Background: an optimization exercise with open tools, aiming at small area and a short achievable clock period. Do not read the settings as production practice. At most, simulation tests tie the RTL to the original design; equivalence was not proved. Not every run is shown, and edits may drop behaviour that the tests do not exercise. No functional check of the RTL was part of runs 1 to 11 and 21. No activity file was given, so power comes from the tool's default toggle rates.

[flow/config.mk]
export PLATFORM = sky130hd
export DESIGN_NAME = top
export DESIGN_NICKNAME = top
export VERILOG_FILES = /design/flow/design.v
export SDC_FILE = /design/flow/constraint.sdc
export NUM_CORES = 8
export LEC_CHECK = 0
export CAP_MARGIN = 20
export CORE_MARGIN = 2
export CORE_UTILIZATION = 40
export SLEW_MARGIN = 20
[flow/constraint.sdc]
create_clock -name core_clock -period 14.0 [get_ports {clk}]
set_input_delay 2.8000 -clock core_clock [delete_from_list [all_inputs] [get_ports {clk}]]
set_output_delay 2.8000 -clock core_clock [all_outputs]
set_load 0.01 [all_outputs]
[flow/design.v]
`timescale 1ns / 1ps
module top (
    input             clk,
    input      [15:0] x,
    input      [15:0] y,
    output reg [31:0] Q_p
);
  wire [15:0] ax, ay;
  wire        s;
  roba_in u_in (.x(x), .y(y), .ax(ax), .ay(ay), .s(s));
  reg  [15:0] ax_r, ay_r;
  reg         s_r;
  always @(posedge clk) begin
    ax_r <= ax;
    ay_r <= ay;
    s_r  <= s;
  end
  wire [30:0] p;
  roba_mid u_mid (.ax(ax_r), .ay(ay_r), .s(s_r), .p(p));
  always @(posedge clk)
    Q_p <= {s_r, p};
endmodule
module roba_mid (
    input  [15:0] ax,
    input  [15:0] ay,
    input         s,
    output [30:0] p
);
  wire        nzx = |ax;
  wire        nzy = |ay;
  wire [3:0]  ex, ey;
  wire [13:0] dx;
  roba_expx rx (.a(ax), .nz(nzy), .e(ex), .d(dx));
  roba_expy ry (.a(ay), .e(ey));
  wire [30:0] A, B;
  roba_sha sha (.d(ay & {16{nzx}}), .e(ex), .o(A));    
  roba_shb shb (.d(dx), .e(ey), .o(B));                 
  roba_add add (.a(A), .b(B), .inv(s), .s(p));
endmodule
module roba_expx (
    input  [15:0] a,
    input         nz,
    output [3:0]  e,
    output [13:0] d
);
  wire [15:0] m;
  wire [15:0] ar, orr;    
  genvar j;
  generate
    for (j = 0; j < 16; j = j + 1) begin : g_r
      assign ar[j] = a[15-j];
      assign m[15-j] = (j == 0) ? 1'b0 : orr[j-1];
    end
  endgenerate
  roba_por #(.N(16)) por (.i(ar), .o(orr));
  wire [16:1] ge;
  assign ge[1]  = m[0];
  assign ge[2]  = m[1];
  generate
    for (j = 3; j < 16; j = j + 1) begin : g_ge
      assign ge[j] = m[j-1] | (a[j-1] & a[j-2]);
    end
  endgenerate
  assign ge[16] = 1'b0;
  assign e[3] = ge[8];
  assign e[2] = ge[4] & ~ge[8] | ge[12];
  assign e[1] = ge[2] & ~ge[4] | ge[6] & ~ge[8] | ge[10] & ~ge[12] | ge[14];
  assign e[0] = ge[1] & ~ge[2] | ge[3] & ~ge[4] | ge[5] & ~ge[6] | ge[7] & ~ge[8]
              | ge[9] & ~ge[10] | ge[11] & ~ge[12] | ge[13] & ~ge[14] | ge[15];
  wire [15:3] upt;
  generate
    for (j = 3; j < 16; j = j + 1) begin : g_up
      assign upt[j] = a[j-1] & a[j-2] & ~m[j-1];
    end
  endgenerate
  wire up = |upt;
  generate
    for (j = 0; j < 14; j = j + 1) begin : g_d
      assign d[j] = nz & (m[j] ? a[j] : up);
    end
  endgenerate
endmodule
module roba_expy (
    input  [15:0] a,
    output [3:0]  e
);
  wire [15:0] m;
  wire [15:0] ar, orr;    
  genvar j;
  generate
    for (j = 0; j < 16; j = j + 1) begin : g_r
      assign ar[j] = a[15-j];
      assign m[15-j] = (j == 0) ? 1'b0 : orr[j-1];
    end
  endgenerate
  roba_por #(.N(16)) por (.i(ar), .o(orr));
  wire [16:1] ge;
  assign ge[1]  = m[0];
  assign ge[2]  = m[1];
  generate
    for (j = 3; j < 16; j = j + 1) begin : g_ge
      assign ge[j] = m[j-1] | (a[j-1] & a[j-2]);
    end
  endgenerate
  assign ge[16] = 1'b0;
  assign e[3] = ge[8];
  assign e[2] = ge[4] & ~ge[8] | ge[12];
  assign e[1] = ge[2] & ~ge[4] | ge[6] & ~ge[8] | ge[10] & ~ge[12] | ge[14];
  assign e[0] = ge[1] & ~ge[2] | ge[3] & ~ge[4] | ge[5] & ~ge[6] | ge[7] & ~ge[8]
              | ge[9] & ~ge[10] | ge[11] & ~ge[12] | ge[13] & ~ge[14] | ge[15];
endmodule
module roba_por #(parameter N = 16, parameter L = 4) (
    input  [N-1:0] i,
    output [N-1:0] o
);
  wire [N-1:0] t [0:L];
  assign t[0] = i;
  genvar l, k;
  generate
    for (l = 0; l < L; l = l + 1) begin : lv
      for (k = 0; k < N; k = k + 1) begin : bt
        if ((k >> l) & 1) begin : op
          assign t[l+1][k] = t[l][k] | t[l][((k >> l) << l) - 1];
        end else begin : pass
          assign t[l+1][k] = t[l][k];
        end
      end
    end
  endgenerate
  assign o = t[L];
endmodule
module roba_in (
    input  [15:0] x,
    input  [15:0] y,
    output [15:0] ax,
    output [15:0] ay,
    output        s
);
  wire o_1, o_2, o_3, o_4, o_5, o_6, o_7, o_8, i_9, o_10, o_11, i_12, o_13, o_14, i_15, o_16, o_17, i_18, o_19, o_20, o_21, i_22, o_23, o_24, o_25, o_26, i_27, o_28, o_29, o_30, i_31, o_32, o_33, o_34, o_35, o_36, o_37, o_38, o_39, t_40, a_41, i_42, t_43, a_44, t_45, a_46, t_47, a_48, t_49, a_50, t_51, a_52, t_53, a_54, t_55, a_56, t_57, a_58, t_59, a_60, t_61, a_62, t_63, a_64, t_65, a_66, t_67, a_68, t_69, a_70, o_71, o_72, o_73, o_74, o_75, o_76, o_77, o_78, i_79, o_80, o_81, i_82, o_83, o_84, i_85, o_86, o_87, i_88, o_89, o_90, o_91, i_92, o_93, o_94, o_95, o_96, i_97, o_98, o_99, o_100, i_101, o_102, o_103, o_104, o_105, o_106, o_107, o_108, o_109, t_110, a_111, i_112, t_113, a_114, t_115, a_116, t_117, a_118, t_119, a_120, t_121, a_122, t_123, a_124, t_125, a_126, t_127, a_128, t_129, a_130, t_131, a_132, t_133, a_134, t_135, a_136, t_137, a_138, t_139, a_140, sx_141, i_142, i_143;
  g_nor2 u1 (x[1], x[0], o_1);
  g_nor2 u2 (x[3], x[2], o_2);
  g_nor2 u3 (x[5], x[4], o_3);
  g_nor2 u4 (x[7], x[6], o_4);
  g_nor2 u5 (x[9], x[8], o_5);
  g_nor2 u6 (x[11], x[10], o_6);
  g_nor2 u7 (x[13], x[12], o_7);
  g_nor2 u8 (x[15], x[14], o_8);
  g_inv u9 (o_1, i_9);
  g_nor2 u10 (x[2], i_9, o_10);
  g_nand2 u11 (o_2, o_1, o_11);
  g_inv u12 (o_3, i_12);
  g_nor2 u13 (x[6], i_12, o_13);
  g_nand2 u14 (o_4, o_3, o_14);
  g_inv u15 (o_5, i_15);
  g_nor2 u16 (x[10], i_15, o_16);
  g_nand2 u17 (o_6, o_5, o_17);
  g_inv u18 (o_7, i_18);
  g_nor2 u19 (x[14], i_18, o_19);
  g_nand2 u20 (o_8, o_7, o_20);
  g_nor2 u21 (x[4], o_11, o_21);
  g_inv u22 (o_11, i_22);
  g_nand2 u23 (o_3, i_22, o_23);
  g_nand2 u24 (o_13, i_22, o_24);
  g_nor2 u25 (o_14, o_11, o_25);
  g_nor2 u26 (x[12], o_17, o_26);
  g_inv u27 (o_17, i_27);
  g_nand2 u28 (o_7, i_27, o_28);
  g_nand2 u29 (o_19, i_27, o_29);
  g_nor2 u30 (o_20, o_17, o_30);
  g_inv u31 (o_25, i_31);
  g_nor2 u32 (x[8], i_31, o_32);
  g_nand2 u33 (o_5, o_25, o_33);
  g_nand2 u34 (o_16, o_25, o_34);
  g_nor2 u35 (o_17, i_31, o_35);
  g_nand2 u36 (o_26, o_25, o_36);
  g_nor2 u37 (o_28, i_31, o_37);
  g_nor2 u38 (o_29, i_31, o_38);
  g_nand2 u39 (o_30, o_25, o_39);
  g_nand2 u40 (x[15], x[0], t_40);
  g_xnor2 u41 (x[1], t_40, a_41);
  g_inv u42 (x[15], i_42);
  g_nor2 u43 (i_42, o_1, t_43);
  g_xor2 u44 (x[2], t_43, a_44);
  g_nor2 u45 (i_42, o_10, t_45);
  g_xor2 u46 (x[3], t_45, a_46);
  g_nand2 u47 (x[15], o_11, t_47);
  g_xnor2 u48 (x[4], t_47, a_48);
  g_nor2 u49 (i_42, o_21, t_49);
  g_xor2 u50 (x[5], t_49, a_50);
  g_nand2 u51 (x[15], o_23, t_51);
  g_xnor2 u52 (x[6], t_51, a_52);
  g_nand2 u53 (x[15], o_24, t_53);
  g_xnor2 u54 (x[7], t_53, a_54);
  g_nor2 u55 (i_42, o_25, t_55);
  g_xor2 u56 (x[8], t_55, a_56);
  g_nor2 u57 (i_42, o_32, t_57);
  g_xor2 u58 (x[9], t_57, a_58);
  g_nand2 u59 (x[15], o_33, t_59);
  g_xnor2 u60 (x[10], t_59, a_60);
  g_nand2 u61 (x[15], o_34, t_61);
  g_xnor2 u62 (x[11], t_61, a_62);
  g_nor2 u63 (i_42, o_35, t_63);
  g_xor2 u64 (x[12], t_63, a_64);
  g_nand2 u65 (x[15], o_36, t_65);
  g_xnor2 u66 (x[13], t_65, a_66);
  g_nor2 u67 (i_42, o_37, t_67);
  g_xor2 u68 (x[14], t_67, a_68);
  g_nor2 u69 (i_42, o_38, t_69);
  g_xor2 u70 (x[15], t_69, a_70);
  g_nor2 u71 (y[1], y[0], o_71);
  g_nor2 u72 (y[3], y[2], o_72);
  g_nor2 u73 (y[5], y[4], o_73);
  g_nor2 u74 (y[7], y[6], o_74);
  g_nor2 u75 (y[9], y[8], o_75);
  g_nor2 u76 (y[11], y[10], o_76);
  g_nor2 u77 (y[13], y[12], o_77);
  g_nor2 u78 (y[15], y[14], o_78);
  g_inv u79 (o_71, i_79);
  g_nor2 u80 (y[2], i_79, o_80);
  g_nand2 u81 (o_72, o_71, o_81);
  g_inv u82 (o_73, i_82);
  g_nor2 u83 (y[6], i_82, o_83);
  g_nand2 u84 (o_74, o_73, o_84);
  g_inv u85 (o_75, i_85);
  g_nor2 u86 (y[10], i_85, o_86);
  g_nand2 u87 (o_76, o_75, o_87);
  g_inv u88 (o_77, i_88);
  g_nor2 u89 (y[14], i_88, o_89);
  g_nand2 u90 (o_78, o_77, o_90);
  g_nor2 u91 (y[4], o_81, o_91);
  g_inv u92 (o_81, i_92);
  g_nand2 u93 (o_73, i_92, o_93);
  g_nand2 u94 (o_83, i_92, o_94);
  g_nor2 u95 (o_84, o_81, o_95);
  g_nor2 u96 (y[12], o_87, o_96);
  g_inv u97 (o_87, i_97);
  g_nand2 u98 (o_77, i_97, o_98);
  g_nand2 u99 (o_89, i_97, o_99);
  g_nor2 u100 (o_90, o_87, o_100);
  g_inv u101 (o_95, i_101);
  g_nor2 u102 (y[8], i_101, o_102);
  g_nand2 u103 (o_75, o_95, o_103);
  g_nand2 u104 (o_86, o_95, o_104);
  g_nor2 u105 (o_87, i_101, o_105);
  g_nand2 u106 (o_96, o_95, o_106);
  g_nor2 u107 (o_98, i_101, o_107);
  g_nor2 u108 (o_99, i_101, o_108);
  g_nand2 u109 (o_100, o_95, o_109);
  g_nand2 u110 (y[15], y[0], t_110);
  g_xnor2 u111 (y[1], t_110, a_111);
  g_inv u112 (y[15], i_112);
  g_nor2 u113 (i_112, o_71, t_113);
  g_xor2 u114 (y[2], t_113, a_114);
  g_nor2 u115 (i_112, o_80, t_115);
  g_xor2 u116 (y[3], t_115, a_116);
  g_nand2 u117 (y[15], o_81, t_117);
  g_xnor2 u118 (y[4], t_117, a_118);
  g_nor2 u119 (i_112, o_91, t_119);
  g_xor2 u120 (y[5], t_119, a_120);
  g_nand2 u121 (y[15], o_93, t_121);
  g_xnor2 u122 (y[6], t_121, a_122);
  g_nand2 u123 (y[15], o_94, t_123);
  g_xnor2 u124 (y[7], t_123, a_124);
  g_nor2 u125 (i_112, o_95, t_125);
  g_xor2 u126 (y[8], t_125, a_126);
  g_nor2 u127 (i_112, o_102, t_127);
  g_xor2 u128 (y[9], t_127, a_128);
  g_nand2 u129 (y[15], o_103, t_129);
  g_xnor2 u130 (y[10], t_129, a_130);
  g_nand2 u131 (y[15], o_104, t_131);
  g_xnor2 u132 (y[11], t_131, a_132);
  g_nor2 u133 (i_112, o_105, t_133);
  g_xor2 u134 (y[12], t_133, a_134);
  g_nand2 u135 (y[15], o_106, t_135);
  g_xnor2 u136 (y[13], t_135, a_136);
  g_nor2 u137 (i_112, o_107, t_137);
  g_xor2 u138 (y[14], t_137, a_138);
  g_nor2 u139 (i_112, o_108, t_139);
  g_xor2 u140 (y[15], t_139, a_140);
  g_xnor2 u141 (x[15], y[15], sx_141);
  g_inv u142 (o_39, i_142);
  g_inv u143 (o_109, i_143);
  assign ax[0] = x[0];
  assign ax[1] = a_41;
  assign ax[2] = a_44;
  assign ax[3] = a_46;
  assign ax[4] = a_48;
  assign ax[5] = a_50;
  assign ax[6] = a_52;
  assign ax[7] = a_54;
  assign ax[8] = a_56;
  assign ax[9] = a_58;
  assign ax[10] = a_60;
  assign ax[11] = a_62;
  assign ax[12] = a_64;
  assign ax[13] = a_66;
  assign ax[14] = a_68;
  assign ax[15] = a_70;
  assign ay[0] = y[0];
  assign ay[1] = a_111;
  assign ay[2] = a_114;
  assign ay[3] = a_116;
  assign ay[4] = a_118;
  assign ay[5] = a_120;
  assign ay[6] = a_122;
  assign ay[7] = a_124;
  assign ay[8] = a_126;
  assign ay[9] = a_128;
  assign ay[10] = a_130;
  assign ay[11] = a_132;
  assign ay[12] = a_134;
  assign ay[13] = a_136;
  assign ay[14] = a_138;
  assign ay[15] = a_140;
  g_nor3 gs (sx_141, i_142, i_143, s);
endmodule
module roba_sha (
    input  [15:0] d,
    input  [3:0]  e,
    output [30:0] o
);
  wire en_1, en_2, en_3, en_4, sh_5, sh_6, sh_7, sh_8, sh_9, sh_10, sh_11, sh_12, sh_13, sh_14, sh_15, sh_16, sh_17, sh_18, sh_19, sh_20, sh_21, sh_22, sh_23, sh_24, sh_25, sh_26, sh_27, sh_28, sh_29, sh_30, sh_31, sh_32, sh_33, sh_34, sh_35, sh_36, sh_37, sh_38, sh_39, sh_40, sh_41, sh_42, sh_43, sh_44, sh_45, sh_46, sh_47, sh_48, sh_49, sh_50, sh_51, sh_52, sh_53, sh_54, sh_55, sh_56, sh_57, sh_58, sh_59, sh_60, sh_61, sh_62, sh_63, sh_64, sh_65, sh_66, sh_67, sh_68, sh_69, sh_70, sh_71, sh_72, sh_73, sh_74, sh_75, sh_76, sh_77, sh_78, sh_79, sh_80, sh_81, sh_82, sh_83, sh_84, sh_85, sh_86, sh_87, sh_88, sh_89, sh_90, sh_91, sh_92, sh_93, sh_94;
  g_inv u1 (e[0], en_1);
  g_inv u2 (e[1], en_2);
  g_inv u3 (e[2], en_3);
  g_inv u4 (e[3], en_4);
  g_nand2 u5 (en_1, d[0], sh_5);
  g_o22ai u6 (d[0], en_1, d[1], e[0], sh_6);
  g_o22ai u7 (d[1], en_1, d[2], e[0], sh_7);
  g_o22ai u8 (d[2], en_1, d[3], e[0], sh_8);
  g_o22ai u9 (d[3], en_1, d[4], e[0], sh_9);
  g_o22ai u10 (d[4], en_1, d[5], e[0], sh_10);
  g_o22ai u11 (d[5], en_1, d[6], e[0], sh_11);
  g_o22ai u12 (d[6], en_1, d[7], e[0], sh_12);
  g_o22ai u13 (d[7], en_1, d[8], e[0], sh_13);
  g_o22ai u14 (d[8], en_1, d[9], e[0], sh_14);
  g_o22ai u15 (d[9], en_1, d[10], e[0], sh_15);
  g_o22ai u16 (d[10], en_1, d[11], e[0], sh_16);
  g_o22ai u17 (d[11], en_1, d[12], e[0], sh_17);
  g_o22ai u18 (d[12], en_1, d[13], e[0], sh_18);
  g_o22ai u19 (d[13], en_1, d[14], e[0], sh_19);
  g_o22ai u20 (d[14], en_1, d[15], e[0], sh_20);
  g_nand2 u21 (e[0], d[15], sh_21);
  g_nor2 u22 (e[1], sh_5, sh_22);
  g_nor2 u23 (e[1], sh_6, sh_23);
  g_o22ai u24 (sh_5, en_2, sh_7, e[1], sh_24);
  g_o22ai u25 (sh_6, en_2, sh_8, e[1], sh_25);
  g_o22ai u26 (sh_7, en_2, sh_9, e[1], sh_26);
  g_o22ai u27 (sh_8, en_2, sh_10, e[1], sh_27);
  g_o22ai u28 (sh_9, en_2, sh_11, e[1], sh_28);
  g_o22ai u29 (sh_10, en_2, sh_12, e[1], sh_29);
  g_o22ai u30 (sh_11, en_2, sh_13, e[1], sh_30);
  g_o22ai u31 (sh_12, en_2, sh_14, e[1], sh_31);
  g_o22ai u32 (sh_13, en_2, sh_15, e[1], sh_32);
  g_o22ai u33 (sh_14, en_2, sh_16, e[1], sh_33);
  g_o22ai u34 (sh_15, en_2, sh_17, e[1], sh_34);
  g_o22ai u35 (sh_16, en_2, sh_18, e[1], sh_35);
  g_o22ai u36 (sh_17, en_2, sh_19, e[1], sh_36);
  g_o22ai u37 (sh_18, en_2, sh_20, e[1], sh_37);
  g_o22ai u38 (sh_19, en_2, sh_21, e[1], sh_38);
  g_nor2 u39 (en_2, sh_20, sh_39);
  g_nor2 u40 (en_2, sh_21, sh_40);
  g_nand2 u41 (en_3, sh_22, sh_41);
  g_nand2 u42 (en_3, sh_23, sh_42);
  g_nand2 u43 (en_3, sh_24, sh_43);
  g_nand2 u44 (en_3, sh_25, sh_44);
  g_o22ai u45 (sh_22, en_3, sh_26, e[2], sh_45);
  g_o22ai u46 (sh_23, en_3, sh_27, e[2], sh_46);
  g_o22ai u47 (sh_24, en_3, sh_28, e[2], sh_47);
  g_o22ai u48 (sh_25, en_3, sh_29, e[2], sh_48);
  g_o22ai u49 (sh_26, en_3, sh_30, e[2], sh_49);
  g_o22ai u50 (sh_27, en_3, sh_31, e[2], sh_50);
  g_o22ai u51 (sh_28, en_3, sh_32, e[2], sh_51);
  g_o22ai u52 (sh_29, en_3, sh_33, e[2], sh_52);
  g_o22ai u53 (sh_30, en_3, sh_34, e[2], sh_53);
  g_o22ai u54 (sh_31, en_3, sh_35, e[2], sh_54);
  g_o22ai u55 (sh_32, en_3, sh_36, e[2], sh_55);
  g_o22ai u56 (sh_33, en_3, sh_37, e[2], sh_56);
  g_o22ai u57 (sh_34, en_3, sh_38, e[2], sh_57);
  g_o22ai u58 (sh_35, en_3, sh_39, e[2], sh_58);
  g_o22ai u59 (sh_36, en_3, sh_40, e[2], sh_59);
  g_nand2 u60 (e[2], sh_37, sh_60);
  g_nand2 u61 (e[2], sh_38, sh_61);
  g_nand2 u62 (e[2], sh_39, sh_62);
  g_nand2 u63 (e[2], sh_40, sh_63);
  g_nor2 u64 (e[3], sh_41, sh_64);
  g_nor2 u65 (e[3], sh_42, sh_65);
  g_nor2 u66 (e[3], sh_43, sh_66);
  g_nor2 u67 (e[3], sh_44, sh_67);
  g_nor2 u68 (e[3], sh_45, sh_68);
  g_nor2 u69 (e[3], sh_46, sh_69);
  g_nor2 u70 (e[3], sh_47, sh_70);
  g_nor2 u71 (e[3], sh_48, sh_71);
  g_o22ai u72 (sh_41, en_4, sh_49, e[3], sh_72);
  g_o22ai u73 (sh_42, en_4, sh_50, e[3], sh_73);
  g_o22ai u74 (sh_43, en_4, sh_51, e[3], sh_74);
  g_o22ai u75 (sh_44, en_4, sh_52, e[3], sh_75);
  g_o22ai u76 (sh_45, en_4, sh_53, e[3], sh_76);
  g_o22ai u77 (sh_46, en_4, sh_54, e[3], sh_77);
  g_o22ai u78 (sh_47, en_4, sh_55, e[3], sh_78);
  g_o22ai u79 (sh_48, en_4, sh_56, e[3], sh_79);
  g_o22ai u80 (sh_49, en_4, sh_57, e[3], sh_80);
  g_o22ai u81 (sh_50, en_4, sh_58, e[3], sh_81);
  g_o22ai u82 (sh_51, en_4, sh_59, e[3], sh_82);
  g_o22ai u83 (sh_52, en_4, sh_60, e[3], sh_83);
  g_o22ai u84 (sh_53, en_4, sh_61, e[3], sh_84);
  g_o22ai u85 (sh_54, en_4, sh_62, e[3], sh_85);
  g_o22ai u86 (sh_55, en_4, sh_63, e[3], sh_86);
  g_nor2 u87 (en_4, sh_56, sh_87);
  g_nor2 u88 (en_4, sh_57, sh_88);
  g_nor2 u89 (en_4, sh_58, sh_89);
  g_nor2 u90 (en_4, sh_59, sh_90);
  g_nor2 u91 (en_4, sh_60, sh_91);
  g_nor2 u92 (en_4, sh_61, sh_92);
  g_nor2 u93 (en_4, sh_62, sh_93);
  g_nor2 u94 (en_4, sh_63, sh_94);
  assign o[0] = sh_64;
  assign o[1] = sh_65;
  assign o[2] = sh_66;
  assign o[3] = sh_67;
  assign o[4] = sh_68;
  assign o[5] = sh_69;
  assign o[6] = sh_70;
  assign o[7] = sh_71;
  assign o[8] = sh_72;
  assign o[9] = sh_73;
  assign o[10] = sh_74;
  assign o[11] = sh_75;
  assign o[12] = sh_76;
  assign o[13] = sh_77;
  assign o[14] = sh_78;
  assign o[15] = sh_79;
  assign o[16] = sh_80;
  assign o[17] = sh_81;
  assign o[18] = sh_82;
  assign o[19] = sh_83;
  assign o[20] = sh_84;
  assign o[21] = sh_85;
  assign o[22] = sh_86;
  assign o[23] = sh_87;
  assign o[24] = sh_88;
  assign o[25] = sh_89;
  assign o[26] = sh_90;
  assign o[27] = sh_91;
  assign o[28] = sh_92;
  assign o[29] = sh_93;
  assign o[30] = sh_94;
endmodule
module roba_shb (
    input  [13:0] d,
    input  [3:0]  e,
    output [30:0] o
);
  wire en_1, en_2, en_3, en_4, sn_5, sh_6, sh_7, sh_8, sh_9, sh_10, sh_11, sh_12, sh_13, sh_14, sh_15, sh_16, sh_17, sh_18, sh_19, sh_20, sh_21, sh_22, sh_23, sh_24, sh_25, sh_26, sh_27, sh_28, sh_29, sh_30, sh_31, sh_32, sh_33, sh_34, sh_35, sh_36, sh_37, sh_38, sh_39, sh_40, sh_41, sh_42, sh_43, sh_44, sh_45, sh_46, sh_47, sh_48, sh_49, sh_50, sh_51, sh_52, sh_53, sh_54, sh_55, sh_56, sh_57, sh_58, sh_59, sh_60, sh_61, sh_62, sh_63, sh_64, sh_65, sh_66, sh_67, sh_68, sh_69, sh_70, sh_71, sh_72, sh_73, sh_74, sh_75, sh_76, sh_77, sh_78, sh_79, sh_80, sh_81, sh_82, sh_83;
  g_inv u1 (e[0], en_1);
  g_inv u2 (e[1], en_2);
  g_inv u3 (e[2], en_3);
  g_inv u4 (e[3], en_4);
  g_inv u5 (d[13], sn_5);
  g_nand2 u6 (en_1, d[0], sh_6);
  g_o22ai u7 (d[0], en_1, d[1], e[0], sh_7);
  g_o22ai u8 (d[1], en_1, d[2], e[0], sh_8);
  g_o22ai u9 (d[2], en_1, d[3], e[0], sh_9);
  g_o22ai u10 (d[3], en_1, d[4], e[0], sh_10);
  g_o22ai u11 (d[4], en_1, d[5], e[0], sh_11);
  g_o22ai u12 (d[5], en_1, d[6], e[0], sh_12);
  g_o22ai u13 (d[6], en_1, d[7], e[0], sh_13);
  g_o22ai u14 (d[7], en_1, d[8], e[0], sh_14);
  g_o22ai u15 (d[8], en_1, d[9], e[0], sh_15);
  g_o22ai u16 (d[9], en_1, d[10], e[0], sh_16);
  g_o22ai u17 (d[10], en_1, d[11], e[0], sh_17);
  g_o22ai u18 (d[11], en_1, d[12], e[0], sh_18);
  g_o22ai u19 (d[12], en_1, d[13], e[0], sh_19);
  g_nor2 u20 (e[1], sh_6, sh_20);
  g_nor2 u21 (e[1], sh_7, sh_21);
  g_o22ai u22 (sh_6, en_2, sh_8, e[1], sh_22);
  g_o22ai u23 (sh_7, en_2, sh_9, e[1], sh_23);
  g_o22ai u24 (sh_8, en_2, sh_10, e[1], sh_24);
  g_o22ai u25 (sh_9, en_2, sh_11, e[1], sh_25);
  g_o22ai u26 (sh_10, en_2, sh_12, e[1], sh_26);
  g_o22ai u27 (sh_11, en_2, sh_13, e[1], sh_27);
  g_o22ai u28 (sh_12, en_2, sh_14, e[1], sh_28);
  g_o22ai u29 (sh_13, en_2, sh_15, e[1], sh_29);
  g_o22ai u30 (sh_14, en_2, sh_16, e[1], sh_30);
  g_o22ai u31 (sh_15, en_2, sh_17, e[1], sh_31);
  g_o22ai u32 (sh_16, en_2, sh_18, e[1], sh_32);
  g_o22ai u33 (sh_17, en_2, sh_19, e[1], sh_33);
  g_o22ai u34 (sh_18, en_2, sn_5, e[1], sh_34);
  g_o22ai u35 (sh_19, en_2, sn_5, e[1], sh_35);
  g_nand2 u36 (en_3, sh_20, sh_36);
  g_nand2 u37 (en_3, sh_21, sh_37);
  g_nand2 u38 (en_3, sh_22, sh_38);
  g_nand2 u39 (en_3, sh_23, sh_39);
  g_o22ai u40 (sh_20, en_3, sh_24, e[2], sh_40);
  g_o22ai u41 (sh_21, en_3, sh_25, e[2], sh_41);
  g_o22ai u42 (sh_22, en_3, sh_26, e[2], sh_42);
  g_o22ai u43 (sh_23, en_3, sh_27, e[2], sh_43);
  g_o22ai u44 (sh_24, en_3, sh_28, e[2], sh_44);
  g_o22ai u45 (sh_25, en_3, sh_29, e[2], sh_45);
  g_o22ai u46 (sh_26, en_3, sh_30, e[2], sh_46);
  g_o22ai u47 (sh_27, en_3, sh_31, e[2], sh_47);
  g_o22ai u48 (sh_28, en_3, sh_32, e[2], sh_48);
  g_o22ai u49 (sh_29, en_3, sh_33, e[2], sh_49);
  g_o22ai u50 (sh_30, en_3, sh_34, e[2], sh_50);
  g_o22ai u51 (sh_31, en_3, sh_35, e[2], sh_51);
  g_o22ai u52 (sh_32, en_3, d[13], e[2], sh_52);
  g_o22ai u53 (sh_33, en_3, d[13], e[2], sh_53);
  g_o22ai u54 (sh_34, en_3, d[13], e[2], sh_54);
  g_o22ai u55 (sh_35, en_3, d[13], e[2], sh_55);
  g_nor2 u56 (e[3], sh_36, sh_56);
  g_nor2 u57 (e[3], sh_37, sh_57);
  g_nor2 u58 (e[3], sh_38, sh_58);
  g_nor2 u59 (e[3], sh_39, sh_59);
  g_nor2 u60 (e[3], sh_40, sh_60);
  g_nor2 u61 (e[3], sh_41, sh_61);
  g_nor2 u62 (e[3], sh_42, sh_62);
  g_nor2 u63 (e[3], sh_43, sh_63);
  g_o22ai u64 (sh_36, en_4, sh_44, e[3], sh_64);
  g_o22ai u65 (sh_37, en_4, sh_45, e[3], sh_65);
  g_o22ai u66 (sh_38, en_4, sh_46, e[3], sh_66);
  g_o22ai u67 (sh_39, en_4, sh_47, e[3], sh_67);
  g_o22ai u68 (sh_40, en_4, sh_48, e[3], sh_68);
  g_o22ai u69 (sh_41, en_4, sh_49, e[3], sh_69);
  g_o22ai u70 (sh_42, en_4, sh_50, e[3], sh_70);
  g_o22ai u71 (sh_43, en_4, sh_51, e[3], sh_71);
  g_o22ai u72 (sh_44, en_4, sh_52, e[3], sh_72);
  g_o22ai u73 (sh_45, en_4, sh_53, e[3], sh_73);
  g_o22ai u74 (sh_46, en_4, sh_54, e[3], sh_74);
  g_o22ai u75 (sh_47, en_4, sh_55, e[3], sh_75);
  g_o22ai u76 (sh_48, en_4, sn_5, e[3], sh_76);
  g_o22ai u77 (sh_49, en_4, sn_5, e[3], sh_77);
  g_o22ai u78 (sh_50, en_4, sn_5, e[3], sh_78);
  g_o22ai u79 (sh_51, en_4, sn_5, e[3], sh_79);
  g_o22ai u80 (sh_52, en_4, sn_5, e[3], sh_80);
  g_o22ai u81 (sh_53, en_4, sn_5, e[3], sh_81);
  g_o22ai u82 (sh_54, en_4, sn_5, e[3], sh_82);
  g_o22ai u83 (sh_55, en_4, sn_5, e[3], sh_83);
  assign o[0] = sh_56;
  assign o[1] = sh_57;
  assign o[2] = sh_58;
  assign o[3] = sh_59;
  assign o[4] = sh_60;
  assign o[5] = sh_61;
  assign o[6] = sh_62;
  assign o[7] = sh_63;
  assign o[8] = sh_64;
  assign o[9] = sh_65;
  assign o[10] = sh_66;
  assign o[11] = sh_67;
  assign o[12] = sh_68;
  assign o[13] = sh_69;
  assign o[14] = sh_70;
  assign o[15] = sh_71;
  assign o[16] = sh_72;
  assign o[17] = sh_73;
  assign o[18] = sh_74;
  assign o[19] = sh_75;
  assign o[20] = sh_76;
  assign o[21] = sh_77;
  assign o[22] = sh_78;
  assign o[23] = sh_79;
  assign o[24] = sh_80;
  assign o[25] = sh_81;
  assign o[26] = sh_82;
  assign o[27] = sh_83;
  assign o[28] = d[13];
  assign o[29] = d[13];
  assign o[30] = d[13];
endmodule
module roba_add (
    input  [30:0] a,
    input  [30:0] b,
    input         inv,
    output [30:0] s
);
  wire g_1, h_2, g_3, h_4, g_5, h_6, g_7, h_8, g_9, h_10, g_11, h_12, g_13, h_14, g_15, h_16, g_17, h_18, g_19, h_20, g_21, h_22, g_23, h_24, g_25, h_26, g_27, h_28, g_29, h_30, g_31, h_32, g_33, h_34, g_35, h_36, g_37, h_38, g_39, h_40, g_41, h_42, g_43, h_44, g_45, h_46, g_47, h_48, g_49, h_50, g_51, h_52, g_53, h_54, g_55, h_56, g_57, h_58, g_59, h_60, g_61, h_62, G_63, G_64, P_65, G_66, P_67, G_68, P_69, G_70, P_71, G_72, P_73, G_74, P_75, G_76, P_77, G_78, P_79, G_80, P_81, G_82, P_83, G_84, P_85, G_86, P_87, G_88, P_89, G_90, P_91, i_92, G_93, G_94, i_95, G_96, i_97, P_98, G_99, P_100, i_101, G_102, i_103, P_104, G_105, P_106, i_107, G_108, i_109, P_110, G_111, P_112, i_113, G_114, i_115, P_116, G_117, P_118, i_119, G_120, i_121, P_122, G_123, P_124, i_125, G_126, i_127, P_128, G_129, P_130, i_131, G_132, i_133, P_134, G_135, i_136, G_137, G_138, G_139, G_140, P_141, i_142, G_143, i_144, P_145, G_146, P_147, G_148, P_149, G_150, P_151, i_152, G_153, i_154, P_155, G_156, P_157, G_158, P_159, G_160, P_161, i_162, G_163, i_164, P_165, G_166, P_167, i_168, G_169, G_170, G_171, G_172, G_173, G_174, G_175, G_176, i_177, G_178, i_179, P_180, G_181, P_182, G_183, P_184, G_185, P_186, G_187, P_188, G_189, P_190, G_191, P_192, G_193, i_194, G_195, G_196, G_197, G_198, G_199, G_200, G_201, G_202, G_203, G_204, G_205, G_206, G_207, G_208, hs_209, hs_210, o_211, hs_212, o_213, hs_214, o_215, hs_216, o_217, hs_218, o_219, hs_220, o_221, hs_222, o_223, hs_224, o_225, hs_226, o_227, hs_228, o_229, hs_230, o_231, hs_232, o_233, hs_234, o_235, hs_236, o_237, hs_238, o_239, hs_240, o_241, hs_242, o_243, hs_244, o_245, hs_246, o_247, hs_248, o_249, hs_250, o_251, hs_252, o_253, hs_254, o_255, hs_256, o_257, hs_258, o_259, hs_260, o_261, hs_262, o_263, hs_264, o_265, hs_266, o_267, hs_268, o_269;
  g_nand2 u1 (a[0], b[0], g_1);
  g_xnor2 u2 (a[0], b[0], h_2);
  g_nand2 u3 (a[1], b[1], g_3);
  g_xnor2 u4 (a[1], b[1], h_4);
  g_nand2 u5 (a[2], b[2], g_5);
  g_xnor2 u6 (a[2], b[2], h_6);
  g_nand2 u7 (a[3], b[3], g_7);
  g_xnor2 u8 (a[3], b[3], h_8);
  g_nand2 u9 (a[4], b[4], g_9);
  g_xnor2 u10 (a[4], b[4], h_10);
  g_nand2 u11 (a[5], b[5], g_11);
  g_xnor2 u12 (a[5], b[5], h_12);
  g_nand2 u13 (a[6], b[6], g_13);
  g_xnor2 u14 (a[6], b[6], h_14);
  g_nand2 u15 (a[7], b[7], g_15);
  g_xnor2 u16 (a[7], b[7], h_16);
  g_nand2 u17 (a[8], b[8], g_17);
  g_xnor2 u18 (a[8], b[8], h_18);
  g_nand2 u19 (a[9], b[9], g_19);
  g_xnor2 u20 (a[9], b[9], h_20);
  g_nand2 u21 (a[10], b[10], g_21);
  g_xnor2 u22 (a[10], b[10], h_22);
  g_nand2 u23 (a[11], b[11], g_23);
  g_xnor2 u24 (a[11], b[11], h_24);
  g_nand2 u25 (a[12], b[12], g_25);
  g_xnor2 u26 (a[12], b[12], h_26);
  g_nand2 u27 (a[13], b[13], g_27);
  g_xnor2 u28 (a[13], b[13], h_28);
  g_nand2 u29 (a[14], b[14], g_29);
  g_xnor2 u30 (a[14], b[14], h_30);
  g_nand2 u31 (a[15], b[15], g_31);
  g_xnor2 u32 (a[15], b[15], h_32);
  g_nand2 u33 (a[16], b[16], g_33);
  g_xnor2 u34 (a[16], b[16], h_34);
  g_nand2 u35 (a[17], b[17], g_35);
  g_xnor2 u36 (a[17], b[17], h_36);
  g_nand2 u37 (a[18], b[18], g_37);
  g_xnor2 u38 (a[18], b[18], h_38);
  g_nand2 u39 (a[19], b[19], g_39);
  g_xnor2 u40 (a[19], b[19], h_40);
  g_nand2 u41 (a[20], b[20], g_41);
  g_xnor2 u42 (a[20], b[20], h_42);
  g_nand2 u43 (a[21], b[21], g_43);
  g_xnor2 u44 (a[21], b[21], h_44);
  g_nand2 u45 (a[22], b[22], g_45);
  g_xnor2 u46 (a[22], b[22], h_46);
  g_nand2 u47 (a[23], b[23], g_47);
  g_xnor2 u48 (a[23], b[23], h_48);
  g_nand2 u49 (a[24], b[24], g_49);
  g_xnor2 u50 (a[24], b[24], h_50);
  g_nand2 u51 (a[25], b[25], g_51);
  g_xnor2 u52 (a[25], b[25], h_52);
  g_nand2 u53 (a[26], b[26], g_53);
  g_xnor2 u54 (a[26], b[26], h_54);
  g_nand2 u55 (a[27], b[27], g_55);
  g_xnor2 u56 (a[27], b[27], h_56);
  g_nand2 u57 (a[28], b[28], g_57);
  g_xnor2 u58 (a[28], b[28], h_58);
  g_nand2 u59 (a[29], b[29], g_59);
  g_xnor2 u60 (a[29], b[29], h_60);
  g_nand2 u61 (a[30], b[30], g_61);
  g_xnor2 u62 (a[30], b[30], h_62);
  g_o21ai u63 (h_4, g_1, g_3, G_63);
  g_o21ai u64 (h_8, g_5, g_7, G_64);
  g_nor2 u65 (h_8, h_6, P_65);
  g_o21ai u66 (h_12, g_9, g_11, G_66);
  g_nor2 u67 (h_12, h_10, P_67);
  g_o21ai u68 (h_16, g_13, g_15, G_68);
  g_nor2 u69 (h_16, h_14, P_69);
  g_o21ai u70 (h_20, g_17, g_19, G_70);
  g_nor2 u71 (h_20, h_18, P_71);
  g_o21ai u72 (h_24, g_21, g_23, G_72);
  g_nor2 u73 (h_24, h_22, P_73);
  g_o21ai u74 (h_28, g_25, g_27, G_74);
  g_nor2 u75 (h_28, h_26, P_75);
  g_o21ai u76 (h_32, g_29, g_31, G_76);
  g_nor2 u77 (h_32, h_30, P_77);
  g_o21ai u78 (h_36, g_33, g_35, G_78);
  g_nor2 u79 (h_36, h_34, P_79);
  g_o21ai u80 (h_40, g_37, g_39, G_80);
  g_nor2 u81 (h_40, h_38, P_81);
  g_o21ai u82 (h_44, g_41, g_43, G_82);
  g_nor2 u83 (h_44, h_42, P_83);
  g_o21ai u84 (h_48, g_45, g_47, G_84);
  g_nor2 u85 (h_48, h_46, P_85);
  g_o21ai u86 (h_52, g_49, g_51, G_86);
  g_nor2 u87 (h_52, h_50, P_87);
  g_o21ai u88 (h_56, g_53, g_55, G_88);
  g_nor2 u89 (h_56, h_54, P_89);
  g_o21ai u90 (h_60, g_57, g_59, G_90);
  g_nor2 u91 (h_60, h_58, P_91);
  g_inv u92 (G_63, i_92);
  g_o21ai u93 (h_6, i_92, g_5, G_93);
  g_a21oi u94 (P_65, G_63, G_64, G_94);
  g_inv u95 (G_66, i_95);
  g_o21ai u96 (h_14, i_95, g_13, G_96);
  g_inv u97 (P_67, i_97);
  g_nor2 u98 (h_14, i_97, P_98);
  g_a21oi u99 (P_69, G_66, G_68, G_99);
  g_nand2 u100 (P_69, P_67, P_100);
  g_inv u101 (G_70, i_101);
  g_o21ai u102 (h_22, i_101, g_21, G_102);
  g_inv u103 (P_71, i_103);
  g_nor2 u104 (h_22, i_103, P_104);
  g_a21oi u105 (P_73, G_70, G_72, G_105);
  g_nand2 u106 (P_73, P_71, P_106);
  g_inv u107 (G_74, i_107);
  g_o21ai u108 (h_30, i_107, g_29, G_108);
  g_inv u109 (P_75, i_109);
  g_nor2 u110 (h_30, i_109, P_110);
  g_a21oi u111 (P_77, G_74, G_76, G_111);
  g_nand2 u112 (P_77, P_75, P_112);
  g_inv u113 (G_78, i_113);
  g_o21ai u114 (h_38, i_113, g_37, G_114);
  g_inv u115 (P_79, i_115);
  g_nor2 u116 (h_38, i_115, P_116);
  g_a21oi u117 (P_81, G_78, G_80, G_117);
  g_nand2 u118 (P_81, P_79, P_118);
  g_inv u119 (G_82, i_119);
  g_o21ai u120 (h_46, i_119, g_45, G_120);
  g_inv u121 (P_83, i_121);
  g_nor2 u122 (h_46, i_121, P_122);
  g_a21oi u123 (P_85, G_82, G_84, G_123);
  g_nand2 u124 (P_85, P_83, P_124);
  g_inv u125 (G_86, i_125);
  g_o21ai u126 (h_54, i_125, g_53, G_126);
  g_inv u127 (P_87, i_127);
  g_nor2 u128 (h_54, i_127, P_128);
  g_a21oi u129 (P_89, G_86, G_88, G_129);
  g_nand2 u130 (P_89, P_87, P_130);
  g_inv u131 (G_90, i_131);
  g_o21ai u132 (h_62, i_131, g_61, G_132);
  g_inv u133 (P_91, i_133);
  g_nor2 u134 (h_62, i_133, P_134);
  g_o21ai u135 (h_10, G_94, g_9, G_135);
  g_inv u136 (G_94, i_136);
  g_a21oi u137 (P_67, i_136, G_66, G_137);
  g_a21oi u138 (P_98, i_136, G_96, G_138);
  g_o21ai u139 (P_100, G_94, G_99, G_139);
  g_o21ai u140 (h_26, G_105, g_25, G_140);
  g_nor2 u141 (h_26, P_106, P_141);
  g_inv u142 (G_105, i_142);
  g_a21oi u143 (P_75, i_142, G_74, G_143);
  g_inv u144 (P_106, i_144);
  g_nand2 u145 (P_75, i_144, P_145);
  g_a21oi u146 (P_110, i_142, G_108, G_146);
  g_nand2 u147 (P_110, i_144, P_147);
  g_o21ai u148 (P_112, G_105, G_111, G_148);
  g_nor2 u149 (P_112, P_106, P_149);
  g_o21ai u150 (h_42, G_117, g_41, G_150);
  g_nor2 u151 (h_42, P_118, P_151);
  g_inv u152 (G_117, i_152);
  g_a21oi u153 (P_83, i_152, G_82, G_153);
  g_inv u154 (P_118, i_154);
  g_nand2 u155 (P_83, i_154, P_155);
  g_a21oi u156 (P_122, i_152, G_120, G_156);
  g_nand2 u157 (P_122, i_154, P_157);
  g_o21ai u158 (P_124, G_117, G_123, G_158);
  g_nor2 u159 (P_124, P_118, P_159);
  g_o21ai u160 (h_58, G_129, g_57, G_160);
  g_nor2 u161 (h_58, P_130, P_161);
  g_inv u162 (G_129, i_162);
  g_a21oi u163 (P_91, i_162, G_90, G_163);
  g_inv u164 (P_130, i_164);
  g_nand2 u165 (P_91, i_164, P_165);
  g_a21oi u166 (P_134, i_162, G_132, G_166);
  g_nand2 u167 (P_134, i_164, P_167);
  g_inv u168 (G_139, i_168);
  g_o21ai u169 (h_18, i_168, g_17, G_169);
  g_a21oi u170 (P_71, G_139, G_70, G_170);
  g_a21oi u171 (P_104, G_139, G_102, G_171);
  g_o21ai u172 (P_106, i_168, G_105, G_172);
  g_a21oi u173 (P_141, G_139, G_140, G_173);
  g_o21ai u174 (P_145, i_168, G_143, G_174);
  g_o21ai u175 (P_147, i_168, G_146, G_175);
  g_a21oi u176 (P_149, G_139, G_148, G_176);
  g_inv u177 (G_158, i_177);
  g_o21ai u178 (h_50, i_177, g_49, G_178);
  g_inv u179 (P_159, i_179);
  g_nor2 u180 (h_50, i_179, P_180);
  g_a21oi u181 (P_87, G_158, G_86, G_181);
  g_nand2 u182 (P_87, P_159, P_182);
  g_a21oi u183 (P_128, G_158, G_126, G_183);
  g_nand2 u184 (P_128, P_159, P_184);
  g_o21ai u185 (P_130, i_177, G_129, G_185);
  g_nor2 u186 (P_130, i_179, P_186);
  g_a21oi u187 (P_161, G_158, G_160, G_187);
  g_nand2 u188 (P_161, P_159, P_188);
  g_o21ai u189 (P_165, i_177, G_163, G_189);
  g_nor2 u190 (P_165, i_179, P_190);
  g_o21ai u191 (P_167, i_177, G_166, G_191);
  g_nor2 u192 (P_167, i_179, P_192);
  g_o21ai u193 (h_34, G_176, g_33, G_193);
  g_inv u194 (G_176, i_194);
  g_a21oi u195 (P_79, i_194, G_78, G_195);
  g_a21oi u196 (P_116, i_194, G_114, G_196);
  g_o21ai u197 (P_118, G_176, G_117, G_197);
  g_a21oi u198 (P_151, i_194, G_150, G_198);
  g_o21ai u199 (P_155, G_176, G_153, G_199);
  g_o21ai u200 (P_157, G_176, G_156, G_200);
  g_a21oi u201 (P_159, i_194, G_158, G_201);
  g_a21oi u202 (P_180, i_194, G_178, G_202);
  g_o21ai u203 (P_182, G_176, G_181, G_203);
  g_o21ai u204 (P_184, G_176, G_183, G_204);
  g_a21oi u205 (P_186, i_194, G_185, G_205);
  g_o21ai u206 (P_188, G_176, G_187, G_206);
  g_a21oi u207 (P_190, i_194, G_189, G_207);
  g_a21oi u208 (P_192, i_194, G_191, G_208);
  g_xnor2 u209 (h_2, inv, hs_209);
  g_xnor2 u210 (h_4, inv, hs_210);
  g_xnor2 u211 (hs_210, g_1, o_211);
  g_xnor2 u212 (h_6, inv, hs_212);
  g_xor2 u213 (hs_212, G_63, o_213);
  g_xnor2 u214 (h_8, inv, hs_214);
  g_xor2 u215 (hs_214, G_93, o_215);
  g_xnor2 u216 (h_10, inv, hs_216);
  g_xnor2 u217 (hs_216, G_94, o_217);
  g_xnor2 u218 (h_12, inv, hs_218);
  g_xor2 u219 (hs_218, G_135, o_219);
  g_xnor2 u220 (h_14, inv, hs_220);
  g_xnor2 u221 (hs_220, G_137, o_221);
  g_xnor2 u222 (h_16, inv, hs_222);
  g_xnor2 u223 (hs_222, G_138, o_223);
  g_xnor2 u224 (h_18, inv, hs_224);
  g_xor2 u225 (hs_224, G_139, o_225);
  g_xnor2 u226 (h_20, inv, hs_226);
  g_xor2 u227 (hs_226, G_169, o_227);
  g_xnor2 u228 (h_22, inv, hs_228);
  g_xnor2 u229 (hs_228, G_170, o_229);
  g_xnor2 u230 (h_24, inv, hs_230);
  g_xnor2 u231 (hs_230, G_171, o_231);
  g_xnor2 u232 (h_26, inv, hs_232);
  g_xor2 u233 (hs_232, G_172, o_233);
  g_xnor2 u234 (h_28, inv, hs_234);
  g_xnor2 u235 (hs_234, G_173, o_235);
  g_xnor2 u236 (h_30, inv, hs_236);
  g_xor2 u237 (hs_236, G_174, o_237);
  g_xnor2 u238 (h_32, inv, hs_238);
  g_xor2 u239 (hs_238, G_175, o_239);
  g_xnor2 u240 (h_34, inv, hs_240);
  g_xnor2 u241 (hs_240, G_176, o_241);
  g_xnor2 u242 (h_36, inv, hs_242);
  g_xor2 u243 (hs_242, G_193, o_243);
  g_xnor2 u244 (h_38, inv, hs_244);
  g_xnor2 u245 (hs_244, G_195, o_245);
  g_xnor2 u246 (h_40, inv, hs_246);
  g_xnor2 u247 (hs_246, G_196, o_247);
  g_xnor2 u248 (h_42, inv, hs_248);
  g_xor2 u249 (hs_248, G_197, o_249);
  g_xnor2 u250 (h_44, inv, hs_250);
  g_xnor2 u251 (hs_250, G_198, o_251);
  g_xnor2 u252 (h_46, inv, hs_252);
  g_xor2 u253 (hs_252, G_199, o_253);
  g_xnor2 u254 (h_48, inv, hs_254);
  g_xor2 u255 (hs_254, G_200, o_255);
  g_xnor2 u256 (h_50, inv, hs_256);
  g_xnor2 u257 (hs_256, G_201, o_257);
  g_xnor2 u258 (h_52, inv, hs_258);
  g_xnor2 u259 (hs_258, G_202, o_259);
  g_xnor2 u260 (h_54, inv, hs_260);
  g_xor2 u261 (hs_260, G_203, o_261);
  g_xnor2 u262 (h_56, inv, hs_262);
  g_xor2 u263 (hs_262, G_204, o_263);
  g_xnor2 u264 (h_58, inv, hs_264);
  g_xnor2 u265 (hs_264, G_205, o_265);
  g_xnor2 u266 (h_60, inv, hs_266);
  g_xor2 u267 (hs_266, G_206, o_267);
  g_xnor2 u268 (h_62, inv, hs_268);
  g_xnor2 u269 (hs_268, G_207, o_269);
  assign s[0] = hs_209;
  assign s[1] = o_211;
  assign s[2] = o_213;
  assign s[3] = o_215;
  assign s[4] = o_217;
  assign s[5] = o_219;
  assign s[6] = o_221;
  assign s[7] = o_223;
  assign s[8] = o_225;
  assign s[9] = o_227;
  assign s[10] = o_229;
  assign s[11] = o_231;
  assign s[12] = o_233;
  assign s[13] = o_235;
  assign s[14] = o_237;
  assign s[15] = o_239;
  assign s[16] = o_241;
  assign s[17] = o_243;
  assign s[18] = o_245;
  assign s[19] = o_247;
  assign s[20] = o_249;
  assign s[21] = o_251;
  assign s[22] = o_253;
  assign s[23] = o_255;
  assign s[24] = o_257;
  assign s[25] = o_259;
  assign s[26] = o_261;
  assign s[27] = o_263;
  assign s[28] = o_265;
  assign s[29] = o_267;
  assign s[30] = o_269;
endmodule
module g_inv   (input a, output y);                   assign y = ~a;                      endmodule
module g_nand2 (input a, input b, output y);          assign y = ~(a & b);                endmodule
module g_nor2  (input a, input b, output y);          assign y = ~(a | b);                endmodule
module g_xor2  (input a, input b, output y);          assign y = a ^ b;                   endmodule
module g_xnor2 (input a, input b, output y);          assign y = ~(a ^ b);                endmodule
module g_a21oi (input a1, input a2, input b1, output y); assign y = ~((a1 & a2) | b1);    endmodule
module g_o21ai (input a1, input a2, input b1, output y); assign y = ~((a1 | a2) & b1);    endmodule
module g_o22ai (input a1, input a2, input b1, input b2, output y); assign y = ~((a1 | a2) & (b1 | b2)); endmodule
module g_nor3  (input a, input b, input c, output y); assign y = ~(a | b | c);          endmodule
module g_nor4  (input a, input b, input c, input d, output y); assign y = ~(a | b | c | d); endmodule
module g_and4  (input a, input b, input c, input d, output y); assign y = a & b & c & d;  endmodule
module g_and2  (input a, input b, output y);          assign y = a & b;                   endmodule
module g_nand3 (input a, input b, input c, output y); assign y = ~(a & b & c);          endmodule
module g_nand4 (input a, input b, input c, input d, output y); assign y = ~(a & b & c & d); endmodule
module g_a22o  (input a1, input a2, input b1, input b2, output y); assign y = (a1 & a2) | (b1 & b2); endmodule
module g_a31oi (input a1, input a2, input a3, input b1, output y); assign y = ~((a1 & a2 & a3) | b1); endmodule
module g_a41oi (input a1, input a2, input a3, input a4, input b1, output y); assign y = ~((a1 & a2 & a3 & a4) | b1); endmodule
[flow/flow/run.sh]
#!/bin/bash
# Own layout flow: the standard ORFS flow with these changes:
#  - synthesis keeps the modules named in KEEP (flattened again at the end, as the standard flow's script
#    does) so that ABC maps each with a script of its own (ABC_PLAN: module:script pairs);
#  - ports get PORT_BUF buffers;
#  - timing repair aims SETUP_MARGIN ns below the clock period.
# Every tool's output goes to a log file in the work folder (and ORFS's own logs under orfs/logs).
set -euo pipefail
WORK=$(pwd)
FLOWDIR=$WORK/flow
source $FLOWDIR/settings.sh

cp config.mk my_config.mk
cat >> my_config.mk <<EOC
export SETUP_SLACK_MARGIN = ${SETUP_MARGIN}
export TNS_END_PERCENT = 100
export BUFFER_PORTS_ARGS = -buffer_cell ${PORT_BUF}
export SYNTH_KEEP_MODULES = ${KEEP:-}
EOC
[ -n "${EXTRA_MK:-}" ] && printf '%b\n' "$EXTRA_MK" >> my_config.mk

# synthesis script: the standard flow's, with abc run once per module of ABC_PLAN, each with its own script
{
  echo "proc abc {args} {"
  echo "  set i [lsearch -exact \$args -script]"
  echo "  foreach {mod scr} {${ABC_PLAN}} {"
  echo "    set a \$args"
  echo "    lset a [expr {\$i + 1}] $FLOWDIR/\$scr"
  echo "    if {[string match roba_exp* \$mod]} { foreach c {${EXP_DU:-}} { lappend a -dont_use \$c } }"
  echo "    yosys abc {*}\$a \$mod"
  echo "  }"
  echo "}"
  cat synth_recipe.tcl
} > my_synth.tcl

make -C "$FLOW_HOME" DESIGN_CONFIG=$WORK/my_config.mk WORK_HOME=$WORK/orfs CLKGATE_MAP_FILE= \
  SYNTH_SCRIPT=$WORK/my_synth.tcl finish > $WORK/make_finish.log 2>&1

RES=$WORK/orfs/results/$FLOW_PLATFORM/top/base
: # left out here: write the final layout as DEF
[flow/flow/amap.abc]
strash; dch -f; amap
[flow/flow/exp.abc]
strash; dch -f; map -D 900; topo; buffer -N 8; upsize -D 900; dnsize -D 900; stime -p
[flow/flow/gate.abc]
strash; map -a
[flow/flow/settings.sh]
SETUP_MARGIN=9.4
PORT_BUF=sky130_fd_sc_hd__buf_1
KEEP="roba_expx roba_expy g_a21oi g_inv g_nand2 g_nor2 g_nor3 g_o21ai g_o22ai g_xnor2 g_xor2 "
ABC_PLAN="roba_expx exp.abc roba_expy exp.abc g_* gate.abc top amap.abc"
EXTRA_MK='export ADDER_MAP_FILE =
export CTS_BUF_LIST = sky130_fd_sc_hd__clkbuf_8
export CTS_CLUSTER_SIZE = 32
export CTS_CLUSTER_DIAMETER = 60
export SKIP_GATE_CLONING = 1
export REMOVE_ABC_BUFFERS = 1'
EXP_DU="sky130_fd_sc_hd__nor4_* sky130_fd_sc_hd__nor3_* sky130_fd_sc_hd__or4_* sky130_fd_sc_hd__or3_* sky130_fd_sc_hd__a211oi_* sky130_fd_sc_hd__a2111oi_* sky130_fd_sc_hd__o2111ai_* sky130_fd_sc_hd__a311oi_* sky130_fd_sc_hd__o311ai_* sky130_fd_sc_hd__a41oi_* sky130_fd_sc_hd__o41ai_* sky130_fd_sc_hd__nor4b_* sky130_fd_sc_hd__nor3b_* sky130_fd_sc_hd__or2_* sky130_fd_sc_hd__and4_* sky130_fd_sc_hd__a221oi_* sky130_fd_sc_hd__o221ai_*"
[flow/standard.sh]
#!/bin/bash
# synth_recipe.tcl (not shown) runs the flow's synth.tcl, then flattens the netlist and writes it again
# the make line also repeats each setting of config.mk as NAME=value (left out here)
make -C /OpenROAD-flow-scripts/flow DESIGN_CONFIG=/design/flow/config.mk WORK_HOME=/design/flow/orfs CLKGATE_MAP_FILE= SYNTH_SCRIPT=/design/flow/synth_recipe.tcl "${@:-finish}"
### M1 wires, run 1

Drawn at 4 px/um.
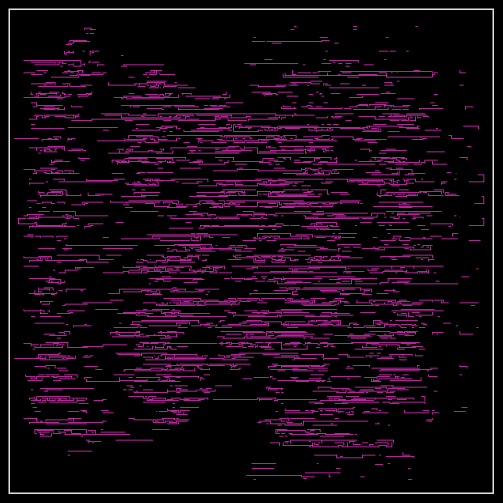
main direction = horizontal
wire length on this layer = 6860 um
GRT met1 Usage: 0.259
via count: 5687
Routed WL: 14.2 mm

### Close-up of the layout, run 1

Region (10, 70) to (50, 110) um. Cells in grey, sequential cells in the stronger grey; small squares are vias.
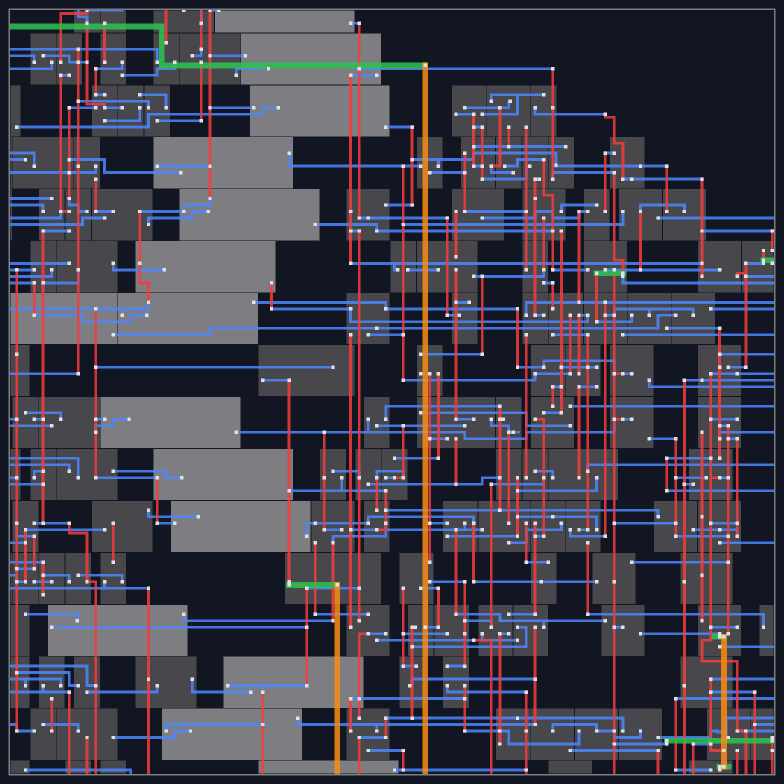
met2 -> red
met1 -> blue
met4 -> orange
met3 -> green
most frequent = nor2_1 (19), nor2b_1 (15), nand2_1 (14)
netlist names of flops here include = ay_r (13)
cells with their middle in the window = 122
sequential cells in the window = 13

==> flow_metrics.env, run 1 <==
export IMPL_grt_pass1_vias=4945
export IMPL_synth_avg_cell_area_um2=6.66
export IMPL_p_leak_uw=0.00220
export IMPL_multi_input_comb_cells=676
export IMPL_ir_worst_vdd_mv=0.0494
export IMPL_wl_met3_um=629
export IMPL_ys_warn_count=2
export IMPL_initial_core_util=0.411
export IMPL_pin_count=65
export IMPL_nClkBuffers=12
export IMPL_core_um2=13200
export IMPL_p_int_uw=519
export IMPL_clock_power_uw=167
export IMPL_synth_common_cells="134 x nor2_1, 123 x o22ai_1, 116 x nand2_1"
export IMPL_comb_cell_power_uw=464
export IMPL_arrival_ns=4.59
export IMPL_rrSetupSlack_ns=9.69
export IMPL_drive_gt1_frac=0.0961
export IMPL_fin_crit_ns=4.31
export IMPL_synth_top_family_by_area="compound AO/OA/AOI/OAI gates"
export IMPL_ys_top_cells_by_area="dfxtp_1 24%, xnor2_1 15%, o22ai_1 14%"
export IMPL_design_seq_count=65
export IMPL_busiest_layer="met2"
export IMPL_die_w_um=121
export IMPL_p_sw_frac=0.416
export IMPL_fin_ws_ns=9.69
export IMPL_clock_sinks=65
export IMPL_clk_share=0.0333
export IMPL_syn2layout_area_growth_pct=18.9
export IMPL_final_cell_mix="126 x nor2_1, 116 x nand2_1, 108 x o22ai_1, 84 x xnor2_1, 65 x buf_1"
export IMPL_grt_pass1_wl_mm=23.2
export IMPL_postSynthCellCount=817
export IMPL_finalSetupTns_ns=0
export IMPL_layout_worst_path_cycle_share=0.308
export IMPL_synth_most_common_cell="nor2_1"
export IMPL_numPortBuffers=64
export IMPL_rsz0062_at_grt="yes"
export IMPL_gr_usage_met2=0.314
export IMPL_yosysTopAreaCell="dfxtp_1"
export IMPL_n_all_buffers=75
export IMPL_min_from="s_r"
export IMPL_cp_startpoint="ax_r[14]"
export IMPL_r2r_start="ax_r[14]"
export IMPL_critPathKind="register to register"
export IMPL_cts_tree="built"
export IMPL_cts_buffers=9
export IMPL_seq_area_frac=0.201
export IMPL_grt_max_degree=33
export IMPL_seqPwrFrac=0.290
export IMPL_slew_headroom=0.330
export IMPL_antenna_found_initial=0
export IMPL_min_to="Q_p[31]"
export IMPL_drv_slew=0
export IMPL_met2_length_mm=6.36
export IMPL_drc=0
export IMPL_setup_violations=0
export IMPL_drtAntennaViolNets=0
export IMPL_cp_max_fo=16
export IMPL_power_leader="combinational logic"
export IMPL_highest_layer="met4"
export IMPL_largest_reg_flops=32
export IMPL_fmax_ghz=0.232
export IMPL_worstHoldPathCells=0
export IMPL_synth_top_area_frac=0.239
export IMPL_synth_adder_area_share=0
export IMPL_synth_seq_cells=65
export IMPL_m1WireLength_mm=6.86
export IMPL_p_seq_uw=257
export IMPL_comb_power_share=0.522
export IMPL_htreeDepth=3
export IMPL_dp_slack_ns=8.10
export IMPL_buf_share=0.0499
export IMPL_gp_congestion=0.884
export IMPL_power_density_nw_per_um2=137
export IMPL_nNetsFinal=933
export IMPL_maxCapViolCount=0
export IMPL_register_area_um2=1300
export IMPL_hp_class="register to register"
export IMPL_dr_pass1_iters=5
export IMPL_endpoint="Q_p[29]"
export IMPL_finalHoldViolCount=0
export IMPL_tap_cells=176
export IMPL_biggestCellCategory="multi-input gates"
export IMPL_worst_pin_slew_ns=1.01
export IMPL_drt_iter0_drc=309
export IMPL_grt_ovfl_total=0
export IMPL_antenna_cells=0
export IMPL_power_frac_clock=0.188
export IMPL_use_met3=0.0335
export IMPL_clk_pin_slew_worst_paths_ns=0.07
export IMPL_synthXorXnorAreaFrac=0.198
export IMPL_cts_root_buf="clkbuf_8"
export IMPL_seq_area_frac_synth=0.239
export IMPL_fin_skew_ns=0.00954
export IMPL_end_kind="register"
export IMPL_netlist_area_um2=5440
export IMPL_status="no timing/DRC/antenna violations"
export IMPL_synthDistinctLibCells=34
export IMPL_holdBufCountCts=0
export IMPL_synth_edff_count=0
export IMPL_clk_latency_ns=0.36
export IMPL_dp_hpwl_mm=11.0
export IMPL_fill_cells=1426
export IMPL_multi_input_area_share=0.637
export IMPL_cp_required_ns=14.28
export IMPL_synthFlopType="dfxtp_1"
export IMPL_synthMuxAreaShare=0
export IMPL_reg2reg_depth=20
export IMPL_reg_largest_list="Q_p (32), ax_r (16), ay_r (16)"
export IMPL_clockBufferDepth=2
export IMPL_viasPerCell=5.26
export IMPL_n_all_inverters=73
export IMPL_synth_compound_area_frac=0.281
export IMPL_track_usage=0.196
export IMPL_post_drt_wl_per_cell_um=13.1
export IMPL_synth_simple_area_share=0.227
export IMPL_multi_input_area_um2=4120
export IMPL_crit_path_start_kind="register"
export IMPL_async_flop_share=0
export IMPL_die_area_um2=14600
export IMPL_r2r_end="Q_p[29]"
export IMPL_top_register="Q_p"
export IMPL_p_switching_uw=369
export IMPL_final_common_cell="nor2_1"
### Full-chip view from the flow's report step, run 1

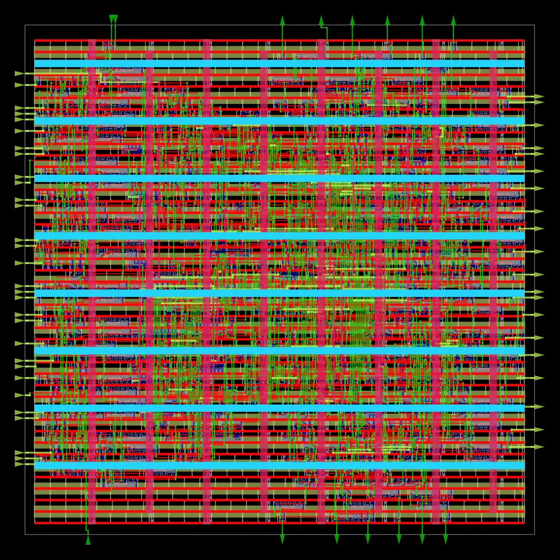
filler-free cell count of the finished design: 1081
chip height: 121 um
Core Rows: 42

run 1: per-stage QoR:
step | utilization | area [um^2] | power (uW) | std cells | hold slack (ns)
global placement | 0.446 | 5910 | 686 | 1057 | 0.855
finish | 0.488 | 6470 | 888 | 1081 | 0.853
floorplan | - | 5420 | 588 | 814 | 0.820
global route | 0.488 | 6470 | 961 | 1081 | 0.878
detailed placement | 0.446 | 5910 | 687 | 1057 | 0.840
CTS | 0.467 | 6180 | 864 | 1076 | 0.845
run 1: worst max-delay path, cell delays in order (launching register included):
cell      delay [ns]
dfxtp_1         0.37
nor2_4          0.17
nand3_4         0.13
nor2_1          0.20
nand2_1         0.08
a22oi_1         0.16
o211ai_1        0.13
a2111o_2        0.54
inv_4           0.17
o22ai_1         0.13
o22ai_1         0.22
o22ai_1         0.16
o22ai_1         0.37
nand2_1         0.12
o21ai_0         0.36
a21oi_1         0.11
o21ai_1         0.15
a21oi_4         0.07
buf_4           0.16
o21ai_0         0.25
xor2_1          0.19
run 1: repair_timing:
item / in CTS / in global routing
setup buffers: 3 / 5
pin swaps: 2 / 4
endpoints found under the setup margin: 23 / 21
gates resized for setup: 16 / 51
==> run 2, diff against run 1 <==
--- a/flow/design.v
+++ b/flow/design.v
@@ -321,128 +321,151 @@
 );
-  wire en_1, en_2, en_3, en_4, sh_5, sh_6, sh_7, sh_8, sh_9, sh_10, sh_11, sh_12, sh_13, sh_14, sh_15, sh_16, sh_17, sh_18, sh_19, sh_20, sh_21, sh_22, sh_23, sh_24, sh_25, sh_26, sh_27, sh_28, sh_29, sh_30, sh_31, sh_32, sh_33, sh_34, sh_35, sh_36, sh_37, sh_38, sh_39, sh_40, sh_41, sh_42, sh_43, sh_44, sh_45, sh_46, sh_47, sh_48, sh_49, sh_50, sh_51, sh_52, sh_53, sh_54, sh_55, sh_56, sh_57, sh_58, sh_59, sh_60, sh_61, sh_62, sh_63, sh_64, sh_65, sh_66, sh_67, sh_68, sh_69, sh_70, sh_71, sh_72, sh_73, sh_74, sh_75, sh_76, sh_77, sh_78, sh_79, sh_80, sh_81, sh_82, sh_83, sh_84, sh_85, sh_86, sh_87, sh_88, sh_89, sh_90, sh_91, sh_92, sh_93, sh_94;
-  g_inv u1 (e[0], en_1);
-  g_inv u2 (e[1], en_2);
-  g_inv u3 (e[2], en_3);
-  g_inv u4 (e[3], en_4);
+  wire en_1, en_2, en_3, en_4, sh_5, sh_6, sh_7, sh_8, sh_9, sh_10, sh_11, sh_12, sh_13, sh_14, sh_15, sh_16, sh_17, sh_18, sh_19, sh_20, sh_21, sh_22, sh_23, sh_24, sh_25, sh_26, sh_27, sh_28, sh_29, sh_30, sh_31, sh_32, sh_33, sh_34, sh_35, sh_36, sh_37, sh_38, sh_39, sh_40, sh_41, sh_42, sh_43, sh_44, sh_45, sh_46, sh_47, sh_48, sh_49, sh_50, sh_51, sh_52, sh_53, sh_54, sh_55, sh_56, sh_57, sh_58, sh_59, sh_60, sh_61, sh_62, sh_63, sh_64, sh_65, sh_66, sh_67, sh_68, sh_69, sh_70, sh_71, sh_72, sh_73, sh_74, sh_75, sh_76, sh_77, sh_78, sh_79, sh_80, sh_81, sh_82, sh_83, sh_84, sh_85, sh_86, sh_87, sh_88, sh_89, sh_90, sh_91, sh_92, sh_93, sh_94, sh_95, sh_96, sh_97, sh_98, sh_99, sh_100, sh_101, sh_102, sh_103, sh_104, sh_105, sh_106, sh_107, sh_108, sh_109, sh_110, sh_111, sh_112, sh_113, sh_114, sh_115, sh_116, sh_117;
+  g_inv u1 (e[3], en_1);
+  g_inv u2 (e[2], en_2);
+  g_inv u3 (e[1], en_3);
+  g_inv u4 (e[0], en_4);
   g_nand2 u5 (en_1, d[0], sh_5);
-  g_o22ai u6 (d[0], en_1, d[1], e[0], sh_6);
-  g_o22ai u7 (d[1], en_1, d[2], e[0], sh_7);
-  g_o22ai u8 (d[2], en_1, d[3], e[0], sh_8);
-  g_o22ai u9 (d[3], en_1, d[4], e[0], sh_9);
-  g_o22ai u10 (d[4], en_1, d[5], e[0], sh_10);
-  g_o22ai u11 (d[5], en_1, d[6], e[0], sh_11);
-  g_o22ai u12 (d[6], en_1, d[7], e[0], sh_12);
-  g_o22ai u13 (d[7], en_1, d[8], e[0], sh_13);
-  g_o22ai u14 (d[8], en_1, d[9], e[0], sh_14);
-  g_o22ai u15 (d[9], en_1, d[10], e[0], sh_15);
-  g_o22ai u16 (d[10], en_1, d[11], e[0], sh_16);
-  g_o22ai u17 (d[11], en_1, d[12], e[0], sh_17);
-  g_o22ai u18 (d[12], en_1, d[13], e[0], sh_18);
-  g_o22ai u19 (d[13], en_1, d[14], e[0], sh_19);
-  g_o22ai u20 (d[14], en_1, d[15], e[0], sh_20);
-  g_nand2 u21 (e[0], d[15], sh_21);
-  g_nor2 u22 (e[1], sh_5, sh_22);
-  g_nor2 u23 (e[1], sh_6, sh_23);
-  g_o22ai u24 (sh_5, en_2, sh_7, e[1], sh_24);
-  g_o22ai u25 (sh_6, en_2, sh_8, e[1], sh_25);
-  g_o22ai u26 (sh_7, en_2, sh_9, e[1], sh_26);
-  g_o22ai u27 (sh_8, en_2, sh_10, e[1], sh_27);
-  g_o22ai u28 (sh_9, en_2, sh_11, e[1], sh_28);
-  g_o22ai u29 (sh_10, en_2, sh_12, e[1], sh_29);
-  g_o22ai u30 (sh_11, en_2, sh_13, e[1], sh_30);
-  g_o22ai u31 (sh_12, en_2, sh_14, e[1], sh_31);
-  g_o22ai u32 (sh_13, en_2, sh_15, e[1], sh_32);
-  g_o22ai u33 (sh_14, en_2, sh_16, e[1], sh_33);
-  g_o22ai u34 (sh_15, en_2, sh_17, e[1], sh_34);
-  g_o22ai u35 (sh_16, en_2, sh_18, e[1], sh_35);
-  g_o22ai u36 (sh_17, en_2, sh_19, e[1], sh_36);
-  g_o22ai u37 (sh_18, en_2, sh_20, e[1], sh_37);
-  g_o22ai u38 (sh_19, en_2, sh_21, e[1], sh_38);
-  g_nor2 u39 (en_2, sh_20, sh_39);
-  g_nor2 u40 (en_2, sh_21, sh_40);
-  g_nand2 u41 (en_3, sh_22, sh_41);
-  g_nand2 u42 (en_3, sh_23, sh_42);
-  g_nand2 u43 (en_3, sh_24, sh_43);
-  g_nand2 u44 (en_3, sh_25, sh_44);
-  g_o22ai u45 (sh_22, en_3, sh_26, e[2], sh_45);
-  g_o22ai u46 (sh_23, en_3, sh_27, e[2], sh_46);
-  g_o22ai u47 (sh_24, en_3, sh_28, e[2], sh_47);
-  g_o22ai u48 (sh_25, en_3, sh_29, e[2], sh_48);
-  g_o22ai u49 (sh_26, en_3, sh_30, e[2], sh_49);
-  g_o22ai u50 (sh_27, en_3, sh_31, e[2], sh_50);
-  g_o22ai u51 (sh_28, en_3, sh_32, e[2], sh_51);
-  g_o22ai u52 (sh_29, en_3, sh_33, e[2], sh_52);
-  g_o22ai u53 (sh_30, en_3, sh_34, e[2], sh_53);
-  g_o22ai u54 (sh_31, en_3, sh_35, e[2], sh_54);
-  g_o22ai u55 (sh_32, en_3, sh_36, e[2], sh_55);
-  g_o22ai u56 (sh_33, en_3, sh_37, e[2], sh_56);
-  g_o22ai u57 (sh_34, en_3, sh_38, e[2], sh_57);
-  g_o22ai u58 (sh_35, en_3, sh_39, e[2], sh_58);
-  g_o22ai u59 (sh_36, en_3, sh_40, e[2], sh_59);
-  g_nand2 u60 (e[2], sh_37, sh_60);
-  g_nand2 u61 (e[2], sh_38, sh_61);
-  g_nand2 u62 (e[2], sh_39, sh_62);
-  g_nand2 u63 (e[2], sh_40, sh_63);
-  g_nor2 u64 (e[3], sh_41, sh_64);
-  g_nor2 u65 (e[3], sh_42, sh_65);
-  g_nor2 u66 (e[3], sh_43, sh_66);
-  g_nor2 u67 (e[3], sh_44, sh_67);
-  g_nor2 u68 (e[3], sh_45, sh_68);
-  g_nor2 u69 (e[3], sh_46, sh_69);
-  g_nor2 u70 (e[3], sh_47, sh_70);
-  g_nor2 u71 (e[3], sh_48, sh_71);
-  g_o22ai u72 (sh_41, en_4, sh_49, e[3], sh_72);
-  g_o22ai u73 (sh_42, en_4, sh_50, e[3], sh_73);
-  g_o22ai u74 (sh_43, en_4, sh_51, e[3], sh_74);
-  g_o22ai u75 (sh_44, en_4, sh_52, e[3], sh_75);
-  g_o22ai u76 (sh_45, en_4, sh_53, e[3], sh_76);
-  g_o22ai u77 (sh_46, en_4, sh_54, e[3], sh_77);
-  g_o22ai u78 (sh_47, en_4, sh_55, e[3], sh_78);
-  g_o22ai u79 (sh_48, en_4, sh_56, e[3], sh_79);
-  g_o22ai u80 (sh_49, en_4, sh_57, e[3], sh_80);
-  g_o22ai u81 (sh_50, en_4, sh_58, e[3], sh_81);
-  g_o22ai u82 (sh_51, en_4, sh_59, e[3], sh_82);
-  g_o22ai u83 (sh_52, en_4, sh_60, e[3], sh_83);
-  g_o22ai u84 (sh_53, en_4, sh_61, e[3], sh_84);
-  g_o22ai u85 (sh_54, en_4, sh_62, e[3], sh_85);
-  g_o22ai u86 (sh_55, en_4, sh_63, e[3], sh_86);
-  g_nor2 u87 (en_4, sh_56, sh_87);
-  g_nor2 u88 (en_4, sh_57, sh_88);
-  g_nor2 u89 (en_4, sh_58, sh_89);
-  g_nor2 u90 (en_4, sh_59, sh_90);
-  g_nor2 u91 (en_4, sh_60, sh_91);
-  g_nor2 u92 (en_4, sh_61, sh_92);
-  g_nor2 u93 (en_4, sh_62, sh_93);
-  g_nor2 u94 (en_4, sh_63, sh_94);
-  assign o[0] = sh_64;
-  assign o[1] = sh_65;
-  assign o[2] = sh_66;
-  assign o[3] = sh_67;
-  assign o[4] = sh_68;
-  assign o[5] = sh_69;
-  assign o[6] = sh_70;
-  assign o[7] = sh_71;
-  assign o[8] = sh_72;
-  assign o[9] = sh_73;
-  assign o[10] = sh_74;
-  assign o[11] = sh_75;
-  assign o[12] = sh_76;
-  assign o[13] = sh_77;
-  assign o[14] = sh_78;
-  assign o[15] = sh_79;
-  assign o[16] = sh_80;
-  assign o[17] = sh_81;
-  assign o[18] = sh_82;
-  assign o[19] = sh_83;
-  assign o[20] = sh_84;
-  assign o[21] = sh_85;
-  assign o[22] = sh_86;
-  assign o[23] = sh_87;
-  assign o[24] = sh_88;
-  assign o[25] = sh_89;
-  assign o[26] = sh_90;
-  assign o[27] = sh_91;
-  assign o[28] = sh_92;
-  assign o[29] = sh_93;
-  assign o[30] = sh_94;
+  g_nand2 u6 (en_1, d[1], sh_6);
+  g_nand2 u7 (en_1, d[2], sh_7);
+  g_nand2 u8 (en_1, d[3], sh_8);
+  g_nand2 u9 (en_1, d[4], sh_9);
+  g_nand2 u10 (en_1, d[5], sh_10);
+  g_nand2 u11 (en_1, d[6], sh_11);
+  g_nand2 u12 (en_1, d[7], sh_12);
+  g_o22ai u13 (d[0], en_1, d[8], e[3], sh_13);
+  g_o22ai u14 (d[1], en_1, d[9], e[3], sh_14);
+  g_o22ai u15 (d[2], en_1, d[10], e[3], sh_15);
+  g_o22ai u16 (d[3], en_1, d[11], e[3], sh_16);
+  g_o22ai u17 (d[4], en_1, d[12], e[3], sh_17);
+  g_o22ai u18 (d[5], en_1, d[13], e[3], sh_18);
+  g_o22ai u19 (d[6], en_1, d[14], e[3], sh_19);
+  g_o22ai u20 (d[7], en_1, d[15], e[3], sh_20);
+  g_nand2 u21 (e[3], d[8], sh_21);
+  g_nand2 u22 (e[3], d[9], sh_22);
+  g_nand2 u23 (e[3], d[10], sh_23);
+  g_nand2 u24 (e[3], d[11], sh_24);
+  g_nand2 u25 (e[3], d[12], sh_25);
+  g_nand2 u26 (e[3], d[13], sh_26);
+  g_nand2 u27 (e[3], d[14], sh_27);
+  g_nand2 u28 (e[3], d[15], sh_28);
+  g_nor2 u29 (e[2], sh_5, sh_29);
+  g_nor2 u30 (e[2], sh_6, sh_30);
+  g_nor2 u31 (e[2], sh_7, sh_31);
+  g_nor2 u32 (e[2], sh_8, sh_32);
+  g_o22ai u33 (sh_5, en_2, sh_9, e[2], sh_33);
+  g_o22ai u34 (sh_6, en_2, sh_10, e[2], sh_34);
+  g_o22ai u35 (sh_7, en_2, sh_11, e[2], sh_35);
+  g_o22ai u36 (sh_8, en_2, sh_12, e[2], sh_36);
+  g_o22ai u37 (sh_9, en_2, sh_13, e[2], sh_37);
+  g_o22ai u38 (sh_10, en_2, sh_14, e[2], sh_38);
+  g_o22ai u39 (sh_11, en_2, sh_15, e[2], sh_39);
+  g_o22ai u40 (sh_12, en_2, sh_16, e[2], sh_40);
+  g_o22ai u41 (sh_13, en_2, sh_17, e[2], sh_41);
+  g_o22ai u42 (sh_14, en_2, sh_18, e[2], sh_42);
+  g_o22ai u43 (sh_15, en_2, sh_19, e[2], sh_43);
+  g_o22ai u44 (sh_16, en_2, sh_20, e[2], sh_44);
+  g_o22ai u45 (sh_17, en_2, sh_21, e[2], sh_45);
+  g_o22ai u46 (sh_18, en_2, sh_22, e[2], sh_46);
+  g_o22ai u47 (sh_19, en_2, sh_23, e[2], sh_47);
+  g_o22ai u48 (sh_20, en_2, sh_24, e[2], sh_48);
+  g_o22ai u49 (sh_21, en_2, sh_25, e[2], sh_49);
+  g_o22ai u50 (sh_22, en_2, sh_26, e[2], sh_50);
+  g_o22ai u51 (sh_23, en_2, sh_27, e[2], sh_51);
+  g_o22ai u52 (sh_24, en_2, sh_28, e[2], sh_52);
+  g_nor2 u53 (en_2, sh_25, sh_53);
+  g_nor2 u54 (en_2, sh_26, sh_54);
+  g_nor2 u55 (en_2, sh_27, sh_55);
+  g_nor2 u56 (en_2, sh_28, sh_56);
+  g_nand2 u57 (en_3, sh_29, sh_57);
+  g_nand2 u58 (en_3, sh_30, sh_58);
+  g_o22ai u59 (sh_29, en_3, sh_31, e[1], sh_59);
+  g_o22ai u60 (sh_30, en_3, sh_32, e[1], sh_60);
+  g_o22ai u61 (sh_31, en_3, sh_33, e[1], sh_61);
+  g_o22ai u62 (sh_32, en_3, sh_34, e[1], sh_62);
+  g_o22ai u63 (sh_33, en_3, sh_35, e[1], sh_63);
+  g_o22ai u64 (sh_34, en_3, sh_36, e[1], sh_64);
+  g_o22ai u65 (sh_35, en_3, sh_37, e[1], sh_65);
+  g_o22ai u66 (sh_36, en_3, sh_38, e[1], sh_66);
+  g_o22ai u67 (sh_37, en_3, sh_39, e[1], sh_67);
+  g_o22ai u68 (sh_38, en_3, sh_40, e[1], sh_68);
+  g_o22ai u69 (sh_39, en_3, sh_41, e[1], sh_69);
+  g_o22ai u70 (sh_40, en_3, sh_42, e[1], sh_70);
+  g_o22ai u71 (sh_41, en_3, sh_43, e[1], sh_71);
+  g_o22ai u72 (sh_42, en_3, sh_44, e[1], sh_72);
+  g_o22ai u73 (sh_43, en_3, sh_45, e[1], sh_73);
+  g_o22ai u74 (sh_44, en_3, sh_46, e[1], sh_74);
+  g_o22ai u75 (sh_45, en_3, sh_47, e[1], sh_75);
+  g_o22ai u76 (sh_46, en_3, sh_48, e[1], sh_76);
+  g_o22ai u77 (sh_47, en_3, sh_49, e[1], sh_77);
+  g_o22ai u78 (sh_48, en_3, sh_50, e[1], sh_78);
+  g_o22ai u79 (sh_49, en_3, sh_51, e[1], sh_79);
+  g_o22ai u80 (sh_50, en_3, sh_52, e[1], sh_80);
+  g_o22ai u81 (sh_51, en_3, sh_53, e[1], sh_81);
+  g_o22ai u82 (sh_52, en_3, sh_54, e[1], sh_82);
+  g_o22ai u83 (sh_53, en_3, sh_55, e[1], sh_83);
+  g_o22ai u84 (sh_54, en_3, sh_56, e[1], sh_84);
+  g_nand2 u85 (e[1], sh_55, sh_85);
+  g_nand2 u86 (e[1], sh_56, sh_86);
+  g_nor2 u87 (e[0], sh_57, sh_87);
+  g_o22ai u88 (sh_57, en_4, sh_58, e[0], sh_88);
+  g_o22ai u89 (sh_58, en_4, sh_59, e[0], sh_89);
+  g_o22ai u90 (sh_59, en_4, sh_60, e[0], sh_90);
+  g_o22ai u91 (sh_60, en_4, sh_61, e[0], sh_91);
+  g_o22ai u92 (sh_61, en_4, sh_62, e[0], sh_92);
+  g_o22ai u93 (sh_62, en_4, sh_63, e[0], sh_93);
+  g_o22ai u94 (sh_63, en_4, sh_64, e[0], sh_94);
+  g_o22ai u95 (sh_64, en_4, sh_65, e[0], sh_95);
+  g_o22ai u96 (sh_65, en_4, sh_66, e[0], sh_96);
+  g_o22ai u97 (sh_66, en_4, sh_67, e[0], sh_97);
+  g_o22ai u98 (sh_67, en_4, sh_68, e[0], sh_98);
+  g_o22ai u99 (sh_68, en_4, sh_69, e[0], sh_99);
+  g_o22ai u100 (sh_69, en_4, sh_70, e[0], sh_100);
+  g_o22ai u101 (sh_70, en_4, sh_71, e[0], sh_101);
+  g_o22ai u102 (sh_71, en_4, sh_72, e[0], sh_102);
+  g_o22ai u103 (sh_72, en_4, sh_73, e[0], sh_103);
+  g_o22ai u104 (sh_73, en_4, sh_74, e[0], sh_104);
+  g_o22ai u105 (sh_74, en_4, sh_75, e[0], sh_105);
+  g_o22ai u106 (sh_75, en_4, sh_76, e[0], sh_106);
+  g_o22ai u107 (sh_76, en_4, sh_77, e[0], sh_107);
+  g_o22ai u108 (sh_77, en_4, sh_78, e[0], sh_108);
+  g_o22ai u109 (sh_78, en_4, sh_79, e[0], sh_109);
+  g_o22ai u110 (sh_79, en_4, sh_80, e[0], sh_110);
+  g_o22ai u111 (sh_80, en_4, sh_81, e[0], sh_111);
+  g_o22ai u112 (sh_81, en_4, sh_82, e[0], sh_112);
+  g_o22ai u113 (sh_82, en_4, sh_83, e[0], sh_113);
+  g_o22ai u114 (sh_83, en_4, sh_84, e[0], sh_114);
+  g_o22ai u115 (sh_84, en_4, sh_85, e[0], sh_115);
+  g_o22ai u116 (sh_85, en_4, sh_86, e[0], sh_116);
+  g_nor2 u117 (en_4, sh_86, sh_117);
+  assign o[0] = sh_87;
+  assign o[1] = sh_88;
+  assign o[2] = sh_89;
+  assign o[3] = sh_90;
+  assign o[4] = sh_91;
+  assign o[5] = sh_92;
+  assign o[6] = sh_93;
+  assign o[7] = sh_94;
+  assign o[8] = sh_95;
+  assign o[9] = sh_96;
+  assign o[10] = sh_97;
+  assign o[11] = sh_98;
+  assign o[12] = sh_99;
+  assign o[13] = sh_100;
+  assign o[14] = sh_101;
+  assign o[15] = sh_102;
+  assign o[16] = sh_103;
+  assign o[17] = sh_104;
+  assign o[18] = sh_105;
+  assign o[19] = sh_106;
+  assign o[20] = sh_107;
+  assign o[21] = sh_108;
+  assign o[22] = sh_109;
+  assign o[23] = sh_110;
+  assign o[24] = sh_111;
+  assign o[25] = sh_112;
+  assign o[26] = sh_113;
+  assign o[27] = sh_114;
+  assign o[28] = sh_115;
+  assign o[29] = sh_116;
+  assign o[30] = sh_117;
 endmodule
@@ -888,3 +911,2 @@
 module g_and4  (input a, input b, input c, input d, output y); assign y = a & b & c & d;  endmodule
-module g_and2  (input a, input b, output y);          assign y = a & b;                   endmodule
 module g_nand3 (input a, input b, input c, output y); assign y = ~(a & b & c);          endmodule
### M1 wires, run 2

Drawn at 4 px/um.
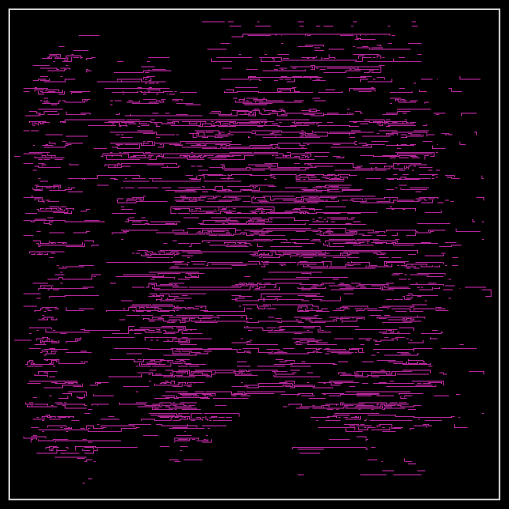
main direction = horizontal
share of all routed wire = 49%
nets with wire on the layer = 868
via count: 5891
Routed WL: 14.6 mm
GRT met1 Usage: 0.264

==> flow_metrics.env, run 2 <==
export IMPL_status="no timing/DRC/antenna violations"
export IMPL_busiest_layer="met2"
export IMPL_min_to="Q_p[31]"
export IMPL_placed_cells=1085
export IMPL_register_area_um2=1300
export IMPL_antenna_found_initial=0
export IMPL_highest_layer="met4"
export IMPL_fin_skew_ns=0.0105
export IMPL_synth_seq_cells=65
export IMPL_antenna_cells=0
export IMPL_htreeDepth=3
export IMPL_hp_class="register to register"
export IMPL_clockBufferDepth=2
export IMPL_clk_latency_ns=0.37
export IMPL_fill_cells=1498
export IMPL_yosysTopAreaCell="dfxtp_1"
export IMPL_rows=43
export IMPL_drt_iter0_drc=388
export IMPL_cts_tree="built"
export IMPL_seq_area_frac_synth=0.233
export IMPL_fin_util=0.472
export IMPL_dpl_instance_area_um2=6070
export IMPL_clk_pin_slew_worst_paths_ns=0.07
export IMPL_track_usage=0.196
export IMPL_gp_congestion=0.951
export IMPL_wl_met3_um=634
export IMPL_synth_avg_cell_area_um2=6.65
export IMPL_met2_length_mm=6.45
export IMPL_rsz0062_at_grt="no"
export IMPL_die_area_um2=14900
export IMPL_worst_pin_slew_ns=1.01
export IMPL_power_density_nw_per_um2=136
export IMPL_critPathSlowestCell="xnor2_1"
export IMPL_fin_crit_ns=4.19
export IMPL_cp_max_fo=32
export IMPL_dr_pass1_iters=5
export IMPL_multi_input_area_um2=4150
export IMPL_ir_worst_vdd_mv=0.0503
export IMPL_design_area_um2=6510
export IMPL_postSynthCellCount=840
export IMPL_post_drt_wl_per_cell_um=13.2
export IMPL_power_total_uw=886
export IMPL_top_register="Q_p"
export IMPL_path_buf_inv=6
export IMPL_seqPwrFrac=0.296
export IMPL_final_common_cell="o22ai_1"
export IMPL_numPortBuffers=64
export IMPL_cts_buffers=9
export IMPL_fmax_ghz=0.239
export IMPL_cpMostUsedCell="nor2_1"
export IMPL_p_switching_uw=371
export IMPL_synthDistinctLibCells=34
export IMPL_syn2layout_area_growth_pct=16.5
export IMPL_cpLargestDelayFamily="buffers and inverters"
export IMPL_drive_gt1_frac=0.0712
export IMPL_r2r_end="Q_p[18]"
export IMPL_grt_pass1_vias=5107
export IMPL_cp_startpoint="ay_r[15]"
export IMPL_grt_max_degree=33
export IMPL_cp_cell_sequence="nor2_1, nand3_1, nor2_1, o21ai_2, buf_6, o21ai_0, buf_4, clkinvlp_4, clkbuf_4, o22ai_1, o22ai_1, xnor2_1, nor2_1, nand2_1, nor2_1, a21oi_1, buf_4, clkinv_1, a21oi_1, xnor2_1"
export IMPL_netlist_area_um2=5590
export IMPL_power_frac_clock=0.180
export IMPL_gr_usage_met2=0.306
export IMPL_comb_power_share=0.524
export IMPL_critPathKind="register to register"
export IMPL_end_kind="register"
export IMPL_p_sw_frac=0.419
export IMPL_finalHoldViolCount=0
export IMPL_nNetsFinal=956
export IMPL_crit_path_start_kind="register"
export IMPL_reg2reg_depth=20
export IMPL_maxCapViolCount=0
export IMPL_use_met3=0.0295
export IMPL_drtAntennaViolNets=0
export IMPL_viasPerCell=5.32
export IMPL_synth_common_cells="146 x o22ai_1, 126 x nand2_1, 124 x nor2_1"
export IMPL_die_y_um=122
export IMPL_reg_largest_list="Q_p (32), ax_r (16), ay_r (16)"
export IMPL_die_w_um=122
export IMPL_crit_path_max_incr_delay_ns=0.35
export IMPL_ys_top_cells_by_area="dfxtp_1 23%, o22ai_1 16%, xnor2_1 14%"
export IMPL_worstHoldPathCells=0
export IMPL_rrSetupSlack_ns=9.81
export IMPL_clock_sinks=65
export IMPL_drc=0
export IMPL_worst_hold_slack_ns=0.845
export IMPL_final_cell_mix="142 x o22ai_1, 126 x nand2_1, 121 x nor2_1, 85 x xnor2_1, 66 x o21ai_0"
export IMPL_crit_cells=20
export IMPL_slew_headroom=0.328
export IMPL_arrival_ns=4.48
### Register map, names as in the netlist, run 2

Drawn at 4 px/um.
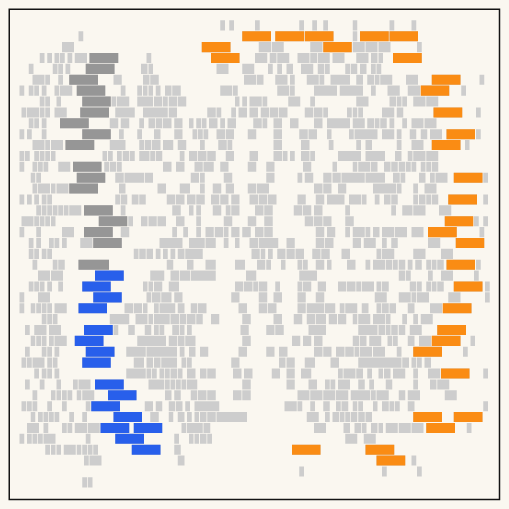
Q_p -> orange  # sequential cells 32
ax_r -> blue  # sequential cells 16, where south-west
not coloured = 17

run 2: changes by cell type after synthesis:
cell / change
nand2_1: +10
nor2_1: -10
o22ai_1: +23
run 2: power groups by stage:
stage          clock network, uW  logic (uW)  registers (uW)
2_1_floorplan                  0         325             282
3_3_place_gp                   0         441             268
3_5_place_dp                   0         442             268
4_1_cts                      165         449             264
5_1_grt                      173         514             269
6_report                     159         464             263
run 2: cells by family (layout without fill, tap and decap cells):
family | after synthesis | in the layout | share of synthesized area
and+or+nand+nor | 292 | 292 | 0.222
xor gates and xnor gates | 123 | 123 | 0.193
AOI/OAI and AO/OA | 284 | 284 | 0.300
DFF | 65 | 65 | 0.233
buffers and inverters | 76 | 163 | 0.0526
run 2: per-module statistics from Yosys (local to each module, per instance), a selection:
module	flip-flops and latches	copies in the design
g_a21oi	0	28
g_inv	0	51
g_nor2	0	104
g_o21ai	0	43
g_xnor2	0	92
g_xor2	0	31
top	65	1
run 2: cell type report:
cell class,instances,area share
well taps,180,0.0346
flip-flops and latches,65,0.200
repair buffers,75,0.0508
multi-input cells,699,0.638
clock buffers,11,0.0233
inverters,73,0.0463
clock inverters,4,0.00673
==> run 3, diff against run 2 <==
--- a/flow/flow/run.sh
+++ b/flow/flow/run.sh
@@ -28,3 +28,2 @@
   echo "    lset a [expr {\$i + 1}] $FLOWDIR/\$scr"
-  echo "    if {[string match roba_exp* \$mod]} { foreach c {${EXP_DU:-}} { lappend a -dont_use \$c } }"
   echo "    yosys abc {*}\$a \$mod"
==> flow/flow/settings.sh (replaced) <==
SETUP_MARGIN=10
PORT_BUF=sky130_fd_sc_hd__buf_1
KEEP="roba_expx roba_expy g_a21oi g_inv g_nand2 g_nor2 g_nor3 g_o21ai g_o22ai g_xnor2 g_xor2 "
ABC_PLAN="roba_expx exp.abc roba_expy exp.abc g_* gate.abc top amap.abc"
EXTRA_MK='export ADDER_MAP_FILE =
export CTS_BUF_LIST = sky130_fd_sc_hd__clkbuf_8
export CTS_CLUSTER_SIZE = 32
export CTS_CLUSTER_DIAMETER = 60
export TNS_END_PERCENT = 0'
### M1 wires, run 3

Drawn at 4 px/um.
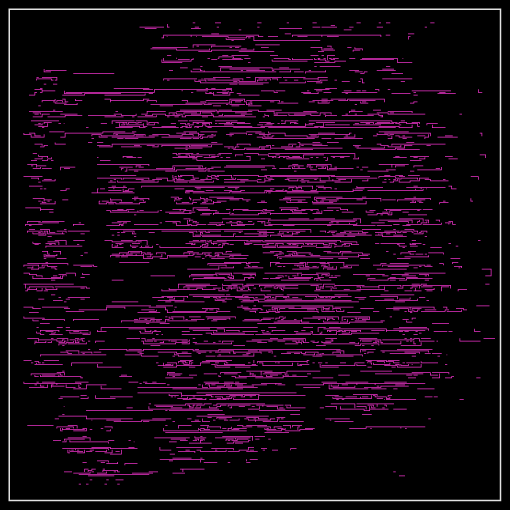
longest straight run = 50.1 um
wire length on this layer = 7640 um

==> flow_metrics.env, run 3 <==
export IMPL_status="no timing/DRC/antenna violations"
export IMPL_clk_pin_slew_worst_paths_ns=0.09
export IMPL_critPathKind="register to register"
export IMPL_reg_largest_list="Q_p (32), ax_r (16), ay_r (16)"
export IMPL_synthMuxAreaShare=0
export IMPL_antenna_cells=0
export IMPL_hp_class="register to register"
export IMPL_critPathSlowestCell="dfxtp_2"
export IMPL_p_leak_uw=0.00263
export IMPL_comb_power_share=0.576
export IMPL_seq_area_frac_synth=0.232
export IMPL_holdBufCountCts=0
export IMPL_p_int_uw=562
export IMPL_r2r_start="ax_r[15]"
export IMPL_synth_top_family_by_area="compound AO/OA/AOI/OAI gates"
export IMPL_cts_buffers=9
export IMPL_synth_compound_area_frac=0.302
export IMPL_gp_congestion=1.03
export IMPL_rrSetupSlack_ns=10.03
export IMPL_seqPwrFrac=0.265
export IMPL_rsz0062_at_grt="yes"
export IMPL_met2_length_mm=7.85
export IMPL_cp_cell_sequence="nor2_4, nand2_2, inv_4, nand2_4, inv_2, o2111ai_4, buf_4, a41oi_2, o22ai_2, o22ai_2, o22ai_2, o22ai_2, xnor2_1, o21ai_0, a21oi_2, o21ai_2, a21oi_4, buf_4, inv_4, a21oi_1, xnor2_1"
export IMPL_highest_layer="met4"
export IMPL_cpMostUsedCell="o22ai_2"
export IMPL_instances_no_fill=1146
export IMPL_core_um2=13800
export IMPL_p_switching_uw=438
export IMPL_slew_headroom=0.326
export IMPL_synth_most_common_cell="o22ai_1"
export IMPL_design_area_um2=7680
export IMPL_yosysTopAreaCell="dfxtp_1"
export IMPL_rows=43
export IMPL_grt_pass1_vias=5544
export IMPL_die_w_um=122
export IMPL_grt_use_met1=0.282
export IMPL_setup_violations=0
export IMPL_power_total_uw=1000
export IMPL_p_seq_uw=265
export IMPL_m1WireLength_mm=7.64
export IMPL_synth_adder_area_share=0
export IMPL_viasPerCell=5.65
export IMPL_drive_gt1_frac=0.248
export IMPL_comb_cell_power_uw=576
export IMPL_synth_common_cells="146 x o22ai_1, 124 x nand2_1, 119 x nor2_1"
export IMPL_min_from="s_r"
export IMPL_cp_max_fo=10
export IMPL_netlist_area_um2=5610
export IMPL_worstHoldPathCells=0
export IMPL_clock_sinks=65
export IMPL_power_leader="combinational logic"
export IMPL_gr_usage_met2=0.349
export IMPL_cts_repair_resized=58
export IMPL_clockBufferDepth=2
export IMPL_synth_top_area_frac=0.232
export IMPL_wl_met3_mm=1.01
export IMPL_clk_latency_ns=0.38
export IMPL_power_frac_clock=0.160
export IMPL_fill_cells=1366
export IMPL_fin_skew_ns=0.0198
export IMPL_async_flop_share=0
export IMPL_crit_path_max_incr_delay_ns=0.35
export IMPL_worst_hold_slack_ns=0.853
export IMPL_post_drt_wl_per_cell_um=15.0
export IMPL_endpoint="Q_p[21]"
export IMPL_finalSetupTns_ns=0
export IMPL_placed_cells=1078
export IMPL_ys_top_cells_by_area="dfxtp_1 23%, o22ai_1 16%, xnor2_1 14%"
export IMPL_initial_core_util=0.407
export IMPL_drtAntennaViolNets=0
export IMPL_synthXorXnorAreaFrac=0.192
export IMPL_final_cell_mix="121 x nand2_1, 103 x nor2_1, 81 x o22ai_1, 71 x xnor2_1"
export IMPL_ir_worst_vdd_mv=0.0596
export IMPL_end_kind="register"
export IMPL_r2r_end="Q_p[21]"
export IMPL_power_density_nw_per_um2=130
export IMPL_synth_avg_cell_area_um2=6.71
export IMPL_antenna_found_initial=0
export IMPL_ys_warn_count=2
export IMPL_postCtsSetupBuffers=15
export IMPL_worst_pin_slew_ns=1.01
export IMPL_synthFlopType="dfxtp_1"
export IMPL_arrival_ns=4.28
export IMPL_die_y_um=122
export IMPL_fin_util=0.557
export IMPL_maxCapViolCount=0
export IMPL_postSynthCellCount=836
export IMPL_drv_slew=0
export IMPL_use_met3=0.0390
export IMPL_largest_reg_flops=32
export IMPL_numPortBuffers=64
export IMPL_cts_tree="built"
export IMPL_layout_worst_path_cycle_share=0.283
export IMPL_reg2reg_depth=21
export IMPL_busiest_layer="met2"
export IMPL_dp_hpwl_mm=11.5
export IMPL_cts_root_buf="clkbuf_8"
export IMPL_vias=6477
export IMPL_grt_pass1_wl_mm=26.3
export IMPL_clock_power_uw=159
export IMPL_die_area_um2=15000
export IMPL_htreeDepth=3
export IMPL_synthDistinctLibCells=37
export IMPL_fmax_ghz=0.252
export IMPL_synth_simple_area_share=0.220
export IMPL_dpl_instance_area_um2=6140
export IMPL_routed_wl_mm=17.2
export IMPL_top_register="Q_p"
export IMPL_dr_pass1_iters=6
export IMPL_track_usage=0.218
export IMPL_synth_seq_cells=65
export IMPL_cp_startpoint="ax_r[15]"
export IMPL_synth_edff_count=0
export IMPL_nNetsFinal=995
export IMPL_p_sw_frac=0.438
export IMPL_pin_count=65
export IMPL_crit_path_start_kind="register"
export IMPL_finalHoldViolCount=0
export IMPL_final_common_cell="nand2_1"
export IMPL_min_to="Q_p[31]"
export IMPL_cp_required_ns=14.31
export IMPL_syn2layout_area_growth_pct=36.9
export IMPL_grt_ovfl_total=0
export IMPL_drc=0
export IMPL_drt_iter0_drc=632
export IMPL_fin_ws_ns=10.03
export IMPL_grt_max_degree=33
export IMPL_dp_slack_ns=9.05
export IMPL_fin_crit_ns=3.97
### Close-up of the layout, run 3

Region (11, 72) to (51, 112) um. Cells in grey, sequential cells in the stronger grey; small squares are vias.
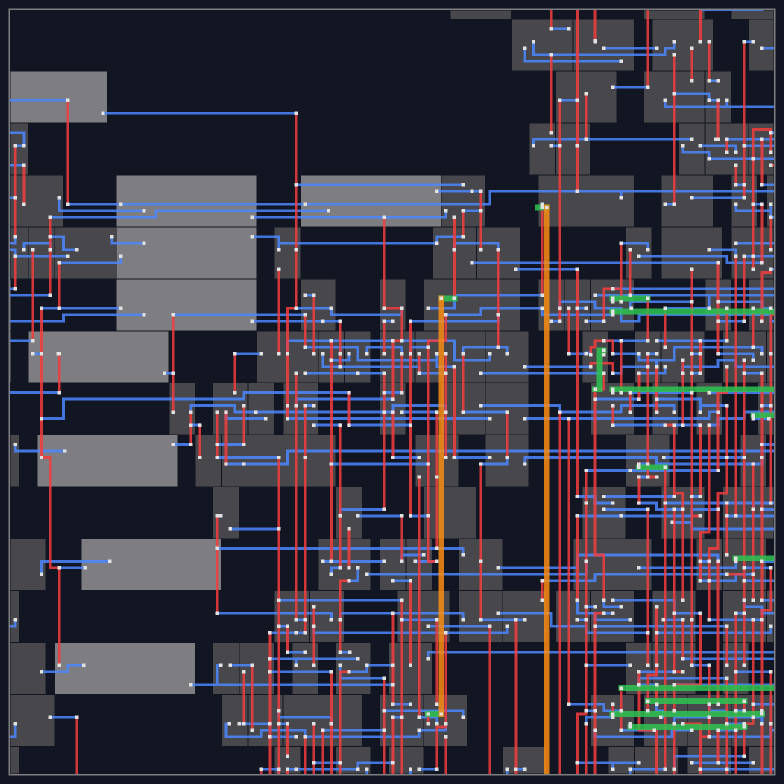
met4 -> orange
met3 -> green
met2 -> red
met1 -> blue
most frequent = nand2_1 (22), o22ai_1 (22)
cells with their middle in the window = 121
netlist names of flops here include = ay_r (9)
sequential cells in the window = 9

==> run 3: final cells by class <==
cell class	instances	area, um^2	share of cell area
Clock buffer	9	124	0.0161
Clock inverter	6	60.1	0.00782
Inverter	74	319	0.0416
Multi-Input combinational cell	697	5000	0.652
Sequential cell	65	1310	0.170
Tap cell	180	225	0.0293
Timing Repair Buffer	115	641	0.0835
==> run 3: critical path, delay by kind of cell (launching register included) <==
kind / cells / cell delay (ns)
AOI/OAI and AO/OA: 11 / 2.03
xor gates and xnor gates: 2 / 0.33
buffers and inverters: 5 / 0.73
DFF: 1 / 0.35
and+or+nand+nor: 3 / 0.43
==> run 3: Yosys stat by module, one instance, submodules excluded, excerpt <==
module     area, um^2  copies in the design  cells inside  flip-flops and latches
roba_expy         199                     1            43                       0
roba_expx         609                     1            99                       0
g_nand2          3.75                   107             1                       0
g_o21ai          5.00                    43             1                       0
g_xor2           8.76                    31             1                       0
g_a21oi          5.00                    28             1                       0
g_nor2           3.75                   104             1                       0
g_o22ai          6.26                   146             1                       0
==> run 4, diff against run 3 <==
--- a/flow/flow/settings.sh
+++ b/flow/flow/settings.sh
@@ -1,2 +1,2 @@
-SETUP_MARGIN=10
+SETUP_MARGIN=9.75
 PORT_BUF=sky130_fd_sc_hd__buf_1
### Power grid, run 4

Drawn at 4 px/um. Pins as bars on the die edge. Tap cells in grey.
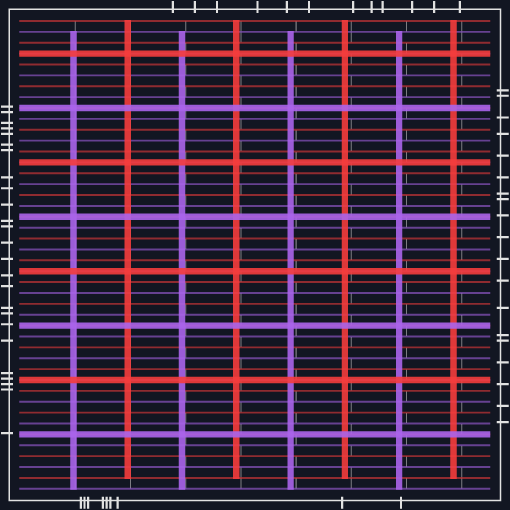
VSS -> purple
VDD -> red
met4 straps = 8
met5 straps = 8
signal pins = 65

==> flow_metrics.env, run 4 <==
export IMPL_nClkBuffers=11
export IMPL_critPathSlowestCell="dfxtp_1"
export IMPL_fill_cells=1470
export IMPL_synthFlopType="dfxtp_1"
export IMPL_synth_most_common_cell="o22ai_1"
export IMPL_synth_seq_cells=65
export IMPL_layout_worst_path_cycle_share=0.292
export IMPL_syn2layout_area_growth_pct=27.1
export IMPL_cts_root_buf="clkbuf_8"
export IMPL_power_total_uw=923
export IMPL_setup_violations=0
export IMPL_rsz0062_at_grt="yes"
export IMPL_drt_iter0_drc=547
export IMPL_numPortBuffers=64
export IMPL_grt_max_degree=33
export IMPL_cpLargestDelayFamily="compound AO/OA/AOI/OAI gates"
export IMPL_fin_crit_ns=4.08
export IMPL_path_buf_inv=3
export IMPL_multi_input_area_share=0.651
export IMPL_p_leak_uw=0.00240
export IMPL_synth_compound_area_frac=0.302
export IMPL_antenna_found_initial=0
export IMPL_comb_cell_power_uw=513
export IMPL_p_switching_uw=398
export IMPL_cts_buffers=9
export IMPL_p_sw_frac=0.431
export IMPL_grt_use_met1=0.274
export IMPL_dp_slack_ns=8.72
export IMPL_largest_reg_flops=32
export IMPL_holdBufCountCts=0
export IMPL_crit_path_start_kind="register"
export IMPL_grt_ovfl_total=0
export IMPL_fin_util=0.517
export IMPL_initial_core_util=0.407
export IMPL_p_int_uw=525
export IMPL_end_kind="register"
export IMPL_power_leader="combinational logic"
export IMPL_n_all_inverters=75
export IMPL_grt_pass1_wl_mm=25.0
export IMPL_synth_top_area_frac=0.232
export IMPL_track_usage=0.206
export IMPL_gp_congestion=0.975
export IMPL_synth_edff_count=0
export IMPL_final_common_cell="nand2_1"
export IMPL_synth_top_family_by_area="compound AO/OA/AOI/OAI gates"
export IMPL_reg_largest_list="Q_p (32), ax_r (16), ay_r (16)"
export IMPL_dpl_instance_area_um2=6120
export IMPL_finalSetupTns_ns=0
export IMPL_nNetsFinal=967
export IMPL_synthMuxAreaShare=0
export IMPL_worst_hold_slack_ns=0.848
export IMPL_m1WireLength_mm=7.28
export IMPL_multi_input_area_um2=4640
export IMPL_cts_tree="built"
export IMPL_async_flop_share=0
export IMPL_met2_length_mm=6.99
export IMPL_post_drt_wl_per_cell_um=14.0
export IMPL_seqPwrFrac=0.286
export IMPL_clk_latency_ns=0.37
export IMPL_dp_hpwl_mm=11.4
export IMPL_tap_cells=180
export IMPL_drv_slew=0
export IMPL_design_area_um2=7130
export IMPL_placed_cells=1078
export IMPL_drc=0
export IMPL_finalHoldViolCount=0
export IMPL_fmax_ghz=0.245
export IMPL_grt_pass1_vias=5253
export IMPL_highest_layer="met4"
export IMPL_crit_path_max_incr_delay_ns=0.43
export IMPL_power_density_nw_per_um2=130
export IMPL_cts_repair_resized=35
export IMPL_ys_top_cells_by_area="dfxtp_1 23%, o22ai_1 16%, xnor2_1 14%"
export IMPL_synth_simple_area_share=0.220
export IMPL_hp_class="register to register"
export IMPL_top_register="Q_p"
export IMPL_viasPerCell=5.53
export IMPL_postSynthCellCount=836
export IMPL_synthXorXnorAreaFrac=0.192
export IMPL_multi_input_comb_cells=696
export IMPL_synth_common_cells="146 x o22ai_1, 124 x nand2_1, 119 x nor2_1"
export IMPL_busiest_layer="met2"
export IMPL_synth_adder_area_share=0
export IMPL_final_cell_mix="122 x nand2_1, 111 x nor2_1, 109 x o22ai_1, 82 x xnor2_1, 64 x buf_1"
export IMPL_gr_usage_met2=0.329
export IMPL_cp_cell_sequence="nor2_4, nand2_2, inv_4, nand2_4, nor3_4, a221oi_4, buf_4, a41oi_4, o22ai_1, o22ai_1, o22ai_2, o22ai_2, xnor2_1, o21ai_1, a21oi_1, o21ai_1, a21oi_4, buf_4, o21ai_0, xor2_1"
export IMPL_maxCapViolCount=0
export IMPL_synthDistinctLibCells=37
export IMPL_status="no timing/DRC/antenna violations"
export IMPL_pin_count=65
export IMPL_worst_pin_slew_ns=0.983
export IMPL_drtAntennaViolNets=0
export IMPL_fin_skew_ns=0.0113
export IMPL_yosysTopAreaCell="dfxtp_1"
export IMPL_buf_share=0.0643
export IMPL_clock_sinks=65
export IMPL_critPathKind="register to register"
export IMPL_dr_pass1_iters=7
export IMPL_clockBufferDepth=2
export IMPL_drive_gt1_frac=0.166
export IMPL_clock_power_uw=146
export IMPL_routed_wl_mm=15.7
export IMPL_core_um2=13800
export IMPL_ys_warn_count=2
export IMPL_comb_power_share=0.556
export IMPL_slew_headroom=0.344
export IMPL_cp_required_ns=14.25
export IMPL_arrival_ns=4.33
export IMPL_p_seq_uw=264
export IMPL_cp_max_fo=8
export IMPL_clk_pin_slew_worst_paths_ns=0.08
export IMPL_seq_area_frac=0.183
### Full-chip view from the flow's report step, run 4

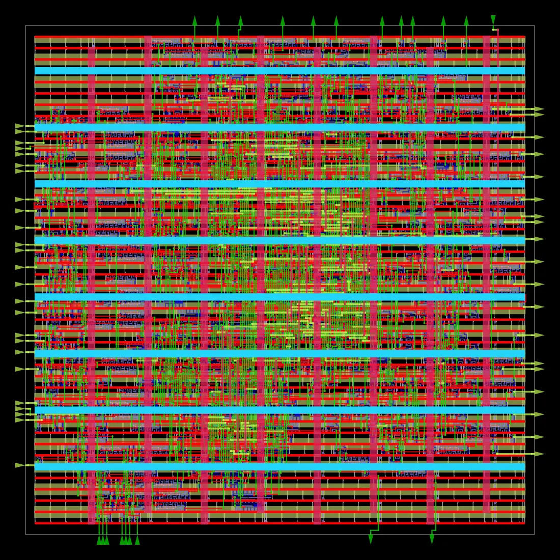
die area: 15000 um^2
chip height: 122 um

run 4: cell types whose count changed in the layout (fill, tap and decap cells not counted), moves of 3 or more:
cell     previous run  this run
buf_4              47        18
o22ai_1            81       109
o22ai_2            64        37
xnor2_1            71        82
xnor2_2            21        10
nor2_1            103       111
nor2_2             14         7
o21ai_0            51        55
o21ai_2             8         5
run 4: path summary, 6_finish.rpt:
path                               start      end  slack [ns]  cells after the start
worst min-delay path                 s_r  Q_p[31]        0.85                      0
worst max-delay path            ax_r[15]  Q_p[20]        9.92                     20
worst max register to register  ax_r[15]  Q_p[20]        9.92                     20
worst min register to register       s_r  Q_p[31]        0.85                      0
run 4: Yosys stat by module (local to each module, per instance):
module,flip-flops and latches,copies in the design,cell area [um^2],cells inside
g_a21oi,0,28,5.00,1
g_inv,0,51,3.75,1
g_nor3,0,1,5.00,1
top,65,1,1470,91
g_xor2,0,31,8.76,1
roba_expx,0,1,609,99
g_nor2,0,104,3.75,1
g_o21ai,0,43,5.00,1
g_nand2,0,107,3.75,1
g_o22ai,0,146,6.26,1
roba_expy,0,1,199,43
g_xnor2,0,92,8.76,1
==> run 5, diff against run 4 <==
--- a/flow/flow/settings.sh
+++ b/flow/flow/settings.sh
@@ -8,2 +8,2 @@
 export CTS_CLUSTER_DIAMETER = 60
-export TNS_END_PERCENT = 0'
+export TNS_END_PERCENT = 30'
### Close-up of the layout, run 5

Region (11, 72) to (51, 112) um. Cells in grey, sequential cells in the stronger grey; small squares are vias.
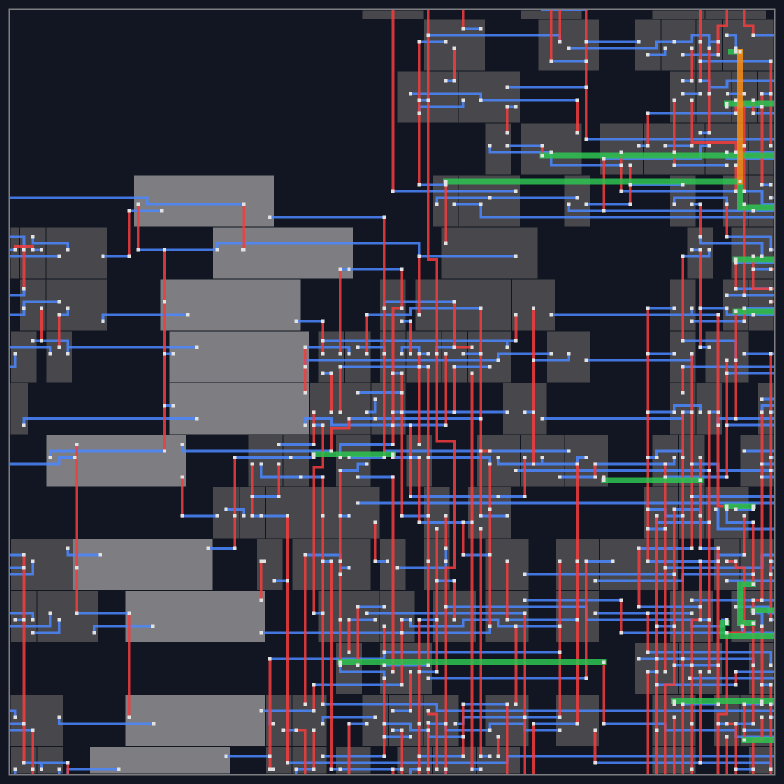
met2 -> red
met3 -> green
met1 -> blue
met4 -> orange
most frequent = nand2_1 (28), o22ai_1 (15)
netlist names of flops here include = ay_r (10)
sequential cells in the window = 10
cells with their middle in the window = 124

==> flow_metrics.env, run 5 <==
export IMPL_rrSetupSlack_ns=9.92
export IMPL_postCtsSetupBuffers=6
export IMPL_drtAntennaViolNets=0
export IMPL_seq_area_frac_synth=0.232
export IMPL_synth_top_area_frac=0.232
export IMPL_routed_wl_mm=15.8
export IMPL_dp_slack_ns=8.72
export IMPL_syn2layout_area_growth_pct=27.3
export IMPL_clk_pin_slew_worst_paths_ns=0.08
export IMPL_synth_edff_count=0
export IMPL_grt_use_met1=0.274
export IMPL_critPathKind="register to register"
export IMPL_finalHoldViolCount=0
export IMPL_clk_latency_ns=0.37
export IMPL_rsz0062_at_grt="yes"
export IMPL_reg2reg_depth=20
export IMPL_layout_worst_path_cycle_share=0.291
export IMPL_grt_max_degree=33
export IMPL_maxCapViolCount=0
export IMPL_hp_class="register to register"
export IMPL_cpMostUsedCell="o22ai_1"
export IMPL_drv_slew=0
export IMPL_netlist_area_um2=5610
export IMPL_synthXorXnorAreaFrac=0.192
export IMPL_cp_cell_sequence="nor2_4, nand2_2, inv_4, nand2_4, nor3_4, a221oi_4, buf_4, a41oi_4, o22ai_1, o22ai_1, o22ai_2, o22ai_1, xnor2_2, nor2_1, a21oi_1, o21ai_1, a21oi_4, buf_4, o21ai_0, xor2_1"
export IMPL_holdBufCountCts=0
export IMPL_cp_startpoint="ax_r[15]"
export IMPL_power_density_nw_per_um2=130
export IMPL_synth_top_family_by_area="compound AO/OA/AOI/OAI gates"
export IMPL_vias=6198
export IMPL_min_to="Q_p[31]"
export IMPL_async_flop_share=0
export IMPL_fin_skew_ns=0.0112
export IMPL_final_cell_mix="122 x nand2_1, 111 x nor2_1, 108 x o22ai_1, 81 x xnor2_1, 64 x buf_1"
export IMPL_placed_cells=1078
export IMPL_gr_usage_met2=0.329
export IMPL_setup_violations=0
export IMPL_synthFlopType="dfxtp_1"
export IMPL_reg_largest_list="Q_p (32), ax_r (16), ay_r (16)"
export IMPL_viasPerCell=5.54
export IMPL_ys_top_cells_by_area="dfxtp_1 23%, o22ai_1 16%, xnor2_1 14%"
export IMPL_synth_compound_area_frac=0.302
export IMPL_ys_warn_count=2
export IMPL_cts_repair_resized=35
export IMPL_fmax_ghz=0.245
export IMPL_grt_ovfl_total=0
export IMPL_drt_iter0_drc=561
export IMPL_yosysTopAreaCell="dfxtp_1"
export IMPL_ir_worst_vdd_mv=0.0526
export IMPL_min_from="s_r"
export IMPL_crit_cells=20
export IMPL_worst_pin_slew_ns=0.973
export IMPL_largest_reg_flops=32
export IMPL_cts_tree="built"
export IMPL_grt_pass1_vias=5253
export IMPL_cts_buffers=9
export IMPL_dp_hpwl_mm=11.4
export IMPL_worstHoldPathCells=0
export IMPL_arrival_ns=4.33
export IMPL_gp_congestion=0.975
export IMPL_final_common_cell="nand2_1"
export IMPL_busiest_layer="met2"
export IMPL_power_total_uw=926
export IMPL_antenna_cells=0
export IMPL_crit_path_start_kind="register"
export IMPL_worst_hold_slack_ns=0.840
export IMPL_dr_pass1_iters=6
export IMPL_use_met3=0.0404
export IMPL_synth_common_cells="146 x o22ai_1, 124 x nand2_1, 119 x nor2_1"
export IMPL_synthMuxAreaShare=0
export IMPL_core_um2=13800
export IMPL_slew_headroom=0.351
export IMPL_synth_adder_area_share=0
export IMPL_die_w_um=122
export IMPL_critPathSlowestCell="dfxtp_1"
export IMPL_path_buf_inv=3
export IMPL_synth_avg_cell_area_um2=6.71
export IMPL_cts_root_buf="clkbuf_8"
export IMPL_synthDistinctLibCells=37
export IMPL_track_usage=0.206
export IMPL_crit_path_max_incr_delay_ns=0.36
export IMPL_rows=43
export IMPL_drc=0
export IMPL_post_drt_wl_per_cell_um=14.1
export IMPL_postSynthCellCount=836
export IMPL_die_area_um2=15000
export IMPL_cp_required_ns=14.25
export IMPL_synth_simple_area_share=0.220
export IMPL_top_register="Q_p"
export IMPL_numPortBuffers=64
export IMPL_end_kind="register"
export IMPL_pin_count=65
export IMPL_dpl_instance_area_um2=6120
export IMPL_design_area_um2=7140
export IMPL_htreeDepth=3
export IMPL_r2r_end="Q_p[20]"
export IMPL_instances_no_fill=1119
export IMPL_grt_pass1_wl_mm=25.0
export IMPL_antenna_found_initial=0
export IMPL_drive_gt1_frac=0.169
export IMPL_die_y_um=122
export IMPL_initial_core_util=0.407
export IMPL_cp_max_fo=8
export IMPL_p_leak_uw=0.00240
export IMPL_nNetsFinal=967
export IMPL_clock_sinks=65
export IMPL_endpoint="Q_p[20]"
export IMPL_status="no timing/DRC/antenna violations"
export IMPL_synth_seq_cells=65
export IMPL_cpLargestDelayFamily="compound AO/OA/AOI/OAI gates"
export IMPL_fill_cells=1472
export IMPL_clockBufferDepth=2
export IMPL_synth_most_common_cell="o22ai_1"
export IMPL_r2r_start="ax_r[15]"
### The worst timing path, run 5

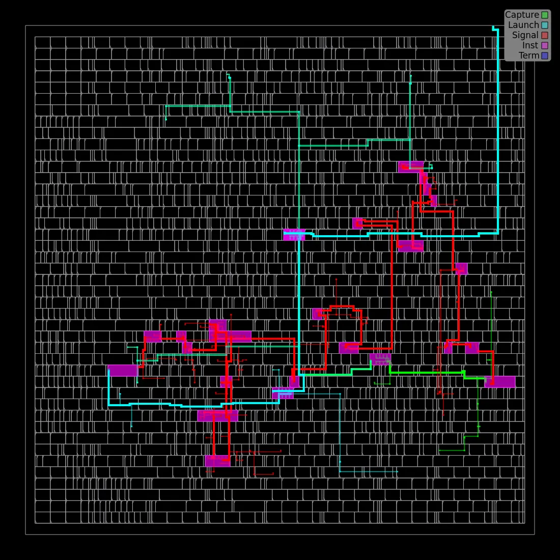
worst setup margin: 9.92 ns
minimum clock period: 4.08 ns
Fin Setup TNS: 0 ns
Layout Utilization: 0.518

==> run 5: layer usage <==
| metal | up-vias | share of wire |
|---|---|---|
| met5 | - | 0 |
| met4 | 0 | 0.024 |
| met3 | 44 | 0.061 |
| met2 | 235 | 0.45 |
| met1 | 2743 | 0.46 |
| li1 | 3176 | - |
==> run 5: report_power, final <==
part | switching, uW | internal [uW] | leakage (uW)
Sequential | 28.1 | 236 | 0.000549
Clock | 73.7 | 72.7 | 0.0000911
Combinational | 298 | 217 | 0.00176
==> run 5: area by class of cell <==
cell class              count  area (um^2)  area share
clock buffers              11          151      0.0212
clock inverters             5         30.0     0.00421
inverters                  74          313      0.0438
multi-input cells         696         4650       0.652
flip-flops and latches     65         1300       0.183
well taps                 180          225      0.0315
repair buffers             87          458      0.0641
repair inverters            1         6.26    0.000876
==> run 5: per-module statistics from Yosys (local to each module, per instance), excerpt <==
module     times used  cells  area [um^2]  flops+latches
g_a21oi            28      1         5.00              0
roba_expy           1     43          199              0
g_xnor2            92      1         8.76              0
g_o22ai           146      1         6.26              0
roba_expx           1     99          609              0
g_o21ai            43      1         5.00              0
top                 1     91         1470             65
g_xor2             31      1         8.76              0
g_nand2           107      1         3.75              0
==> run 6, diff against run 5 <==
--- a/flow/flow/settings.sh
+++ b/flow/flow/settings.sh
@@ -1,2 +1,2 @@
-SETUP_MARGIN=9.75
+SETUP_MARGIN=9.5
 PORT_BUF=sky130_fd_sc_hd__buf_1
@@ -8,2 +8,2 @@
 export CTS_CLUSTER_DIAMETER = 60
-export TNS_END_PERCENT = 30'
+export SKIP_GATE_CLONING = 1'
### Close-up of the layout, run 6

Region (11, 72) to (51, 112) um. Cells in grey, sequential cells in the stronger grey; small squares are vias.
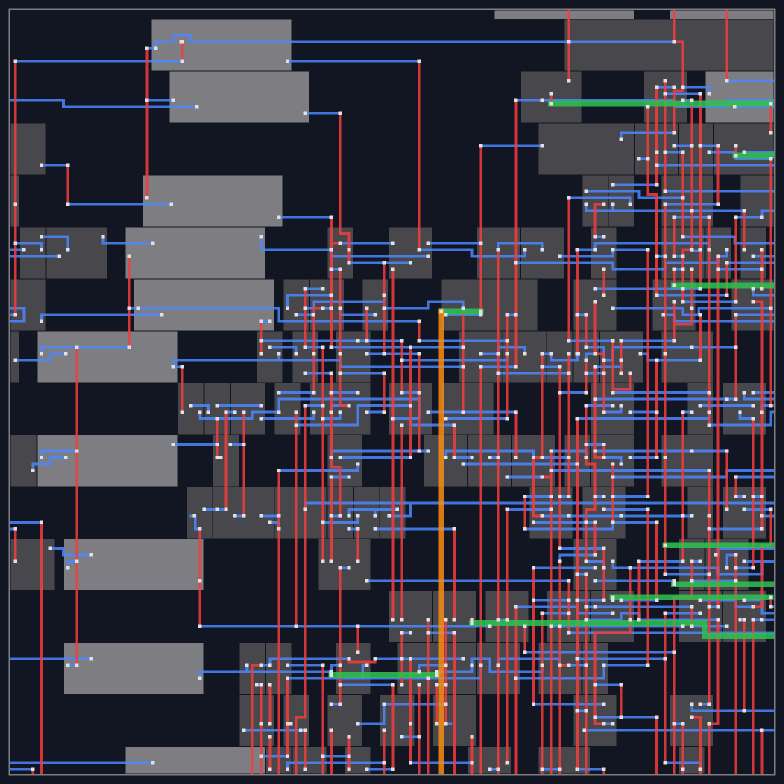
met1 -> blue
met2 -> red
met3 -> green
met4 -> orange
netlist names of flops here include = ay_r (10)
most frequent = o22ai_1 (21), nand2_1 (18), nor2b_1 (11)
cells with their middle in the window = 110
sequential cells in the window = 10

==> flow_metrics.env, run 6 <==
export IMPL_synth_common_cells="146 x o22ai_1, 124 x nand2_1, 119 x nor2_1"
export IMPL_reg2reg_depth=21
export IMPL_tap_cells=180
export IMPL_synth_edff_count=0
export IMPL_cts_repair_resized=14
export IMPL_finalSetupTns_ns=0
export IMPL_reg_largest_list="Q_p (32), ax_r (16), ay_r (16)"
export IMPL_yosysTopAreaCell="dfxtp_1"
export IMPL_cp_required_ns=14.26
export IMPL_clockBufferDepth=2
export IMPL_rsz0062_at_grt="no"
export IMPL_worst_pin_slew_ns=1.04
export IMPL_crit_path_max_incr_delay_ns=0.36
export IMPL_clk_pin_slew_worst_paths_ns=0.08
export IMPL_biggestCellCategory="multi-input gates"
export IMPL_synth_top_area_frac=0.232
export IMPL_multi_input_area_share=0.634
export IMPL_setup_violations=0
export IMPL_busiest_layer="met2"
export IMPL_critPathSlowestCell="dfxtp_1"
export IMPL_cts_root_buf="clkbuf_8"
export IMPL_synth_simple_area_share=0.220
export IMPL_antenna_cells=0
export IMPL_cp_cell_sequence="nor2_4, nand2_2, inv_4, nand2_4, nor3_4, a221oi_4, buf_4, buf_4, a41oi_1, o22ai_1, o22ai_1, o22ai_1, o22ai_1, xnor2_1, o21ai_1, a21oi_2, o21ai_0, a21oi_2, buf_4, o21ai_0, xor2_1"
export IMPL_fin_skew_ns=0.0202
export IMPL_grt_max_degree=33
export IMPL_gp_congestion=0.915
export IMPL_cts_tree="built"
export IMPL_met2_length_mm=6.71
export IMPL_grt_use_met1=0.278
export IMPL_arrival_ns=4.50
export IMPL_min_to="Q_p[31]"
export IMPL_viasPerCell=5.51
export IMPL_maxCapViolCount=0
export IMPL_synth_avg_cell_area_um2=6.71
export IMPL_ys_top_cells_by_area="dfxtp_1 23%, o22ai_1 16%, xnor2_1 14%"
export IMPL_layout_worst_path_cycle_share=0.303
export IMPL_track_usage=0.206
export IMPL_design_seq_count=65
export IMPL_antenna_found_initial=0
export IMPL_finalHoldViolCount=0
export IMPL_drt_iter0_drc=483
export IMPL_synth_compound_area_frac=0.302
export IMPL_gr_usage_met2=0.317
export IMPL_seq_area_frac=0.198
export IMPL_clock_sinks=65
export IMPL_final_cell_mix="145 x o22ai_1, 122 x nand2_1, 117 x nor2_1, 90 x xnor2_1"
export IMPL_synth_top_family_by_area="compound AO/OA/AOI/OAI gates"
export IMPL_status="no timing/DRC/antenna violations"
export IMPL_top_register="Q_p"
export IMPL_synth_adder_area_share=0
export IMPL_numPortBuffers=64
export IMPL_dr_pass1_iters=5
export IMPL_r2r_end="Q_p[29]"
export IMPL_rrSetupSlack_ns=9.76
export IMPL_grt_pass1_wl_mm=25.0
export IMPL_synthFlopType="dfxtp_1"
export IMPL_min_from="s_r"
export IMPL_worst_hold_slack_ns=0.876
export IMPL_final_common_cell="o22ai_1"
### Power grid, run 6

Drawn at 4 px/um. Pins as bars on the die edge. Tap cells in grey.
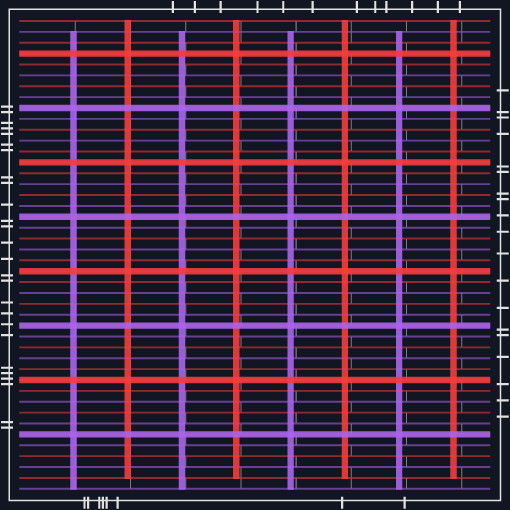
VSS -> purple
VDD -> red
met5 straps = 8
tap cells = 180
Worst VDD drop: 0.0481 mV
core footprint: 13800 um^2
Die Wd: 122 um

run 6: Yosys stat by module, one instance, submodules excluded, excerpt:
module     cell area, um^2  cells
g_o21ai               5.00      1
roba_expy              199     43
g_xnor2               8.76      1
roba_expx              609     99
g_nand2               3.75      1
g_inv                 3.75      1
g_xor2                8.76      1
g_a21oi               5.00      1
g_nor3                5.00      1
g_nor2                3.75      1
run 6: power by group:
group / internal [uW] / leakage (uW) / switching (uW)
clock network: 85.7 / 0.0000995 / 78.5
registers: 236 / 0.000549 / 28.6
logic: 189 / 0.00156 / 278
total: 511 / 0.00221 / 385
run 6: how the worst max path moves through the flow:
stage,start,endpoint,slack [ns],cells after the start
CTS,ax_r[15],Q_p[19],9.51,19
floorplan,ay_r[15],Q_p[24],9.50,19
detailed placement,ax_r[7],Q_p[28],8.42,16
global route,ay_r[15],Q_p[29],9.45,21
global placement,ay_r[15],Q_p[30],8.12,17
finish,ax_r[15],Q_p[29],9.76,21
run 6: metrics by stage:
stage               setup slack, ns  area, um^2
floorplan                      9.50        5650
global placement               8.12        6110
detailed placement             8.42        6120
CTS                            9.51        6390
global route                   9.45        6570
finish                         9.76        6570
==> run 7, diff against run 6 <==
--- a/flow/flow/settings.sh
+++ b/flow/flow/settings.sh
@@ -7,3 +7,2 @@
 export CTS_CLUSTER_SIZE = 32
-export CTS_CLUSTER_DIAMETER = 60
-export SKIP_GATE_CLONING = 1'
+export CTS_CLUSTER_DIAMETER = 60'
### Close-up of the layout, run 7

Region (11, 72) to (51, 112) um. Cells in grey, sequential cells in the stronger grey; small squares are vias.
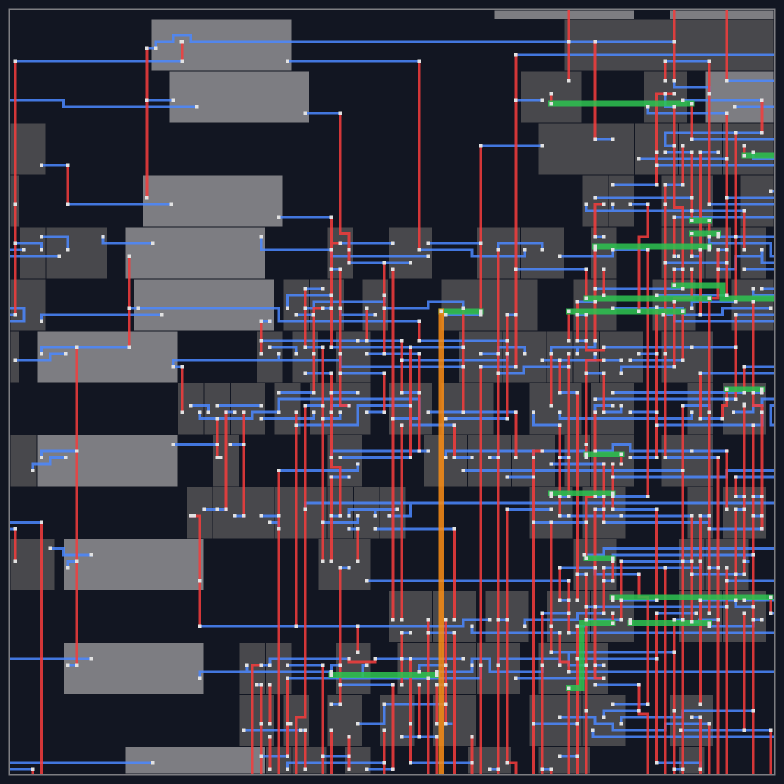
met4 -> orange
met1 -> blue
met2 -> red
met3 -> green
sequential cells in the window = 10
cells with their middle in the window = 112
netlist names of flops here include = ay_r (10)
most frequent = o22ai_1 (21), nand2_1 (18), nor2b_1 (11)

==> flow_metrics.env, run 7 <==
export IMPL_path_buf_inv=3
export IMPL_cp_required_ns=14.26
export IMPL_numPortBuffers=64
export IMPL_synthXorXnorAreaFrac=0.192
export IMPL_arrival_ns=4.49
export IMPL_synthFlopType="dfxtp_1"
export IMPL_critPathKind="register to register"
export IMPL_power_total_uw=899
export IMPL_cp_startpoint="ax_r[13]"
export IMPL_grt_pass1_vias=5350
export IMPL_die_area_um2=15000
export IMPL_seqPwrFrac=0.294
export IMPL_antenna_found_initial=0
export IMPL_crit_path_max_incr_delay_ns=0.43
export IMPL_initial_core_util=0.407
export IMPL_clockBufferDepth=2
export IMPL_yosysTopAreaCell="dfxtp_1"
export IMPL_rrSetupSlack_ns=9.77
export IMPL_track_usage=0.209
export IMPL_power_density_nw_per_um2=136
export IMPL_clk_latency_ns=0.38
export IMPL_crit_path_start_kind="register"
export IMPL_synth_top_family_by_area="compound AO/OA/AOI/OAI gates"
export IMPL_setup_violations=0
export IMPL_syn2layout_area_growth_pct=17.6
export IMPL_crit_cells=20
export IMPL_fin_crit_ns=4.23
export IMPL_drtAntennaViolNets=0
export IMPL_reg_largest_list="Q_p (32), ax_r (16), ay_r (16)"
export IMPL_layout_worst_path_cycle_share=0.302
export IMPL_seq_area_frac_synth=0.232
export IMPL_synth_most_common_cell="o22ai_1"
export IMPL_grt_max_degree=33
export IMPL_cts_tree="built"
export IMPL_worstHoldPathCells=0
export IMPL_drt_iter0_drc=632
export IMPL_busiest_layer="met2"
export IMPL_drv_slew=0
export IMPL_m1WireLength_mm=7.35
export IMPL_viasPerCell=5.60
export IMPL_synth_common_cells="146 x o22ai_1, 124 x nand2_1, 119 x nor2_1"
export IMPL_core_um2=13800
export IMPL_p_sw_frac=0.432
export IMPL_holdBufCountCts=0
export IMPL_ir_worst_vdd_mv=0.0518
export IMPL_status="no timing/DRC/antenna violations"
export IMPL_p_int_uw=511
export IMPL_clock_power_uw=165
export IMPL_grt_ovfl_total=0
export IMPL_use_met3=0.0302
export IMPL_fill_cells=1504
export IMPL_ys_top_cells_by_area="dfxtp_1 23%, o22ai_1 16%, xnor2_1 14%"
export IMPL_cp_cell_sequence="nor2_1, nand2_2, inv_4, nand2_4, nor3_4, a221oi_4, buf_4, a41oi_1, o22ai_1, o22ai_1, o22ai_1, o22ai_1, xnor2_1, o21ai_0, a21oi_2, o21ai_0, a21oi_2, buf_4, o21ai_0, xor2_1"
export IMPL_synthMuxAreaShare=0
export IMPL_final_cell_mix="145 x o22ai_1, 122 x nand2_1, 117 x nor2_1, 91 x xnor2_1"
export IMPL_async_flop_share=0
export IMPL_comb_power_share=0.522
export IMPL_cts_root_buf="clkbuf_8"
export IMPL_end_kind="register"
export IMPL_nNetsFinal=959
export IMPL_min_to="Q_p[31]"
export IMPL_multi_input_area_um2=4200
export IMPL_endpoint="Q_p[29]"
export IMPL_finalHoldViolCount=0
export IMPL_register_area_um2=1300
export IMPL_dpl_instance_area_um2=6120
export IMPL_synth_avg_cell_area_um2=6.71
export IMPL_postSynthCellCount=836
export IMPL_synth_compound_area_frac=0.302
export IMPL_finalSetupTns_ns=0
export IMPL_grt_pass1_wl_mm=25.4
export IMPL_power_frac_clock=0.183
export IMPL_synth_top_area_frac=0.232
export IMPL_instances_no_fill=1111
export IMPL_fin_ws_ns=9.77
export IMPL_ys_warn_count=2
export IMPL_die_y_um=122
### Full-chip view from the flow's report step, run 7

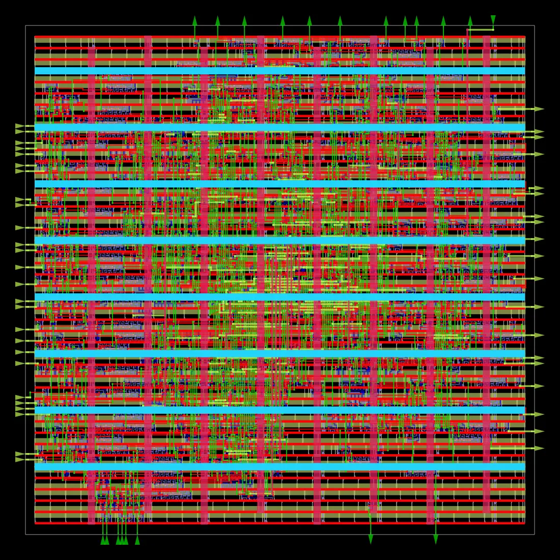
Routed WL: 15.7 mm
Ports: 65
Core Rows: 43
Layout Utilization: 0.479

[run 7: final cells by class]
| cell class | count | share of cell area |
|---|---|---|
| Timing Repair Buffer | 79 | 0.0535 |
| Multi-Input combinational cell | 696 | 0.637 |
| Tap cell | 180 | 0.0341 |
| Clock inverter | 6 | 0.00892 |
| Inverter | 74 | 0.0465 |
| Clock buffer | 10 | 0.0209 |
| Timing Repair inverter | 1 | 0.00114 |
| Sequential cell | 65 | 0.197 |
[run 7: repair_timing]
| action | 4_1_cts | 5_1_grt |
|---|---|---|
| endpoints found under the hold margin | 0 | 0 |
| buffers inserted | 4 | 8 |
| resized for setup | 15 | 25 |
| pin swaps | 3 | 5 |
| cloned | 2 | 2 |
| endpoints found under the setup margin | 23 | 19 |
[run 7: Yosys stat by module, one instance, submodules excluded]
module | flops+latches | cell area (um^2)
roba_expx | 0 | 609
g_o21ai | 0 | 5.00
g_a21oi | 0 | 5.00
g_inv | 0 | 3.75
top | 65 | 1470
g_xnor2 | 0 | 8.76
g_nand2 | 0 | 3.75
roba_expy | 0 | 199
g_xor2 | 0 | 8.76
g_o22ai | 0 | 6.26
g_nor3 | 0 | 5.00
g_nor2 | 0 | 3.75
==> run 8, diff against run 7 <==
--- a/flow/flow/settings.sh
+++ b/flow/flow/settings.sh
@@ -1,2 +1,2 @@
-SETUP_MARGIN=9.5
+SETUP_MARGIN=9.75
 PORT_BUF=sky130_fd_sc_hd__buf_1
### Register map, names as in the netlist, run 8

Drawn at 4 px/um.
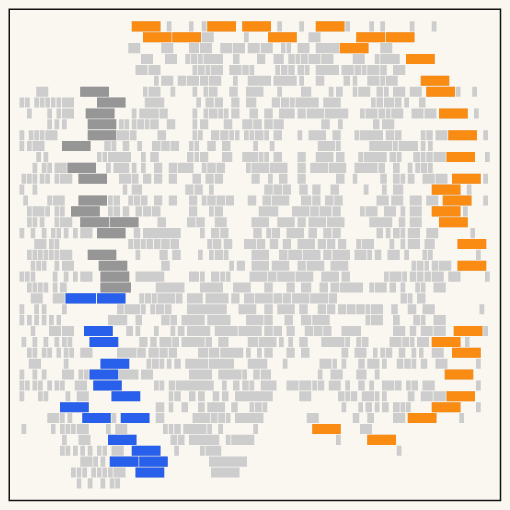
ax_r -> blue  # sequential cells 16, where south-west
Q_p -> orange  # sequential cells 32
not coloured = 17
sequential logic power: 264 uW
Layout Utilization: 0.518
FF+latch area: 1300 um^2

==> flow_metrics.env, run 8 <==
export IMPL_viasPerCell=5.54
export IMPL_synth_common_cells="146 x o22ai_1, 124 x nand2_1, 119 x nor2_1"
export IMPL_core_um2=13800
export IMPL_cts_tree="built"
export IMPL_instances_no_fill=1119
export IMPL_yosysTopAreaCell="dfxtp_1"
export IMPL_ir_worst_vdd_mv=0.0526
export IMPL_final_common_cell="nand2_1"
export IMPL_dp_slack_ns=8.72
export IMPL_tap_cells=180
export IMPL_cp_startpoint="ax_r[15]"
export IMPL_dpl_instance_area_um2=6120
export IMPL_buf_share=0.0641
export IMPL_cts_repair_resized=35
export IMPL_routed_wl_mm=15.8
export IMPL_grt_max_degree=33
export IMPL_design_seq_count=65
export IMPL_worst_hold_slack_ns=0.840
export IMPL_seq_area_frac=0.183
export IMPL_r2r_start="ax_r[15]"
export IMPL_clock_sinks=65
export IMPL_synth_most_common_cell="o22ai_1"
export IMPL_crit_path_max_incr_delay_ns=0.36
export IMPL_async_flop_share=0
export IMPL_ys_top_cells_by_area="dfxtp_1 23%, o22ai_1 16%, xnor2_1 14%"
export IMPL_synth_edff_count=0
export IMPL_seq_area_frac_synth=0.232
export IMPL_n_all_inverters=75
export IMPL_reg2reg_depth=20
export IMPL_worst_pin_slew_ns=0.973
export IMPL_layout_worst_path_cycle_share=0.291
export IMPL_setup_violations=0
export IMPL_power_density_nw_per_um2=130
export IMPL_drtAntennaViolNets=0
export IMPL_antenna_found_initial=0
export IMPL_endpoint="Q_p[20]"
export IMPL_nNetsFinal=967
export IMPL_maxCapViolCount=0
export IMPL_clockBufferDepth=2
export IMPL_dp_hpwl_mm=11.4
export IMPL_grt_ovfl_total=0
export IMPL_die_y_um=122
export IMPL_dr_pass1_iters=6
export IMPL_syn2layout_area_growth_pct=27.3
export IMPL_crit_path_start_kind="register"
export IMPL_cts_buffers=9
export IMPL_status="no timing/DRC/antenna violations"
export IMPL_slew_headroom=0.351
export IMPL_track_usage=0.206
export IMPL_drt_iter0_drc=561
export IMPL_rrSetupSlack_ns=9.92
export IMPL_synth_seq_cells=65
export IMPL_critPathSlowestCell="dfxtp_1"
export IMPL_multi_input_comb_cells=696
export IMPL_cts_root_buf="clkbuf_8"
export IMPL_critPathKind="register to register"
export IMPL_arrival_ns=4.33
export IMPL_p_leak_uw=0.00240
export IMPL_postSynthCellCount=836
export IMPL_netlist_area_um2=5610
export IMPL_clk_pin_slew_worst_paths_ns=0.08
export IMPL_grt_pass1_vias=5253
export IMPL_n_all_buffers=87
export IMPL_fill_cells=1472
export IMPL_rows=43
export IMPL_drv_slew=0
export IMPL_fmax_ghz=0.245
export IMPL_htreeDepth=3
export IMPL_postCtsSetupBuffers=6
export IMPL_finalHoldViolCount=0
export IMPL_fin_ws_ns=9.92
export IMPL_synth_avg_cell_area_um2=6.71
export IMPL_holdBufCountCts=0
export IMPL_die_w_um=122
export IMPL_cpMostUsedCell="o22ai_1"
export IMPL_final_cell_mix="122 x nand2_1, 111 x nor2_1, 108 x o22ai_1, 81 x xnor2_1, 64 x buf_1"
export IMPL_pin_count=65
export IMPL_fin_skew_ns=0.0112
export IMPL_post_drt_wl_per_cell_um=14.1
export IMPL_power_total_uw=926
export IMPL_min_to="Q_p[31]"
export IMPL_design_area_um2=7140
export IMPL_initial_core_util=0.407
export IMPL_ys_warn_count=2
export IMPL_gp_congestion=0.975
export IMPL_nClkBuffers=11
export IMPL_finalSetupTns_ns=0
export IMPL_synth_top_area_frac=0.232
export IMPL_top_register="Q_p"
export IMPL_biggestCellCategory="multi-input gates"
export IMPL_clk_latency_ns=0.37
export IMPL_synthDistinctLibCells=37
export IMPL_largest_reg_flops=32
export IMPL_cp_max_fo=8
export IMPL_min_from="s_r"
export IMPL_hp_class="register to register"
export IMPL_reg_largest_list="Q_p (32), ax_r (16), ay_r (16)"
export IMPL_multi_input_area_share=0.652
export IMPL_r2r_end="Q_p[20]"
export IMPL_antenna_cells=0
export IMPL_drive_gt1_frac=0.169
export IMPL_synthFlopType="dfxtp_1"
export IMPL_fin_crit_ns=4.08
export IMPL_rsz0062_at_grt="yes"
export IMPL_multi_input_area_um2=4650
export IMPL_end_kind="register"
export IMPL_vias=6198
export IMPL_grt_pass1_wl_mm=25.0
export IMPL_die_area_um2=15000
export IMPL_drc=0
export IMPL_clk_share=0.0254
export IMPL_placed_cells=1078
export IMPL_worstHoldPathCells=0
export IMPL_numPortBuffers=64
export IMPL_cp_required_ns=14.25
export IMPL_cp_cell_sequence="nor2_4, nand2_2, inv_4, nand2_4, nor3_4, a221oi_4, buf_4, a41oi_4, o22ai_1, o22ai_1, o22ai_2, o22ai_1, xnor2_2, nor2_1, a21oi_1, o21ai_1, a21oi_4, buf_4, o21ai_0, xor2_1"
### M1 wires, run 8

Drawn at 4 px/um.
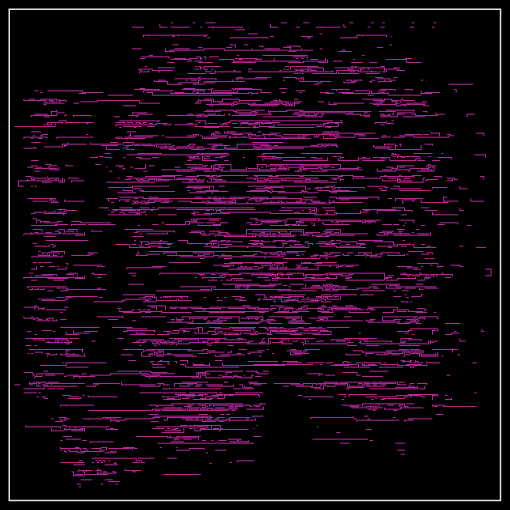
main direction = horizontal
longest straight run = 31.3 um
share of all routed wire = 46%

-- run 8: power breakdown --
group / leakage [uW] / switching, uW / total, uW / internal, uW
Sequential: 0.000549 / 28.1 / 264 / 236
Clock: 0.0000911 / 73.7 / 146 / 72.7
Combinational: 0.00176 / 298 / 516 / 217
Total: 0.00240 / 400 / 926 / 526
-- run 8: critical path, delay by kind of cell, from the launching register on --
| kind | cells | cell delay, ns |
|---|---|---|
| buffers and inverters | 3 | 0.48 |
| xor gates and xnor gates | 2 | 0.37 |
| and+or+nand+nor | 5 | 0.78 |
| AOI/OAI and AO/OA | 10 | 1.95 |
| DFF | 1 | 0.36 |
-- run 8: layer usage --
layer | vias up | global-route usage | wire [um]
li1 | 3176 | - | -
met1 | 2743 | 0.274 | 7320
met2 | 235 | 0.329 | 7100
met3 | 44 | 0.0404 | 967
met4 | 0 | 0.0754 | 384
met5 | - | 0 | 0
-- run 8: logic make-up (layout without fill, tap and decap cells) --
group	after synthesis	in the layout	share of synthesized area
flops	65	65	0.232
compound gates	282	284	0.302
xor+xnor	123	123	0.192
simple gates	288	289	0.220
buf+inv	78	178	0.0542
==> run 9, diff against run 8 <==
--- a/flow/flow/settings.sh
+++ b/flow/flow/settings.sh
@@ -1,2 +1,2 @@
-SETUP_MARGIN=9.75
+SETUP_MARGIN=9.5
 PORT_BUF=sky130_fd_sc_hd__buf_1
@@ -8 +8,3 @@
 export CTS_CLUSTER_DIAMETER = 60'
+EXTRA_MK='export ADDER_MAP_FILE =
+export CTS_ARGS = -sink_clustering_enable -repair_clock_nets -buf_list sky130_fd_sc_hd__clkbuf_8 -sink_clustering_buffer sky130_fd_sc_hd__clkbuf_4 -sink_clustering_size 12 -sink_clustering_max_diameter 50'
### The worst timing path, run 9

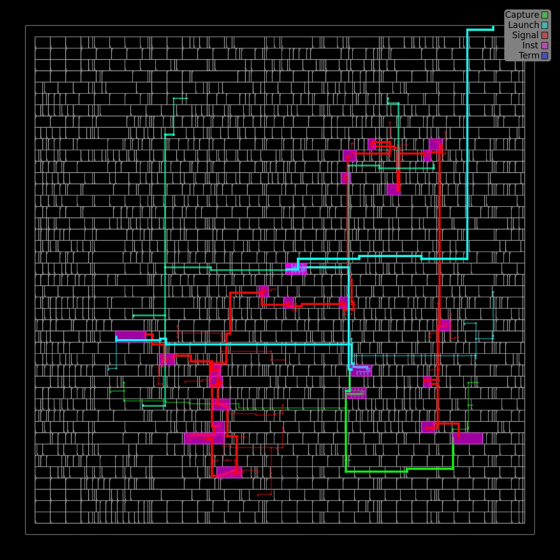
worst setup margin: 9.77 ns
minimum clock period: 4.23 ns
Layout Utilization: 0.479

==> flow_metrics.env, run 9 <==
export IMPL_r2r_end="Q_p[29]"
export IMPL_register_area_um2=1300
export IMPL_worstHoldPathCells=0
export IMPL_dr_pass1_iters=5
export IMPL_synthXorXnorAreaFrac=0.192
export IMPL_min_to="Q_p[31]"
export IMPL_synth_common_cells="146 x o22ai_1, 124 x nand2_1, 119 x nor2_1"
export IMPL_clk_pin_slew_worst_paths_ns=0.09
export IMPL_synth_edff_count=0
export IMPL_multi_input_comb_cells=696
export IMPL_busiest_layer="met2"
export IMPL_power_frac_clock=0.183
export IMPL_fin_skew_ns=0.0230
export IMPL_finalHoldViolCount=0
export IMPL_final_common_cell="o22ai_1"
export IMPL_synth_avg_cell_area_um2=6.71
export IMPL_grt_pass1_vias=5350
export IMPL_clk_share=0.0298
export IMPL_netlist_area_um2=5610
export IMPL_reg_largest_list="Q_p (32), ax_r (16), ay_r (16)"
export IMPL_power_leader="combinational logic"
export IMPL_drt_iter0_drc=632
export IMPL_antenna_found_initial=0
export IMPL_biggestCellCategory="multi-input gates"
export IMPL_drtAntennaViolNets=0
export IMPL_clock_sinks=65
export IMPL_syn2layout_area_growth_pct=17.6
export IMPL_slew_headroom=0.314
export IMPL_numPortBuffers=64
export IMPL_drive_gt1_frac=0.0870
export IMPL_synth_adder_area_share=0
export IMPL_cts_buffers=9
export IMPL_rows=43
export IMPL_gp_congestion=0.915
export IMPL_dpl_instance_area_um2=6120
export IMPL_p_seq_uw=265
export IMPL_rsz0062_at_grt="no"
export IMPL_comb_cell_power_uw=470
export IMPL_r2r_start="ax_r[13]"
export IMPL_comb_power_share=0.522
export IMPL_synth_top_family_by_area="compound AO/OA/AOI/OAI gates"
export IMPL_rrSetupSlack_ns=9.77
export IMPL_p_leak_uw=0.00221
export IMPL_antenna_cells=0
export IMPL_p_sw_frac=0.432
export IMPL_nNetsFinal=959
export IMPL_die_area_um2=15000
export IMPL_pin_count=65
export IMPL_track_usage=0.209
export IMPL_grt_use_met1=0.284
export IMPL_grt_max_degree=33
export IMPL_reg2reg_depth=20
export IMPL_die_w_um=122
export IMPL_ys_top_cells_by_area="dfxtp_1 23%, o22ai_1 16%, xnor2_1 14%"
export IMPL_core_um2=13800
export IMPL_seq_area_frac=0.197
export IMPL_fill_cells=1504
export IMPL_maxCapViolCount=0
export IMPL_cp_required_ns=14.26
export IMPL_drv_slew=0
export IMPL_hp_class="register to register"
export IMPL_synth_top_area_frac=0.232
export IMPL_crit_path_start_kind="register"
export IMPL_highest_layer="met4"
export IMPL_gr_usage_met2=0.326
export IMPL_design_seq_count=65
export IMPL_cts_root_buf="clkbuf_8"
export IMPL_largest_reg_flops=32
export IMPL_grt_ovfl_total=0
export IMPL_synthDistinctLibCells=37
export IMPL_m1WireLength_mm=7.35
export IMPL_synth_compound_area_frac=0.302
export IMPL_endpoint="Q_p[29]"
export IMPL_multi_input_area_um2=4200
export IMPL_tap_cells=180
export IMPL_use_met3=0.0302
export IMPL_status="no timing/DRC/antenna violations"
export IMPL_worst_pin_slew_ns=1.03
export IMPL_cp_max_fo=8
export IMPL_seqPwrFrac=0.294
export IMPL_async_flop_share=0
export IMPL_critPathKind="register to register"
export IMPL_wl_met3_um=944
export IMPL_synthFlopType="dfxtp_1"
export IMPL_ys_warn_count=2
export IMPL_layout_worst_path_cycle_share=0.302
export IMPL_fmax_ghz=0.236
export IMPL_p_int_uw=511
export IMPL_power_density_nw_per_um2=136
export IMPL_min_from="s_r"
export IMPL_grt_pass1_wl_mm=25.4
export IMPL_cp_startpoint="ax_r[13]"
export IMPL_vias=6226
export IMPL_setup_violations=0
export IMPL_htreeDepth=3
export IMPL_post_drt_wl_per_cell_um=14.1
export IMPL_design_area_um2=6600
export IMPL_die_y_um=122
export IMPL_cts_tree="built"
export IMPL_met2_length_mm=6.91
export IMPL_dp_hpwl_mm=11.5
export IMPL_initial_core_util=0.407
export IMPL_multi_input_area_share=0.637
export IMPL_p_switching_uw=388
export IMPL_nClkBuffers=10
export IMPL_buf_share=0.0535
export IMPL_seq_area_frac_synth=0.232
export IMPL_n_all_inverters=75
export IMPL_n_all_buffers=79
export IMPL_synth_simple_area_share=0.220
export IMPL_clk_latency_ns=0.38
export IMPL_synth_most_common_cell="o22ai_1"
export IMPL_top_register="Q_p"
export IMPL_postSynthCellCount=836
export IMPL_routed_wl_mm=15.7
export IMPL_final_cell_mix="145 x o22ai_1, 122 x nand2_1, 117 x nor2_1, 91 x xnor2_1"
export IMPL_finalSetupTns_ns=0
export IMPL_holdBufCountCts=0
export IMPL_drc=0
export IMPL_synth_seq_cells=65
export IMPL_ir_worst_vdd_mv=0.0518
export IMPL_arrival_ns=4.49
export IMPL_end_kind="register"
export IMPL_clockBufferDepth=2
export IMPL_yosysTopAreaCell="dfxtp_1"
export IMPL_synthMuxAreaShare=0
export IMPL_clock_power_uw=165
export IMPL_viasPerCell=5.60
### M1 wires, run 9

Drawn at 4 px/um.
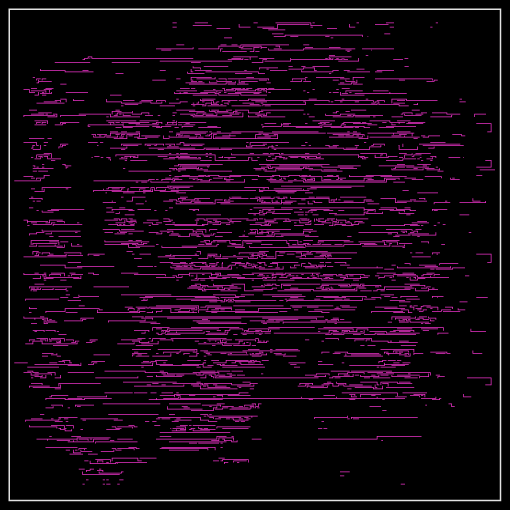
longest straight run = 56.1 um
wire length on this layer = 7350 um

==> run 9: cell counts after synthesis <==
No cell type changed its count.
==> run 9: worst max-delay path, stage by stage, from the launching register on <==
cell and delay, ns:
dfxtp_1 0.43, nor2_1 0.08, nand2_2 0.14, inv_4 0.06, nand2_4 0.14, nor3_4 0.07
a221oi_4 0.41, buf_4 0.23, a41oi_1 0.18, o22ai_1 0.24, o22ai_1 0.15, o22ai_1 0.25
o22ai_1 0.15, xnor2_1 0.32, o21ai_0 0.17, a21oi_2 0.20, o21ai_0 0.14, a21oi_2 0.23
buf_4 0.18, o21ai_0 0.12, xor2_1 0.18
==> run 9: through the flow <==
stage                      util  setup WS [ns]  power, uW  hold WS (ns)  instances
final                     0.479           9.77        899         0.869       1111
after CTS                 0.466           9.51        887         0.881       1101
after global placement    0.443           8.12        711         0.880       1078
after detailed placement  0.444           8.42        713         0.877       1079
after floorplan               -           9.50        610         0.813        836
after global routing      0.479           9.46        968         0.898       1111
==> run 9: repair_timing <==
| item | 4_1_cts | 5_1_grt |
|---|---|---|
| resized for setup | 15 | 25 |
| buffers inserted | 4 | 8 |
| pin swaps | 3 | 5 |
| endpoints found under the setup margin | 23 | 19 |
| gates cloned | 2 | 2 |
==> run 10, diff against run 9 <==
==> flow/flow/settings.sh (replaced) <==
SETUP_MARGIN=9.5
PORT_BUF=sky130_fd_sc_hd__buf_1
KEEP="roba_expx roba_expy g_inv g_nand2 g_nor2 g_xor2 g_xnor2 g_a21oi g_o21ai g_o22ai g_nor3 g_nor4 g_and4 g_nand3 g_nand4 g_a22o g_a31oi g_a41oi "
ABC_PLAN="roba_expx exp.abc roba_expy exp.abc g_* gate.abc top amap.abc"
EXTRA_MK='export ADDER_MAP_FILE =
export CTS_BUF_LIST = sky130_fd_sc_hd__clkbuf_8
export CTS_CLUSTER_SIZE = 32
export CTS_CLUSTER_DIAMETER = 60'
==> flow_metrics.env, run 10 <==
export IMPL_error_line="ERROR: No such module: g_nor4"
export IMPL_failing_step="1_2_yosys"
export IMPL_status="aborted with a tool error"
export IMPL_ys_warn_count=2
==> run 11, diff against run 10 <==
--- a/flow/flow/settings.sh
+++ b/flow/flow/settings.sh
@@ -1,2 +1,2 @@
-SETUP_MARGIN=9.5
+SETUP_MARGIN=9.75
 PORT_BUF=sky130_fd_sc_hd__buf_1
==> flow_metrics.env, run 11 <==
export IMPL_status="aborted with a tool error"
export IMPL_failing_step="1_2_yosys"
export IMPL_error_line="ERROR: No such module: g_nor4"
export IMPL_ys_warn_count=2
==> run 12, diff against run 11 <==
--- a/flow/design.v
+++ b/flow/design.v
@@ -28,16 +28,13 @@
 );
-  wire        nzx = |ax;
-  wire        nzy = |ay;
   wire [3:0]  ex, ey;
   wire [13:0] dx;
-  roba_expx rx (.a(ax), .nz(nzy), .e(ex), .d(dx));
-  roba_expy ry (.a(ay), .e(ey));
+  roba_exp rx (.a(ax), .e(ex), .d(dx));
+  roba_exp ry (.a(ay), .e(ey), .d());
   wire [30:0] A, B;
-  roba_sha sha (.d(ay & {16{nzx}}), .e(ex), .o(A));    
-  roba_shb shb (.d(dx), .e(ey), .o(B));                 
+  roba_sha sha (.d(ay), .e(ex), .o(A));    
+  roba_shb shb (.d(dx), .e(ey), .o(B));    
   roba_add add (.a(A), .b(B), .inv(s), .s(p));
 endmodule
-module roba_expx (
+module roba_exp (
     input  [15:0] a,
-    input         nz,
     output [3:0]  e,
@@ -78,3 +75,3 @@
     for (j = 0; j < 14; j = j + 1) begin : g_d
-      assign d[j] = nz & (m[j] ? a[j] : up);
+      assign d[j] = m[j] ? a[j] : up;
     end
@@ -82,31 +79,2 @@
 endmodule
-module roba_expy (
-    input  [15:0] a,
-    output [3:0]  e
-);
-  wire [15:0] m;
-  wire [15:0] ar, orr;    
-  genvar j;
-  generate
-    for (j = 0; j < 16; j = j + 1) begin : g_r
-      assign ar[j] = a[15-j];
-      assign m[15-j] = (j == 0) ? 1'b0 : orr[j-1];
-    end
-  endgenerate
-  roba_por #(.N(16)) por (.i(ar), .o(orr));
-  wire [16:1] ge;
-  assign ge[1]  = m[0];
-  assign ge[2]  = m[1];
-  generate
-    for (j = 3; j < 16; j = j + 1) begin : g_ge
-      assign ge[j] = m[j-1] | (a[j-1] & a[j-2]);
-    end
-  endgenerate
-  assign ge[16] = 1'b0;
-  assign e[3] = ge[8];
-  assign e[2] = ge[4] & ~ge[8] | ge[12];
-  assign e[1] = ge[2] & ~ge[4] | ge[6] & ~ge[8] | ge[10] & ~ge[12] | ge[14];
-  assign e[0] = ge[1] & ~ge[2] | ge[3] & ~ge[4] | ge[5] & ~ge[6] | ge[7] & ~ge[8]
-              | ge[9] & ~ge[10] | ge[11] & ~ge[12] | ge[13] & ~ge[14] | ge[15];
-endmodule
 module roba_por #(parameter N = 16, parameter L = 4) (
@@ -138,179 +106,133 @@
 );
-  wire o_1, o_2, o_3, o_4, o_5, o_6, o_7, o_8, i_9, o_10, o_11, i_12, o_13, o_14, i_15, o_16, o_17, i_18, o_19, o_20, o_21, i_22, o_23, o_24, o_25, o_26, i_27, o_28, o_29, o_30, i_31, o_32, o_33, o_34, o_35, o_36, o_37, o_38, o_39, t_40, a_41, i_42, t_43, a_44, t_45, a_46, t_47, a_48, t_49, a_50, t_51, a_52, t_53, a_54, t_55, a_56, t_57, a_58, t_59, a_60, t_61, a_62, t_63, a_64, t_65, a_66, t_67, a_68, t_69, a_70, o_71, o_72, o_73, o_74, o_75, o_76, o_77, o_78, i_79, o_80, o_81, i_82, o_83, o_84, i_85, o_86, o_87, i_88, o_89, o_90, o_91, i_92, o_93, o_94, o_95, o_96, i_97, o_98, o_99, o_100, i_101, o_102, o_103, o_104, o_105, o_106, o_107, o_108, o_109, t_110, a_111, i_112, t_113, a_114, t_115, a_116, t_117, a_118, t_119, a_120, t_121, a_122, t_123, a_124, t_125, a_126, t_127, a_128, t_129, a_130, t_131, a_132, t_133, a_134, t_135, a_136, t_137, a_138, t_139, a_140, sx_141, i_142, i_143;
-  g_nor2 u1 (x[1], x[0], o_1);
-  g_nor2 u2 (x[3], x[2], o_2);
-  g_nor2 u3 (x[5], x[4], o_3);
-  g_nor2 u4 (x[7], x[6], o_4);
-  g_nor2 u5 (x[9], x[8], o_5);
-  g_nor2 u6 (x[11], x[10], o_6);
-  g_nor2 u7 (x[13], x[12], o_7);
-  g_nor2 u8 (x[15], x[14], o_8);
-  g_inv u9 (o_1, i_9);
-  g_nor2 u10 (x[2], i_9, o_10);
-  g_nand2 u11 (o_2, o_1, o_11);
-  g_inv u12 (o_3, i_12);
-  g_nor2 u13 (x[6], i_12, o_13);
-  g_nand2 u14 (o_4, o_3, o_14);
-  g_inv u15 (o_5, i_15);
-  g_nor2 u16 (x[10], i_15, o_16);
-  g_nand2 u17 (o_6, o_5, o_17);
-  g_inv u18 (o_7, i_18);
-  g_nor2 u19 (x[14], i_18, o_19);
-  g_nand2 u20 (o_8, o_7, o_20);
-  g_nor2 u21 (x[4], o_11, o_21);
-  g_inv u22 (o_11, i_22);
-  g_nand2 u23 (o_3, i_22, o_23);
-  g_nand2 u24 (o_13, i_22, o_24);
-  g_nor2 u25 (o_14, o_11, o_25);
-  g_nor2 u26 (x[12], o_17, o_26);
-  g_inv u27 (o_17, i_27);
-  g_nand2 u28 (o_7, i_27, o_28);
-  g_nand2 u29 (o_19, i_27, o_29);
-  g_nor2 u30 (o_20, o_17, o_30);
-  g_inv u31 (o_25, i_31);
-  g_nor2 u32 (x[8], i_31, o_32);
-  g_nand2 u33 (o_5, o_25, o_33);
-  g_nand2 u34 (o_16, o_25, o_34);
-  g_nor2 u35 (o_17, i_31, o_35);
-  g_nand2 u36 (o_26, o_25, o_36);
-  g_nor2 u37 (o_28, i_31, o_37);
-  g_nor2 u38 (o_29, i_31, o_38);
-  g_nand2 u39 (o_30, o_25, o_39);
-  g_nand2 u40 (x[15], x[0], t_40);
-  g_xnor2 u41 (x[1], t_40, a_41);
-  g_inv u42 (x[15], i_42);
-  g_nor2 u43 (i_42, o_1, t_43);
-  g_xor2 u44 (x[2], t_43, a_44);
-  g_nor2 u45 (i_42, o_10, t_45);
-  g_xor2 u46 (x[3], t_45, a_46);
-  g_nand2 u47 (x[15], o_11, t_47);
-  g_xnor2 u48 (x[4], t_47, a_48);
-  g_nor2 u49 (i_42, o_21, t_49);
-  g_xor2 u50 (x[5], t_49, a_50);
-  g_nand2 u51 (x[15], o_23, t_51);
-  g_xnor2 u52 (x[6], t_51, a_52);
-  g_nand2 u53 (x[15], o_24, t_53);
-  g_xnor2 u54 (x[7], t_53, a_54);
-  g_nor2 u55 (i_42, o_25, t_55);
-  g_xor2 u56 (x[8], t_55, a_56);
-  g_nor2 u57 (i_42, o_32, t_57);
-  g_xor2 u58 (x[9], t_57, a_58);
-  g_nand2 u59 (x[15], o_33, t_59);
-  g_xnor2 u60 (x[10], t_59, a_60);
-  g_nand2 u61 (x[15], o_34, t_61);
-  g_xnor2 u62 (x[11], t_61, a_62);
-  g_nor2 u63 (i_42, o_35, t_63);
-  g_xor2 u64 (x[12], t_63, a_64);
-  g_nand2 u65 (x[15], o_36, t_65);
-  g_xnor2 u66 (x[13], t_65, a_66);
-  g_nor2 u67 (i_42, o_37, t_67);
-  g_xor2 u68 (x[14], t_67, a_68);
-  g_nor2 u69 (i_42, o_38, t_69);
-  g_xor2 u70 (x[15], t_69, a_70);
-  g_nor2 u71 (y[1], y[0], o_71);
-  g_nor2 u72 (y[3], y[2], o_72);
-  g_nor2 u73 (y[5], y[4], o_73);
-  g_nor2 u74 (y[7], y[6], o_74);
-  g_nor2 u75 (y[9], y[8], o_75);
-  g_nor2 u76 (y[11], y[10], o_76);
-  g_nor2 u77 (y[13], y[12], o_77);
-  g_nor2 u78 (y[15], y[14], o_78);
-  g_inv u79 (o_71, i_79);
-  g_nor2 u80 (y[2], i_79, o_80);
-  g_nand2 u81 (o_72, o_71, o_81);
-  g_inv u82 (o_73, i_82);
-  g_nor2 u83 (y[6], i_82, o_83);
-  g_nand2 u84 (o_74, o_73, o_84);
-  g_inv u85 (o_75, i_85);
-  g_nor2 u86 (y[10], i_85, o_86);
-  g_nand2 u87 (o_76, o_75, o_87);
-  g_inv u88 (o_77, i_88);
-  g_nor2 u89 (y[14], i_88, o_89);
-  g_nand2 u90 (o_78, o_77, o_90);
-  g_nor2 u91 (y[4], o_81, o_91);
-  g_inv u92 (o_81, i_92);
-  g_nand2 u93 (o_73, i_92, o_93);
-  g_nand2 u94 (o_83, i_92, o_94);
-  g_nor2 u95 (o_84, o_81, o_95);
-  g_nor2 u96 (y[12], o_87, o_96);
-  g_inv u97 (o_87, i_97);
-  g_nand2 u98 (o_77, i_97, o_98);
-  g_nand2 u99 (o_89, i_97, o_99);
-  g_nor2 u100 (o_90, o_87, o_100);
-  g_inv u101 (o_95, i_101);
-  g_nor2 u102 (y[8], i_101, o_102);
-  g_nand2 u103 (o_75, o_95, o_103);
-  g_nand2 u104 (o_86, o_95, o_104);
-  g_nor2 u105 (o_87, i_101, o_105);
-  g_nand2 u106 (o_96, o_95, o_106);
-  g_nor2 u107 (o_98, i_101, o_107);
-  g_nor2 u108 (o_99, i_101, o_108);
-  g_nand2 u109 (o_100, o_95, o_109);
-  g_nand2 u110 (y[15], y[0], t_110);
-  g_xnor2 u111 (y[1], t_110, a_111);
-  g_inv u112 (y[15], i_112);
-  g_nor2 u113 (i_112, o_71, t_113);
-  g_xor2 u114 (y[2], t_113, a_114);
-  g_nor2 u115 (i_112, o_80, t_115);
-  g_xor2 u116 (y[3], t_115, a_116);
-  g_nand2 u117 (y[15], o_81, t_117);
-  g_xnor2 u118 (y[4], t_117, a_118);
-  g_nor2 u119 (i_112, o_91, t_119);
-  g_xor2 u120 (y[5], t_119, a_120);
-  g_nand2 u121 (y[15], o_93, t_121);
-  g_xnor2 u122 (y[6], t_121, a_122);
-  g_nand2 u123 (y[15], o_94, t_123);
-  g_xnor2 u124 (y[7], t_123, a_124);
-  g_nor2 u125 (i_112, o_95, t_125);
-  g_xor2 u126 (y[8], t_125, a_126);
-  g_nor2 u127 (i_112, o_102, t_127);
-  g_xor2 u128 (y[9], t_127, a_128);
-  g_nand2 u129 (y[15], o_103, t_129);
-  g_xnor2 u130 (y[10], t_129, a_130);
-  g_nand2 u131 (y[15], o_104, t_131);
-  g_xnor2 u132 (y[11], t_131, a_132);
-  g_nor2 u133 (i_112, o_105, t_133);
-  g_xor2 u134 (y[12], t_133, a_134);
-  g_nand2 u135 (y[15], o_106, t_135);
-  g_xnor2 u136 (y[13], t_135, a_136);
-  g_nor2 u137 (i_112, o_107, t_137);
-  g_xor2 u138 (y[14], t_137, a_138);
-  g_nor2 u139 (i_112, o_108, t_139);
-  g_xor2 u140 (y[15], t_139, a_140);
-  g_xnor2 u141 (x[15], y[15], sx_141);
-  g_inv u142 (o_39, i_142);
-  g_inv u143 (o_109, i_143);
-  assign ax[0] = x[0];
-  assign ax[1] = a_41;
-  assign ax[2] = a_44;
-  assign ax[3] = a_46;
-  assign ax[4] = a_48;
-  assign ax[5] = a_50;
-  assign ax[6] = a_52;
-  assign ax[7] = a_54;
-  assign ax[8] = a_56;
-  assign ax[9] = a_58;
-  assign ax[10] = a_60;
-  assign ax[11] = a_62;
-  assign ax[12] = a_64;
-  assign ax[13] = a_66;
-  assign ax[14] = a_68;
-  assign ax[15] = a_70;
-  assign ay[0] = y[0];
-  assign ay[1] = a_111;
-  assign ay[2] = a_114;
-  assign ay[3] = a_116;
-  assign ay[4] = a_118;
-  assign ay[5] = a_120;
-  assign ay[6] = a_122;
-  assign ay[7] = a_124;
-  assign ay[8] = a_126;
-  assign ay[9] = a_128;
-  assign ay[10] = a_130;
-  assign ay[11] = a_132;
-  assign ay[12] = a_134;
-  assign ay[13] = a_136;
-  assign ay[14] = a_138;
-  assign ay[15] = a_140;
-  g_nor3 gs (sx_141, i_142, i_143, s);
+  wire ns_1, l_2, l_3, l_4, l_5, l_6, l_7, l_8, l_9, l_10, l_11, l_12, l_13, l_14, l_15, l_16, l_17, t_18, an_19, t_20, an_21, t_22, an_23, t_24, an_25, t_26, an_27, t_28, an_29, t_30, an_31, t_32, an_33, t_34, an_35, t_36, an_37, t_38, an_39, t_40, an_41, t_42, an_43, t_44, an_45, t_46, an_47, z_48, ns_49, l_50, l_51, l_52, l_53, l_54, l_55, l_56, l_57, l_58, l_59, l_60, l_61, l_62, l_63, l_64, l_65, t_66, an_67, t_68, an_69, t_70, an_71, t_72, an_73, t_74, an_75, t_76, an_77, t_78, an_79, t_80, an_81, t_82, an_83, t_84, an_85, t_86, an_87, t_88, an_89, t_90, an_91, t_92, an_93, t_94, an_95, z_96, sx_97;
+  g_inv u1 (x[15], ns_1);
+  g_inv u2 (x[0], l_2);
+  g_nor2 u3 (x[0], x[1], l_3);
+  g_nor3 u4 (x[0], x[1], x[2], l_4);
+  g_nor4 u5 (x[0], x[1], x[2], x[3], l_5);
+  g_inv u6 (x[4], l_6);
+  g_nor2 u7 (x[4], x[5], l_7);
+  g_nor3 u8 (x[4], x[5], x[6], l_8);
+  g_nor4 u9 (x[4], x[5], x[6], x[7], l_9);
+  g_inv u10 (x[8], l_10);
+  g_nor2 u11 (x[8], x[9], l_11);
+  g_nor3 u12 (x[8], x[9], x[10], l_12);
+  g_nor4 u13 (x[8], x[9], x[10], x[11], l_13);
+  g_inv u14 (x[12], l_14);
+  g_nor2 u15 (x[12], x[13], l_15);
+  g_nor3 u16 (x[12], x[13], x[14], l_16);
+  g_nor4 u17 (x[12], x[13], x[14], x[15], l_17);
+  g_nor2 u18 (ns_1, l_2, t_18);
+  g_xnor2 u19 (x[1], t_18, an_19);
+  g_nor2 u20 (ns_1, l_3, t_20);
+  g_xnor2 u21 (x[2], t_20, an_21);
+  g_nor2 u22 (ns_1, l_4, t_22);
+  g_xnor2 u23 (x[3], t_22, an_23);
+  g_nor2 u24 (ns_1, l_5, t_24);
+  g_xnor2 u25 (x[4], t_24, an_25);
+  g_a21oi u26 (l_6, l_5, ns_1, t_26);
+  g_xnor2 u27 (x[5], t_26, an_27);
+  g_a21oi u28 (l_7, l_5, ns_1, t_28);
+  g_xnor2 u29 (x[6], t_28, an_29);
+  g_a21oi u30 (l_8, l_5, ns_1, t_30);
+  g_xnor2 u31 (x[7], t_30, an_31);
+  g_a21oi u32 (l_9, l_5, ns_1, t_32);
+  g_xnor2 u33 (x[8], t_32, an_33);
+  g_a31oi u34 (l_10, l_5, l_9, ns_1, t_34);
+  g_xnor2 u35 (x[9], t_34, an_35);
+  g_a31oi u36 (l_11, l_5, l_9, ns_1, t_36);
+  g_xnor2 u37 (x[10], t_36, an_37);
+  g_a31oi u38 (l_12, l_5, l_9, ns_1, t_38);
+  g_xnor2 u39 (x[11], t_38, an_39);
+  g_a31oi u40 (l_13, l_5, l_9, ns_1, t_40);
+  g_xnor2 u41 (x[12], t_40, an_41);
+  g_a41oi u42 (l_14, l_5, l_9, l_13, ns_1, t_42);
+  g_xnor2 u43 (x[13], t_42, an_43);
+  g_a41oi u44 (l_15, l_5, l_9, l_13, ns_1, t_44);
+  g_xnor2 u45 (x[14], t_44, an_45);
+  g_a41oi u46 (l_16, l_5, l_9, l_13, ns_1, t_46);
+  g_xnor2 u47 (x[15], t_46, an_47);
+  g_and4 u48 (l_5, l_9, l_13, l_17, z_48);
+  g_inv u49 (y[15], ns_49);
+  g_inv u50 (y[0], l_50);
+  g_nor2 u51 (y[0], y[1], l_51);
+  g_nor3 u52 (y[0], y[1], y[2], l_52);
+  g_nor4 u53 (y[0], y[1], y[2], y[3], l_53);
+  g_inv u54 (y[4], l_54);
+  g_nor2 u55 (y[4], y[5], l_55);
+  g_nor3 u56 (y[4], y[5], y[6], l_56);
+  g_nor4 u57 (y[4], y[5], y[6], y[7], l_57);
+  g_inv u58 (y[8], l_58);
+  g_nor2 u59 (y[8], y[9], l_59);
+  g_nor3 u60 (y[8], y[9], y[10], l_60);
+  g_nor4 u61 (y[8], y[9], y[10], y[11], l_61);
+  g_inv u62 (y[12], l_62);
+  g_nor2 u63 (y[12], y[13], l_63);
+  g_nor3 u64 (y[12], y[13], y[14], l_64);
+  g_nor4 u65 (y[12], y[13], y[14], y[15], l_65);
+  g_nor2 u66 (ns_49, l_50, t_66);
+  g_xnor2 u67 (y[1], t_66, an_67);
+  g_nor2 u68 (ns_49, l_51, t_68);
+  g_xnor2 u69 (y[2], t_68, an_69);
+  g_nor2 u70 (ns_49, l_52, t_70);
+  g_xnor2 u71 (y[3], t_70, an_71);
+  g_nor2 u72 (ns_49, l_53, t_72);
+  g_xnor2 u73 (y[4], t_72, an_73);
+  g_a21oi u74 (l_54, l_53, ns_49, t_74);
+  g_xnor2 u75 (y[5], t_74, an_75);
+  g_a21oi u76 (l_55, l_53, ns_49, t_76);
+  g_xnor2 u77 (y[6], t_76, an_77);
+  g_a21oi u78 (l_56, l_53, ns_49, t_78);
+  g_xnor2 u79 (y[7], t_78, an_79);
+  g_a21oi u80 (l_57, l_53, ns_49, t_80);
+  g_xnor2 u81 (y[8], t_80, an_81);
+  g_a31oi u82 (l_58, l_53, l_57, ns_49, t_82);
+  g_xnor2 u83 (y[9], t_82, an_83);
+  g_a31oi u84 (l_59, l_53, l_57, ns_49, t_84);
+  g_xnor2 u85 (y[10], t_84, an_85);
+  g_a31oi u86 (l_60, l_53, l_57, ns_49, t_86);
+  g_xnor2 u87 (y[11], t_86, an_87);
+  g_a31oi u88 (l_61, l_53, l_57, ns_49, t_88);
+  g_xnor2 u89 (y[12], t_88, an_89);
+  g_a41oi u90 (l_62, l_53, l_57, l_61, ns_49, t_90);
+  g_xnor2 u91 (y[13], t_90, an_91);
+  g_a41oi u92 (l_63, l_53, l_57, l_61, ns_49, t_92);
+  g_xnor2 u93 (y[14], t_92, an_93);
+  g_a41oi u94 (l_64, l_53, l_57, l_61, ns_49, t_94);
+  g_xnor2 u95 (y[15], t_94, an_95);
+  g_and4 u96 (l_53, l_57, l_61, l_65, z_96);
+  g_xnor2 u97 (x[15], y[15], sx_97);
+  g_nor2 gx0 (l_2, z_96, ax[0]);
+  g_nor2 gy0 (l_50, z_48, ay[0]);
+  g_nor2 gx1 (an_19, z_96, ax[1]);
+  g_nor2 gy1 (an_67, z_48, ay[1]);
+  g_nor2 gx2 (an_21, z_96, ax[2]);
+  g_nor2 gy2 (an_69, z_48, ay[2]);
+  g_nor2 gx3 (an_23, z_96, ax[3]);
+  g_nor2 gy3 (an_71, z_48, ay[3]);
+  g_nor2 gx4 (an_25, z_96, ax[4]);
+  g_nor2 gy4 (an_73, z_48, ay[4]);
+  g_nor2 gx5 (an_27, z_96, ax[5]);
+  g_nor2 gy5 (an_75, z_48, ay[5]);
+  g_nor2 gx6 (an_29, z_96, ax[6]);
+  g_nor2 gy6 (an_77, z_48, ay[6]);
+  g_nor2 gx7 (an_31, z_96, ax[7]);
+  g_nor2 gy7 (an_79, z_48, ay[7]);
+  g_nor2 gx8 (an_33, z_96, ax[8]);
+  g_nor2 gy8 (an_81, z_48, ay[8]);
+  g_nor2 gx9 (an_35, z_96, ax[9]);
+  g_nor2 gy9 (an_83, z_48, ay[9]);
+  g_nor2 gx10 (an_37, z_96, ax[10]);
+  g_nor2 gy10 (an_85, z_48, ay[10]);
+  g_nor2 gx11 (an_39, z_96, ax[11]);
+  g_nor2 gy11 (an_87, z_48, ay[11]);
+  g_nor2 gx12 (an_41, z_96, ax[12]);
+  g_nor2 gy12 (an_89, z_48, ay[12]);
+  g_nor2 gx13 (an_43, z_96, ax[13]);
+  g_nor2 gy13 (an_91, z_48, ay[13]);
+  g_nor2 gx14 (an_45, z_96, ax[14]);
+  g_nor2 gy14 (an_93, z_48, ay[14]);
+  g_nor2 gx15 (an_47, z_96, ax[15]);
+  g_nor2 gy15 (an_95, z_48, ay[15]);
+  g_nor3 gs (sx_97, z_48, z_96, s);
 endmodule
@@ -911,5 +833,2 @@
 module g_and4  (input a, input b, input c, input d, output y); assign y = a & b & c & d;  endmodule
-module g_nand3 (input a, input b, input c, output y); assign y = ~(a & b & c);          endmodule
-module g_nand4 (input a, input b, input c, input d, output y); assign y = ~(a & b & c & d); endmodule
-module g_a22o  (input a1, input a2, input b1, input b2, output y); assign y = (a1 & a2) | (b1 & b2); endmodule
 module g_a31oi (input a1, input a2, input a3, input b1, output y); assign y = ~((a1 & a2 & a3) | b1); endmodule
==> flow/flow/fast.abc (new file) <==
strash; dch -f; map -D 700; topo; buffer -N 6; upsize -D 700; dnsize -D 700; stime -p
==> flow/flow/settings.sh (replaced) <==
SETUP_MARGIN=9
PORT_BUF=sky130_fd_sc_hd__buf_1
KEEP="roba_exp g_inv g_nand2 g_nor2 g_xor2 g_xnor2 g_a21oi g_o21ai g_o22ai g_nor3 g_nor4 g_and4 g_a31oi g_a41oi"
ABC_PLAN="roba_exp exp.abc g_* gate.abc top amap.abc"
EXTRA_MK='export ADDER_MAP_FILE ='
### M1 wires, run 12

Drawn at 4 px/um.
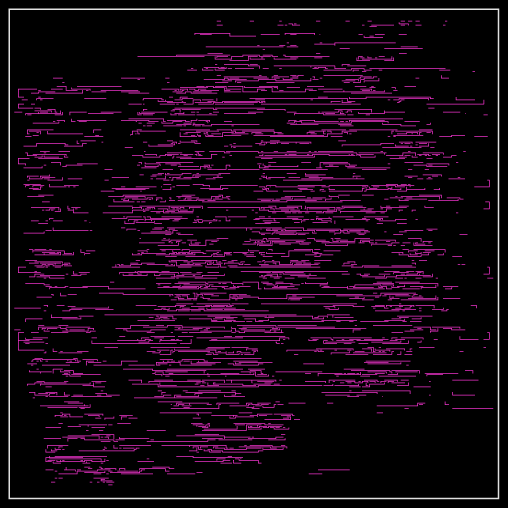
main direction = horizontal
wire length on this layer = 7240 um
share of all routed wire = 48%
Routed WL: 15.1 mm
via count: 5907
GRT met1 Usage: 0.274

==> flow_metrics.env, run 12 <==
export IMPL_status="no timing/DRC/antenna violations"
export IMPL_drtAntennaViolNets=0
export IMPL_die_y_um=122
export IMPL_grt_pass1_vias=5116
export IMPL_cp_required_ns=14.28
export IMPL_layout_worst_path_cycle_share=0.329
export IMPL_path_buf_inv=4
export IMPL_htreeDepth=3
export IMPL_ir_worst_vdd_mv=0.0744
export IMPL_register_area_um2=1300
export IMPL_ys_warn_count=2
export IMPL_rrSetupSlack_ns=9.39
export IMPL_clk_latency_ns=0.35
export IMPL_fin_util=0.480
export IMPL_die_w_um=122
export IMPL_fill_cells=1436
export IMPL_dp_hpwl_mm=11.3
export IMPL_rows=43
export IMPL_pin_count=65
export IMPL_finalSetupTns_ns=0
export IMPL_arrival_ns=4.88
export IMPL_critPathSlowestCell="a21oi_2"
export IMPL_reg_largest_list="Q_p (32), ax_r (16), ay_r (16)"
export IMPL_crit_path_start_kind="register"
export IMPL_antenna_found_initial=0
export IMPL_p_leak_uw=0.00221
export IMPL_end_kind="register"
export IMPL_slew_headroom=0.343
export IMPL_drt_iter0_drc=527
export IMPL_cts_root_buf="clkbuf_16"
export IMPL_netlist_area_um2=5560
export IMPL_final_common_cell="o22ai_1"
export IMPL_r2r_start="ax_r[15]"
export IMPL_clock_sinks=65
export IMPL_dpl_instance_area_um2=6080
export IMPL_grt_pass1_wl_mm=24.1
export IMPL_largest_reg_flops=32
export IMPL_placed_cells=1058
export IMPL_gp_congestion=0.895
export IMPL_drive_gt1_frac=0.0796
export IMPL_dp_slack_ns=7.88
export IMPL_cp_max_fo=28
export IMPL_track_usage=0.202
export IMPL_antenna_cells=0
export IMPL_min_to="Q_p[1]"
export IMPL_clk_pin_slew_worst_paths_ns=0.06
export IMPL_syn2layout_area_growth_pct=18.3
export IMPL_clockBufferDepth=2
export IMPL_nNetsFinal=934
export IMPL_power_density_nw_per_um2=148
export IMPL_core_um2=13700
export IMPL_drv_slew=0
export IMPL_design_area_um2=6590
export IMPL_worst_pin_slew_ns=0.982
export IMPL_post_drt_wl_per_cell_um=13.9
export IMPL_fmax_ghz=0.217
export IMPL_final_cell_mix="146 x o22ai_1, 118 x nor2_1, 108 x xnor2_1, 82 x nand2_1"
export IMPL_top_register="Q_p"
export IMPL_holdBufCountCts=0
export IMPL_critPathKind="register to register"
export IMPL_worstHoldPathCells=6
export IMPL_die_area_um2=14900
export IMPL_cts_buffers=9
export IMPL_synth_avg_cell_area_um2=6.86
export IMPL_initial_core_util=0.406
export IMPL_dr_pass1_iters=6
export IMPL_numPortBuffers=64
export IMPL_crit_path_max_incr_delay_ns=0.36
export IMPL_r2r_end="Q_p[19]"
export IMPL_grt_ovfl_total=0
export IMPL_worst_hold_slack_ns=0.804
export IMPL_setup_violations=0
export IMPL_cts_tree="built"
### The worst timing path, run 12

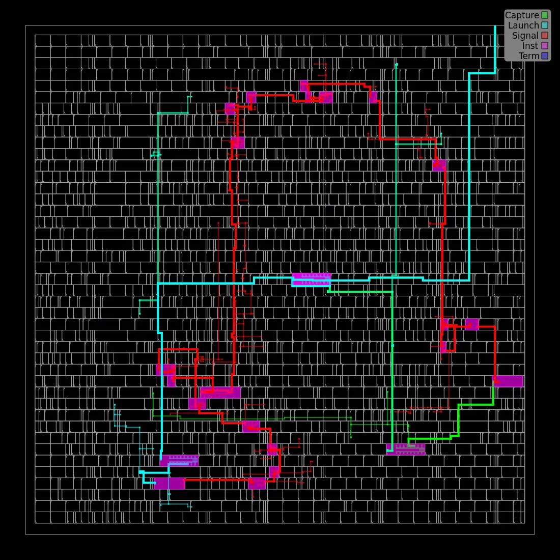
filler-free cell count of the finished design: 1085
minimum clock period: 4.61 ns
worst setup margin: 9.39 ns

[run 12: how the worst max path moves through the flow]
stage / start / to / depth (start not counted)
after floorplan: ax_r[13] / Q_p[24] / 19
after global placement: ax_r[15] / Q_p[19] / 19
after detailed placement: ay_r[11] / Q_p[19] / 18
after CTS: ax_r[15] / Q_p[29] / 20
after global routing: ax_r[13] / Q_p[19] / 20
final: ax_r[15] / Q_p[19] / 20
[run 12: layout make-up]
type                    count  share of cell area
clock buffers              13              0.0410
clock inverters             2             0.00912
inverters                  80              0.0490
multi-input cells         665               0.614
flip-flops and latches     65               0.198
well taps                 180              0.0342
repair buffers             80              0.0547
[run 12: report_power, final]
part,internal (uW),switching (uW)
registers,236,28.6
logic,186,275
clock network,169,81.8
[run 12: timing repair]
item | in CTS | in global routing
buffers inserted | 3 | 7
endpoints found under the setup margin | 23 | 22
pin swaps | 4 | 2
resized for setup | 12 | 8
gates cloned | 2 | 0
[run 12: per-layer routing]
metal | vias up | GRT usage | part of all wire
li1 | 3124 | - | -
met4 | 0 | 0.0984 | 0.027
met5 | - | 0 | 0
met2 | 210 | 0.313 | 0.43
met3 | 32 | 0.0332 | 0.066
met1 | 2541 | 0.274 | 0.48
==> run 13, diff against run 12 <==
--- a/flow/flow/settings.sh
+++ b/flow/flow/settings.sh
@@ -1,2 +1,2 @@
-SETUP_MARGIN=9
+SETUP_MARGIN=9.5
 PORT_BUF=sky130_fd_sc_hd__buf_1
### Full-chip view from the flow's report step, run 13

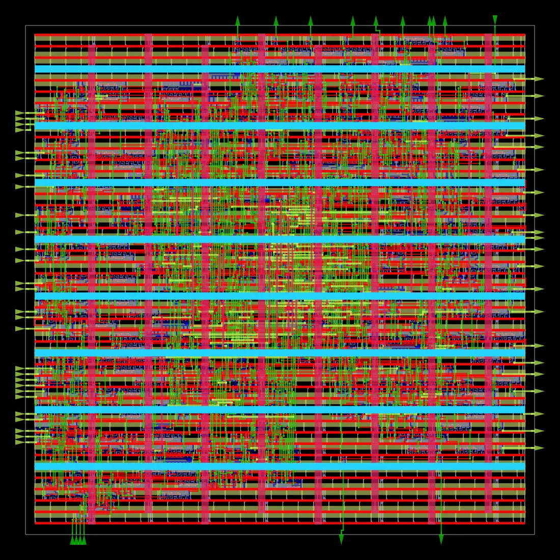
Die Wd: 122 um
Layout Utilization: 0.493
filler-free cell count of the finished design: 1083

==> flow_metrics.env, run 13 <==
export IMPL_top_register="Q_p"
export IMPL_drt_iter0_drc=553
export IMPL_antenna_found_initial=0
export IMPL_min_to="Q_p[1]"
export IMPL_synth_avg_cell_area_um2=6.86
export IMPL_fin_ws_ns=9.73
export IMPL_rows=43
export IMPL_gp_congestion=0.912
export IMPL_drtAntennaViolNets=0
export IMPL_crit_path_start_kind="input pin"
export IMPL_worstHoldPathCells=6
export IMPL_track_usage=0.202
export IMPL_setup_violations=0
export IMPL_clockBufferDepth=2
export IMPL_holdBufCountCts=0
export IMPL_hp_class="register to register"
export IMPL_critPathKind="input pin to register"
export IMPL_netlist_area_um2=5560
export IMPL_cts_tree="built"
export IMPL_r2r_start="ay_r[14]"
export IMPL_drc=0
export IMPL_nNetsFinal=931
export IMPL_design_area_um2=6760
export IMPL_clk_pin_slew_worst_paths_ns=0.05
export IMPL_core_um2=13700
export IMPL_ir_worst_vdd_mv=0.0752
export IMPL_cts_repair_resized=16
export IMPL_clk_latency_ns=0.35
export IMPL_drive_gt1_frac=0.111
export IMPL_postCtsSetupBuffers=3
export IMPL_power_density_nw_per_um2=144
export IMPL_cts_buffers=9
export IMPL_crit_path_max_incr_delay_ns=0.69
export IMPL_slew_headroom=0.328
export IMPL_die_area_um2=14900
export IMPL_htreeDepth=3
export IMPL_postSynthCellCount=811
export IMPL_pin_count=65
export IMPL_grt_pass1_vias=5069
export IMPL_cp_required_ns=14.19
export IMPL_initial_core_util=0.406
export IMPL_grt_max_degree=33
export IMPL_drv_slew=0
export IMPL_finalSetupTns_ns=0
export IMPL_reg_largest_list="Q_p (32), ax_r (16), ay_r (16)"
export IMPL_arrival_ns=4.46
export IMPL_antenna_cells=0
export IMPL_p_leak_uw=0.00223
export IMPL_fin_skew_ns=0.00979
export IMPL_routed_wl_mm=15.3
export IMPL_maxCapViolCount=0
export IMPL_power_total_uw=977
export IMPL_end_kind="register"
export IMPL_final_common_cell="o22ai_1"
export IMPL_fill_cells=1397
export IMPL_finalHoldViolCount=0
export IMPL_vias=5943
export IMPL_rrSetupSlack_ns=9.79
export IMPL_cp_startpoint="y[5]"
export IMPL_min_from="ay_r[0]"
export IMPL_dp_hpwl_mm=11.3
export IMPL_grt_pass1_wl_mm=24.2
export IMPL_grt_ovfl_total=0
export IMPL_clock_sinks=65
export IMPL_ys_warn_count=2
export IMPL_cp_max_fo=17
export IMPL_cp_cell_sequence="buf_1, nor4_2, nand3_1, nor2_2, nor2_1"
export IMPL_cts_root_buf="clkbuf_16"
export IMPL_placed_cells=1055
export IMPL_reg2reg_depth=23
export IMPL_fin_crit_ns=4.27
export IMPL_dpl_instance_area_um2=6120
export IMPL_dr_pass1_iters=5
export IMPL_status="no timing/DRC/antenna violations"
export IMPL_endpoint="ax_r[12]"
export IMPL_largest_reg_flops=32
export IMPL_worst_pin_slew_ns=1.01
export IMPL_critPathSlowestCell="nor4_2"
export IMPL_final_cell_mix="145 x o22ai_1, 117 x nor2_1, 98 x xnor2_1, 82 x nand2_1, 64 x buf_1"
export IMPL_fmax_ghz=0.234
export IMPL_syn2layout_area_growth_pct=21.6
export IMPL_layout_worst_path_cycle_share=0.305
export IMPL_dp_slack_ns=8.69
export IMPL_r2r_end="Q_p[18]"
export IMPL_numPortBuffers=64
export IMPL_post_drt_wl_per_cell_um=14.1
export IMPL_viasPerCell=5.49
export IMPL_rsz0062_at_grt="no"
### Register map, names as in the netlist, run 13

Drawn at 4 px/um.
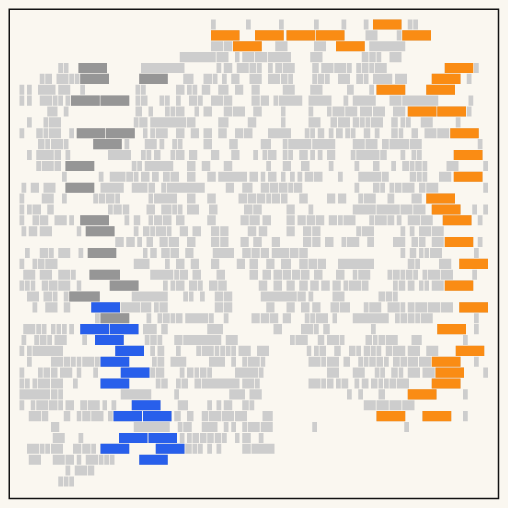
ax_r -> blue  # sequential cells 16, where south-west
Q_p -> orange  # sequential cells 32

==> run 13: per-layer routing <==
metal / global-route usage / vias up / part of all wire
li1: - / 3113 / -
met1: 0.275 / 2556 / 0.47
met2: 0.311 / 233 / 0.43
met3: 0.0342 / 41 / 0.064
met4: 0.0927 / 0 / 0.029
met5: 0 / - / 0
==> run 13: power breakdown <==
group,internal [uW],switching (uW),total (uW)
Sequential,236,29.8,266
Clock,152,85.5,237
Combinational,193,280,474
Total,582,396,977
==> run 13: cell type report <==
cell class | instances | area (um^2) | area share
Clock inverter | 4 | 50.0 | 0.00740
Sequential cell | 65 | 1300 | 0.193
Tap cell | 180 | 225 | 0.0333
Timing Repair inverter | 1 | 6.26 | 0.000925
Multi-Input combinational cell | 665 | 4230 | 0.626
Inverter | 80 | 333 | 0.0492
Clock buffer | 12 | 267 | 0.0394
Timing Repair Buffer | 76 | 347 | 0.0512
==> run 13: per-stage QoR <==
step,utilization,hold WS [ns]
final,0.493,0.806
after global routing,0.493,0.866
after CTS,0.477,0.804
after detailed placement,0.446,0.789
after global placement,0.446,0.825
after floorplan,-,0.718
==> run 13: worst max-delay path: cells and delay by family <==
family,cells,cell delay (ns)
buf+inv,1,0.13
simple gates,4,1.52
==> run 14, diff against run 13 <==
==> flow/flow/settings.sh (replaced) <==
SETUP_MARGIN=9.75
PORT_BUF=sky130_fd_sc_hd__buf_1
KEEP="roba_exp g_inv g_nand2 g_nor2 g_xor2 g_xnor2 g_a21oi g_o21ai g_o22ai g_nor3 g_nor4 g_and4 g_a31oi g_a41oi"
ABC_PLAN="roba_exp exp.abc g_* gate.abc top amap.abc"
EXTRA_MK='export ADDER_MAP_FILE =
export CTS_BUF_LIST = sky130_fd_sc_hd__clkbuf_8
export CTS_CLUSTER_SIZE = 32
export CTS_CLUSTER_DIAMETER = 60'
### M1 wires, run 14

Drawn at 4 px/um.
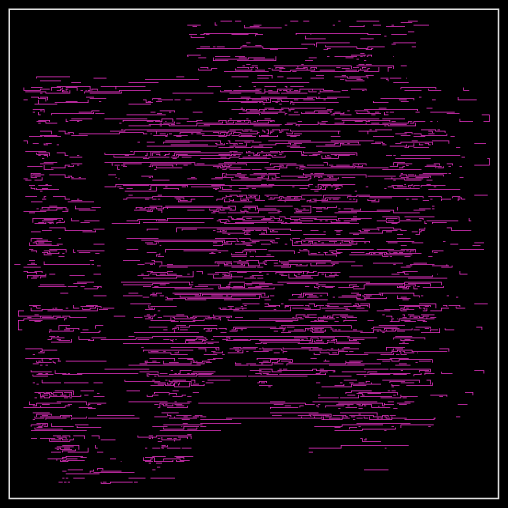
nets with wire on the layer = 870
longest straight run = 34.0 um
GRT met1 Usage: 0.278
via count: 6099

==> flow_metrics.env, run 14 <==
export IMPL_clock_power_uw=140
export IMPL_path_buf_inv=1
export IMPL_postSynthCellCount=811
export IMPL_cp_max_fo=17
export IMPL_worst_hold_slack_ns=0.822
export IMPL_fmax_ghz=0.248
export IMPL_busiest_layer="met2"
export IMPL_highest_layer="met4"
export IMPL_cts_root_buf="clkbuf_8"
export IMPL_drtAntennaViolNets=0
export IMPL_status="no timing/DRC/antenna violations"
export IMPL_use_met3=0.0379
export IMPL_power_frac_clock=0.152
export IMPL_holdBufCountCts=0
export IMPL_wl_met3_um=923
export IMPL_final_common_cell="o22ai_1"
export IMPL_clock_sinks=65
export IMPL_dp_slack_ns=8.81
export IMPL_dr_pass1_iters=6
export IMPL_cts_repair_resized=17
export IMPL_cts_buffers=9
export IMPL_grt_max_degree=33
export IMPL_netlist_area_um2=5560
export IMPL_arrival_ns=4.27
export IMPL_maxCapViolCount=0
export IMPL_rsz0062_at_grt="yes"
export IMPL_worst_pin_slew_ns=0.990
export IMPL_htreeDepth=3
export IMPL_power_leader="combinational logic"
export IMPL_cts_tree="built"
export IMPL_clk_latency_ns=0.37
export IMPL_cpLargestDelayFamily="simple AND/OR/NAND/NOR gates"
export IMPL_cp_cell_sequence="buf_1, nor4_4, nand3_1, nor2_4, nor2_1"
export IMPL_hp_class="register to register"
export IMPL_grt_ovfl_total=0
export IMPL_core_um2=13700
export IMPL_p_leak_uw=0.00236
export IMPL_fin_crit_ns=4.04
export IMPL_drive_gt1_frac=0.195
export IMPL_finalHoldViolCount=0
export IMPL_comb_cell_power_uw=510
export IMPL_die_area_um2=14900
export IMPL_m1WireLength_mm=7.32
export IMPL_die_w_um=122
export IMPL_pin_count=65
export IMPL_p_int_uw=516
export IMPL_comb_power_share=0.557
export IMPL_final_cell_mix="110 x o22ai_1, 103 x nor2_1, 94 x xnor2_1, 82 x nand2_1, 64 x buf_1"
export IMPL_critPathSlowestCell="nor4_4"
export IMPL_finalSetupTns_ns=0
export IMPL_nNetsFinal=949
export IMPL_synth_avg_cell_area_um2=6.86
export IMPL_dp_hpwl_mm=11.2
export IMPL_postCtsSetupBuffers=6
export IMPL_power_total_uw=916
export IMPL_layout_worst_path_cycle_share=0.288
export IMPL_clk_pin_slew_worst_paths_ns=0.07
export IMPL_numPortBuffers=64
export IMPL_drt_iter0_drc=432
export IMPL_seqPwrFrac=0.291
export IMPL_register_area_um2=1310
export IMPL_multi_input_area_um2=4590
export IMPL_grt_pass1_wl_mm=24.7
export IMPL_fin_skew_ns=0.0226
export IMPL_ys_warn_count=2
export IMPL_gp_congestion=0.894
export IMPL_rows=43
export IMPL_p_sw_frac=0.437
export IMPL_gr_usage_met2=0.319
export IMPL_clockBufferDepth=2
export IMPL_top_register="Q_p"
export IMPL_critPathKind="input pin to register"
export IMPL_syn2layout_area_growth_pct=27.9
export IMPL_reg_largest_list="Q_p (32), ax_r (16), ay_r (16)"
export IMPL_end_kind="register"
export IMPL_p_switching_uw=400
export IMPL_setup_violations=0
export IMPL_slew_headroom=0.340
export IMPL_antenna_found_initial=0
export IMPL_drv_slew=0
export IMPL_cp_required_ns=14.23
### Full-chip view from the flow's report step, run 14

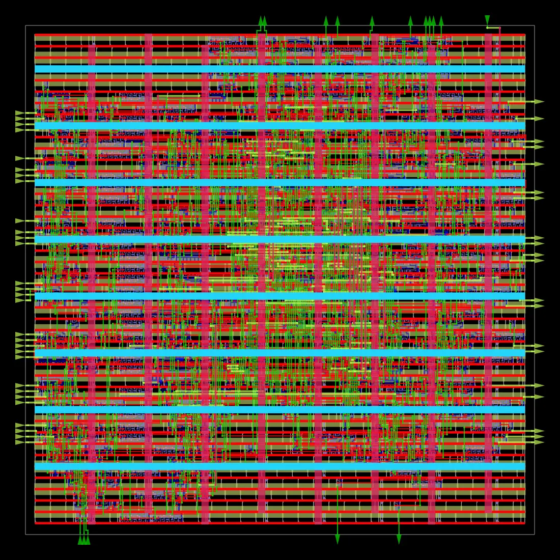
Layout Utilization: 0.519
Routed WL: 15.7 mm
final instance area: 7120 um^2
filler-free cell count of the finished design: 1100
chip height: 122 um

-- run 14: cell count changes in the layout (fill, tap and decap cells not counted), sizes merged --
cell and delta:
buf +16, clkinv -1, bufinv -1, clkinvlp +1, nand2 +1, clkbuf -2
inv +3
-- run 14: per-stage QoR --
stage | std cells | area [um^2]
after detailed placement | 1054 | 6140
after CTS | 1077 | 6440
after global placement | 1054 | 6140
after floorplan | 811 | 5680
final | 1100 | 7120
after global routing | 1100 | 7120
-- run 14: area by class of cell --
cell class | instances | share of cell area
Clock buffer | 10 | 0.0193
Clock inverter | 5 | 0.00352
Inverter | 80 | 0.0480
Multi-Input combinational cell | 666 | 0.645
Sequential cell | 65 | 0.184
Tap cell | 180 | 0.0316
Timing Repair Buffer | 92 | 0.0673
Timing Repair inverter | 2 | 0.00193
-- run 14: final timing paths --
path / from / endpoint / slack (ns) / depth (start not counted)
max reg2reg: ay_r[10] / Q_p[18] / 10.04 / 24
min: ay_r[0] / Q_p[1] / 0.82 / 6
max: y[1] / ax_r[10] / 9.96 / 5
min reg2reg: ay_r[0] / Q_p[1] / 0.82 / 6
==> run 15, diff against run 14 <==
--- a/flow/flow/settings.sh
+++ b/flow/flow/settings.sh
@@ -1,2 +1,2 @@
-SETUP_MARGIN=9.75
+SETUP_MARGIN=9.25
 PORT_BUF=sky130_fd_sc_hd__buf_1
### The worst timing path, run 15

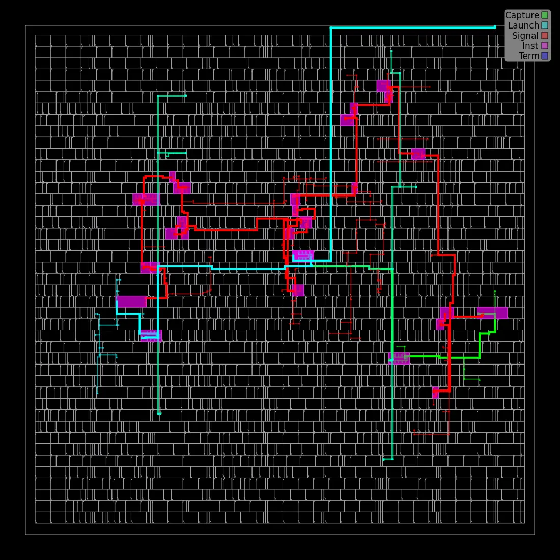
minimum clock period: 4.50 ns
filler-free cell count of the finished design: 1084

==> flow_metrics.env, run 15 <==
export IMPL_p_seq_uw=266
export IMPL_multi_input_area_share=0.630
export IMPL_power_leader="combinational logic"
export IMPL_antenna_cells=0
export IMPL_fin_util=0.474
export IMPL_netlist_area_um2=5560
export IMPL_dr_pass1_iters=5
export IMPL_numPortBuffers=64
export IMPL_antenna_found_initial=0
export IMPL_drv_slew=0
export IMPL_design_area_um2=6500
export IMPL_clock_power_uw=162
export IMPL_n_all_buffers=79
export IMPL_power_total_uw=889
export IMPL_status="no timing/DRC/antenna violations"
export IMPL_post_drt_wl_per_cell_um=13.7
export IMPL_top_register="Q_p"
export IMPL_nClkBuffers=11
export IMPL_ys_warn_count=2
export IMPL_die_y_um=122
export IMPL_setup_violations=0
export IMPL_cp_required_ns=14.29
export IMPL_comb_cell_power_uw=462
export IMPL_fill_cells=1460
export IMPL_drc=0
export IMPL_syn2layout_area_growth_pct=16.8
export IMPL_routed_wl_mm=14.8
export IMPL_crit_path_start_kind="register"
export IMPL_grt_pass1_vias=5073
export IMPL_hp_class="register to register"
export IMPL_placed_cells=1058
export IMPL_dpl_instance_area_um2=6120
export IMPL_die_area_um2=14900
export IMPL_clockBufferDepth=2
export IMPL_biggestCellCategory="multi-input gates"
export IMPL_gp_congestion=0.902
export IMPL_drive_gt1_frac=0.0896
export IMPL_comb_power_share=0.519
export IMPL_finalHoldViolCount=0
export IMPL_register_area_um2=1300
export IMPL_dp_hpwl_mm=11.3
export IMPL_end_kind="register"
export IMPL_p_switching_uw=376
export IMPL_gr_usage_met2=0.311
export IMPL_drt_iter0_drc=466
export IMPL_m1WireLength_mm=7.15
export IMPL_vias=5906
export IMPL_p_sw_frac=0.423
export IMPL_use_met3=0.0290
export IMPL_finalSetupTns_ns=0
export IMPL_cp_max_fo=32
export IMPL_maxCapViolCount=0
export IMPL_arrival_ns=4.79
export IMPL_worst_hold_slack_ns=0.793
export IMPL_synth_avg_cell_area_um2=6.86
export IMPL_fin_ws_ns=9.50
export IMPL_die_w_um=122
export IMPL_grt_pass1_wl_mm=24.2
export IMPL_seqPwrFrac=0.299
export IMPL_clk_share=0.0300
export IMPL_highest_layer="met4"
export IMPL_met2_length_mm=6.37
export IMPL_grt_max_degree=33
export IMPL_clk_latency_ns=0.38
export IMPL_wl_met3_um=791
export IMPL_pin_count=65
export IMPL_cts_root_buf="clkbuf_8"
export IMPL_layout_worst_path_cycle_share=0.321
export IMPL_tap_cells=180
export IMPL_rsz0062_at_grt="no"
export IMPL_slew_headroom=0.327
export IMPL_buf_share=0.0543
export IMPL_p_int_uw=513
export IMPL_multi_input_comb_cells=665
export IMPL_dp_slack_ns=8.26
export IMPL_reg_largest_list="Q_p (32), ax_r (16), ay_r (16)"
export IMPL_power_density_nw_per_um2=137
export IMPL_critPathKind="register to register"
export IMPL_htreeDepth=3
export IMPL_power_frac_clock=0.182
export IMPL_worst_pin_slew_ns=1.01
export IMPL_viasPerCell=5.45
export IMPL_clock_sinks=65
export IMPL_final_common_cell="o22ai_1"
export IMPL_p_leak_uw=0.00216
### Power grid, run 15

Drawn at 4 px/um. Pins as bars on the die edge. Tap cells in grey.
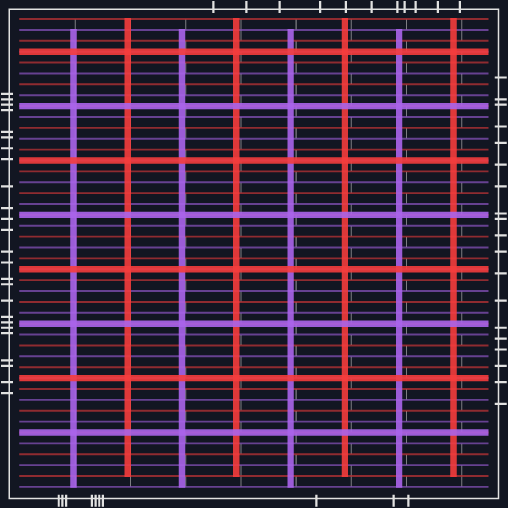
VSS -> purple
VDD -> red
rows = 43
met5 straps = 8
signal pins = 65
tap cells = 180
met4 straps = 8
core footprint: 13700 um^2
Worst VDD drop: 0.0635 mV

## run 15: final timing paths
| kind | startpoint | end | slack [ns] | cells after the start |
|---|---|---|---|---|
| worst min-delay path | ay_r[0] | Q_p[1] | 0.79 | 6 |
| worst max register to register | ay_r[13] | Q_p[18] | 9.50 | 23 |
| worst max-delay path | ay_r[13] | Q_p[18] | 9.50 | 23 |
| worst min register to register | ay_r[0] | Q_p[1] | 0.79 | 6 |
## run 15: critical path, cell delays in order (launching register included)
cell,delay [ns]
dfxtp_1,0.37
nor2_2,0.13
nand2_2,0.09
inv_4,0.06
nand2_4,0.06
inv_1,0.10
nand2_4,0.21
a21oi_1,0.19
a211oi_1,0.06
nand4_1,0.25
clkinvlp_4,0.26
buf_4,0.20
o22ai_1,0.22
nor2_1,0.10
o22ai_1,0.23
nor2_1,0.12
xnor2_1,0.30
o21ai_0,0.20
a21oi_1,0.20
o21ai_2,0.15
a21oi_2,0.30
clkinv_1,0.25
a21oi_1,0.21
xnor2_1,0.13
## run 15: what timing repair did
item                                    CTS  global route
cloned                                    1             1
resized for setup                         7            18
endpoints found under the setup margin   22            22
buffers inserted                          4             5
pin swaps                                 4             2
==> run 16, diff against run 15 <==
--- a/flow/flow/settings.sh
+++ b/flow/flow/settings.sh
@@ -1,2 +1,2 @@
-SETUP_MARGIN=9.25
+SETUP_MARGIN=9.5
 PORT_BUF=sky130_fd_sc_hd__buf_1
### Full-chip view from the flow's report step, run 16

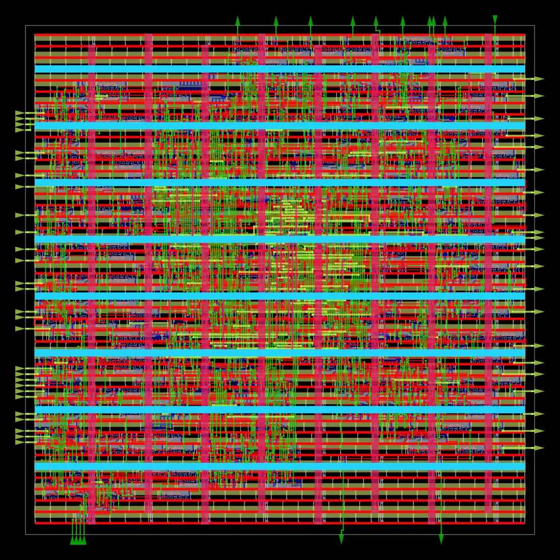
Layout Utilization: 0.486
filler-free cell count of the finished design: 1085

==> flow_metrics.env, run 16 <==
export IMPL_hp_class="register to register"
export IMPL_fill_cells=1414
export IMPL_grt_pass1_wl_mm=24.1
export IMPL_reg_largest_list="Q_p (32), ax_r (16), ay_r (16)"
export IMPL_initial_core_util=0.406
export IMPL_nNetsFinal=933
export IMPL_finalSetupTns_ns=0
export IMPL_die_y_um=122
export IMPL_grt_use_met1=0.274
export IMPL_clk_latency_ns=0.38
export IMPL_biggestCellCategory="multi-input gates"
export IMPL_vias=5952
export IMPL_power_density_nw_per_um2=137
export IMPL_cts_root_buf="clkbuf_8"
export IMPL_clock_sinks=65
export IMPL_final_common_cell="o22ai_1"
export IMPL_fmax_ghz=0.236
export IMPL_top_register="Q_p"
export IMPL_p_int_uw=526
export IMPL_rsz0062_at_grt="no"
export IMPL_dr_pass1_iters=7
export IMPL_fin_crit_ns=4.24
export IMPL_power_leader="combinational logic"
export IMPL_maxCapViolCount=0
export IMPL_viasPerCell=5.49
export IMPL_comb_power_share=0.517
export IMPL_holdBufCountCts=0
export IMPL_multi_input_area_share=0.634
export IMPL_buf_share=0.0542
export IMPL_cp_cell_sequence="buf_1, nor4_2, nand3_1, nor2_2, nor2_1"
export IMPL_fin_ws_ns=9.76
export IMPL_pin_count=65
export IMPL_postSynthCellCount=811
export IMPL_antenna_found_initial=0
export IMPL_clockBufferDepth=2
export IMPL_routed_wl_mm=15.1
export IMPL_drv_slew=0
export IMPL_drt_iter0_drc=562
export IMPL_power_frac_clock=0.192
export IMPL_antenna_cells=0
export IMPL_p_sw_frac=0.424
export IMPL_netlist_area_um2=5560
export IMPL_busiest_layer="met2"
export IMPL_cts_tree="built"
export IMPL_largest_reg_flops=32
export IMPL_grt_ovfl_total=0
export IMPL_seqPwrFrac=0.290
export IMPL_fin_skew_ns=0.0191
export IMPL_clk_pin_slew_worst_paths_ns=0.07
export IMPL_syn2layout_area_growth_pct=19.9
export IMPL_finalHoldViolCount=0
export IMPL_critPathKind="input pin to register"
export IMPL_grt_max_degree=33
export IMPL_use_met3=0.0356
export IMPL_cp_required_ns=14.23
export IMPL_dp_hpwl_mm=11.3
export IMPL_slew_headroom=0.331
export IMPL_grt_pass1_vias=5084
export IMPL_n_all_buffers=78
export IMPL_register_area_um2=1300
export IMPL_ir_worst_vdd_mv=0.0550
export IMPL_critPathSlowestCell="nor4_2"
export IMPL_gr_usage_met2=0.311
export IMPL_arrival_ns=4.46
export IMPL_p_seq_uw=265
export IMPL_p_switching_uw=388
export IMPL_comb_cell_power_uw=473
export IMPL_nClkBuffers=12
export IMPL_die_area_um2=14900
export IMPL_gp_congestion=0.912
export IMPL_track_usage=0.200
export IMPL_seq_area_frac=0.195
export IMPL_drtAntennaViolNets=0
export IMPL_end_kind="register"
export IMPL_ys_warn_count=2
export IMPL_cp_max_fo=17
export IMPL_die_w_um=122
export IMPL_multi_input_area_um2=4230
export IMPL_worst_pin_slew_ns=1.00
export IMPL_synth_avg_cell_area_um2=6.86
export IMPL_setup_violations=0
export IMPL_crit_path_start_kind="input pin"
export IMPL_post_drt_wl_per_cell_um=13.9
export IMPL_dp_slack_ns=8.69
export IMPL_clk_share=0.0323
export IMPL_crit_path_max_incr_delay_ns=0.69
export IMPL_drc=0
export IMPL_layout_worst_path_cycle_share=0.303
export IMPL_drive_gt1_frac=0.113
export IMPL_numPortBuffers=64
export IMPL_cts_buffers=9
export IMPL_htreeDepth=3
export IMPL_status="no timing/DRC/antenna violations"
export IMPL_design_seq_count=65
export IMPL_rows=43
export IMPL_n_all_inverters=81
export IMPL_multi_input_comb_cells=665
export IMPL_p_leak_uw=0.00219
export IMPL_core_um2=13700
export IMPL_clock_power_uw=176
export IMPL_tap_cells=180
export IMPL_final_cell_mix="144 x o22ai_1, 117 x nor2_1, 98 x xnor2_1, 82 x nand2_1, 64 x buf_1"
### M1 wires, run 16

Drawn at 4 px/um.
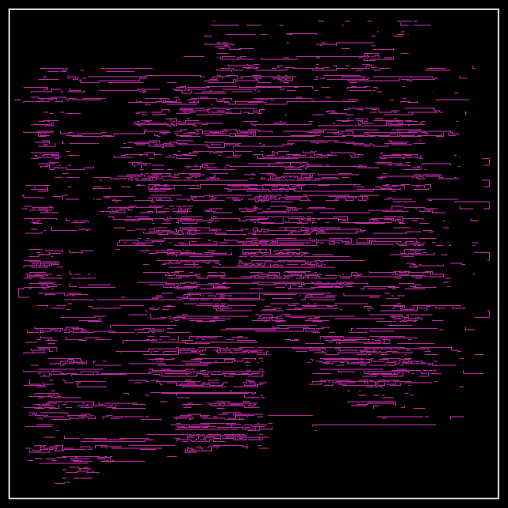
share of all routed wire = 48%
wire length on this layer = 7250 um
nets with wire on the layer = 850
main direction = horizontal

==> run 16: critical path, delay by kind of cell <==
kind | cells | cell delay, ns
and+or+nand+nor | 4 | 1.53
buffers and inverters | 1 | 0.13
==> run 16: worst paths after layout <==
check	cells after the start	start	endpoint	slack [ns]
min	6	ay_r[0]	Q_p[1]	0.81
max	5	y[5]	ax_r[12]	9.76
max reg2reg	23	ay_r[15]	Q_p[19]	9.80
min reg2reg	6	ay_r[0]	Q_p[1]	0.81
==> run 16: per-layer routing <==
layer / vias up / share of wire
li1: 3102 / -
met1: 2580 / 0.48
met2: 233 / 0.43
met3: 37 / 0.065
met4: 0 / 0.027
met5: - / 0
==> run 16: through the flow <==
step                cells  hold slack (ns)   util  instance area [um^2]  power [uW]
finish               1085            0.808  0.486                  6670         914
detailed placement   1055            0.789  0.446                  6120         714
global route         1085            0.869  0.486                  6670         987
floorplan             811            0.718      -                  5650         612
CTS                  1077            0.806  0.469                  6440         897
global placement     1055            0.825  0.446                  6120         714
==> run 16: repair_timing <==
item                                    CTS  global route
resized for setup                        15            34
setup buffers                             3             8
cloned                                    3             0
pin swaps                                 4             5
endpoints found under the setup margin   40            51
==> run 17, diff against run 16 <==
--- a/flow/flow/settings.sh
+++ b/flow/flow/settings.sh
@@ -7,2 +7,3 @@
 export CTS_CLUSTER_SIZE = 32
-export CTS_CLUSTER_DIAMETER = 60'
+export CTS_CLUSTER_DIAMETER = 60
+export GPL_TIMING_DRIVEN = 1'
### Register map, names as in the netlist, run 17

Drawn at 4 px/um.
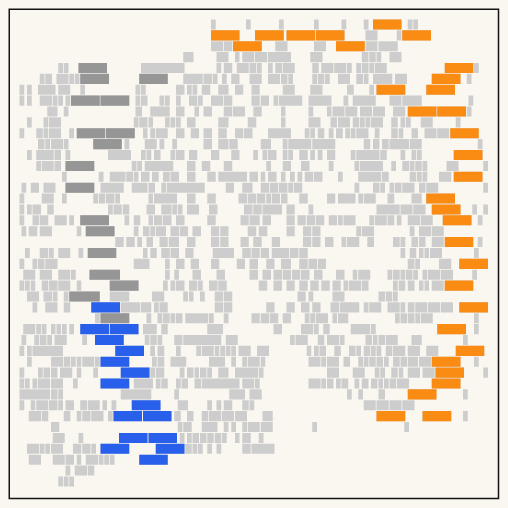
Q_p -> orange  # sequential cells 32
ax_r -> blue  # sequential cells 16, where south-west
not coloured = 17

==> flow_metrics.env, run 17 <==
export IMPL_dpl_instance_area_um2=6120
export IMPL_drtAntennaViolNets=0
export IMPL_netlist_area_um2=5560
export IMPL_fill_cells=1414
export IMPL_dp_hpwl_mm=11.3
export IMPL_cp_cell_sequence="buf_1, nor4_2, nand3_1, nor2_2, nor2_1"
export IMPL_design_area_um2=6670
export IMPL_cp_required_ns=14.23
export IMPL_die_w_um=122
export IMPL_dp_slack_ns=8.69
export IMPL_htreeDepth=3
export IMPL_nNetsFinal=933
export IMPL_clk_latency_ns=0.38
export IMPL_drt_iter0_drc=562
export IMPL_dr_pass1_iters=7
export IMPL_top_register="Q_p"
export IMPL_ir_worst_vdd_mv=0.0550
export IMPL_p_leak_uw=0.00219
export IMPL_fin_crit_ns=4.24
export IMPL_rows=43
export IMPL_fin_skew_ns=0.0191
export IMPL_gp_congestion=0.912
export IMPL_grt_max_degree=33
export IMPL_fin_ws_ns=9.76
export IMPL_slew_headroom=0.331
export IMPL_synth_avg_cell_area_um2=6.86
export IMPL_crit_path_max_incr_delay_ns=0.69
export IMPL_routed_wl_mm=15.1
export IMPL_crit_path_start_kind="input pin"
export IMPL_worst_pin_slew_ns=1.00
export IMPL_clockBufferDepth=2
export IMPL_ys_warn_count=2
export IMPL_post_drt_wl_per_cell_um=13.9
export IMPL_grt_pass1_vias=5084
export IMPL_final_common_cell="o22ai_1"
export IMPL_core_um2=13700
export IMPL_final_cell_mix="144 x o22ai_1, 117 x nor2_1, 98 x xnor2_1, 82 x nand2_1, 64 x buf_1"
export IMPL_antenna_cells=0
export IMPL_power_density_nw_per_um2=137
export IMPL_antenna_found_initial=0
export IMPL_register_area_um2=1300
export IMPL_numPortBuffers=64
export IMPL_largest_reg_flops=32
export IMPL_instances_no_fill=1085
export IMPL_viasPerCell=5.49
export IMPL_arrival_ns=4.46
export IMPL_critPathKind="input pin to register"
export IMPL_clock_sinks=65
export IMPL_maxCapViolCount=0
export IMPL_holdBufCountCts=0
export IMPL_vias=5952
export IMPL_cpLargestDelayFamily="simple AND/OR/NAND/NOR gates"
export IMPL_layout_worst_path_cycle_share=0.303
export IMPL_end_kind="register"
export IMPL_clk_pin_slew_worst_paths_ns=0.07
export IMPL_die_area_um2=14900
export IMPL_setup_violations=0
export IMPL_fin_util=0.486
export IMPL_multi_input_area_um2=4230
export IMPL_postSynthCellCount=811
export IMPL_reg_largest_list="Q_p (32), ax_r (16), ay_r (16)"
export IMPL_placed_cells=1055
export IMPL_finalSetupTns_ns=0
export IMPL_track_usage=0.200
export IMPL_syn2layout_area_growth_pct=19.9
export IMPL_cp_max_fo=17
export IMPL_power_total_uw=914
export IMPL_critPathSlowestCell="nor4_2"
export IMPL_cts_tree="built"
export IMPL_finalHoldViolCount=0
export IMPL_die_y_um=122
export IMPL_grt_ovfl_total=0
export IMPL_path_buf_inv=1
export IMPL_cts_buffers=9
export IMPL_pin_count=65
export IMPL_drive_gt1_frac=0.113
export IMPL_drc=0
export IMPL_cts_root_buf="clkbuf_8"
export IMPL_initial_core_util=0.406
export IMPL_worst_hold_slack_ns=0.808
export IMPL_rsz0062_at_grt="no"
export IMPL_drv_slew=0
export IMPL_hp_class="register to register"
export IMPL_status="no timing/DRC/antenna violations"
export IMPL_fmax_ghz=0.236
export IMPL_grt_pass1_wl_mm=24.1
### Power grid, run 17

Drawn at 4 px/um. Pins as bars on the die edge. Tap cells in grey.
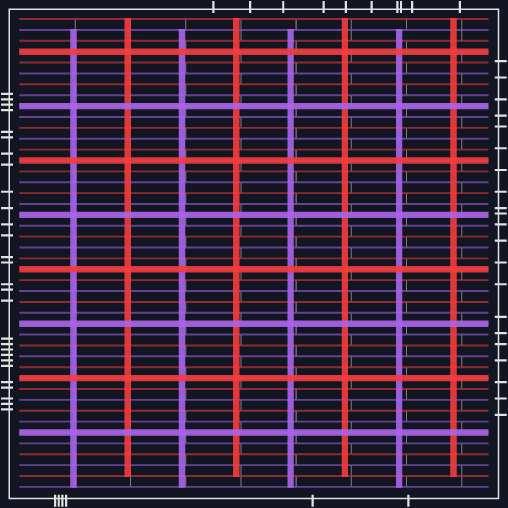
VSS -> purple
VDD -> red
rows = 43
met5 straps = 8
tap cells = 180
met4 straps = 8

-- run 17: repair_timing --
action	CTS	global route
setup buffers	3	8
endpoints found under the setup margin	40	51
gates cloned	3	0
resized for setup	15	34
pin swaps	4	5
-- run 17: per-layer routing --
layer	global-route usage	share of wire	vias to the layer above	wire, um
li1	-	-	3102	-
met1	0.274	0.48	2580	7250
met2	0.311	0.43	233	6470
met3	0.0356	0.065	37	988
met4	0.0776	0.027	0	405
met5	0	0	-	0
-- run 17: where the power goes --
group          internal, uW  switching (uW)  leakage [uW]
combinational           194             279       0.00154
clock                  96.4            79.3      0.000105
sequential              236            29.3      0.000549
-- run 17: layout make-up --
class,count,share of cell area
timing repair inverter,1,0.000938
inverter,80,0.0499
clock inverter,4,0.00750
sequential,65,0.195
multi-input combinational,665,0.634
timing repair buffer,78,0.0542
tap,180,0.0338
clock buffer,12,0.0248
-- run 17: path summary, 6_finish.rpt --
path / from / end / slack [ns] / depth (start not counted)
setup / recovery: y[5] / ax_r[12] / 9.76 / 5
hold / removal: ay_r[0] / Q_p[1] / 0.81 / 6
setup reg to reg: ay_r[15] / Q_p[19] / 9.80 / 23
hold reg to reg: ay_r[0] / Q_p[1] / 0.81 / 6
==> run 18, diff against run 17 <==
--- a/flow/flow/settings.sh
+++ b/flow/flow/settings.sh
@@ -8,2 +8,2 @@
 export CTS_CLUSTER_DIAMETER = 60
-export GPL_TIMING_DRIVEN = 1'
+export CORE_UTILIZATION = 65'
### The worst timing path, run 18

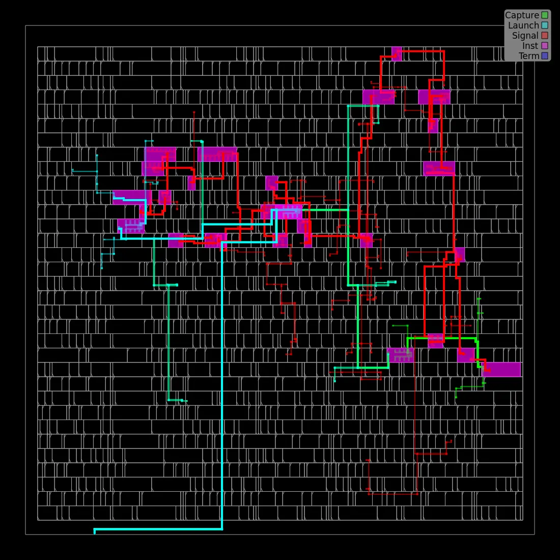
minimum clock period: 4.41 ns
filler-free cell count of the finished design: 1005
worst setup margin: 9.59 ns

==> flow_metrics.env, run 18 <==
export IMPL_power_total_uw=939
export IMPL_nNetsFinal=929
export IMPL_p_int_uw=542
export IMPL_track_usage=0.334
export IMPL_critPathSlowestCell="dfxtp_1"
export IMPL_rows=33
export IMPL_dr_pass1_iters=7
export IMPL_viasPerCell=6.51
export IMPL_p_switching_uw=397
export IMPL_postSynthCellCount=811
export IMPL_arrival_ns=4.65
export IMPL_gr_usage_met2=0.576
export IMPL_comb_cell_power_uw=490
export IMPL_drc=0
export IMPL_largest_reg_flops=32
export IMPL_worst_pin_slew_ns=1.02
export IMPL_grt_ovfl_total=0
export IMPL_syn2layout_area_growth_pct=18.3
export IMPL_critPathKind="register to register"
export IMPL_core_um2=8260
export IMPL_m1WireLength_mm=6.47
export IMPL_power_density_nw_per_um2=143
export IMPL_end_kind="register"
export IMPL_dp_hpwl_mm=11.2
export IMPL_clockBufferDepth=2
export IMPL_die_y_um=96.5
export IMPL_design_area_um2=6580
export IMPL_final_common_cell="o22ai_1"
export IMPL_cts_tree="built"
export IMPL_grt_max_degree=33
export IMPL_htreeDepth=3
export IMPL_wl_met3_mm=1.33
export IMPL_crit_path_max_incr_delay_ns=0.34
export IMPL_fill_cells=581
export IMPL_rrSetupSlack_ns=9.59
export IMPL_top_register="Q_p"
export IMPL_grt_pass1_vias=5653
export IMPL_fin_skew_ns=0.00541
export IMPL_p_seq_uw=266
export IMPL_drv_slew=0
export IMPL_cp_max_fo=32
export IMPL_cpMostUsedCell="a21oi_1"
export IMPL_p_leak_uw=0.00218
export IMPL_final_cell_mix="142 x o22ai_1, 113 x nor2_1, 100 x xnor2_1, 82 x nand2_1"
export IMPL_cp_required_ns=14.24
export IMPL_drt_iter0_drc=911
export IMPL_grt_pass1_wl_mm=24.9
export IMPL_multi_input_area_um2=4260
export IMPL_status="no timing/DRC/antenna violations"
export IMPL_path_buf_inv=5
export IMPL_drive_gt1_frac=0.108
export IMPL_comb_power_share=0.522
export IMPL_highest_layer="met4"
export IMPL_pin_count=65
export IMPL_clock_power_uw=183
export IMPL_seqPwrFrac=0.283
export IMPL_vias=6543
export IMPL_antenna_cells=0
export IMPL_antenna_found_initial=0
export IMPL_synth_avg_cell_area_um2=6.86
export IMPL_p_sw_frac=0.423
export IMPL_initial_core_util=0.674
export IMPL_register_area_um2=1300
export IMPL_drtAntennaViolNets=0
export IMPL_layout_worst_path_cycle_share=0.315
export IMPL_cpLargestDelayFamily="compound AO/OA/AOI/OAI gates"
export IMPL_use_met3=0.0458
export IMPL_reg_largest_list="Q_p (32), ax_r (16), ay_r (16)"
export IMPL_power_leader="combinational logic"
export IMPL_power_frac_clock=0.195
export IMPL_post_drt_wl_per_cell_um=16.1
export IMPL_crit_path_start_kind="register"
export IMPL_met2_length_mm=7.54
export IMPL_clk_pin_slew_worst_paths_ns=0.07
export IMPL_rsz0062_at_grt="yes"
export IMPL_busiest_layer="met2"
export IMPL_hp_class="register to register"
export IMPL_die_area_um2=9320
export IMPL_clock_sinks=65
export IMPL_netlist_area_um2=5560
export IMPL_maxCapViolCount=0
export IMPL_die_w_um=96.5
export IMPL_routed_wl_mm=16.2
export IMPL_clk_latency_ns=0.36
export IMPL_finalSetupTns_ns=0
export IMPL_gp_congestion=1.01
export IMPL_ir_worst_vdd_mv=0.0633
export IMPL_finalHoldViolCount=0
export IMPL_slew_headroom=0.317
export IMPL_ys_warn_count=2
export IMPL_dpl_instance_area_um2=6010
export IMPL_cp_cell_sequence="inv_2, nand2_2, nor3_4, nand2_4, inv_1, nand2_8, a21oi_1, a211oi_1, nand4_1, buf_4, clkinvlp_4, o22ai_1, nor2_1, o22ai_1, nor2_2, xnor2_2, o21ai_0, a21oi_1, o21ai_4, a21oi_4, clkinvlp_4, a21oi_1, xnor2_1"
export IMPL_cts_root_buf="clkbuf_8"
export IMPL_setup_violations=0
export IMPL_numPortBuffers=64
export IMPL_fmax_ghz=0.227
export IMPL_grt_use_met1=0.409
export IMPL_cts_buffers=9
### Close-up of the layout, run 18

Region (4, 52) to (44, 92) um. Cells in grey, sequential cells in the stronger grey; small squares are vias.
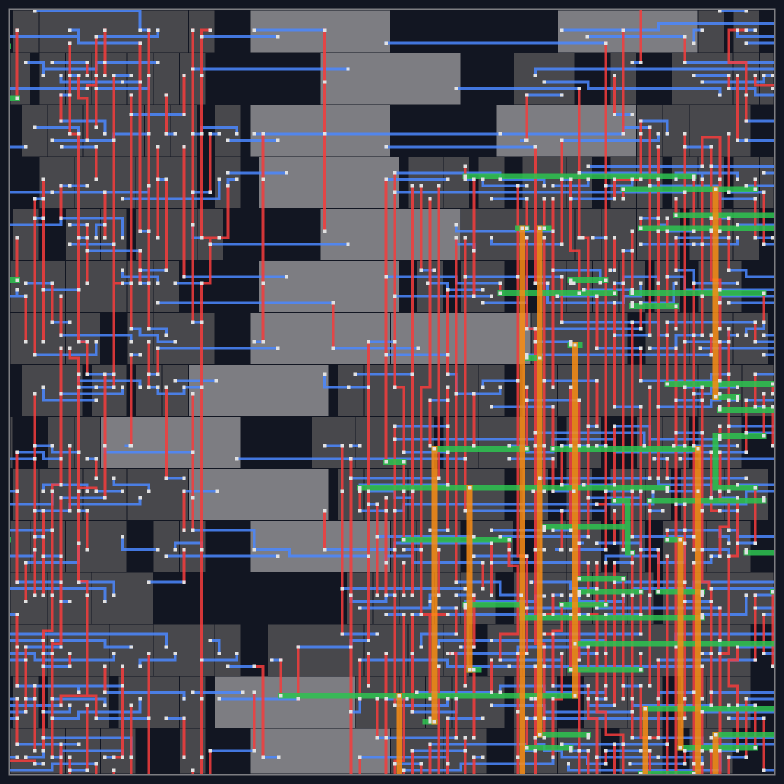
met4 -> orange
met1 -> blue
met3 -> green
met2 -> red
sequential cells in the window = 16
cells with their middle in the window = 183
most frequent = nor2_1 (31), o22ai_1 (23), nand2_1 (19)
netlist names of flops here include = ay_r (14), Q_p (2)

## run 18: path summary, 6_finish.rpt
| path | depth (start not counted) | end | from |
|---|---|---|---|
| setup / recovery | 23 | Q_p[21] | ay_r[11] |
| hold / removal | 0 | Q_p[31] | s_r |
| setup reg to reg | 23 | Q_p[21] | ay_r[11] |
| hold reg to reg | 0 | Q_p[31] | s_r |
## run 18: cell type report
class / count / share of cell area
multi-input combinational: 665 / 0.647
sequential: 65 / 0.198
inverter: 80 / 0.0506
timing repair buffer: 73 / 0.0473
clock buffer: 12 / 0.0251
tap: 105 / 0.0200
clock inverter: 3 / 0.00970
timing repair inverter: 2 / 0.00209
## run 18: stage by stage
step	utilization	setup WS [ns]	cells	hold WS, ns
after floorplan	-	9.53	811	0.718
after global placement	0.727	8.87	978	0.803
final	0.797	9.59	1005	0.866
after CTS	0.768	9.51	998	0.831
after global routing	0.797	9.29	1005	0.878
after detailed placement	0.727	8.58	978	0.814
## run 18: what timing repair did
item,4_1_cts,5_1_grt
setup endpoints to repair,59,52
hold buffers,0,0
buffers inserted,2,6
cloned,3,1
pin swaps,4,5
gates resized for setup,16,38
==> run 19, diff against run 18 <==
--- a/flow/flow/settings.sh
+++ b/flow/flow/settings.sh
@@ -6,4 +6,3 @@
 export CTS_BUF_LIST = sky130_fd_sc_hd__clkbuf_8
-export CTS_CLUSTER_SIZE = 32
-export CTS_CLUSTER_DIAMETER = 60
-export CORE_UTILIZATION = 65'
+export CTS_CLUSTER_SIZE = 64
+export CTS_CLUSTER_DIAMETER = 200'
### Close-up of the layout, run 19

Region (10, 71) to (50, 111) um. Cells in grey, sequential cells in the stronger grey; small squares are vias.
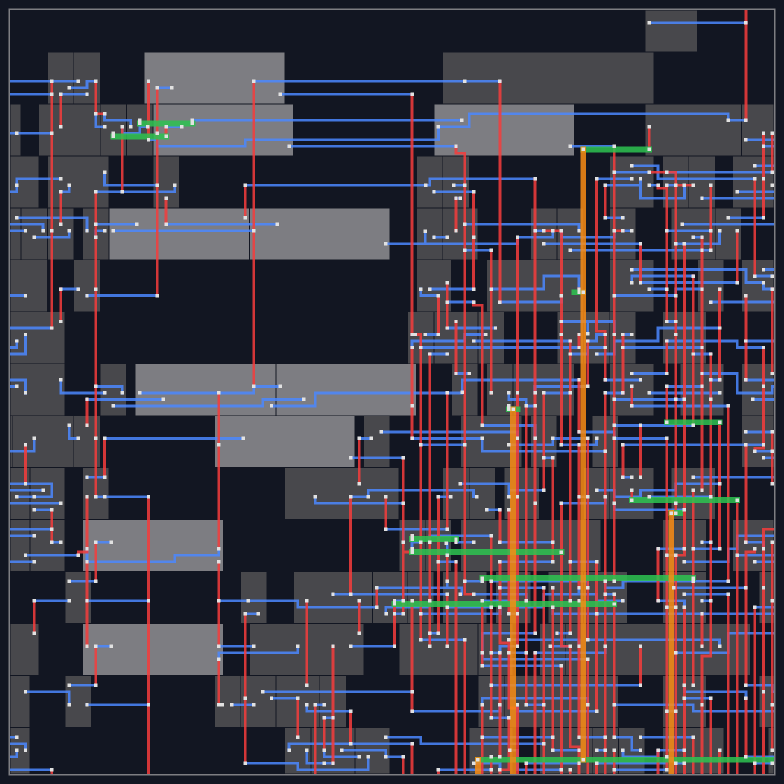
met4 -> orange
met1 -> blue
met2 -> red
met3 -> green
sequential cells in the window = 10
cells with their middle in the window = 114
most frequent = nor2_1 (19), o22ai_1 (19), nand2_1 (15)
netlist names of flops here include = ay_r (10)

==> flow_metrics.env, run 19 <==
export IMPL_status="no timing/DRC/antenna violations"
export IMPL_layout_worst_path_cycle_share=0.303
export IMPL_antenna_cells=0
export IMPL_r2r_end="Q_p[19]"
export IMPL_finalHoldViolCount=0
export IMPL_gp_congestion=0.912
export IMPL_comb_power_share=0.517
export IMPL_cts_tree="built"
export IMPL_largest_reg_flops=32
export IMPL_rrSetupSlack_ns=9.80
export IMPL_ys_warn_count=2
export IMPL_p_switching_uw=388
export IMPL_clk_pin_slew_worst_paths_ns=0.07
export IMPL_reg2reg_depth=23
export IMPL_fin_skew_ns=0.0191
export IMPL_drt_iter0_drc=562
export IMPL_drtAntennaViolNets=0
export IMPL_grt_pass1_vias=5084
export IMPL_numPortBuffers=64
export IMPL_nNetsFinal=933
export IMPL_maxCapViolCount=0
export IMPL_min_to="Q_p[1]"
export IMPL_final_common_cell="o22ai_1"
export IMPL_power_density_nw_per_um2=137
export IMPL_p_seq_uw=265
export IMPL_p_int_uw=526
export IMPL_cp_cell_sequence="buf_1, nor4_2, nand3_1, nor2_2, nor2_1"
export IMPL_die_y_um=122
export IMPL_p_leak_uw=0.00219
export IMPL_dr_pass1_iters=7
export IMPL_initial_core_util=0.406
export IMPL_rows=43
export IMPL_path_buf_inv=1
export IMPL_top_register="Q_p"
export IMPL_endpoint="ax_r[12]"
export IMPL_dp_hpwl_mm=11.3
export IMPL_end_kind="register"
export IMPL_post_drt_wl_per_cell_um=13.9
export IMPL_cpLargestDelayFamily="simple AND/OR/NAND/NOR gates"
export IMPL_grt_ovfl_total=0
export IMPL_r2r_start="ay_r[15]"
export IMPL_antenna_found_initial=0
export IMPL_critPathKind="input pin to register"
export IMPL_dp_slack_ns=8.69
export IMPL_ir_worst_vdd_mv=0.0550
export IMPL_core_um2=13700
export IMPL_hp_class="register to register"
export IMPL_crit_cells=5
export IMPL_clock_sinks=65
export IMPL_clockBufferDepth=2
export IMPL_placed_cells=1055
export IMPL_power_total_uw=914
export IMPL_fmax_ghz=0.236
export IMPL_postSynthCellCount=811
export IMPL_die_area_um2=14900
export IMPL_pin_count=65
export IMPL_vias=5952
export IMPL_rsz0062_at_grt="no"
export IMPL_arrival_ns=4.46
export IMPL_comb_cell_power_uw=473
export IMPL_routed_wl_mm=15.1
export IMPL_cts_buffers=9
export IMPL_grt_pass1_wl_mm=24.1
export IMPL_reg_largest_list="Q_p (32), ax_r (16), ay_r (16)"
export IMPL_drive_gt1_frac=0.113
export IMPL_slew_headroom=0.331
export IMPL_setup_violations=0
export IMPL_drc=0
export IMPL_cts_root_buf="clkbuf_8"
export IMPL_drv_slew=0
export IMPL_netlist_area_um2=5560
export IMPL_track_usage=0.200
export IMPL_clk_latency_ns=0.38
export IMPL_crit_path_max_incr_delay_ns=0.69
export IMPL_min_from="ay_r[0]"
export IMPL_die_w_um=122
export IMPL_crit_path_start_kind="input pin"
export IMPL_synth_avg_cell_area_um2=6.86
export IMPL_syn2layout_area_growth_pct=19.9
export IMPL_worstHoldPathCells=6
export IMPL_htreeDepth=3
### The worst timing path, run 19

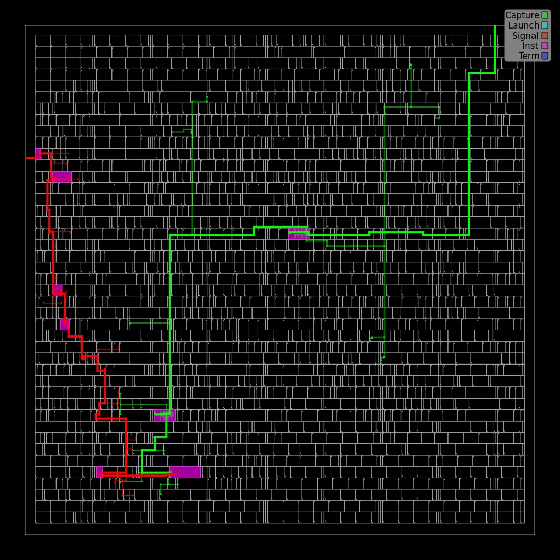
filler-free cell count of the finished design: 1085
worst setup margin: 9.76 ns
minimum clock period: 4.24 ns

[run 19: routing by layer]
metal	track usage	wire (um)	vias to the layer above	part of all wire
met5	0	0	-	0
met4	0.0776	405	0	0.027
met3	0.0356	988	37	0.065
met2	0.311	6470	233	0.43
met1	0.274	7250	2580	0.48
li1	-	-	3102	-
[run 19: repair_timing]
action | 4_1_cts | 5_1_grt
setup endpoints to repair | 40 | 51
gates resized for setup | 15 | 34
gates cloned | 3 | 0
pin swaps | 4 | 5
setup buffers | 3 | 8
[run 19: final cells by class]
class | count | area, um^2
fill | 1414 | 7050
clock buffer | 12 | 165
inverter | 80 | 333
multi-input combinational | 665 | 4230
tap | 180 | 225
sequential | 65 | 1300
clock inverter | 4 | 50.0
timing repair buffer | 78 | 362
timing repair inverter | 1 | 6.26
[run 19: stage by stage]
step / hold WS, ns / util / cell area (um^2)
after floorplan: 0.718 / - / 5650
after global placement: 0.825 / 0.446 / 6120
after detailed placement: 0.789 / 0.446 / 6120
after CTS: 0.806 / 0.469 / 6440
after global routing: 0.869 / 0.486 / 6670
final: 0.808 / 0.486 / 6670
==> run 20, diff against run 19 <==
--- a/flow/flow/settings.sh
+++ b/flow/flow/settings.sh
@@ -5,3 +5,3 @@
 EXTRA_MK='export ADDER_MAP_FILE =
-export CTS_BUF_LIST = sky130_fd_sc_hd__clkbuf_8
+export CTS_BUF_LIST = sky130_fd_sc_hd__clkbuf_16
 export CTS_CLUSTER_SIZE = 64
### M1 wires, run 20

Drawn at 4 px/um.
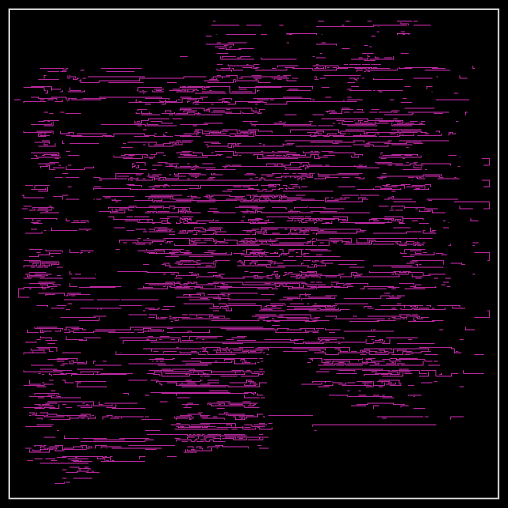
main direction = horizontal
longest straight run = 33.1 um
share of all routed wire = 48%
wire length on this layer = 7230 um
nets with wire on the layer = 851
Routed WL: 15.1 mm
GRT met1 Usage: 0.276
via count: 5934

==> flow_metrics.env, run 20 <==
export IMPL_seqPwrFrac=0.278
export IMPL_core_um2=13700
export IMPL_worst_pin_slew_ns=0.997
export IMPL_fmax_ghz=0.234
export IMPL_met2_length_mm=6.52
export IMPL_comb_power_share=0.491
export IMPL_finalHoldViolCount=0
export IMPL_postSynthCellCount=811
export IMPL_cts_root_buf="clkbuf_16"
export IMPL_min_to="Q_p[1]"
export IMPL_hp_class="register to register"
export IMPL_nNetsFinal=935
export IMPL_maxCapViolCount=0
export IMPL_grt_pass1_wl_mm=24.2
export IMPL_r2r_end="Q_p[26]"
export IMPL_slew_headroom=0.335
export IMPL_ir_worst_vdd_mv=0.0752
export IMPL_highest_layer="met4"
export IMPL_worst_hold_slack_ns=0.807
export IMPL_clk_pin_slew_worst_paths_ns=0.05
export IMPL_holdBufCountCts=0
export IMPL_antenna_cells=0
export IMPL_reg_largest_list="Q_p (32), ax_r (16), ay_r (16)"
export IMPL_final_cell_mix="145 x o22ai_1, 117 x nor2_1, 98 x xnor2_1, 82 x nand2_1, 64 x buf_1"
export IMPL_track_usage=0.202
export IMPL_crit_path_start_kind="input pin"
export IMPL_power_density_nw_per_um2=142
export IMPL_clk_latency_ns=0.35
export IMPL_min_from="ay_r[0]"
export IMPL_reg2reg_depth=23
export IMPL_htreeDepth=3
export IMPL_m1WireLength_mm=7.23
export IMPL_syn2layout_area_growth_pct=21.3
export IMPL_fin_ws_ns=9.73
export IMPL_power_total_uw=957
export IMPL_cts_tree="built"
export IMPL_cp_cell_sequence="buf_1, nor4_2, nand3_1, nor2_2, nor2_1"
export IMPL_largest_reg_flops=32
export IMPL_fin_skew_ns=0.0114
export IMPL_dr_pass1_iters=5
export IMPL_drt_iter0_drc=541
export IMPL_postCtsSetupBuffers=3
export IMPL_crit_path_max_incr_delay_ns=0.69
export IMPL_clock_sinks=65
export IMPL_r2r_start="ay_r[14]"
export IMPL_fin_crit_ns=4.27
export IMPL_initial_core_util=0.406
export IMPL_arrival_ns=4.46
export IMPL_grt_pass1_vias=5069
export IMPL_p_sw_frac=0.411
export IMPL_end_kind="register"
export IMPL_dp_slack_ns=8.69
export IMPL_synth_avg_cell_area_um2=6.86
export IMPL_p_switching_uw=393
export IMPL_dp_hpwl_mm=11.3
export IMPL_finalSetupTns_ns=0
export IMPL_gp_congestion=0.912
export IMPL_post_drt_wl_per_cell_um=13.9
export IMPL_drv_slew=0
export IMPL_setup_violations=0
export IMPL_grt_ovfl_total=0
export IMPL_dpl_instance_area_um2=6120
export IMPL_rows=43
export IMPL_cts_buffers=9
export IMPL_worstHoldPathCells=6
export IMPL_drive_gt1_frac=0.111
export IMPL_rrSetupSlack_ns=9.80
export IMPL_die_w_um=122
export IMPL_drc=0
export IMPL_critPathKind="input pin to register"
export IMPL_cpLargestDelayFamily="simple AND/OR/NAND/NOR gates"
export IMPL_viasPerCell=5.46
export IMPL_wl_met3_mm=1.01
export IMPL_cp_required_ns=14.20
export IMPL_top_register="Q_p"
export IMPL_netlist_area_um2=5560
export IMPL_busiest_layer="met2"
export IMPL_ys_warn_count=2
export IMPL_cp_max_fo=17
export IMPL_p_leak_uw=0.00223
export IMPL_die_y_um=122
export IMPL_antenna_found_initial=0
export IMPL_numPortBuffers=64
export IMPL_path_buf_inv=1
export IMPL_gr_usage_met2=0.310
export IMPL_layout_worst_path_cycle_share=0.305
export IMPL_critPathSlowestCell="nor4_2"
export IMPL_cts_repair_resized=16
export IMPL_rsz0062_at_grt="no"
export IMPL_p_int_uw=564
export IMPL_use_met3=0.0431
export IMPL_grt_max_degree=33
export IMPL_clockBufferDepth=2
export IMPL_power_frac_clock=0.231
export IMPL_final_common_cell="o22ai_1"
export IMPL_pin_count=65
export IMPL_drtAntennaViolNets=0
export IMPL_placed_cells=1055
export IMPL_status="no timing/DRC/antenna violations"
### Full-chip view from the flow's report step, run 20

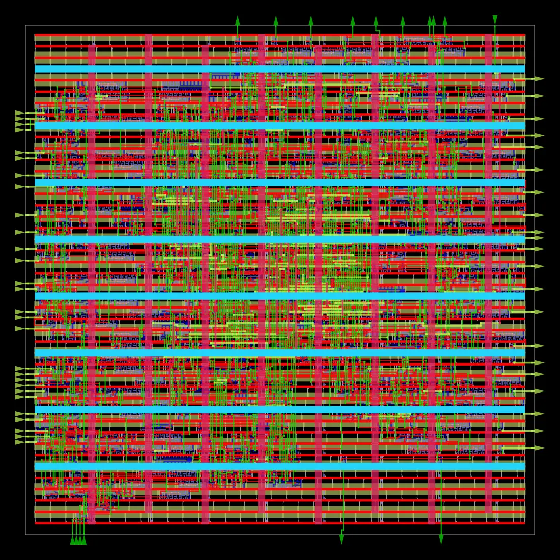
die area: 14900 um^2
final instance area: 6750 um^2
Layout Utilization: 0.492
filler-free cell count of the finished design: 1087

## run 20: cell types whose count changed in the layout (fill, tap and decap cells not counted), sizes merged
cell      change
clkinv        +2
clkinvlp      +1
clkbuf        -3
buf           +2
## run 20: power by group through the flow
stage | Clock (uW) | Combinational (uW) | Sequential [uW]
6_report | 221 | 470 | 266
5_1_grt | 235 | 524 | 273
4_1_cts | 226 | 452 | 266
3_5_place_dp | 0 | 445 | 270
3_3_place_gp | 0 | 445 | 268
2_1_floorplan | 0 | 328 | 284
## run 20: layout make-up
class | count | area, um^2
Inverter | 80 | 337
Timing Repair inverter | 1 | 6.26
Tap cell | 180 | 225
Fill cell | 1406 | 6970
Clock buffer | 9 | 225
Sequential cell | 65 | 1300
Multi-Input combinational cell | 665 | 4230
Timing Repair Buffer | 80 | 364
Clock inverter | 7 | 61.3
## run 20: worst max-delay path by stage
stage,from,depth (start not counted),slack [ns],endpoint
finish,y[5],5,9.73,ax_r[12]
global route,ax_r[13],20,9.50,Q_p[24]
CTS,x[1],5,9.55,ay_r[0]
detailed placement,ax_r[11],20,8.69,Q_p[21]
global placement,ax_r[15],20,8.73,Q_p[28]
floorplan,x[1],4,9.53,s_r
==> run 21, diff against run 20 <==
--- a/flow/design.v
+++ b/flow/design.v
@@ -30,4 +30,4 @@
   wire [13:0] dx;
-  roba_exp rx (.a(ax), .e(ex), .d(dx));
-  roba_exp ry (.a(ay), .e(ey), .d());
+  roba_expx rx (.a(ax), .e(ex), .d(dx));
+  roba_expy ry (.a(ay), .e(ey));
   wire [30:0] A, B;
@@ -37,64 +37,2 @@
 endmodule
-module roba_exp (
-    input  [15:0] a,
-    output [3:0]  e,
-    output [13:0] d
-);
-  wire [15:0] m;
-  wire [15:0] ar, orr;    
-  genvar j;
-  generate
-    for (j = 0; j < 16; j = j + 1) begin : g_r
-      assign ar[j] = a[15-j];
-      assign m[15-j] = (j == 0) ? 1'b0 : orr[j-1];
-    end
-  endgenerate
-  roba_por #(.N(16)) por (.i(ar), .o(orr));
-  wire [16:1] ge;
-  assign ge[1]  = m[0];
-  assign ge[2]  = m[1];
-  generate
-    for (j = 3; j < 16; j = j + 1) begin : g_ge
-      assign ge[j] = m[j-1] | (a[j-1] & a[j-2]);
-    end
-  endgenerate
-  assign ge[16] = 1'b0;
-  assign e[3] = ge[8];
-  assign e[2] = ge[4] & ~ge[8] | ge[12];
-  assign e[1] = ge[2] & ~ge[4] | ge[6] & ~ge[8] | ge[10] & ~ge[12] | ge[14];
-  assign e[0] = ge[1] & ~ge[2] | ge[3] & ~ge[4] | ge[5] & ~ge[6] | ge[7] & ~ge[8]
-              | ge[9] & ~ge[10] | ge[11] & ~ge[12] | ge[13] & ~ge[14] | ge[15];
-  wire [15:3] upt;
-  generate
-    for (j = 3; j < 16; j = j + 1) begin : g_up
-      assign upt[j] = a[j-1] & a[j-2] & ~m[j-1];
-    end
-  endgenerate
-  wire up = |upt;
-  generate
-    for (j = 0; j < 14; j = j + 1) begin : g_d
-      assign d[j] = m[j] ? a[j] : up;
-    end
-  endgenerate
-endmodule
-module roba_por #(parameter N = 16, parameter L = 4) (
-    input  [N-1:0] i,
-    output [N-1:0] o
-);
-  wire [N-1:0] t [0:L];
-  assign t[0] = i;
-  genvar l, k;
-  generate
-    for (l = 0; l < L; l = l + 1) begin : lv
-      for (k = 0; k < N; k = k + 1) begin : bt
-        if ((k >> l) & 1) begin : op
-          assign t[l+1][k] = t[l][k] | t[l][((k >> l) << l) - 1];
-        end else begin : pass
-          assign t[l+1][k] = t[l][k];
-        end
-      end
-    end
-  endgenerate
-  assign o = t[L];
-endmodule
 module roba_in (
@@ -238,2 +176,206 @@
 endmodule
+module roba_expx (
+    input  [15:0] a,
+    output [3:0]  e,
+    output [13:0] d
+);
+  wire i_1, mn_2, mn_3, k_4, i_5, q_6, q_7, k_8, i_9, r_10, r_11, k_12, i_13, u_14, u_15, m_16, m_17, m_18, m_19, m_20, m_21, m_22, m_23, m_24, m_25, m_26, i_27, i_28, i_29, i_30, i_31, gn_32, gn_33, gn_34, gn_35, gn_36, gn_37, gn_38, gn_39, gn_40, gn_41, gn_42, gn_43, gn_44, i_45, i_46, i_47, i_48, i_49, i_50, e_51, e_52, e_53, e_54, i_55, e_56, e_57, e_58, e_59, e_60, e_61, e_62, i_63, i_64, i_65, i_66, i_67, i_68, i_69, i_70, i_71, i_72, i_73, tn_74, tn_75, tn_76, tn_77, tn_78, tn_79, tn_80, tn_81, tn_82, tn_83, tn_84, tn_85, tn_86, up_87, up_88, up_89, i_90, up_91, up_92, up_93, d_94, d_95, d_96, d_97, d_98, d_99, d_100, d_101, d_102, d_103, d_104, d_105, d_106, d_107;
+  g_inv u1 (a[15], i_1);
+  g_nor2 u2 (a[15], a[14], mn_2);
+  g_nor3 u3 (a[15], a[14], a[13], mn_3);
+  g_nor4 u4 (a[15], a[14], a[13], a[12], k_4);
+  g_inv u5 (a[11], i_5);
+  g_nor2 u6 (a[11], a[10], q_6);
+  g_nor3 u7 (a[11], a[10], a[9], q_7);
+  g_nor4 u8 (a[11], a[10], a[9], a[8], k_8);
+  g_inv u9 (a[7], i_9);
+  g_nor2 u10 (a[7], a[6], r_10);
+  g_nor3 u11 (a[7], a[6], a[5], r_11);
+  g_nor4 u12 (a[7], a[6], a[5], a[4], k_12);
+  g_inv u13 (a[3], i_13);
+  g_nor2 u14 (a[3], a[2], u_14);
+  g_nor3 u15 (a[3], a[2], a[1], u_15);
+  g_nand2 u16 (k_4, i_5, m_16);
+  g_nand2 u17 (k_4, q_6, m_17);
+  g_nand2 u18 (k_4, q_7, m_18);
+  g_nand2 u19 (k_4, k_8, m_19);
+  g_nand3 u20 (k_4, k_8, i_9, m_20);
+  g_nand3 u21 (k_4, k_8, r_10, m_21);
+  g_nand3 u22 (k_4, k_8, r_11, m_22);
+  g_nand3 u23 (k_4, k_8, k_12, m_23);
+  g_nand4 u24 (k_4, k_8, k_12, i_13, m_24);
+  g_nand4 u25 (k_4, k_8, k_12, u_14, m_25);
+  g_nand4 u26 (k_4, k_8, k_12, u_15, m_26);
+  g_inv u27 (mn_2, i_27);
+  g_inv u28 (mn_3, i_28);
+  g_inv u29 (k_4, i_29);
+  g_inv u30 (m_26, i_30);
+  g_inv u31 (m_25, i_31);
+  g_a21oi u32 (a[2], a[1], m_24, gn_32);
+  g_a21oi u33 (a[3], a[2], m_23, gn_33);
+  g_a21oi u34 (a[4], a[3], m_22, gn_34);
+  g_a21oi u35 (a[5], a[4], m_21, gn_35);
+  g_a21oi u36 (a[6], a[5], m_20, gn_36);
+  g_a21oi u37 (a[7], a[6], m_19, gn_37);
+  g_a21oi u38 (a[8], a[7], m_18, gn_38);
+  g_a21oi u39 (a[9], a[8], m_17, gn_39);
+  g_a21oi u40 (a[10], a[9], m_16, gn_40);
+  g_a21oi u41 (a[11], a[10], i_29, gn_41);
+  g_a21oi u42 (a[12], a[11], i_28, gn_42);
+  g_a21oi u43 (a[13], a[12], i_27, gn_43);
+  g_a21oi u44 (a[14], a[13], a[15], gn_44);
+  g_inv u45 (gn_33, i_45);
+  g_inv u46 (gn_35, i_46);
+  g_inv u47 (gn_37, i_47);
+  g_inv u48 (gn_39, i_48);
+  g_inv u49 (gn_41, i_49);
+  g_inv u50 (gn_43, i_50);
+  g_o21ai u51 (gn_33, i_47, gn_41, e_51);
+  g_o22ai u52 (i_31, i_45, gn_35, i_47, e_52);
+  g_o21ai u53 (gn_39, i_49, gn_43, e_53);
+  g_nor2 u54 (e_52, e_53, e_54);
+  g_inv u55 (e_54, i_55);
+  g_o22ai u56 (i_30, m_25, gn_32, i_45, e_56);
+  g_o22ai u57 (gn_34, i_46, gn_36, i_47, e_57);
+  g_o22ai u58 (gn_38, i_48, gn_40, i_49, e_58);
+  g_o21ai u59 (gn_42, i_50, gn_44, e_59);
+  g_nor2 u60 (e_56, e_57, e_60);
+  g_nor2 u61 (e_58, e_59, e_61);
+  g_nand2 u62 (e_60, e_61, e_62);
+  g_inv u63 (m_26, i_63);
+  g_inv u64 (m_25, i_64);
+  g_inv u65 (m_24, i_65);
+  g_inv u66 (m_23, i_66);
+  g_inv u67 (m_22, i_67);
+  g_inv u68 (m_21, i_68);
+  g_inv u69 (m_20, i_69);
+  g_inv u70 (m_19, i_70);
+  g_inv u71 (m_18, i_71);
+  g_inv u72 (m_17, i_72);
+  g_inv u73 (m_16, i_73);
+  g_nand3 u74 (a[2], a[1], i_65, tn_74);
+  g_nand3 u75 (a[3], a[2], i_66, tn_75);
+  g_nand3 u76 (a[4], a[3], i_67, tn_76);
+  g_nand3 u77 (a[5], a[4], i_68, tn_77);
+  g_nand3 u78 (a[6], a[5], i_69, tn_78);
+  g_nand3 u79 (a[7], a[6], i_70, tn_79);
+  g_nand3 u80 (a[8], a[7], i_71, tn_80);
+  g_nand3 u81 (a[9], a[8], i_72, tn_81);
+  g_nand3 u82 (a[10], a[9], i_73, tn_82);
+  g_nand3 u83 (a[11], a[10], k_4, tn_83);
+  g_nand3 u84 (a[12], a[11], mn_3, tn_84);
+  g_nand3 u85 (a[13], a[12], mn_2, tn_85);
+  g_nand3 u86 (a[14], a[13], i_1, tn_86);
+  g_nand4 u87 (tn_74, tn_75, tn_76, tn_77, up_87);
+  g_nand4 u88 (tn_78, tn_79, tn_80, tn_81, up_88);
+  g_nand4 u89 (tn_82, tn_83, tn_84, tn_85, up_89);
+  g_inv u90 (tn_86, i_90);
+  g_nor2 u91 (up_87, up_88, up_91);
+  g_nor2 u92 (up_89, i_90, up_92);
+  g_nand2 u93 (up_91, up_92, up_93);
+  g_a22o u94 (m_26, a[0], i_63, up_93, d_94);
+  g_a22o u95 (m_25, a[1], i_64, up_93, d_95);
+  g_a22o u96 (m_24, a[2], i_65, up_93, d_96);
+  g_a22o u97 (m_23, a[3], i_66, up_93, d_97);
+  g_a22o u98 (m_22, a[4], i_67, up_93, d_98);
+  g_a22o u99 (m_21, a[5], i_68, up_93, d_99);
+  g_a22o u100 (m_20, a[6], i_69, up_93, d_100);
+  g_a22o u101 (m_19, a[7], i_70, up_93, d_101);
+  g_a22o u102 (m_18, a[8], i_71, up_93, d_102);
+  g_a22o u103 (m_17, a[9], i_72, up_93, d_103);
+  g_a22o u104 (m_16, a[10], i_73, up_93, d_104);
+  g_a22o u105 (i_29, a[11], k_4, up_93, d_105);
+  g_a22o u106 (i_28, a[12], mn_3, up_93, d_106);
+  g_a22o u107 (i_27, a[13], mn_2, up_93, d_107);
+  assign e[0] = e_62;
+  assign e[1] = i_55;
+  assign e[2] = e_51;
+  assign e[3] = i_47;
+  assign d[0] = d_94;
+  assign d[1] = d_95;
+  assign d[2] = d_96;
+  assign d[3] = d_97;
+  assign d[4] = d_98;
+  assign d[5] = d_99;
+  assign d[6] = d_100;
+  assign d[7] = d_101;
+  assign d[8] = d_102;
+  assign d[9] = d_103;
+  assign d[10] = d_104;
+  assign d[11] = d_105;
+  assign d[12] = d_106;
+  assign d[13] = d_107;
+endmodule
+module roba_expy (
+    input  [15:0] a,
+    output [3:0]  e
+);
+  wire i_1, mn_2, mn_3, k_4, i_5, q_6, q_7, k_8, i_9, r_10, r_11, k_12, i_13, u_14, u_15, m_16, m_17, m_18, m_19, m_20, m_21, m_22, m_23, m_24, m_25, m_26, i_27, i_28, i_29, i_30, i_31, gn_32, gn_33, gn_34, gn_35, gn_36, gn_37, gn_38, gn_39, gn_40, gn_41, gn_42, gn_43, gn_44, i_45, i_46, i_47, i_48, i_49, i_50, e_51, e_52, e_53, e_54, i_55, e_56, e_57, e_58, e_59, e_60, e_61, e_62;
+  g_inv u1 (a[15], i_1);
+  g_nor2 u2 (a[15], a[14], mn_2);
+  g_nor3 u3 (a[15], a[14], a[13], mn_3);
+  g_nor4 u4 (a[15], a[14], a[13], a[12], k_4);
+  g_inv u5 (a[11], i_5);
+  g_nor2 u6 (a[11], a[10], q_6);
+  g_nor3 u7 (a[11], a[10], a[9], q_7);
+  g_nor4 u8 (a[11], a[10], a[9], a[8], k_8);
+  g_inv u9 (a[7], i_9);
+  g_nor2 u10 (a[7], a[6], r_10);
+  g_nor3 u11 (a[7], a[6], a[5], r_11);
+  g_nor4 u12 (a[7], a[6], a[5], a[4], k_12);
+  g_inv u13 (a[3], i_13);
+  g_nor2 u14 (a[3], a[2], u_14);
+  g_nor3 u15 (a[3], a[2], a[1], u_15);
+  g_nand2 u16 (k_4, i_5, m_16);
+  g_nand2 u17 (k_4, q_6, m_17);
+  g_nand2 u18 (k_4, q_7, m_18);
+  g_nand2 u19 (k_4, k_8, m_19);
+  g_nand3 u20 (k_4, k_8, i_9, m_20);
+  g_nand3 u21 (k_4, k_8, r_10, m_21);
+  g_nand3 u22 (k_4, k_8, r_11, m_22);
+  g_nand3 u23 (k_4, k_8, k_12, m_23);
+  g_nand4 u24 (k_4, k_8, k_12, i_13, m_24);
+  g_nand4 u25 (k_4, k_8, k_12, u_14, m_25);
+  g_nand4 u26 (k_4, k_8, k_12, u_15, m_26);
+  g_inv u27 (mn_2, i_27);
+  g_inv u28 (mn_3, i_28);
+  g_inv u29 (k_4, i_29);
+  g_inv u30 (m_26, i_30);
+  g_inv u31 (m_25, i_31);
+  g_a21oi u32 (a[2], a[1], m_24, gn_32);
+  g_a21oi u33 (a[3], a[2], m_23, gn_33);
+  g_a21oi u34 (a[4], a[3], m_22, gn_34);
+  g_a21oi u35 (a[5], a[4], m_21, gn_35);
+  g_a21oi u36 (a[6], a[5], m_20, gn_36);
+  g_a21oi u37 (a[7], a[6], m_19, gn_37);
+  g_a21oi u38 (a[8], a[7], m_18, gn_38);
+  g_a21oi u39 (a[9], a[8], m_17, gn_39);
+  g_a21oi u40 (a[10], a[9], m_16, gn_40);
+  g_a21oi u41 (a[11], a[10], i_29, gn_41);
+  g_a21oi u42 (a[12], a[11], i_28, gn_42);
+  g_a21oi u43 (a[13], a[12], i_27, gn_43);
+  g_a21oi u44 (a[14], a[13], a[15], gn_44);
+  g_inv u45 (gn_33, i_45);
+  g_inv u46 (gn_35, i_46);
+  g_inv u47 (gn_37, i_47);
+  g_inv u48 (gn_39, i_48);
+  g_inv u49 (gn_41, i_49);
+  g_inv u50 (gn_43, i_50);
+  g_o21ai u51 (gn_33, i_47, gn_41, e_51);
+  g_o22ai u52 (i_31, i_45, gn_35, i_47, e_52);
+  g_o21ai u53 (gn_39, i_49, gn_43, e_53);
+  g_nor2 u54 (e_52, e_53, e_54);
+  g_inv u55 (e_54, i_55);
+  g_o22ai u56 (i_30, m_25, gn_32, i_45, e_56);
+  g_o22ai u57 (gn_34, i_46, gn_36, i_47, e_57);
+  g_o22ai u58 (gn_38, i_48, gn_40, i_49, e_58);
+  g_o21ai u59 (gn_42, i_50, gn_44, e_59);
+  g_nor2 u60 (e_56, e_57, e_60);
+  g_nor2 u61 (e_58, e_59, e_61);
+  g_nand2 u62 (e_60, e_61, e_62);
+  assign e[0] = e_62;
+  assign e[1] = i_55;
+  assign e[2] = e_51;
+  assign e[3] = i_47;
+endmodule
 module roba_sha (
@@ -833,2 +975,5 @@
 module g_and4  (input a, input b, input c, input d, output y); assign y = a & b & c & d;  endmodule
+module g_nand3 (input a, input b, input c, output y); assign y = ~(a & b & c);          endmodule
+module g_nand4 (input a, input b, input c, input d, output y); assign y = ~(a & b & c & d); endmodule
+module g_a22o  (input a1, input a2, input b1, input b2, output y); assign y = (a1 & a2) | (b1 & b2); endmodule
 module g_a31oi (input a1, input a2, input a3, input b1, output y); assign y = ~((a1 & a2 & a3) | b1); endmodule
==> flow/flow/settings.sh (replaced) <==
SETUP_MARGIN=9
PORT_BUF=sky130_fd_sc_hd__buf_1
KEEP="g_inv g_nand2 g_nor2 g_xor2 g_xnor2 g_a21oi g_o21ai g_o22ai g_nor3 g_nor4 g_and4 g_nand3 g_nand4 g_a22o g_a31oi g_a41oi "
ABC_PLAN="g_* gate.abc top amap.abc"
EXTRA_MK='export ADDER_MAP_FILE ='
EXTRA_MK='export ADDER_MAP_FILE =
export CTS_BUF_LIST = sky130_fd_sc_hd__clkbuf_8
export CTS_CLUSTER_SIZE = 32
export CTS_CLUSTER_DIAMETER = 60'
removed: flow/flow/exp.abc
removed: flow/flow/fast.abc
### Register map, names as in the netlist, run 21

Drawn at 4 px/um.
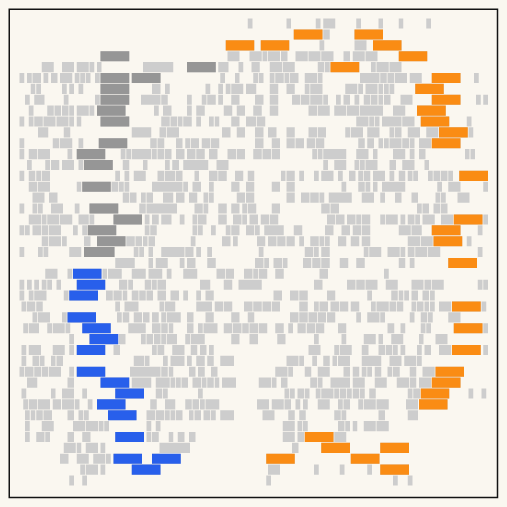
Q_p -> orange  # sequential cells 32
ax_r -> blue  # sequential cells 16
not coloured = 17
Layout Utilization: 0.475
FF+latch area: 1300 um^2
sequential logic power: 270 uW

==> flow_metrics.env, run 21 <==
export IMPL_status="no timing/DRC/antenna violations"
export IMPL_multi_input_area_um2=4100
export IMPL_initial_core_util=0.404
export IMPL_finalHoldViolCount=0
export IMPL_cp_cell_sequence="nor4_4, buf_4, nand3_1, a21oi_2, clkinv_1, o22ai_1, nor2_1, nand2_2, clkinv_2, o22ai_1, o22ai_1, o22ai_1, nor2_1, xnor2_1, o21ai_0, a21oi_1, o21ai_2, a21oi_2, buf_4, o21ai_0, xor2_1"
export IMPL_placed_cells=1074
export IMPL_largest_reg_flops=32
export IMPL_grt_pass1_wl_mm=24.7
export IMPL_comb_cell_power_uw=455
export IMPL_viasPerCell=5.53
export IMPL_grt_pass1_vias=5232
export IMPL_r2r_start="ay_r[11]"
export IMPL_n_all_buffers=81
export IMPL_netlist_area_um2=5540
export IMPL_synth_seq_cells=65
export IMPL_reg_largest_list="Q_p (32), ax_r (16), ay_r (16)"
export IMPL_crit_path_max_incr_delay_ns=0.41
export IMPL_pin_count=65
export IMPL_worst_pin_slew_ns=1.03
export IMPL_cts_buffers=9
export IMPL_drt_iter0_drc=514
export IMPL_arrival_ns=4.98
export IMPL_dp_slack_ns=7.81
export IMPL_clk_pin_slew_worst_paths_ns=0.07
export IMPL_dp_hpwl_mm=11.4
export IMPL_vias=6093
export IMPL_grt_max_degree=33
export IMPL_cts_repair_resized=19
export IMPL_core_um2=13700
export IMPL_seq_area_frac=0.200
export IMPL_cts_root_buf="clkbuf_8"
export IMPL_track_usage=0.204
export IMPL_critPathSlowestCell="dfxtp_1"
export IMPL_synthDistinctLibCells=16
export IMPL_worst_hold_slack_ns=0.801
export IMPL_r2r_end="Q_p[17]"
export IMPL_gp_congestion=0.928
export IMPL_power_density_nw_per_um2=132
export IMPL_buf_share=0.0565
export IMPL_synthFlopType="dfxtp_1"
export IMPL_power_frac_clock=0.153
export IMPL_multi_input_comb_cells=674
export IMPL_biggestCellCategory="multi-input gates"
export IMPL_antenna_found_initial=0
export IMPL_hp_class="register to register"
export IMPL_layout_worst_path_cycle_share=0.339
export IMPL_clock_sinks=65
export IMPL_ys_top_cells_by_area="dfxtp_1 23%, o22ai_1 17%, xnor2_1 17%"
export IMPL_p_leak_uw=0.00207
export IMPL_critPathKind="register to register"
export IMPL_seqPwrFrac=0.316
export IMPL_synth_common_cells="154 x o22ai_1, 114 x nor2_1, 108 x xnor2_1"
export IMPL_synth_top_area_frac=0.235
export IMPL_dr_pass1_iters=5
export IMPL_drc=0
export IMPL_multi_input_area_share=0.629
export IMPL_async_flop_share=0
export IMPL_design_area_um2=6520
export IMPL_synth_edff_count=0
export IMPL_syn2layout_area_growth_pct=17.5
export IMPL_final_common_cell="o22ai_1"
export IMPL_clk_share=0.0230
export IMPL_postCtsSetupBuffers=7
export IMPL_synth_avg_cell_area_um2=6.71
export IMPL_slew_headroom=0.311
export IMPL_seq_area_frac_synth=0.235
export IMPL_fill_cells=1454
export IMPL_min_to="Q_p[1]"
export IMPL_design_seq_count=65
export IMPL_clk_latency_ns=0.36
export IMPL_routed_wl_mm=15.3
export IMPL_cp_max_fo=14
export IMPL_path_buf_inv=4
export IMPL_comb_power_share=0.532
export IMPL_drtAntennaViolNets=0
export IMPL_nNetsFinal=953
export IMPL_cpLargestDelayFamily="compound AO/OA/AOI/OAI gates"
export IMPL_end_kind="register"
export IMPL_worstHoldPathCells=6
export IMPL_htreeDepth=3
export IMPL_reg2reg_depth=21
export IMPL_p_sw_frac=0.432
export IMPL_nClkBuffers=10
export IMPL_dpl_instance_area_um2=6100
### The worst timing path, run 21

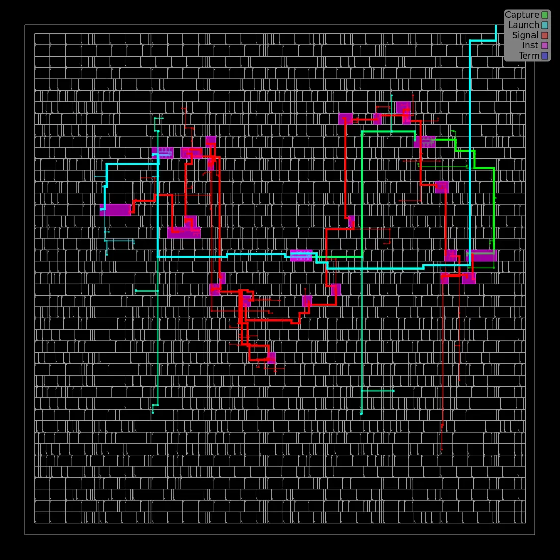
filler-free cell count of the finished design: 1102
minimum clock period: 4.74 ns

[run 21: cell count changes in the layout (fill, tap and decap cells not counted), sizes merged, moves of 8 or more]
cell    previous run  this run
clkinv            43        85
inv               38         4
nand3              2        23
a22o               0        14
nor2             125       114
a41oi             16         6
nand2             90        80
o21ai             60        50
o22ai            146       154
[run 21: routing by layer]
metal  vias up  wire length, um  global-route usage  share of wire
met2       195             6780               0.321           0.44
li1       3191                -                   -              -
met1      2678             7320               0.281           0.48
met5         -                0                   0              0
met3        29              766              0.0262          0.050
met4         0              422              0.0898          0.028
[run 21: how the worst max path moves through the flow]
stage | to | slack (ns) | cells past startpoint
final | Q_p[17] | 9.26 | 21
after global routing | Q_p[22] | 9.03 | 20
after CTS | Q_p[30] | 8.99 | 18
after detailed placement | Q_p[30] | 7.81 | 18
after global placement | Q_p[19] | 7.91 | 18
after floorplan | Q_p[24] | 9.11 | 18
[run 21: cells by family (layout without fill, tap and decap cells)]
group,count (synthesis),count (layout),synth area share
DFF,65,65,0.235
buffers and inverters,88,183,0.0596
AOI/OAI and AO/OA,293,294,0.318
and+or+nand+nor,257,257,0.193
xor gates and xnor gates,123,123,0.194

==> static timing again, ports no longer ideal <==
The results above use ideal ports. As a check the final layouts listed here were re-extracted and re-timed, cells and wires unchanged. Step 1 assumes that a clkbuf_16 drives the clock port and a buf_2 every other input. Step 2 moves the port delays by t, midway between the first and last clock arrival at a register: inputs arrive t later, outputs are due t later. That takes back most of the time a late clock gives input paths. a / b / c = ideal / step 1 / step 2; a / b = the first two.
run | t, ns | slack for setup (ns) | latest minus earliest clock arrival (ns) | worst register clock-pin slew, ns | cell pins on the clock port's net
run 1 | 0.389 | 9.690 / 9.690 / 9.668 | 0.009 / 0.010 | 0.07 / 0.07 | 1
run 2 | 0.397 | 9.807 / 9.807 / 9.683 | 0.010 / 0.010 | 0.07 / 0.07 | 1
run 3 | 0.406 | 10.032 / 10.032 / 9.708 | 0.020 / 0.020 | 0.09 / 0.09 | 1
run 4 | 0.400 | 9.918 / 9.918 / 9.695 | 0.012 / 0.011 | 0.08 / 0.08 | 1
run 5 | 0.402 | 9.925 / 9.925 / 9.697 | 0.011 / 0.012 | 0.08 / 0.08 | 1
run 6 | 0.401 | 9.760 / 9.760 / 9.640 | 0.021 / 0.021 | 0.09 / 0.09 | 1
run 7 | 0.407 | 9.770 / 9.770 / 9.644 | 0.023 / 0.023 | 0.09 / 0.09 | 1
run 8 | 0.402 | 9.925 / 9.925 / 9.697 | 0.011 / 0.012 | 0.08 / 0.08 | 1
run 9 | 0.407 | 9.770 / 9.770 / 9.644 | 0.023 / 0.023 | 0.09 / 0.09 | 1
run 12 | 0.386 | 9.395 / 9.395 / 9.090 | 0.009 / 0.009 | 0.06 / 0.06 | 1
run 13 | 0.384 | 9.733 / 9.756 / 9.372 | 0.010 / 0.010 | 0.06 / 0.06 | 1
run 14 | 0.399 | 9.964 / 9.980 / 9.581 | 0.023 / 0.022 | 0.09 / 0.09 | 1
run 15 | 0.404 | 9.500 / 9.500 / 9.170 | 0.016 / 0.016 | 0.08 / 0.08 | 1
run 16 | 0.405 | 9.761 / 9.776 / 9.371 | 0.019 / 0.019 | 0.09 / 0.09 | 1
run 17 | 0.405 | 9.761 / 9.776 / 9.371 | 0.019 / 0.019 | 0.09 / 0.09 | 1
run 18 | 0.389 | 9.590 / 9.590 / 9.410 | 0.007 / 0.007 | 0.07 / 0.07 | 1
run 19 | 0.405 | 9.761 / 9.776 / 9.371 | 0.019 / 0.019 | 0.09 / 0.09 | 1
run 20 | 0.386 | 9.732 / 9.755 / 9.370 | 0.012 / 0.011 | 0.06 / 0.06 | 1
run 21 | 0.389 | 9.261 / 9.261 / 9.189 | 0.008 / 0.008 | 0.07 / 0.07 | 1
After both steps setup and hold are still met in every run listed.
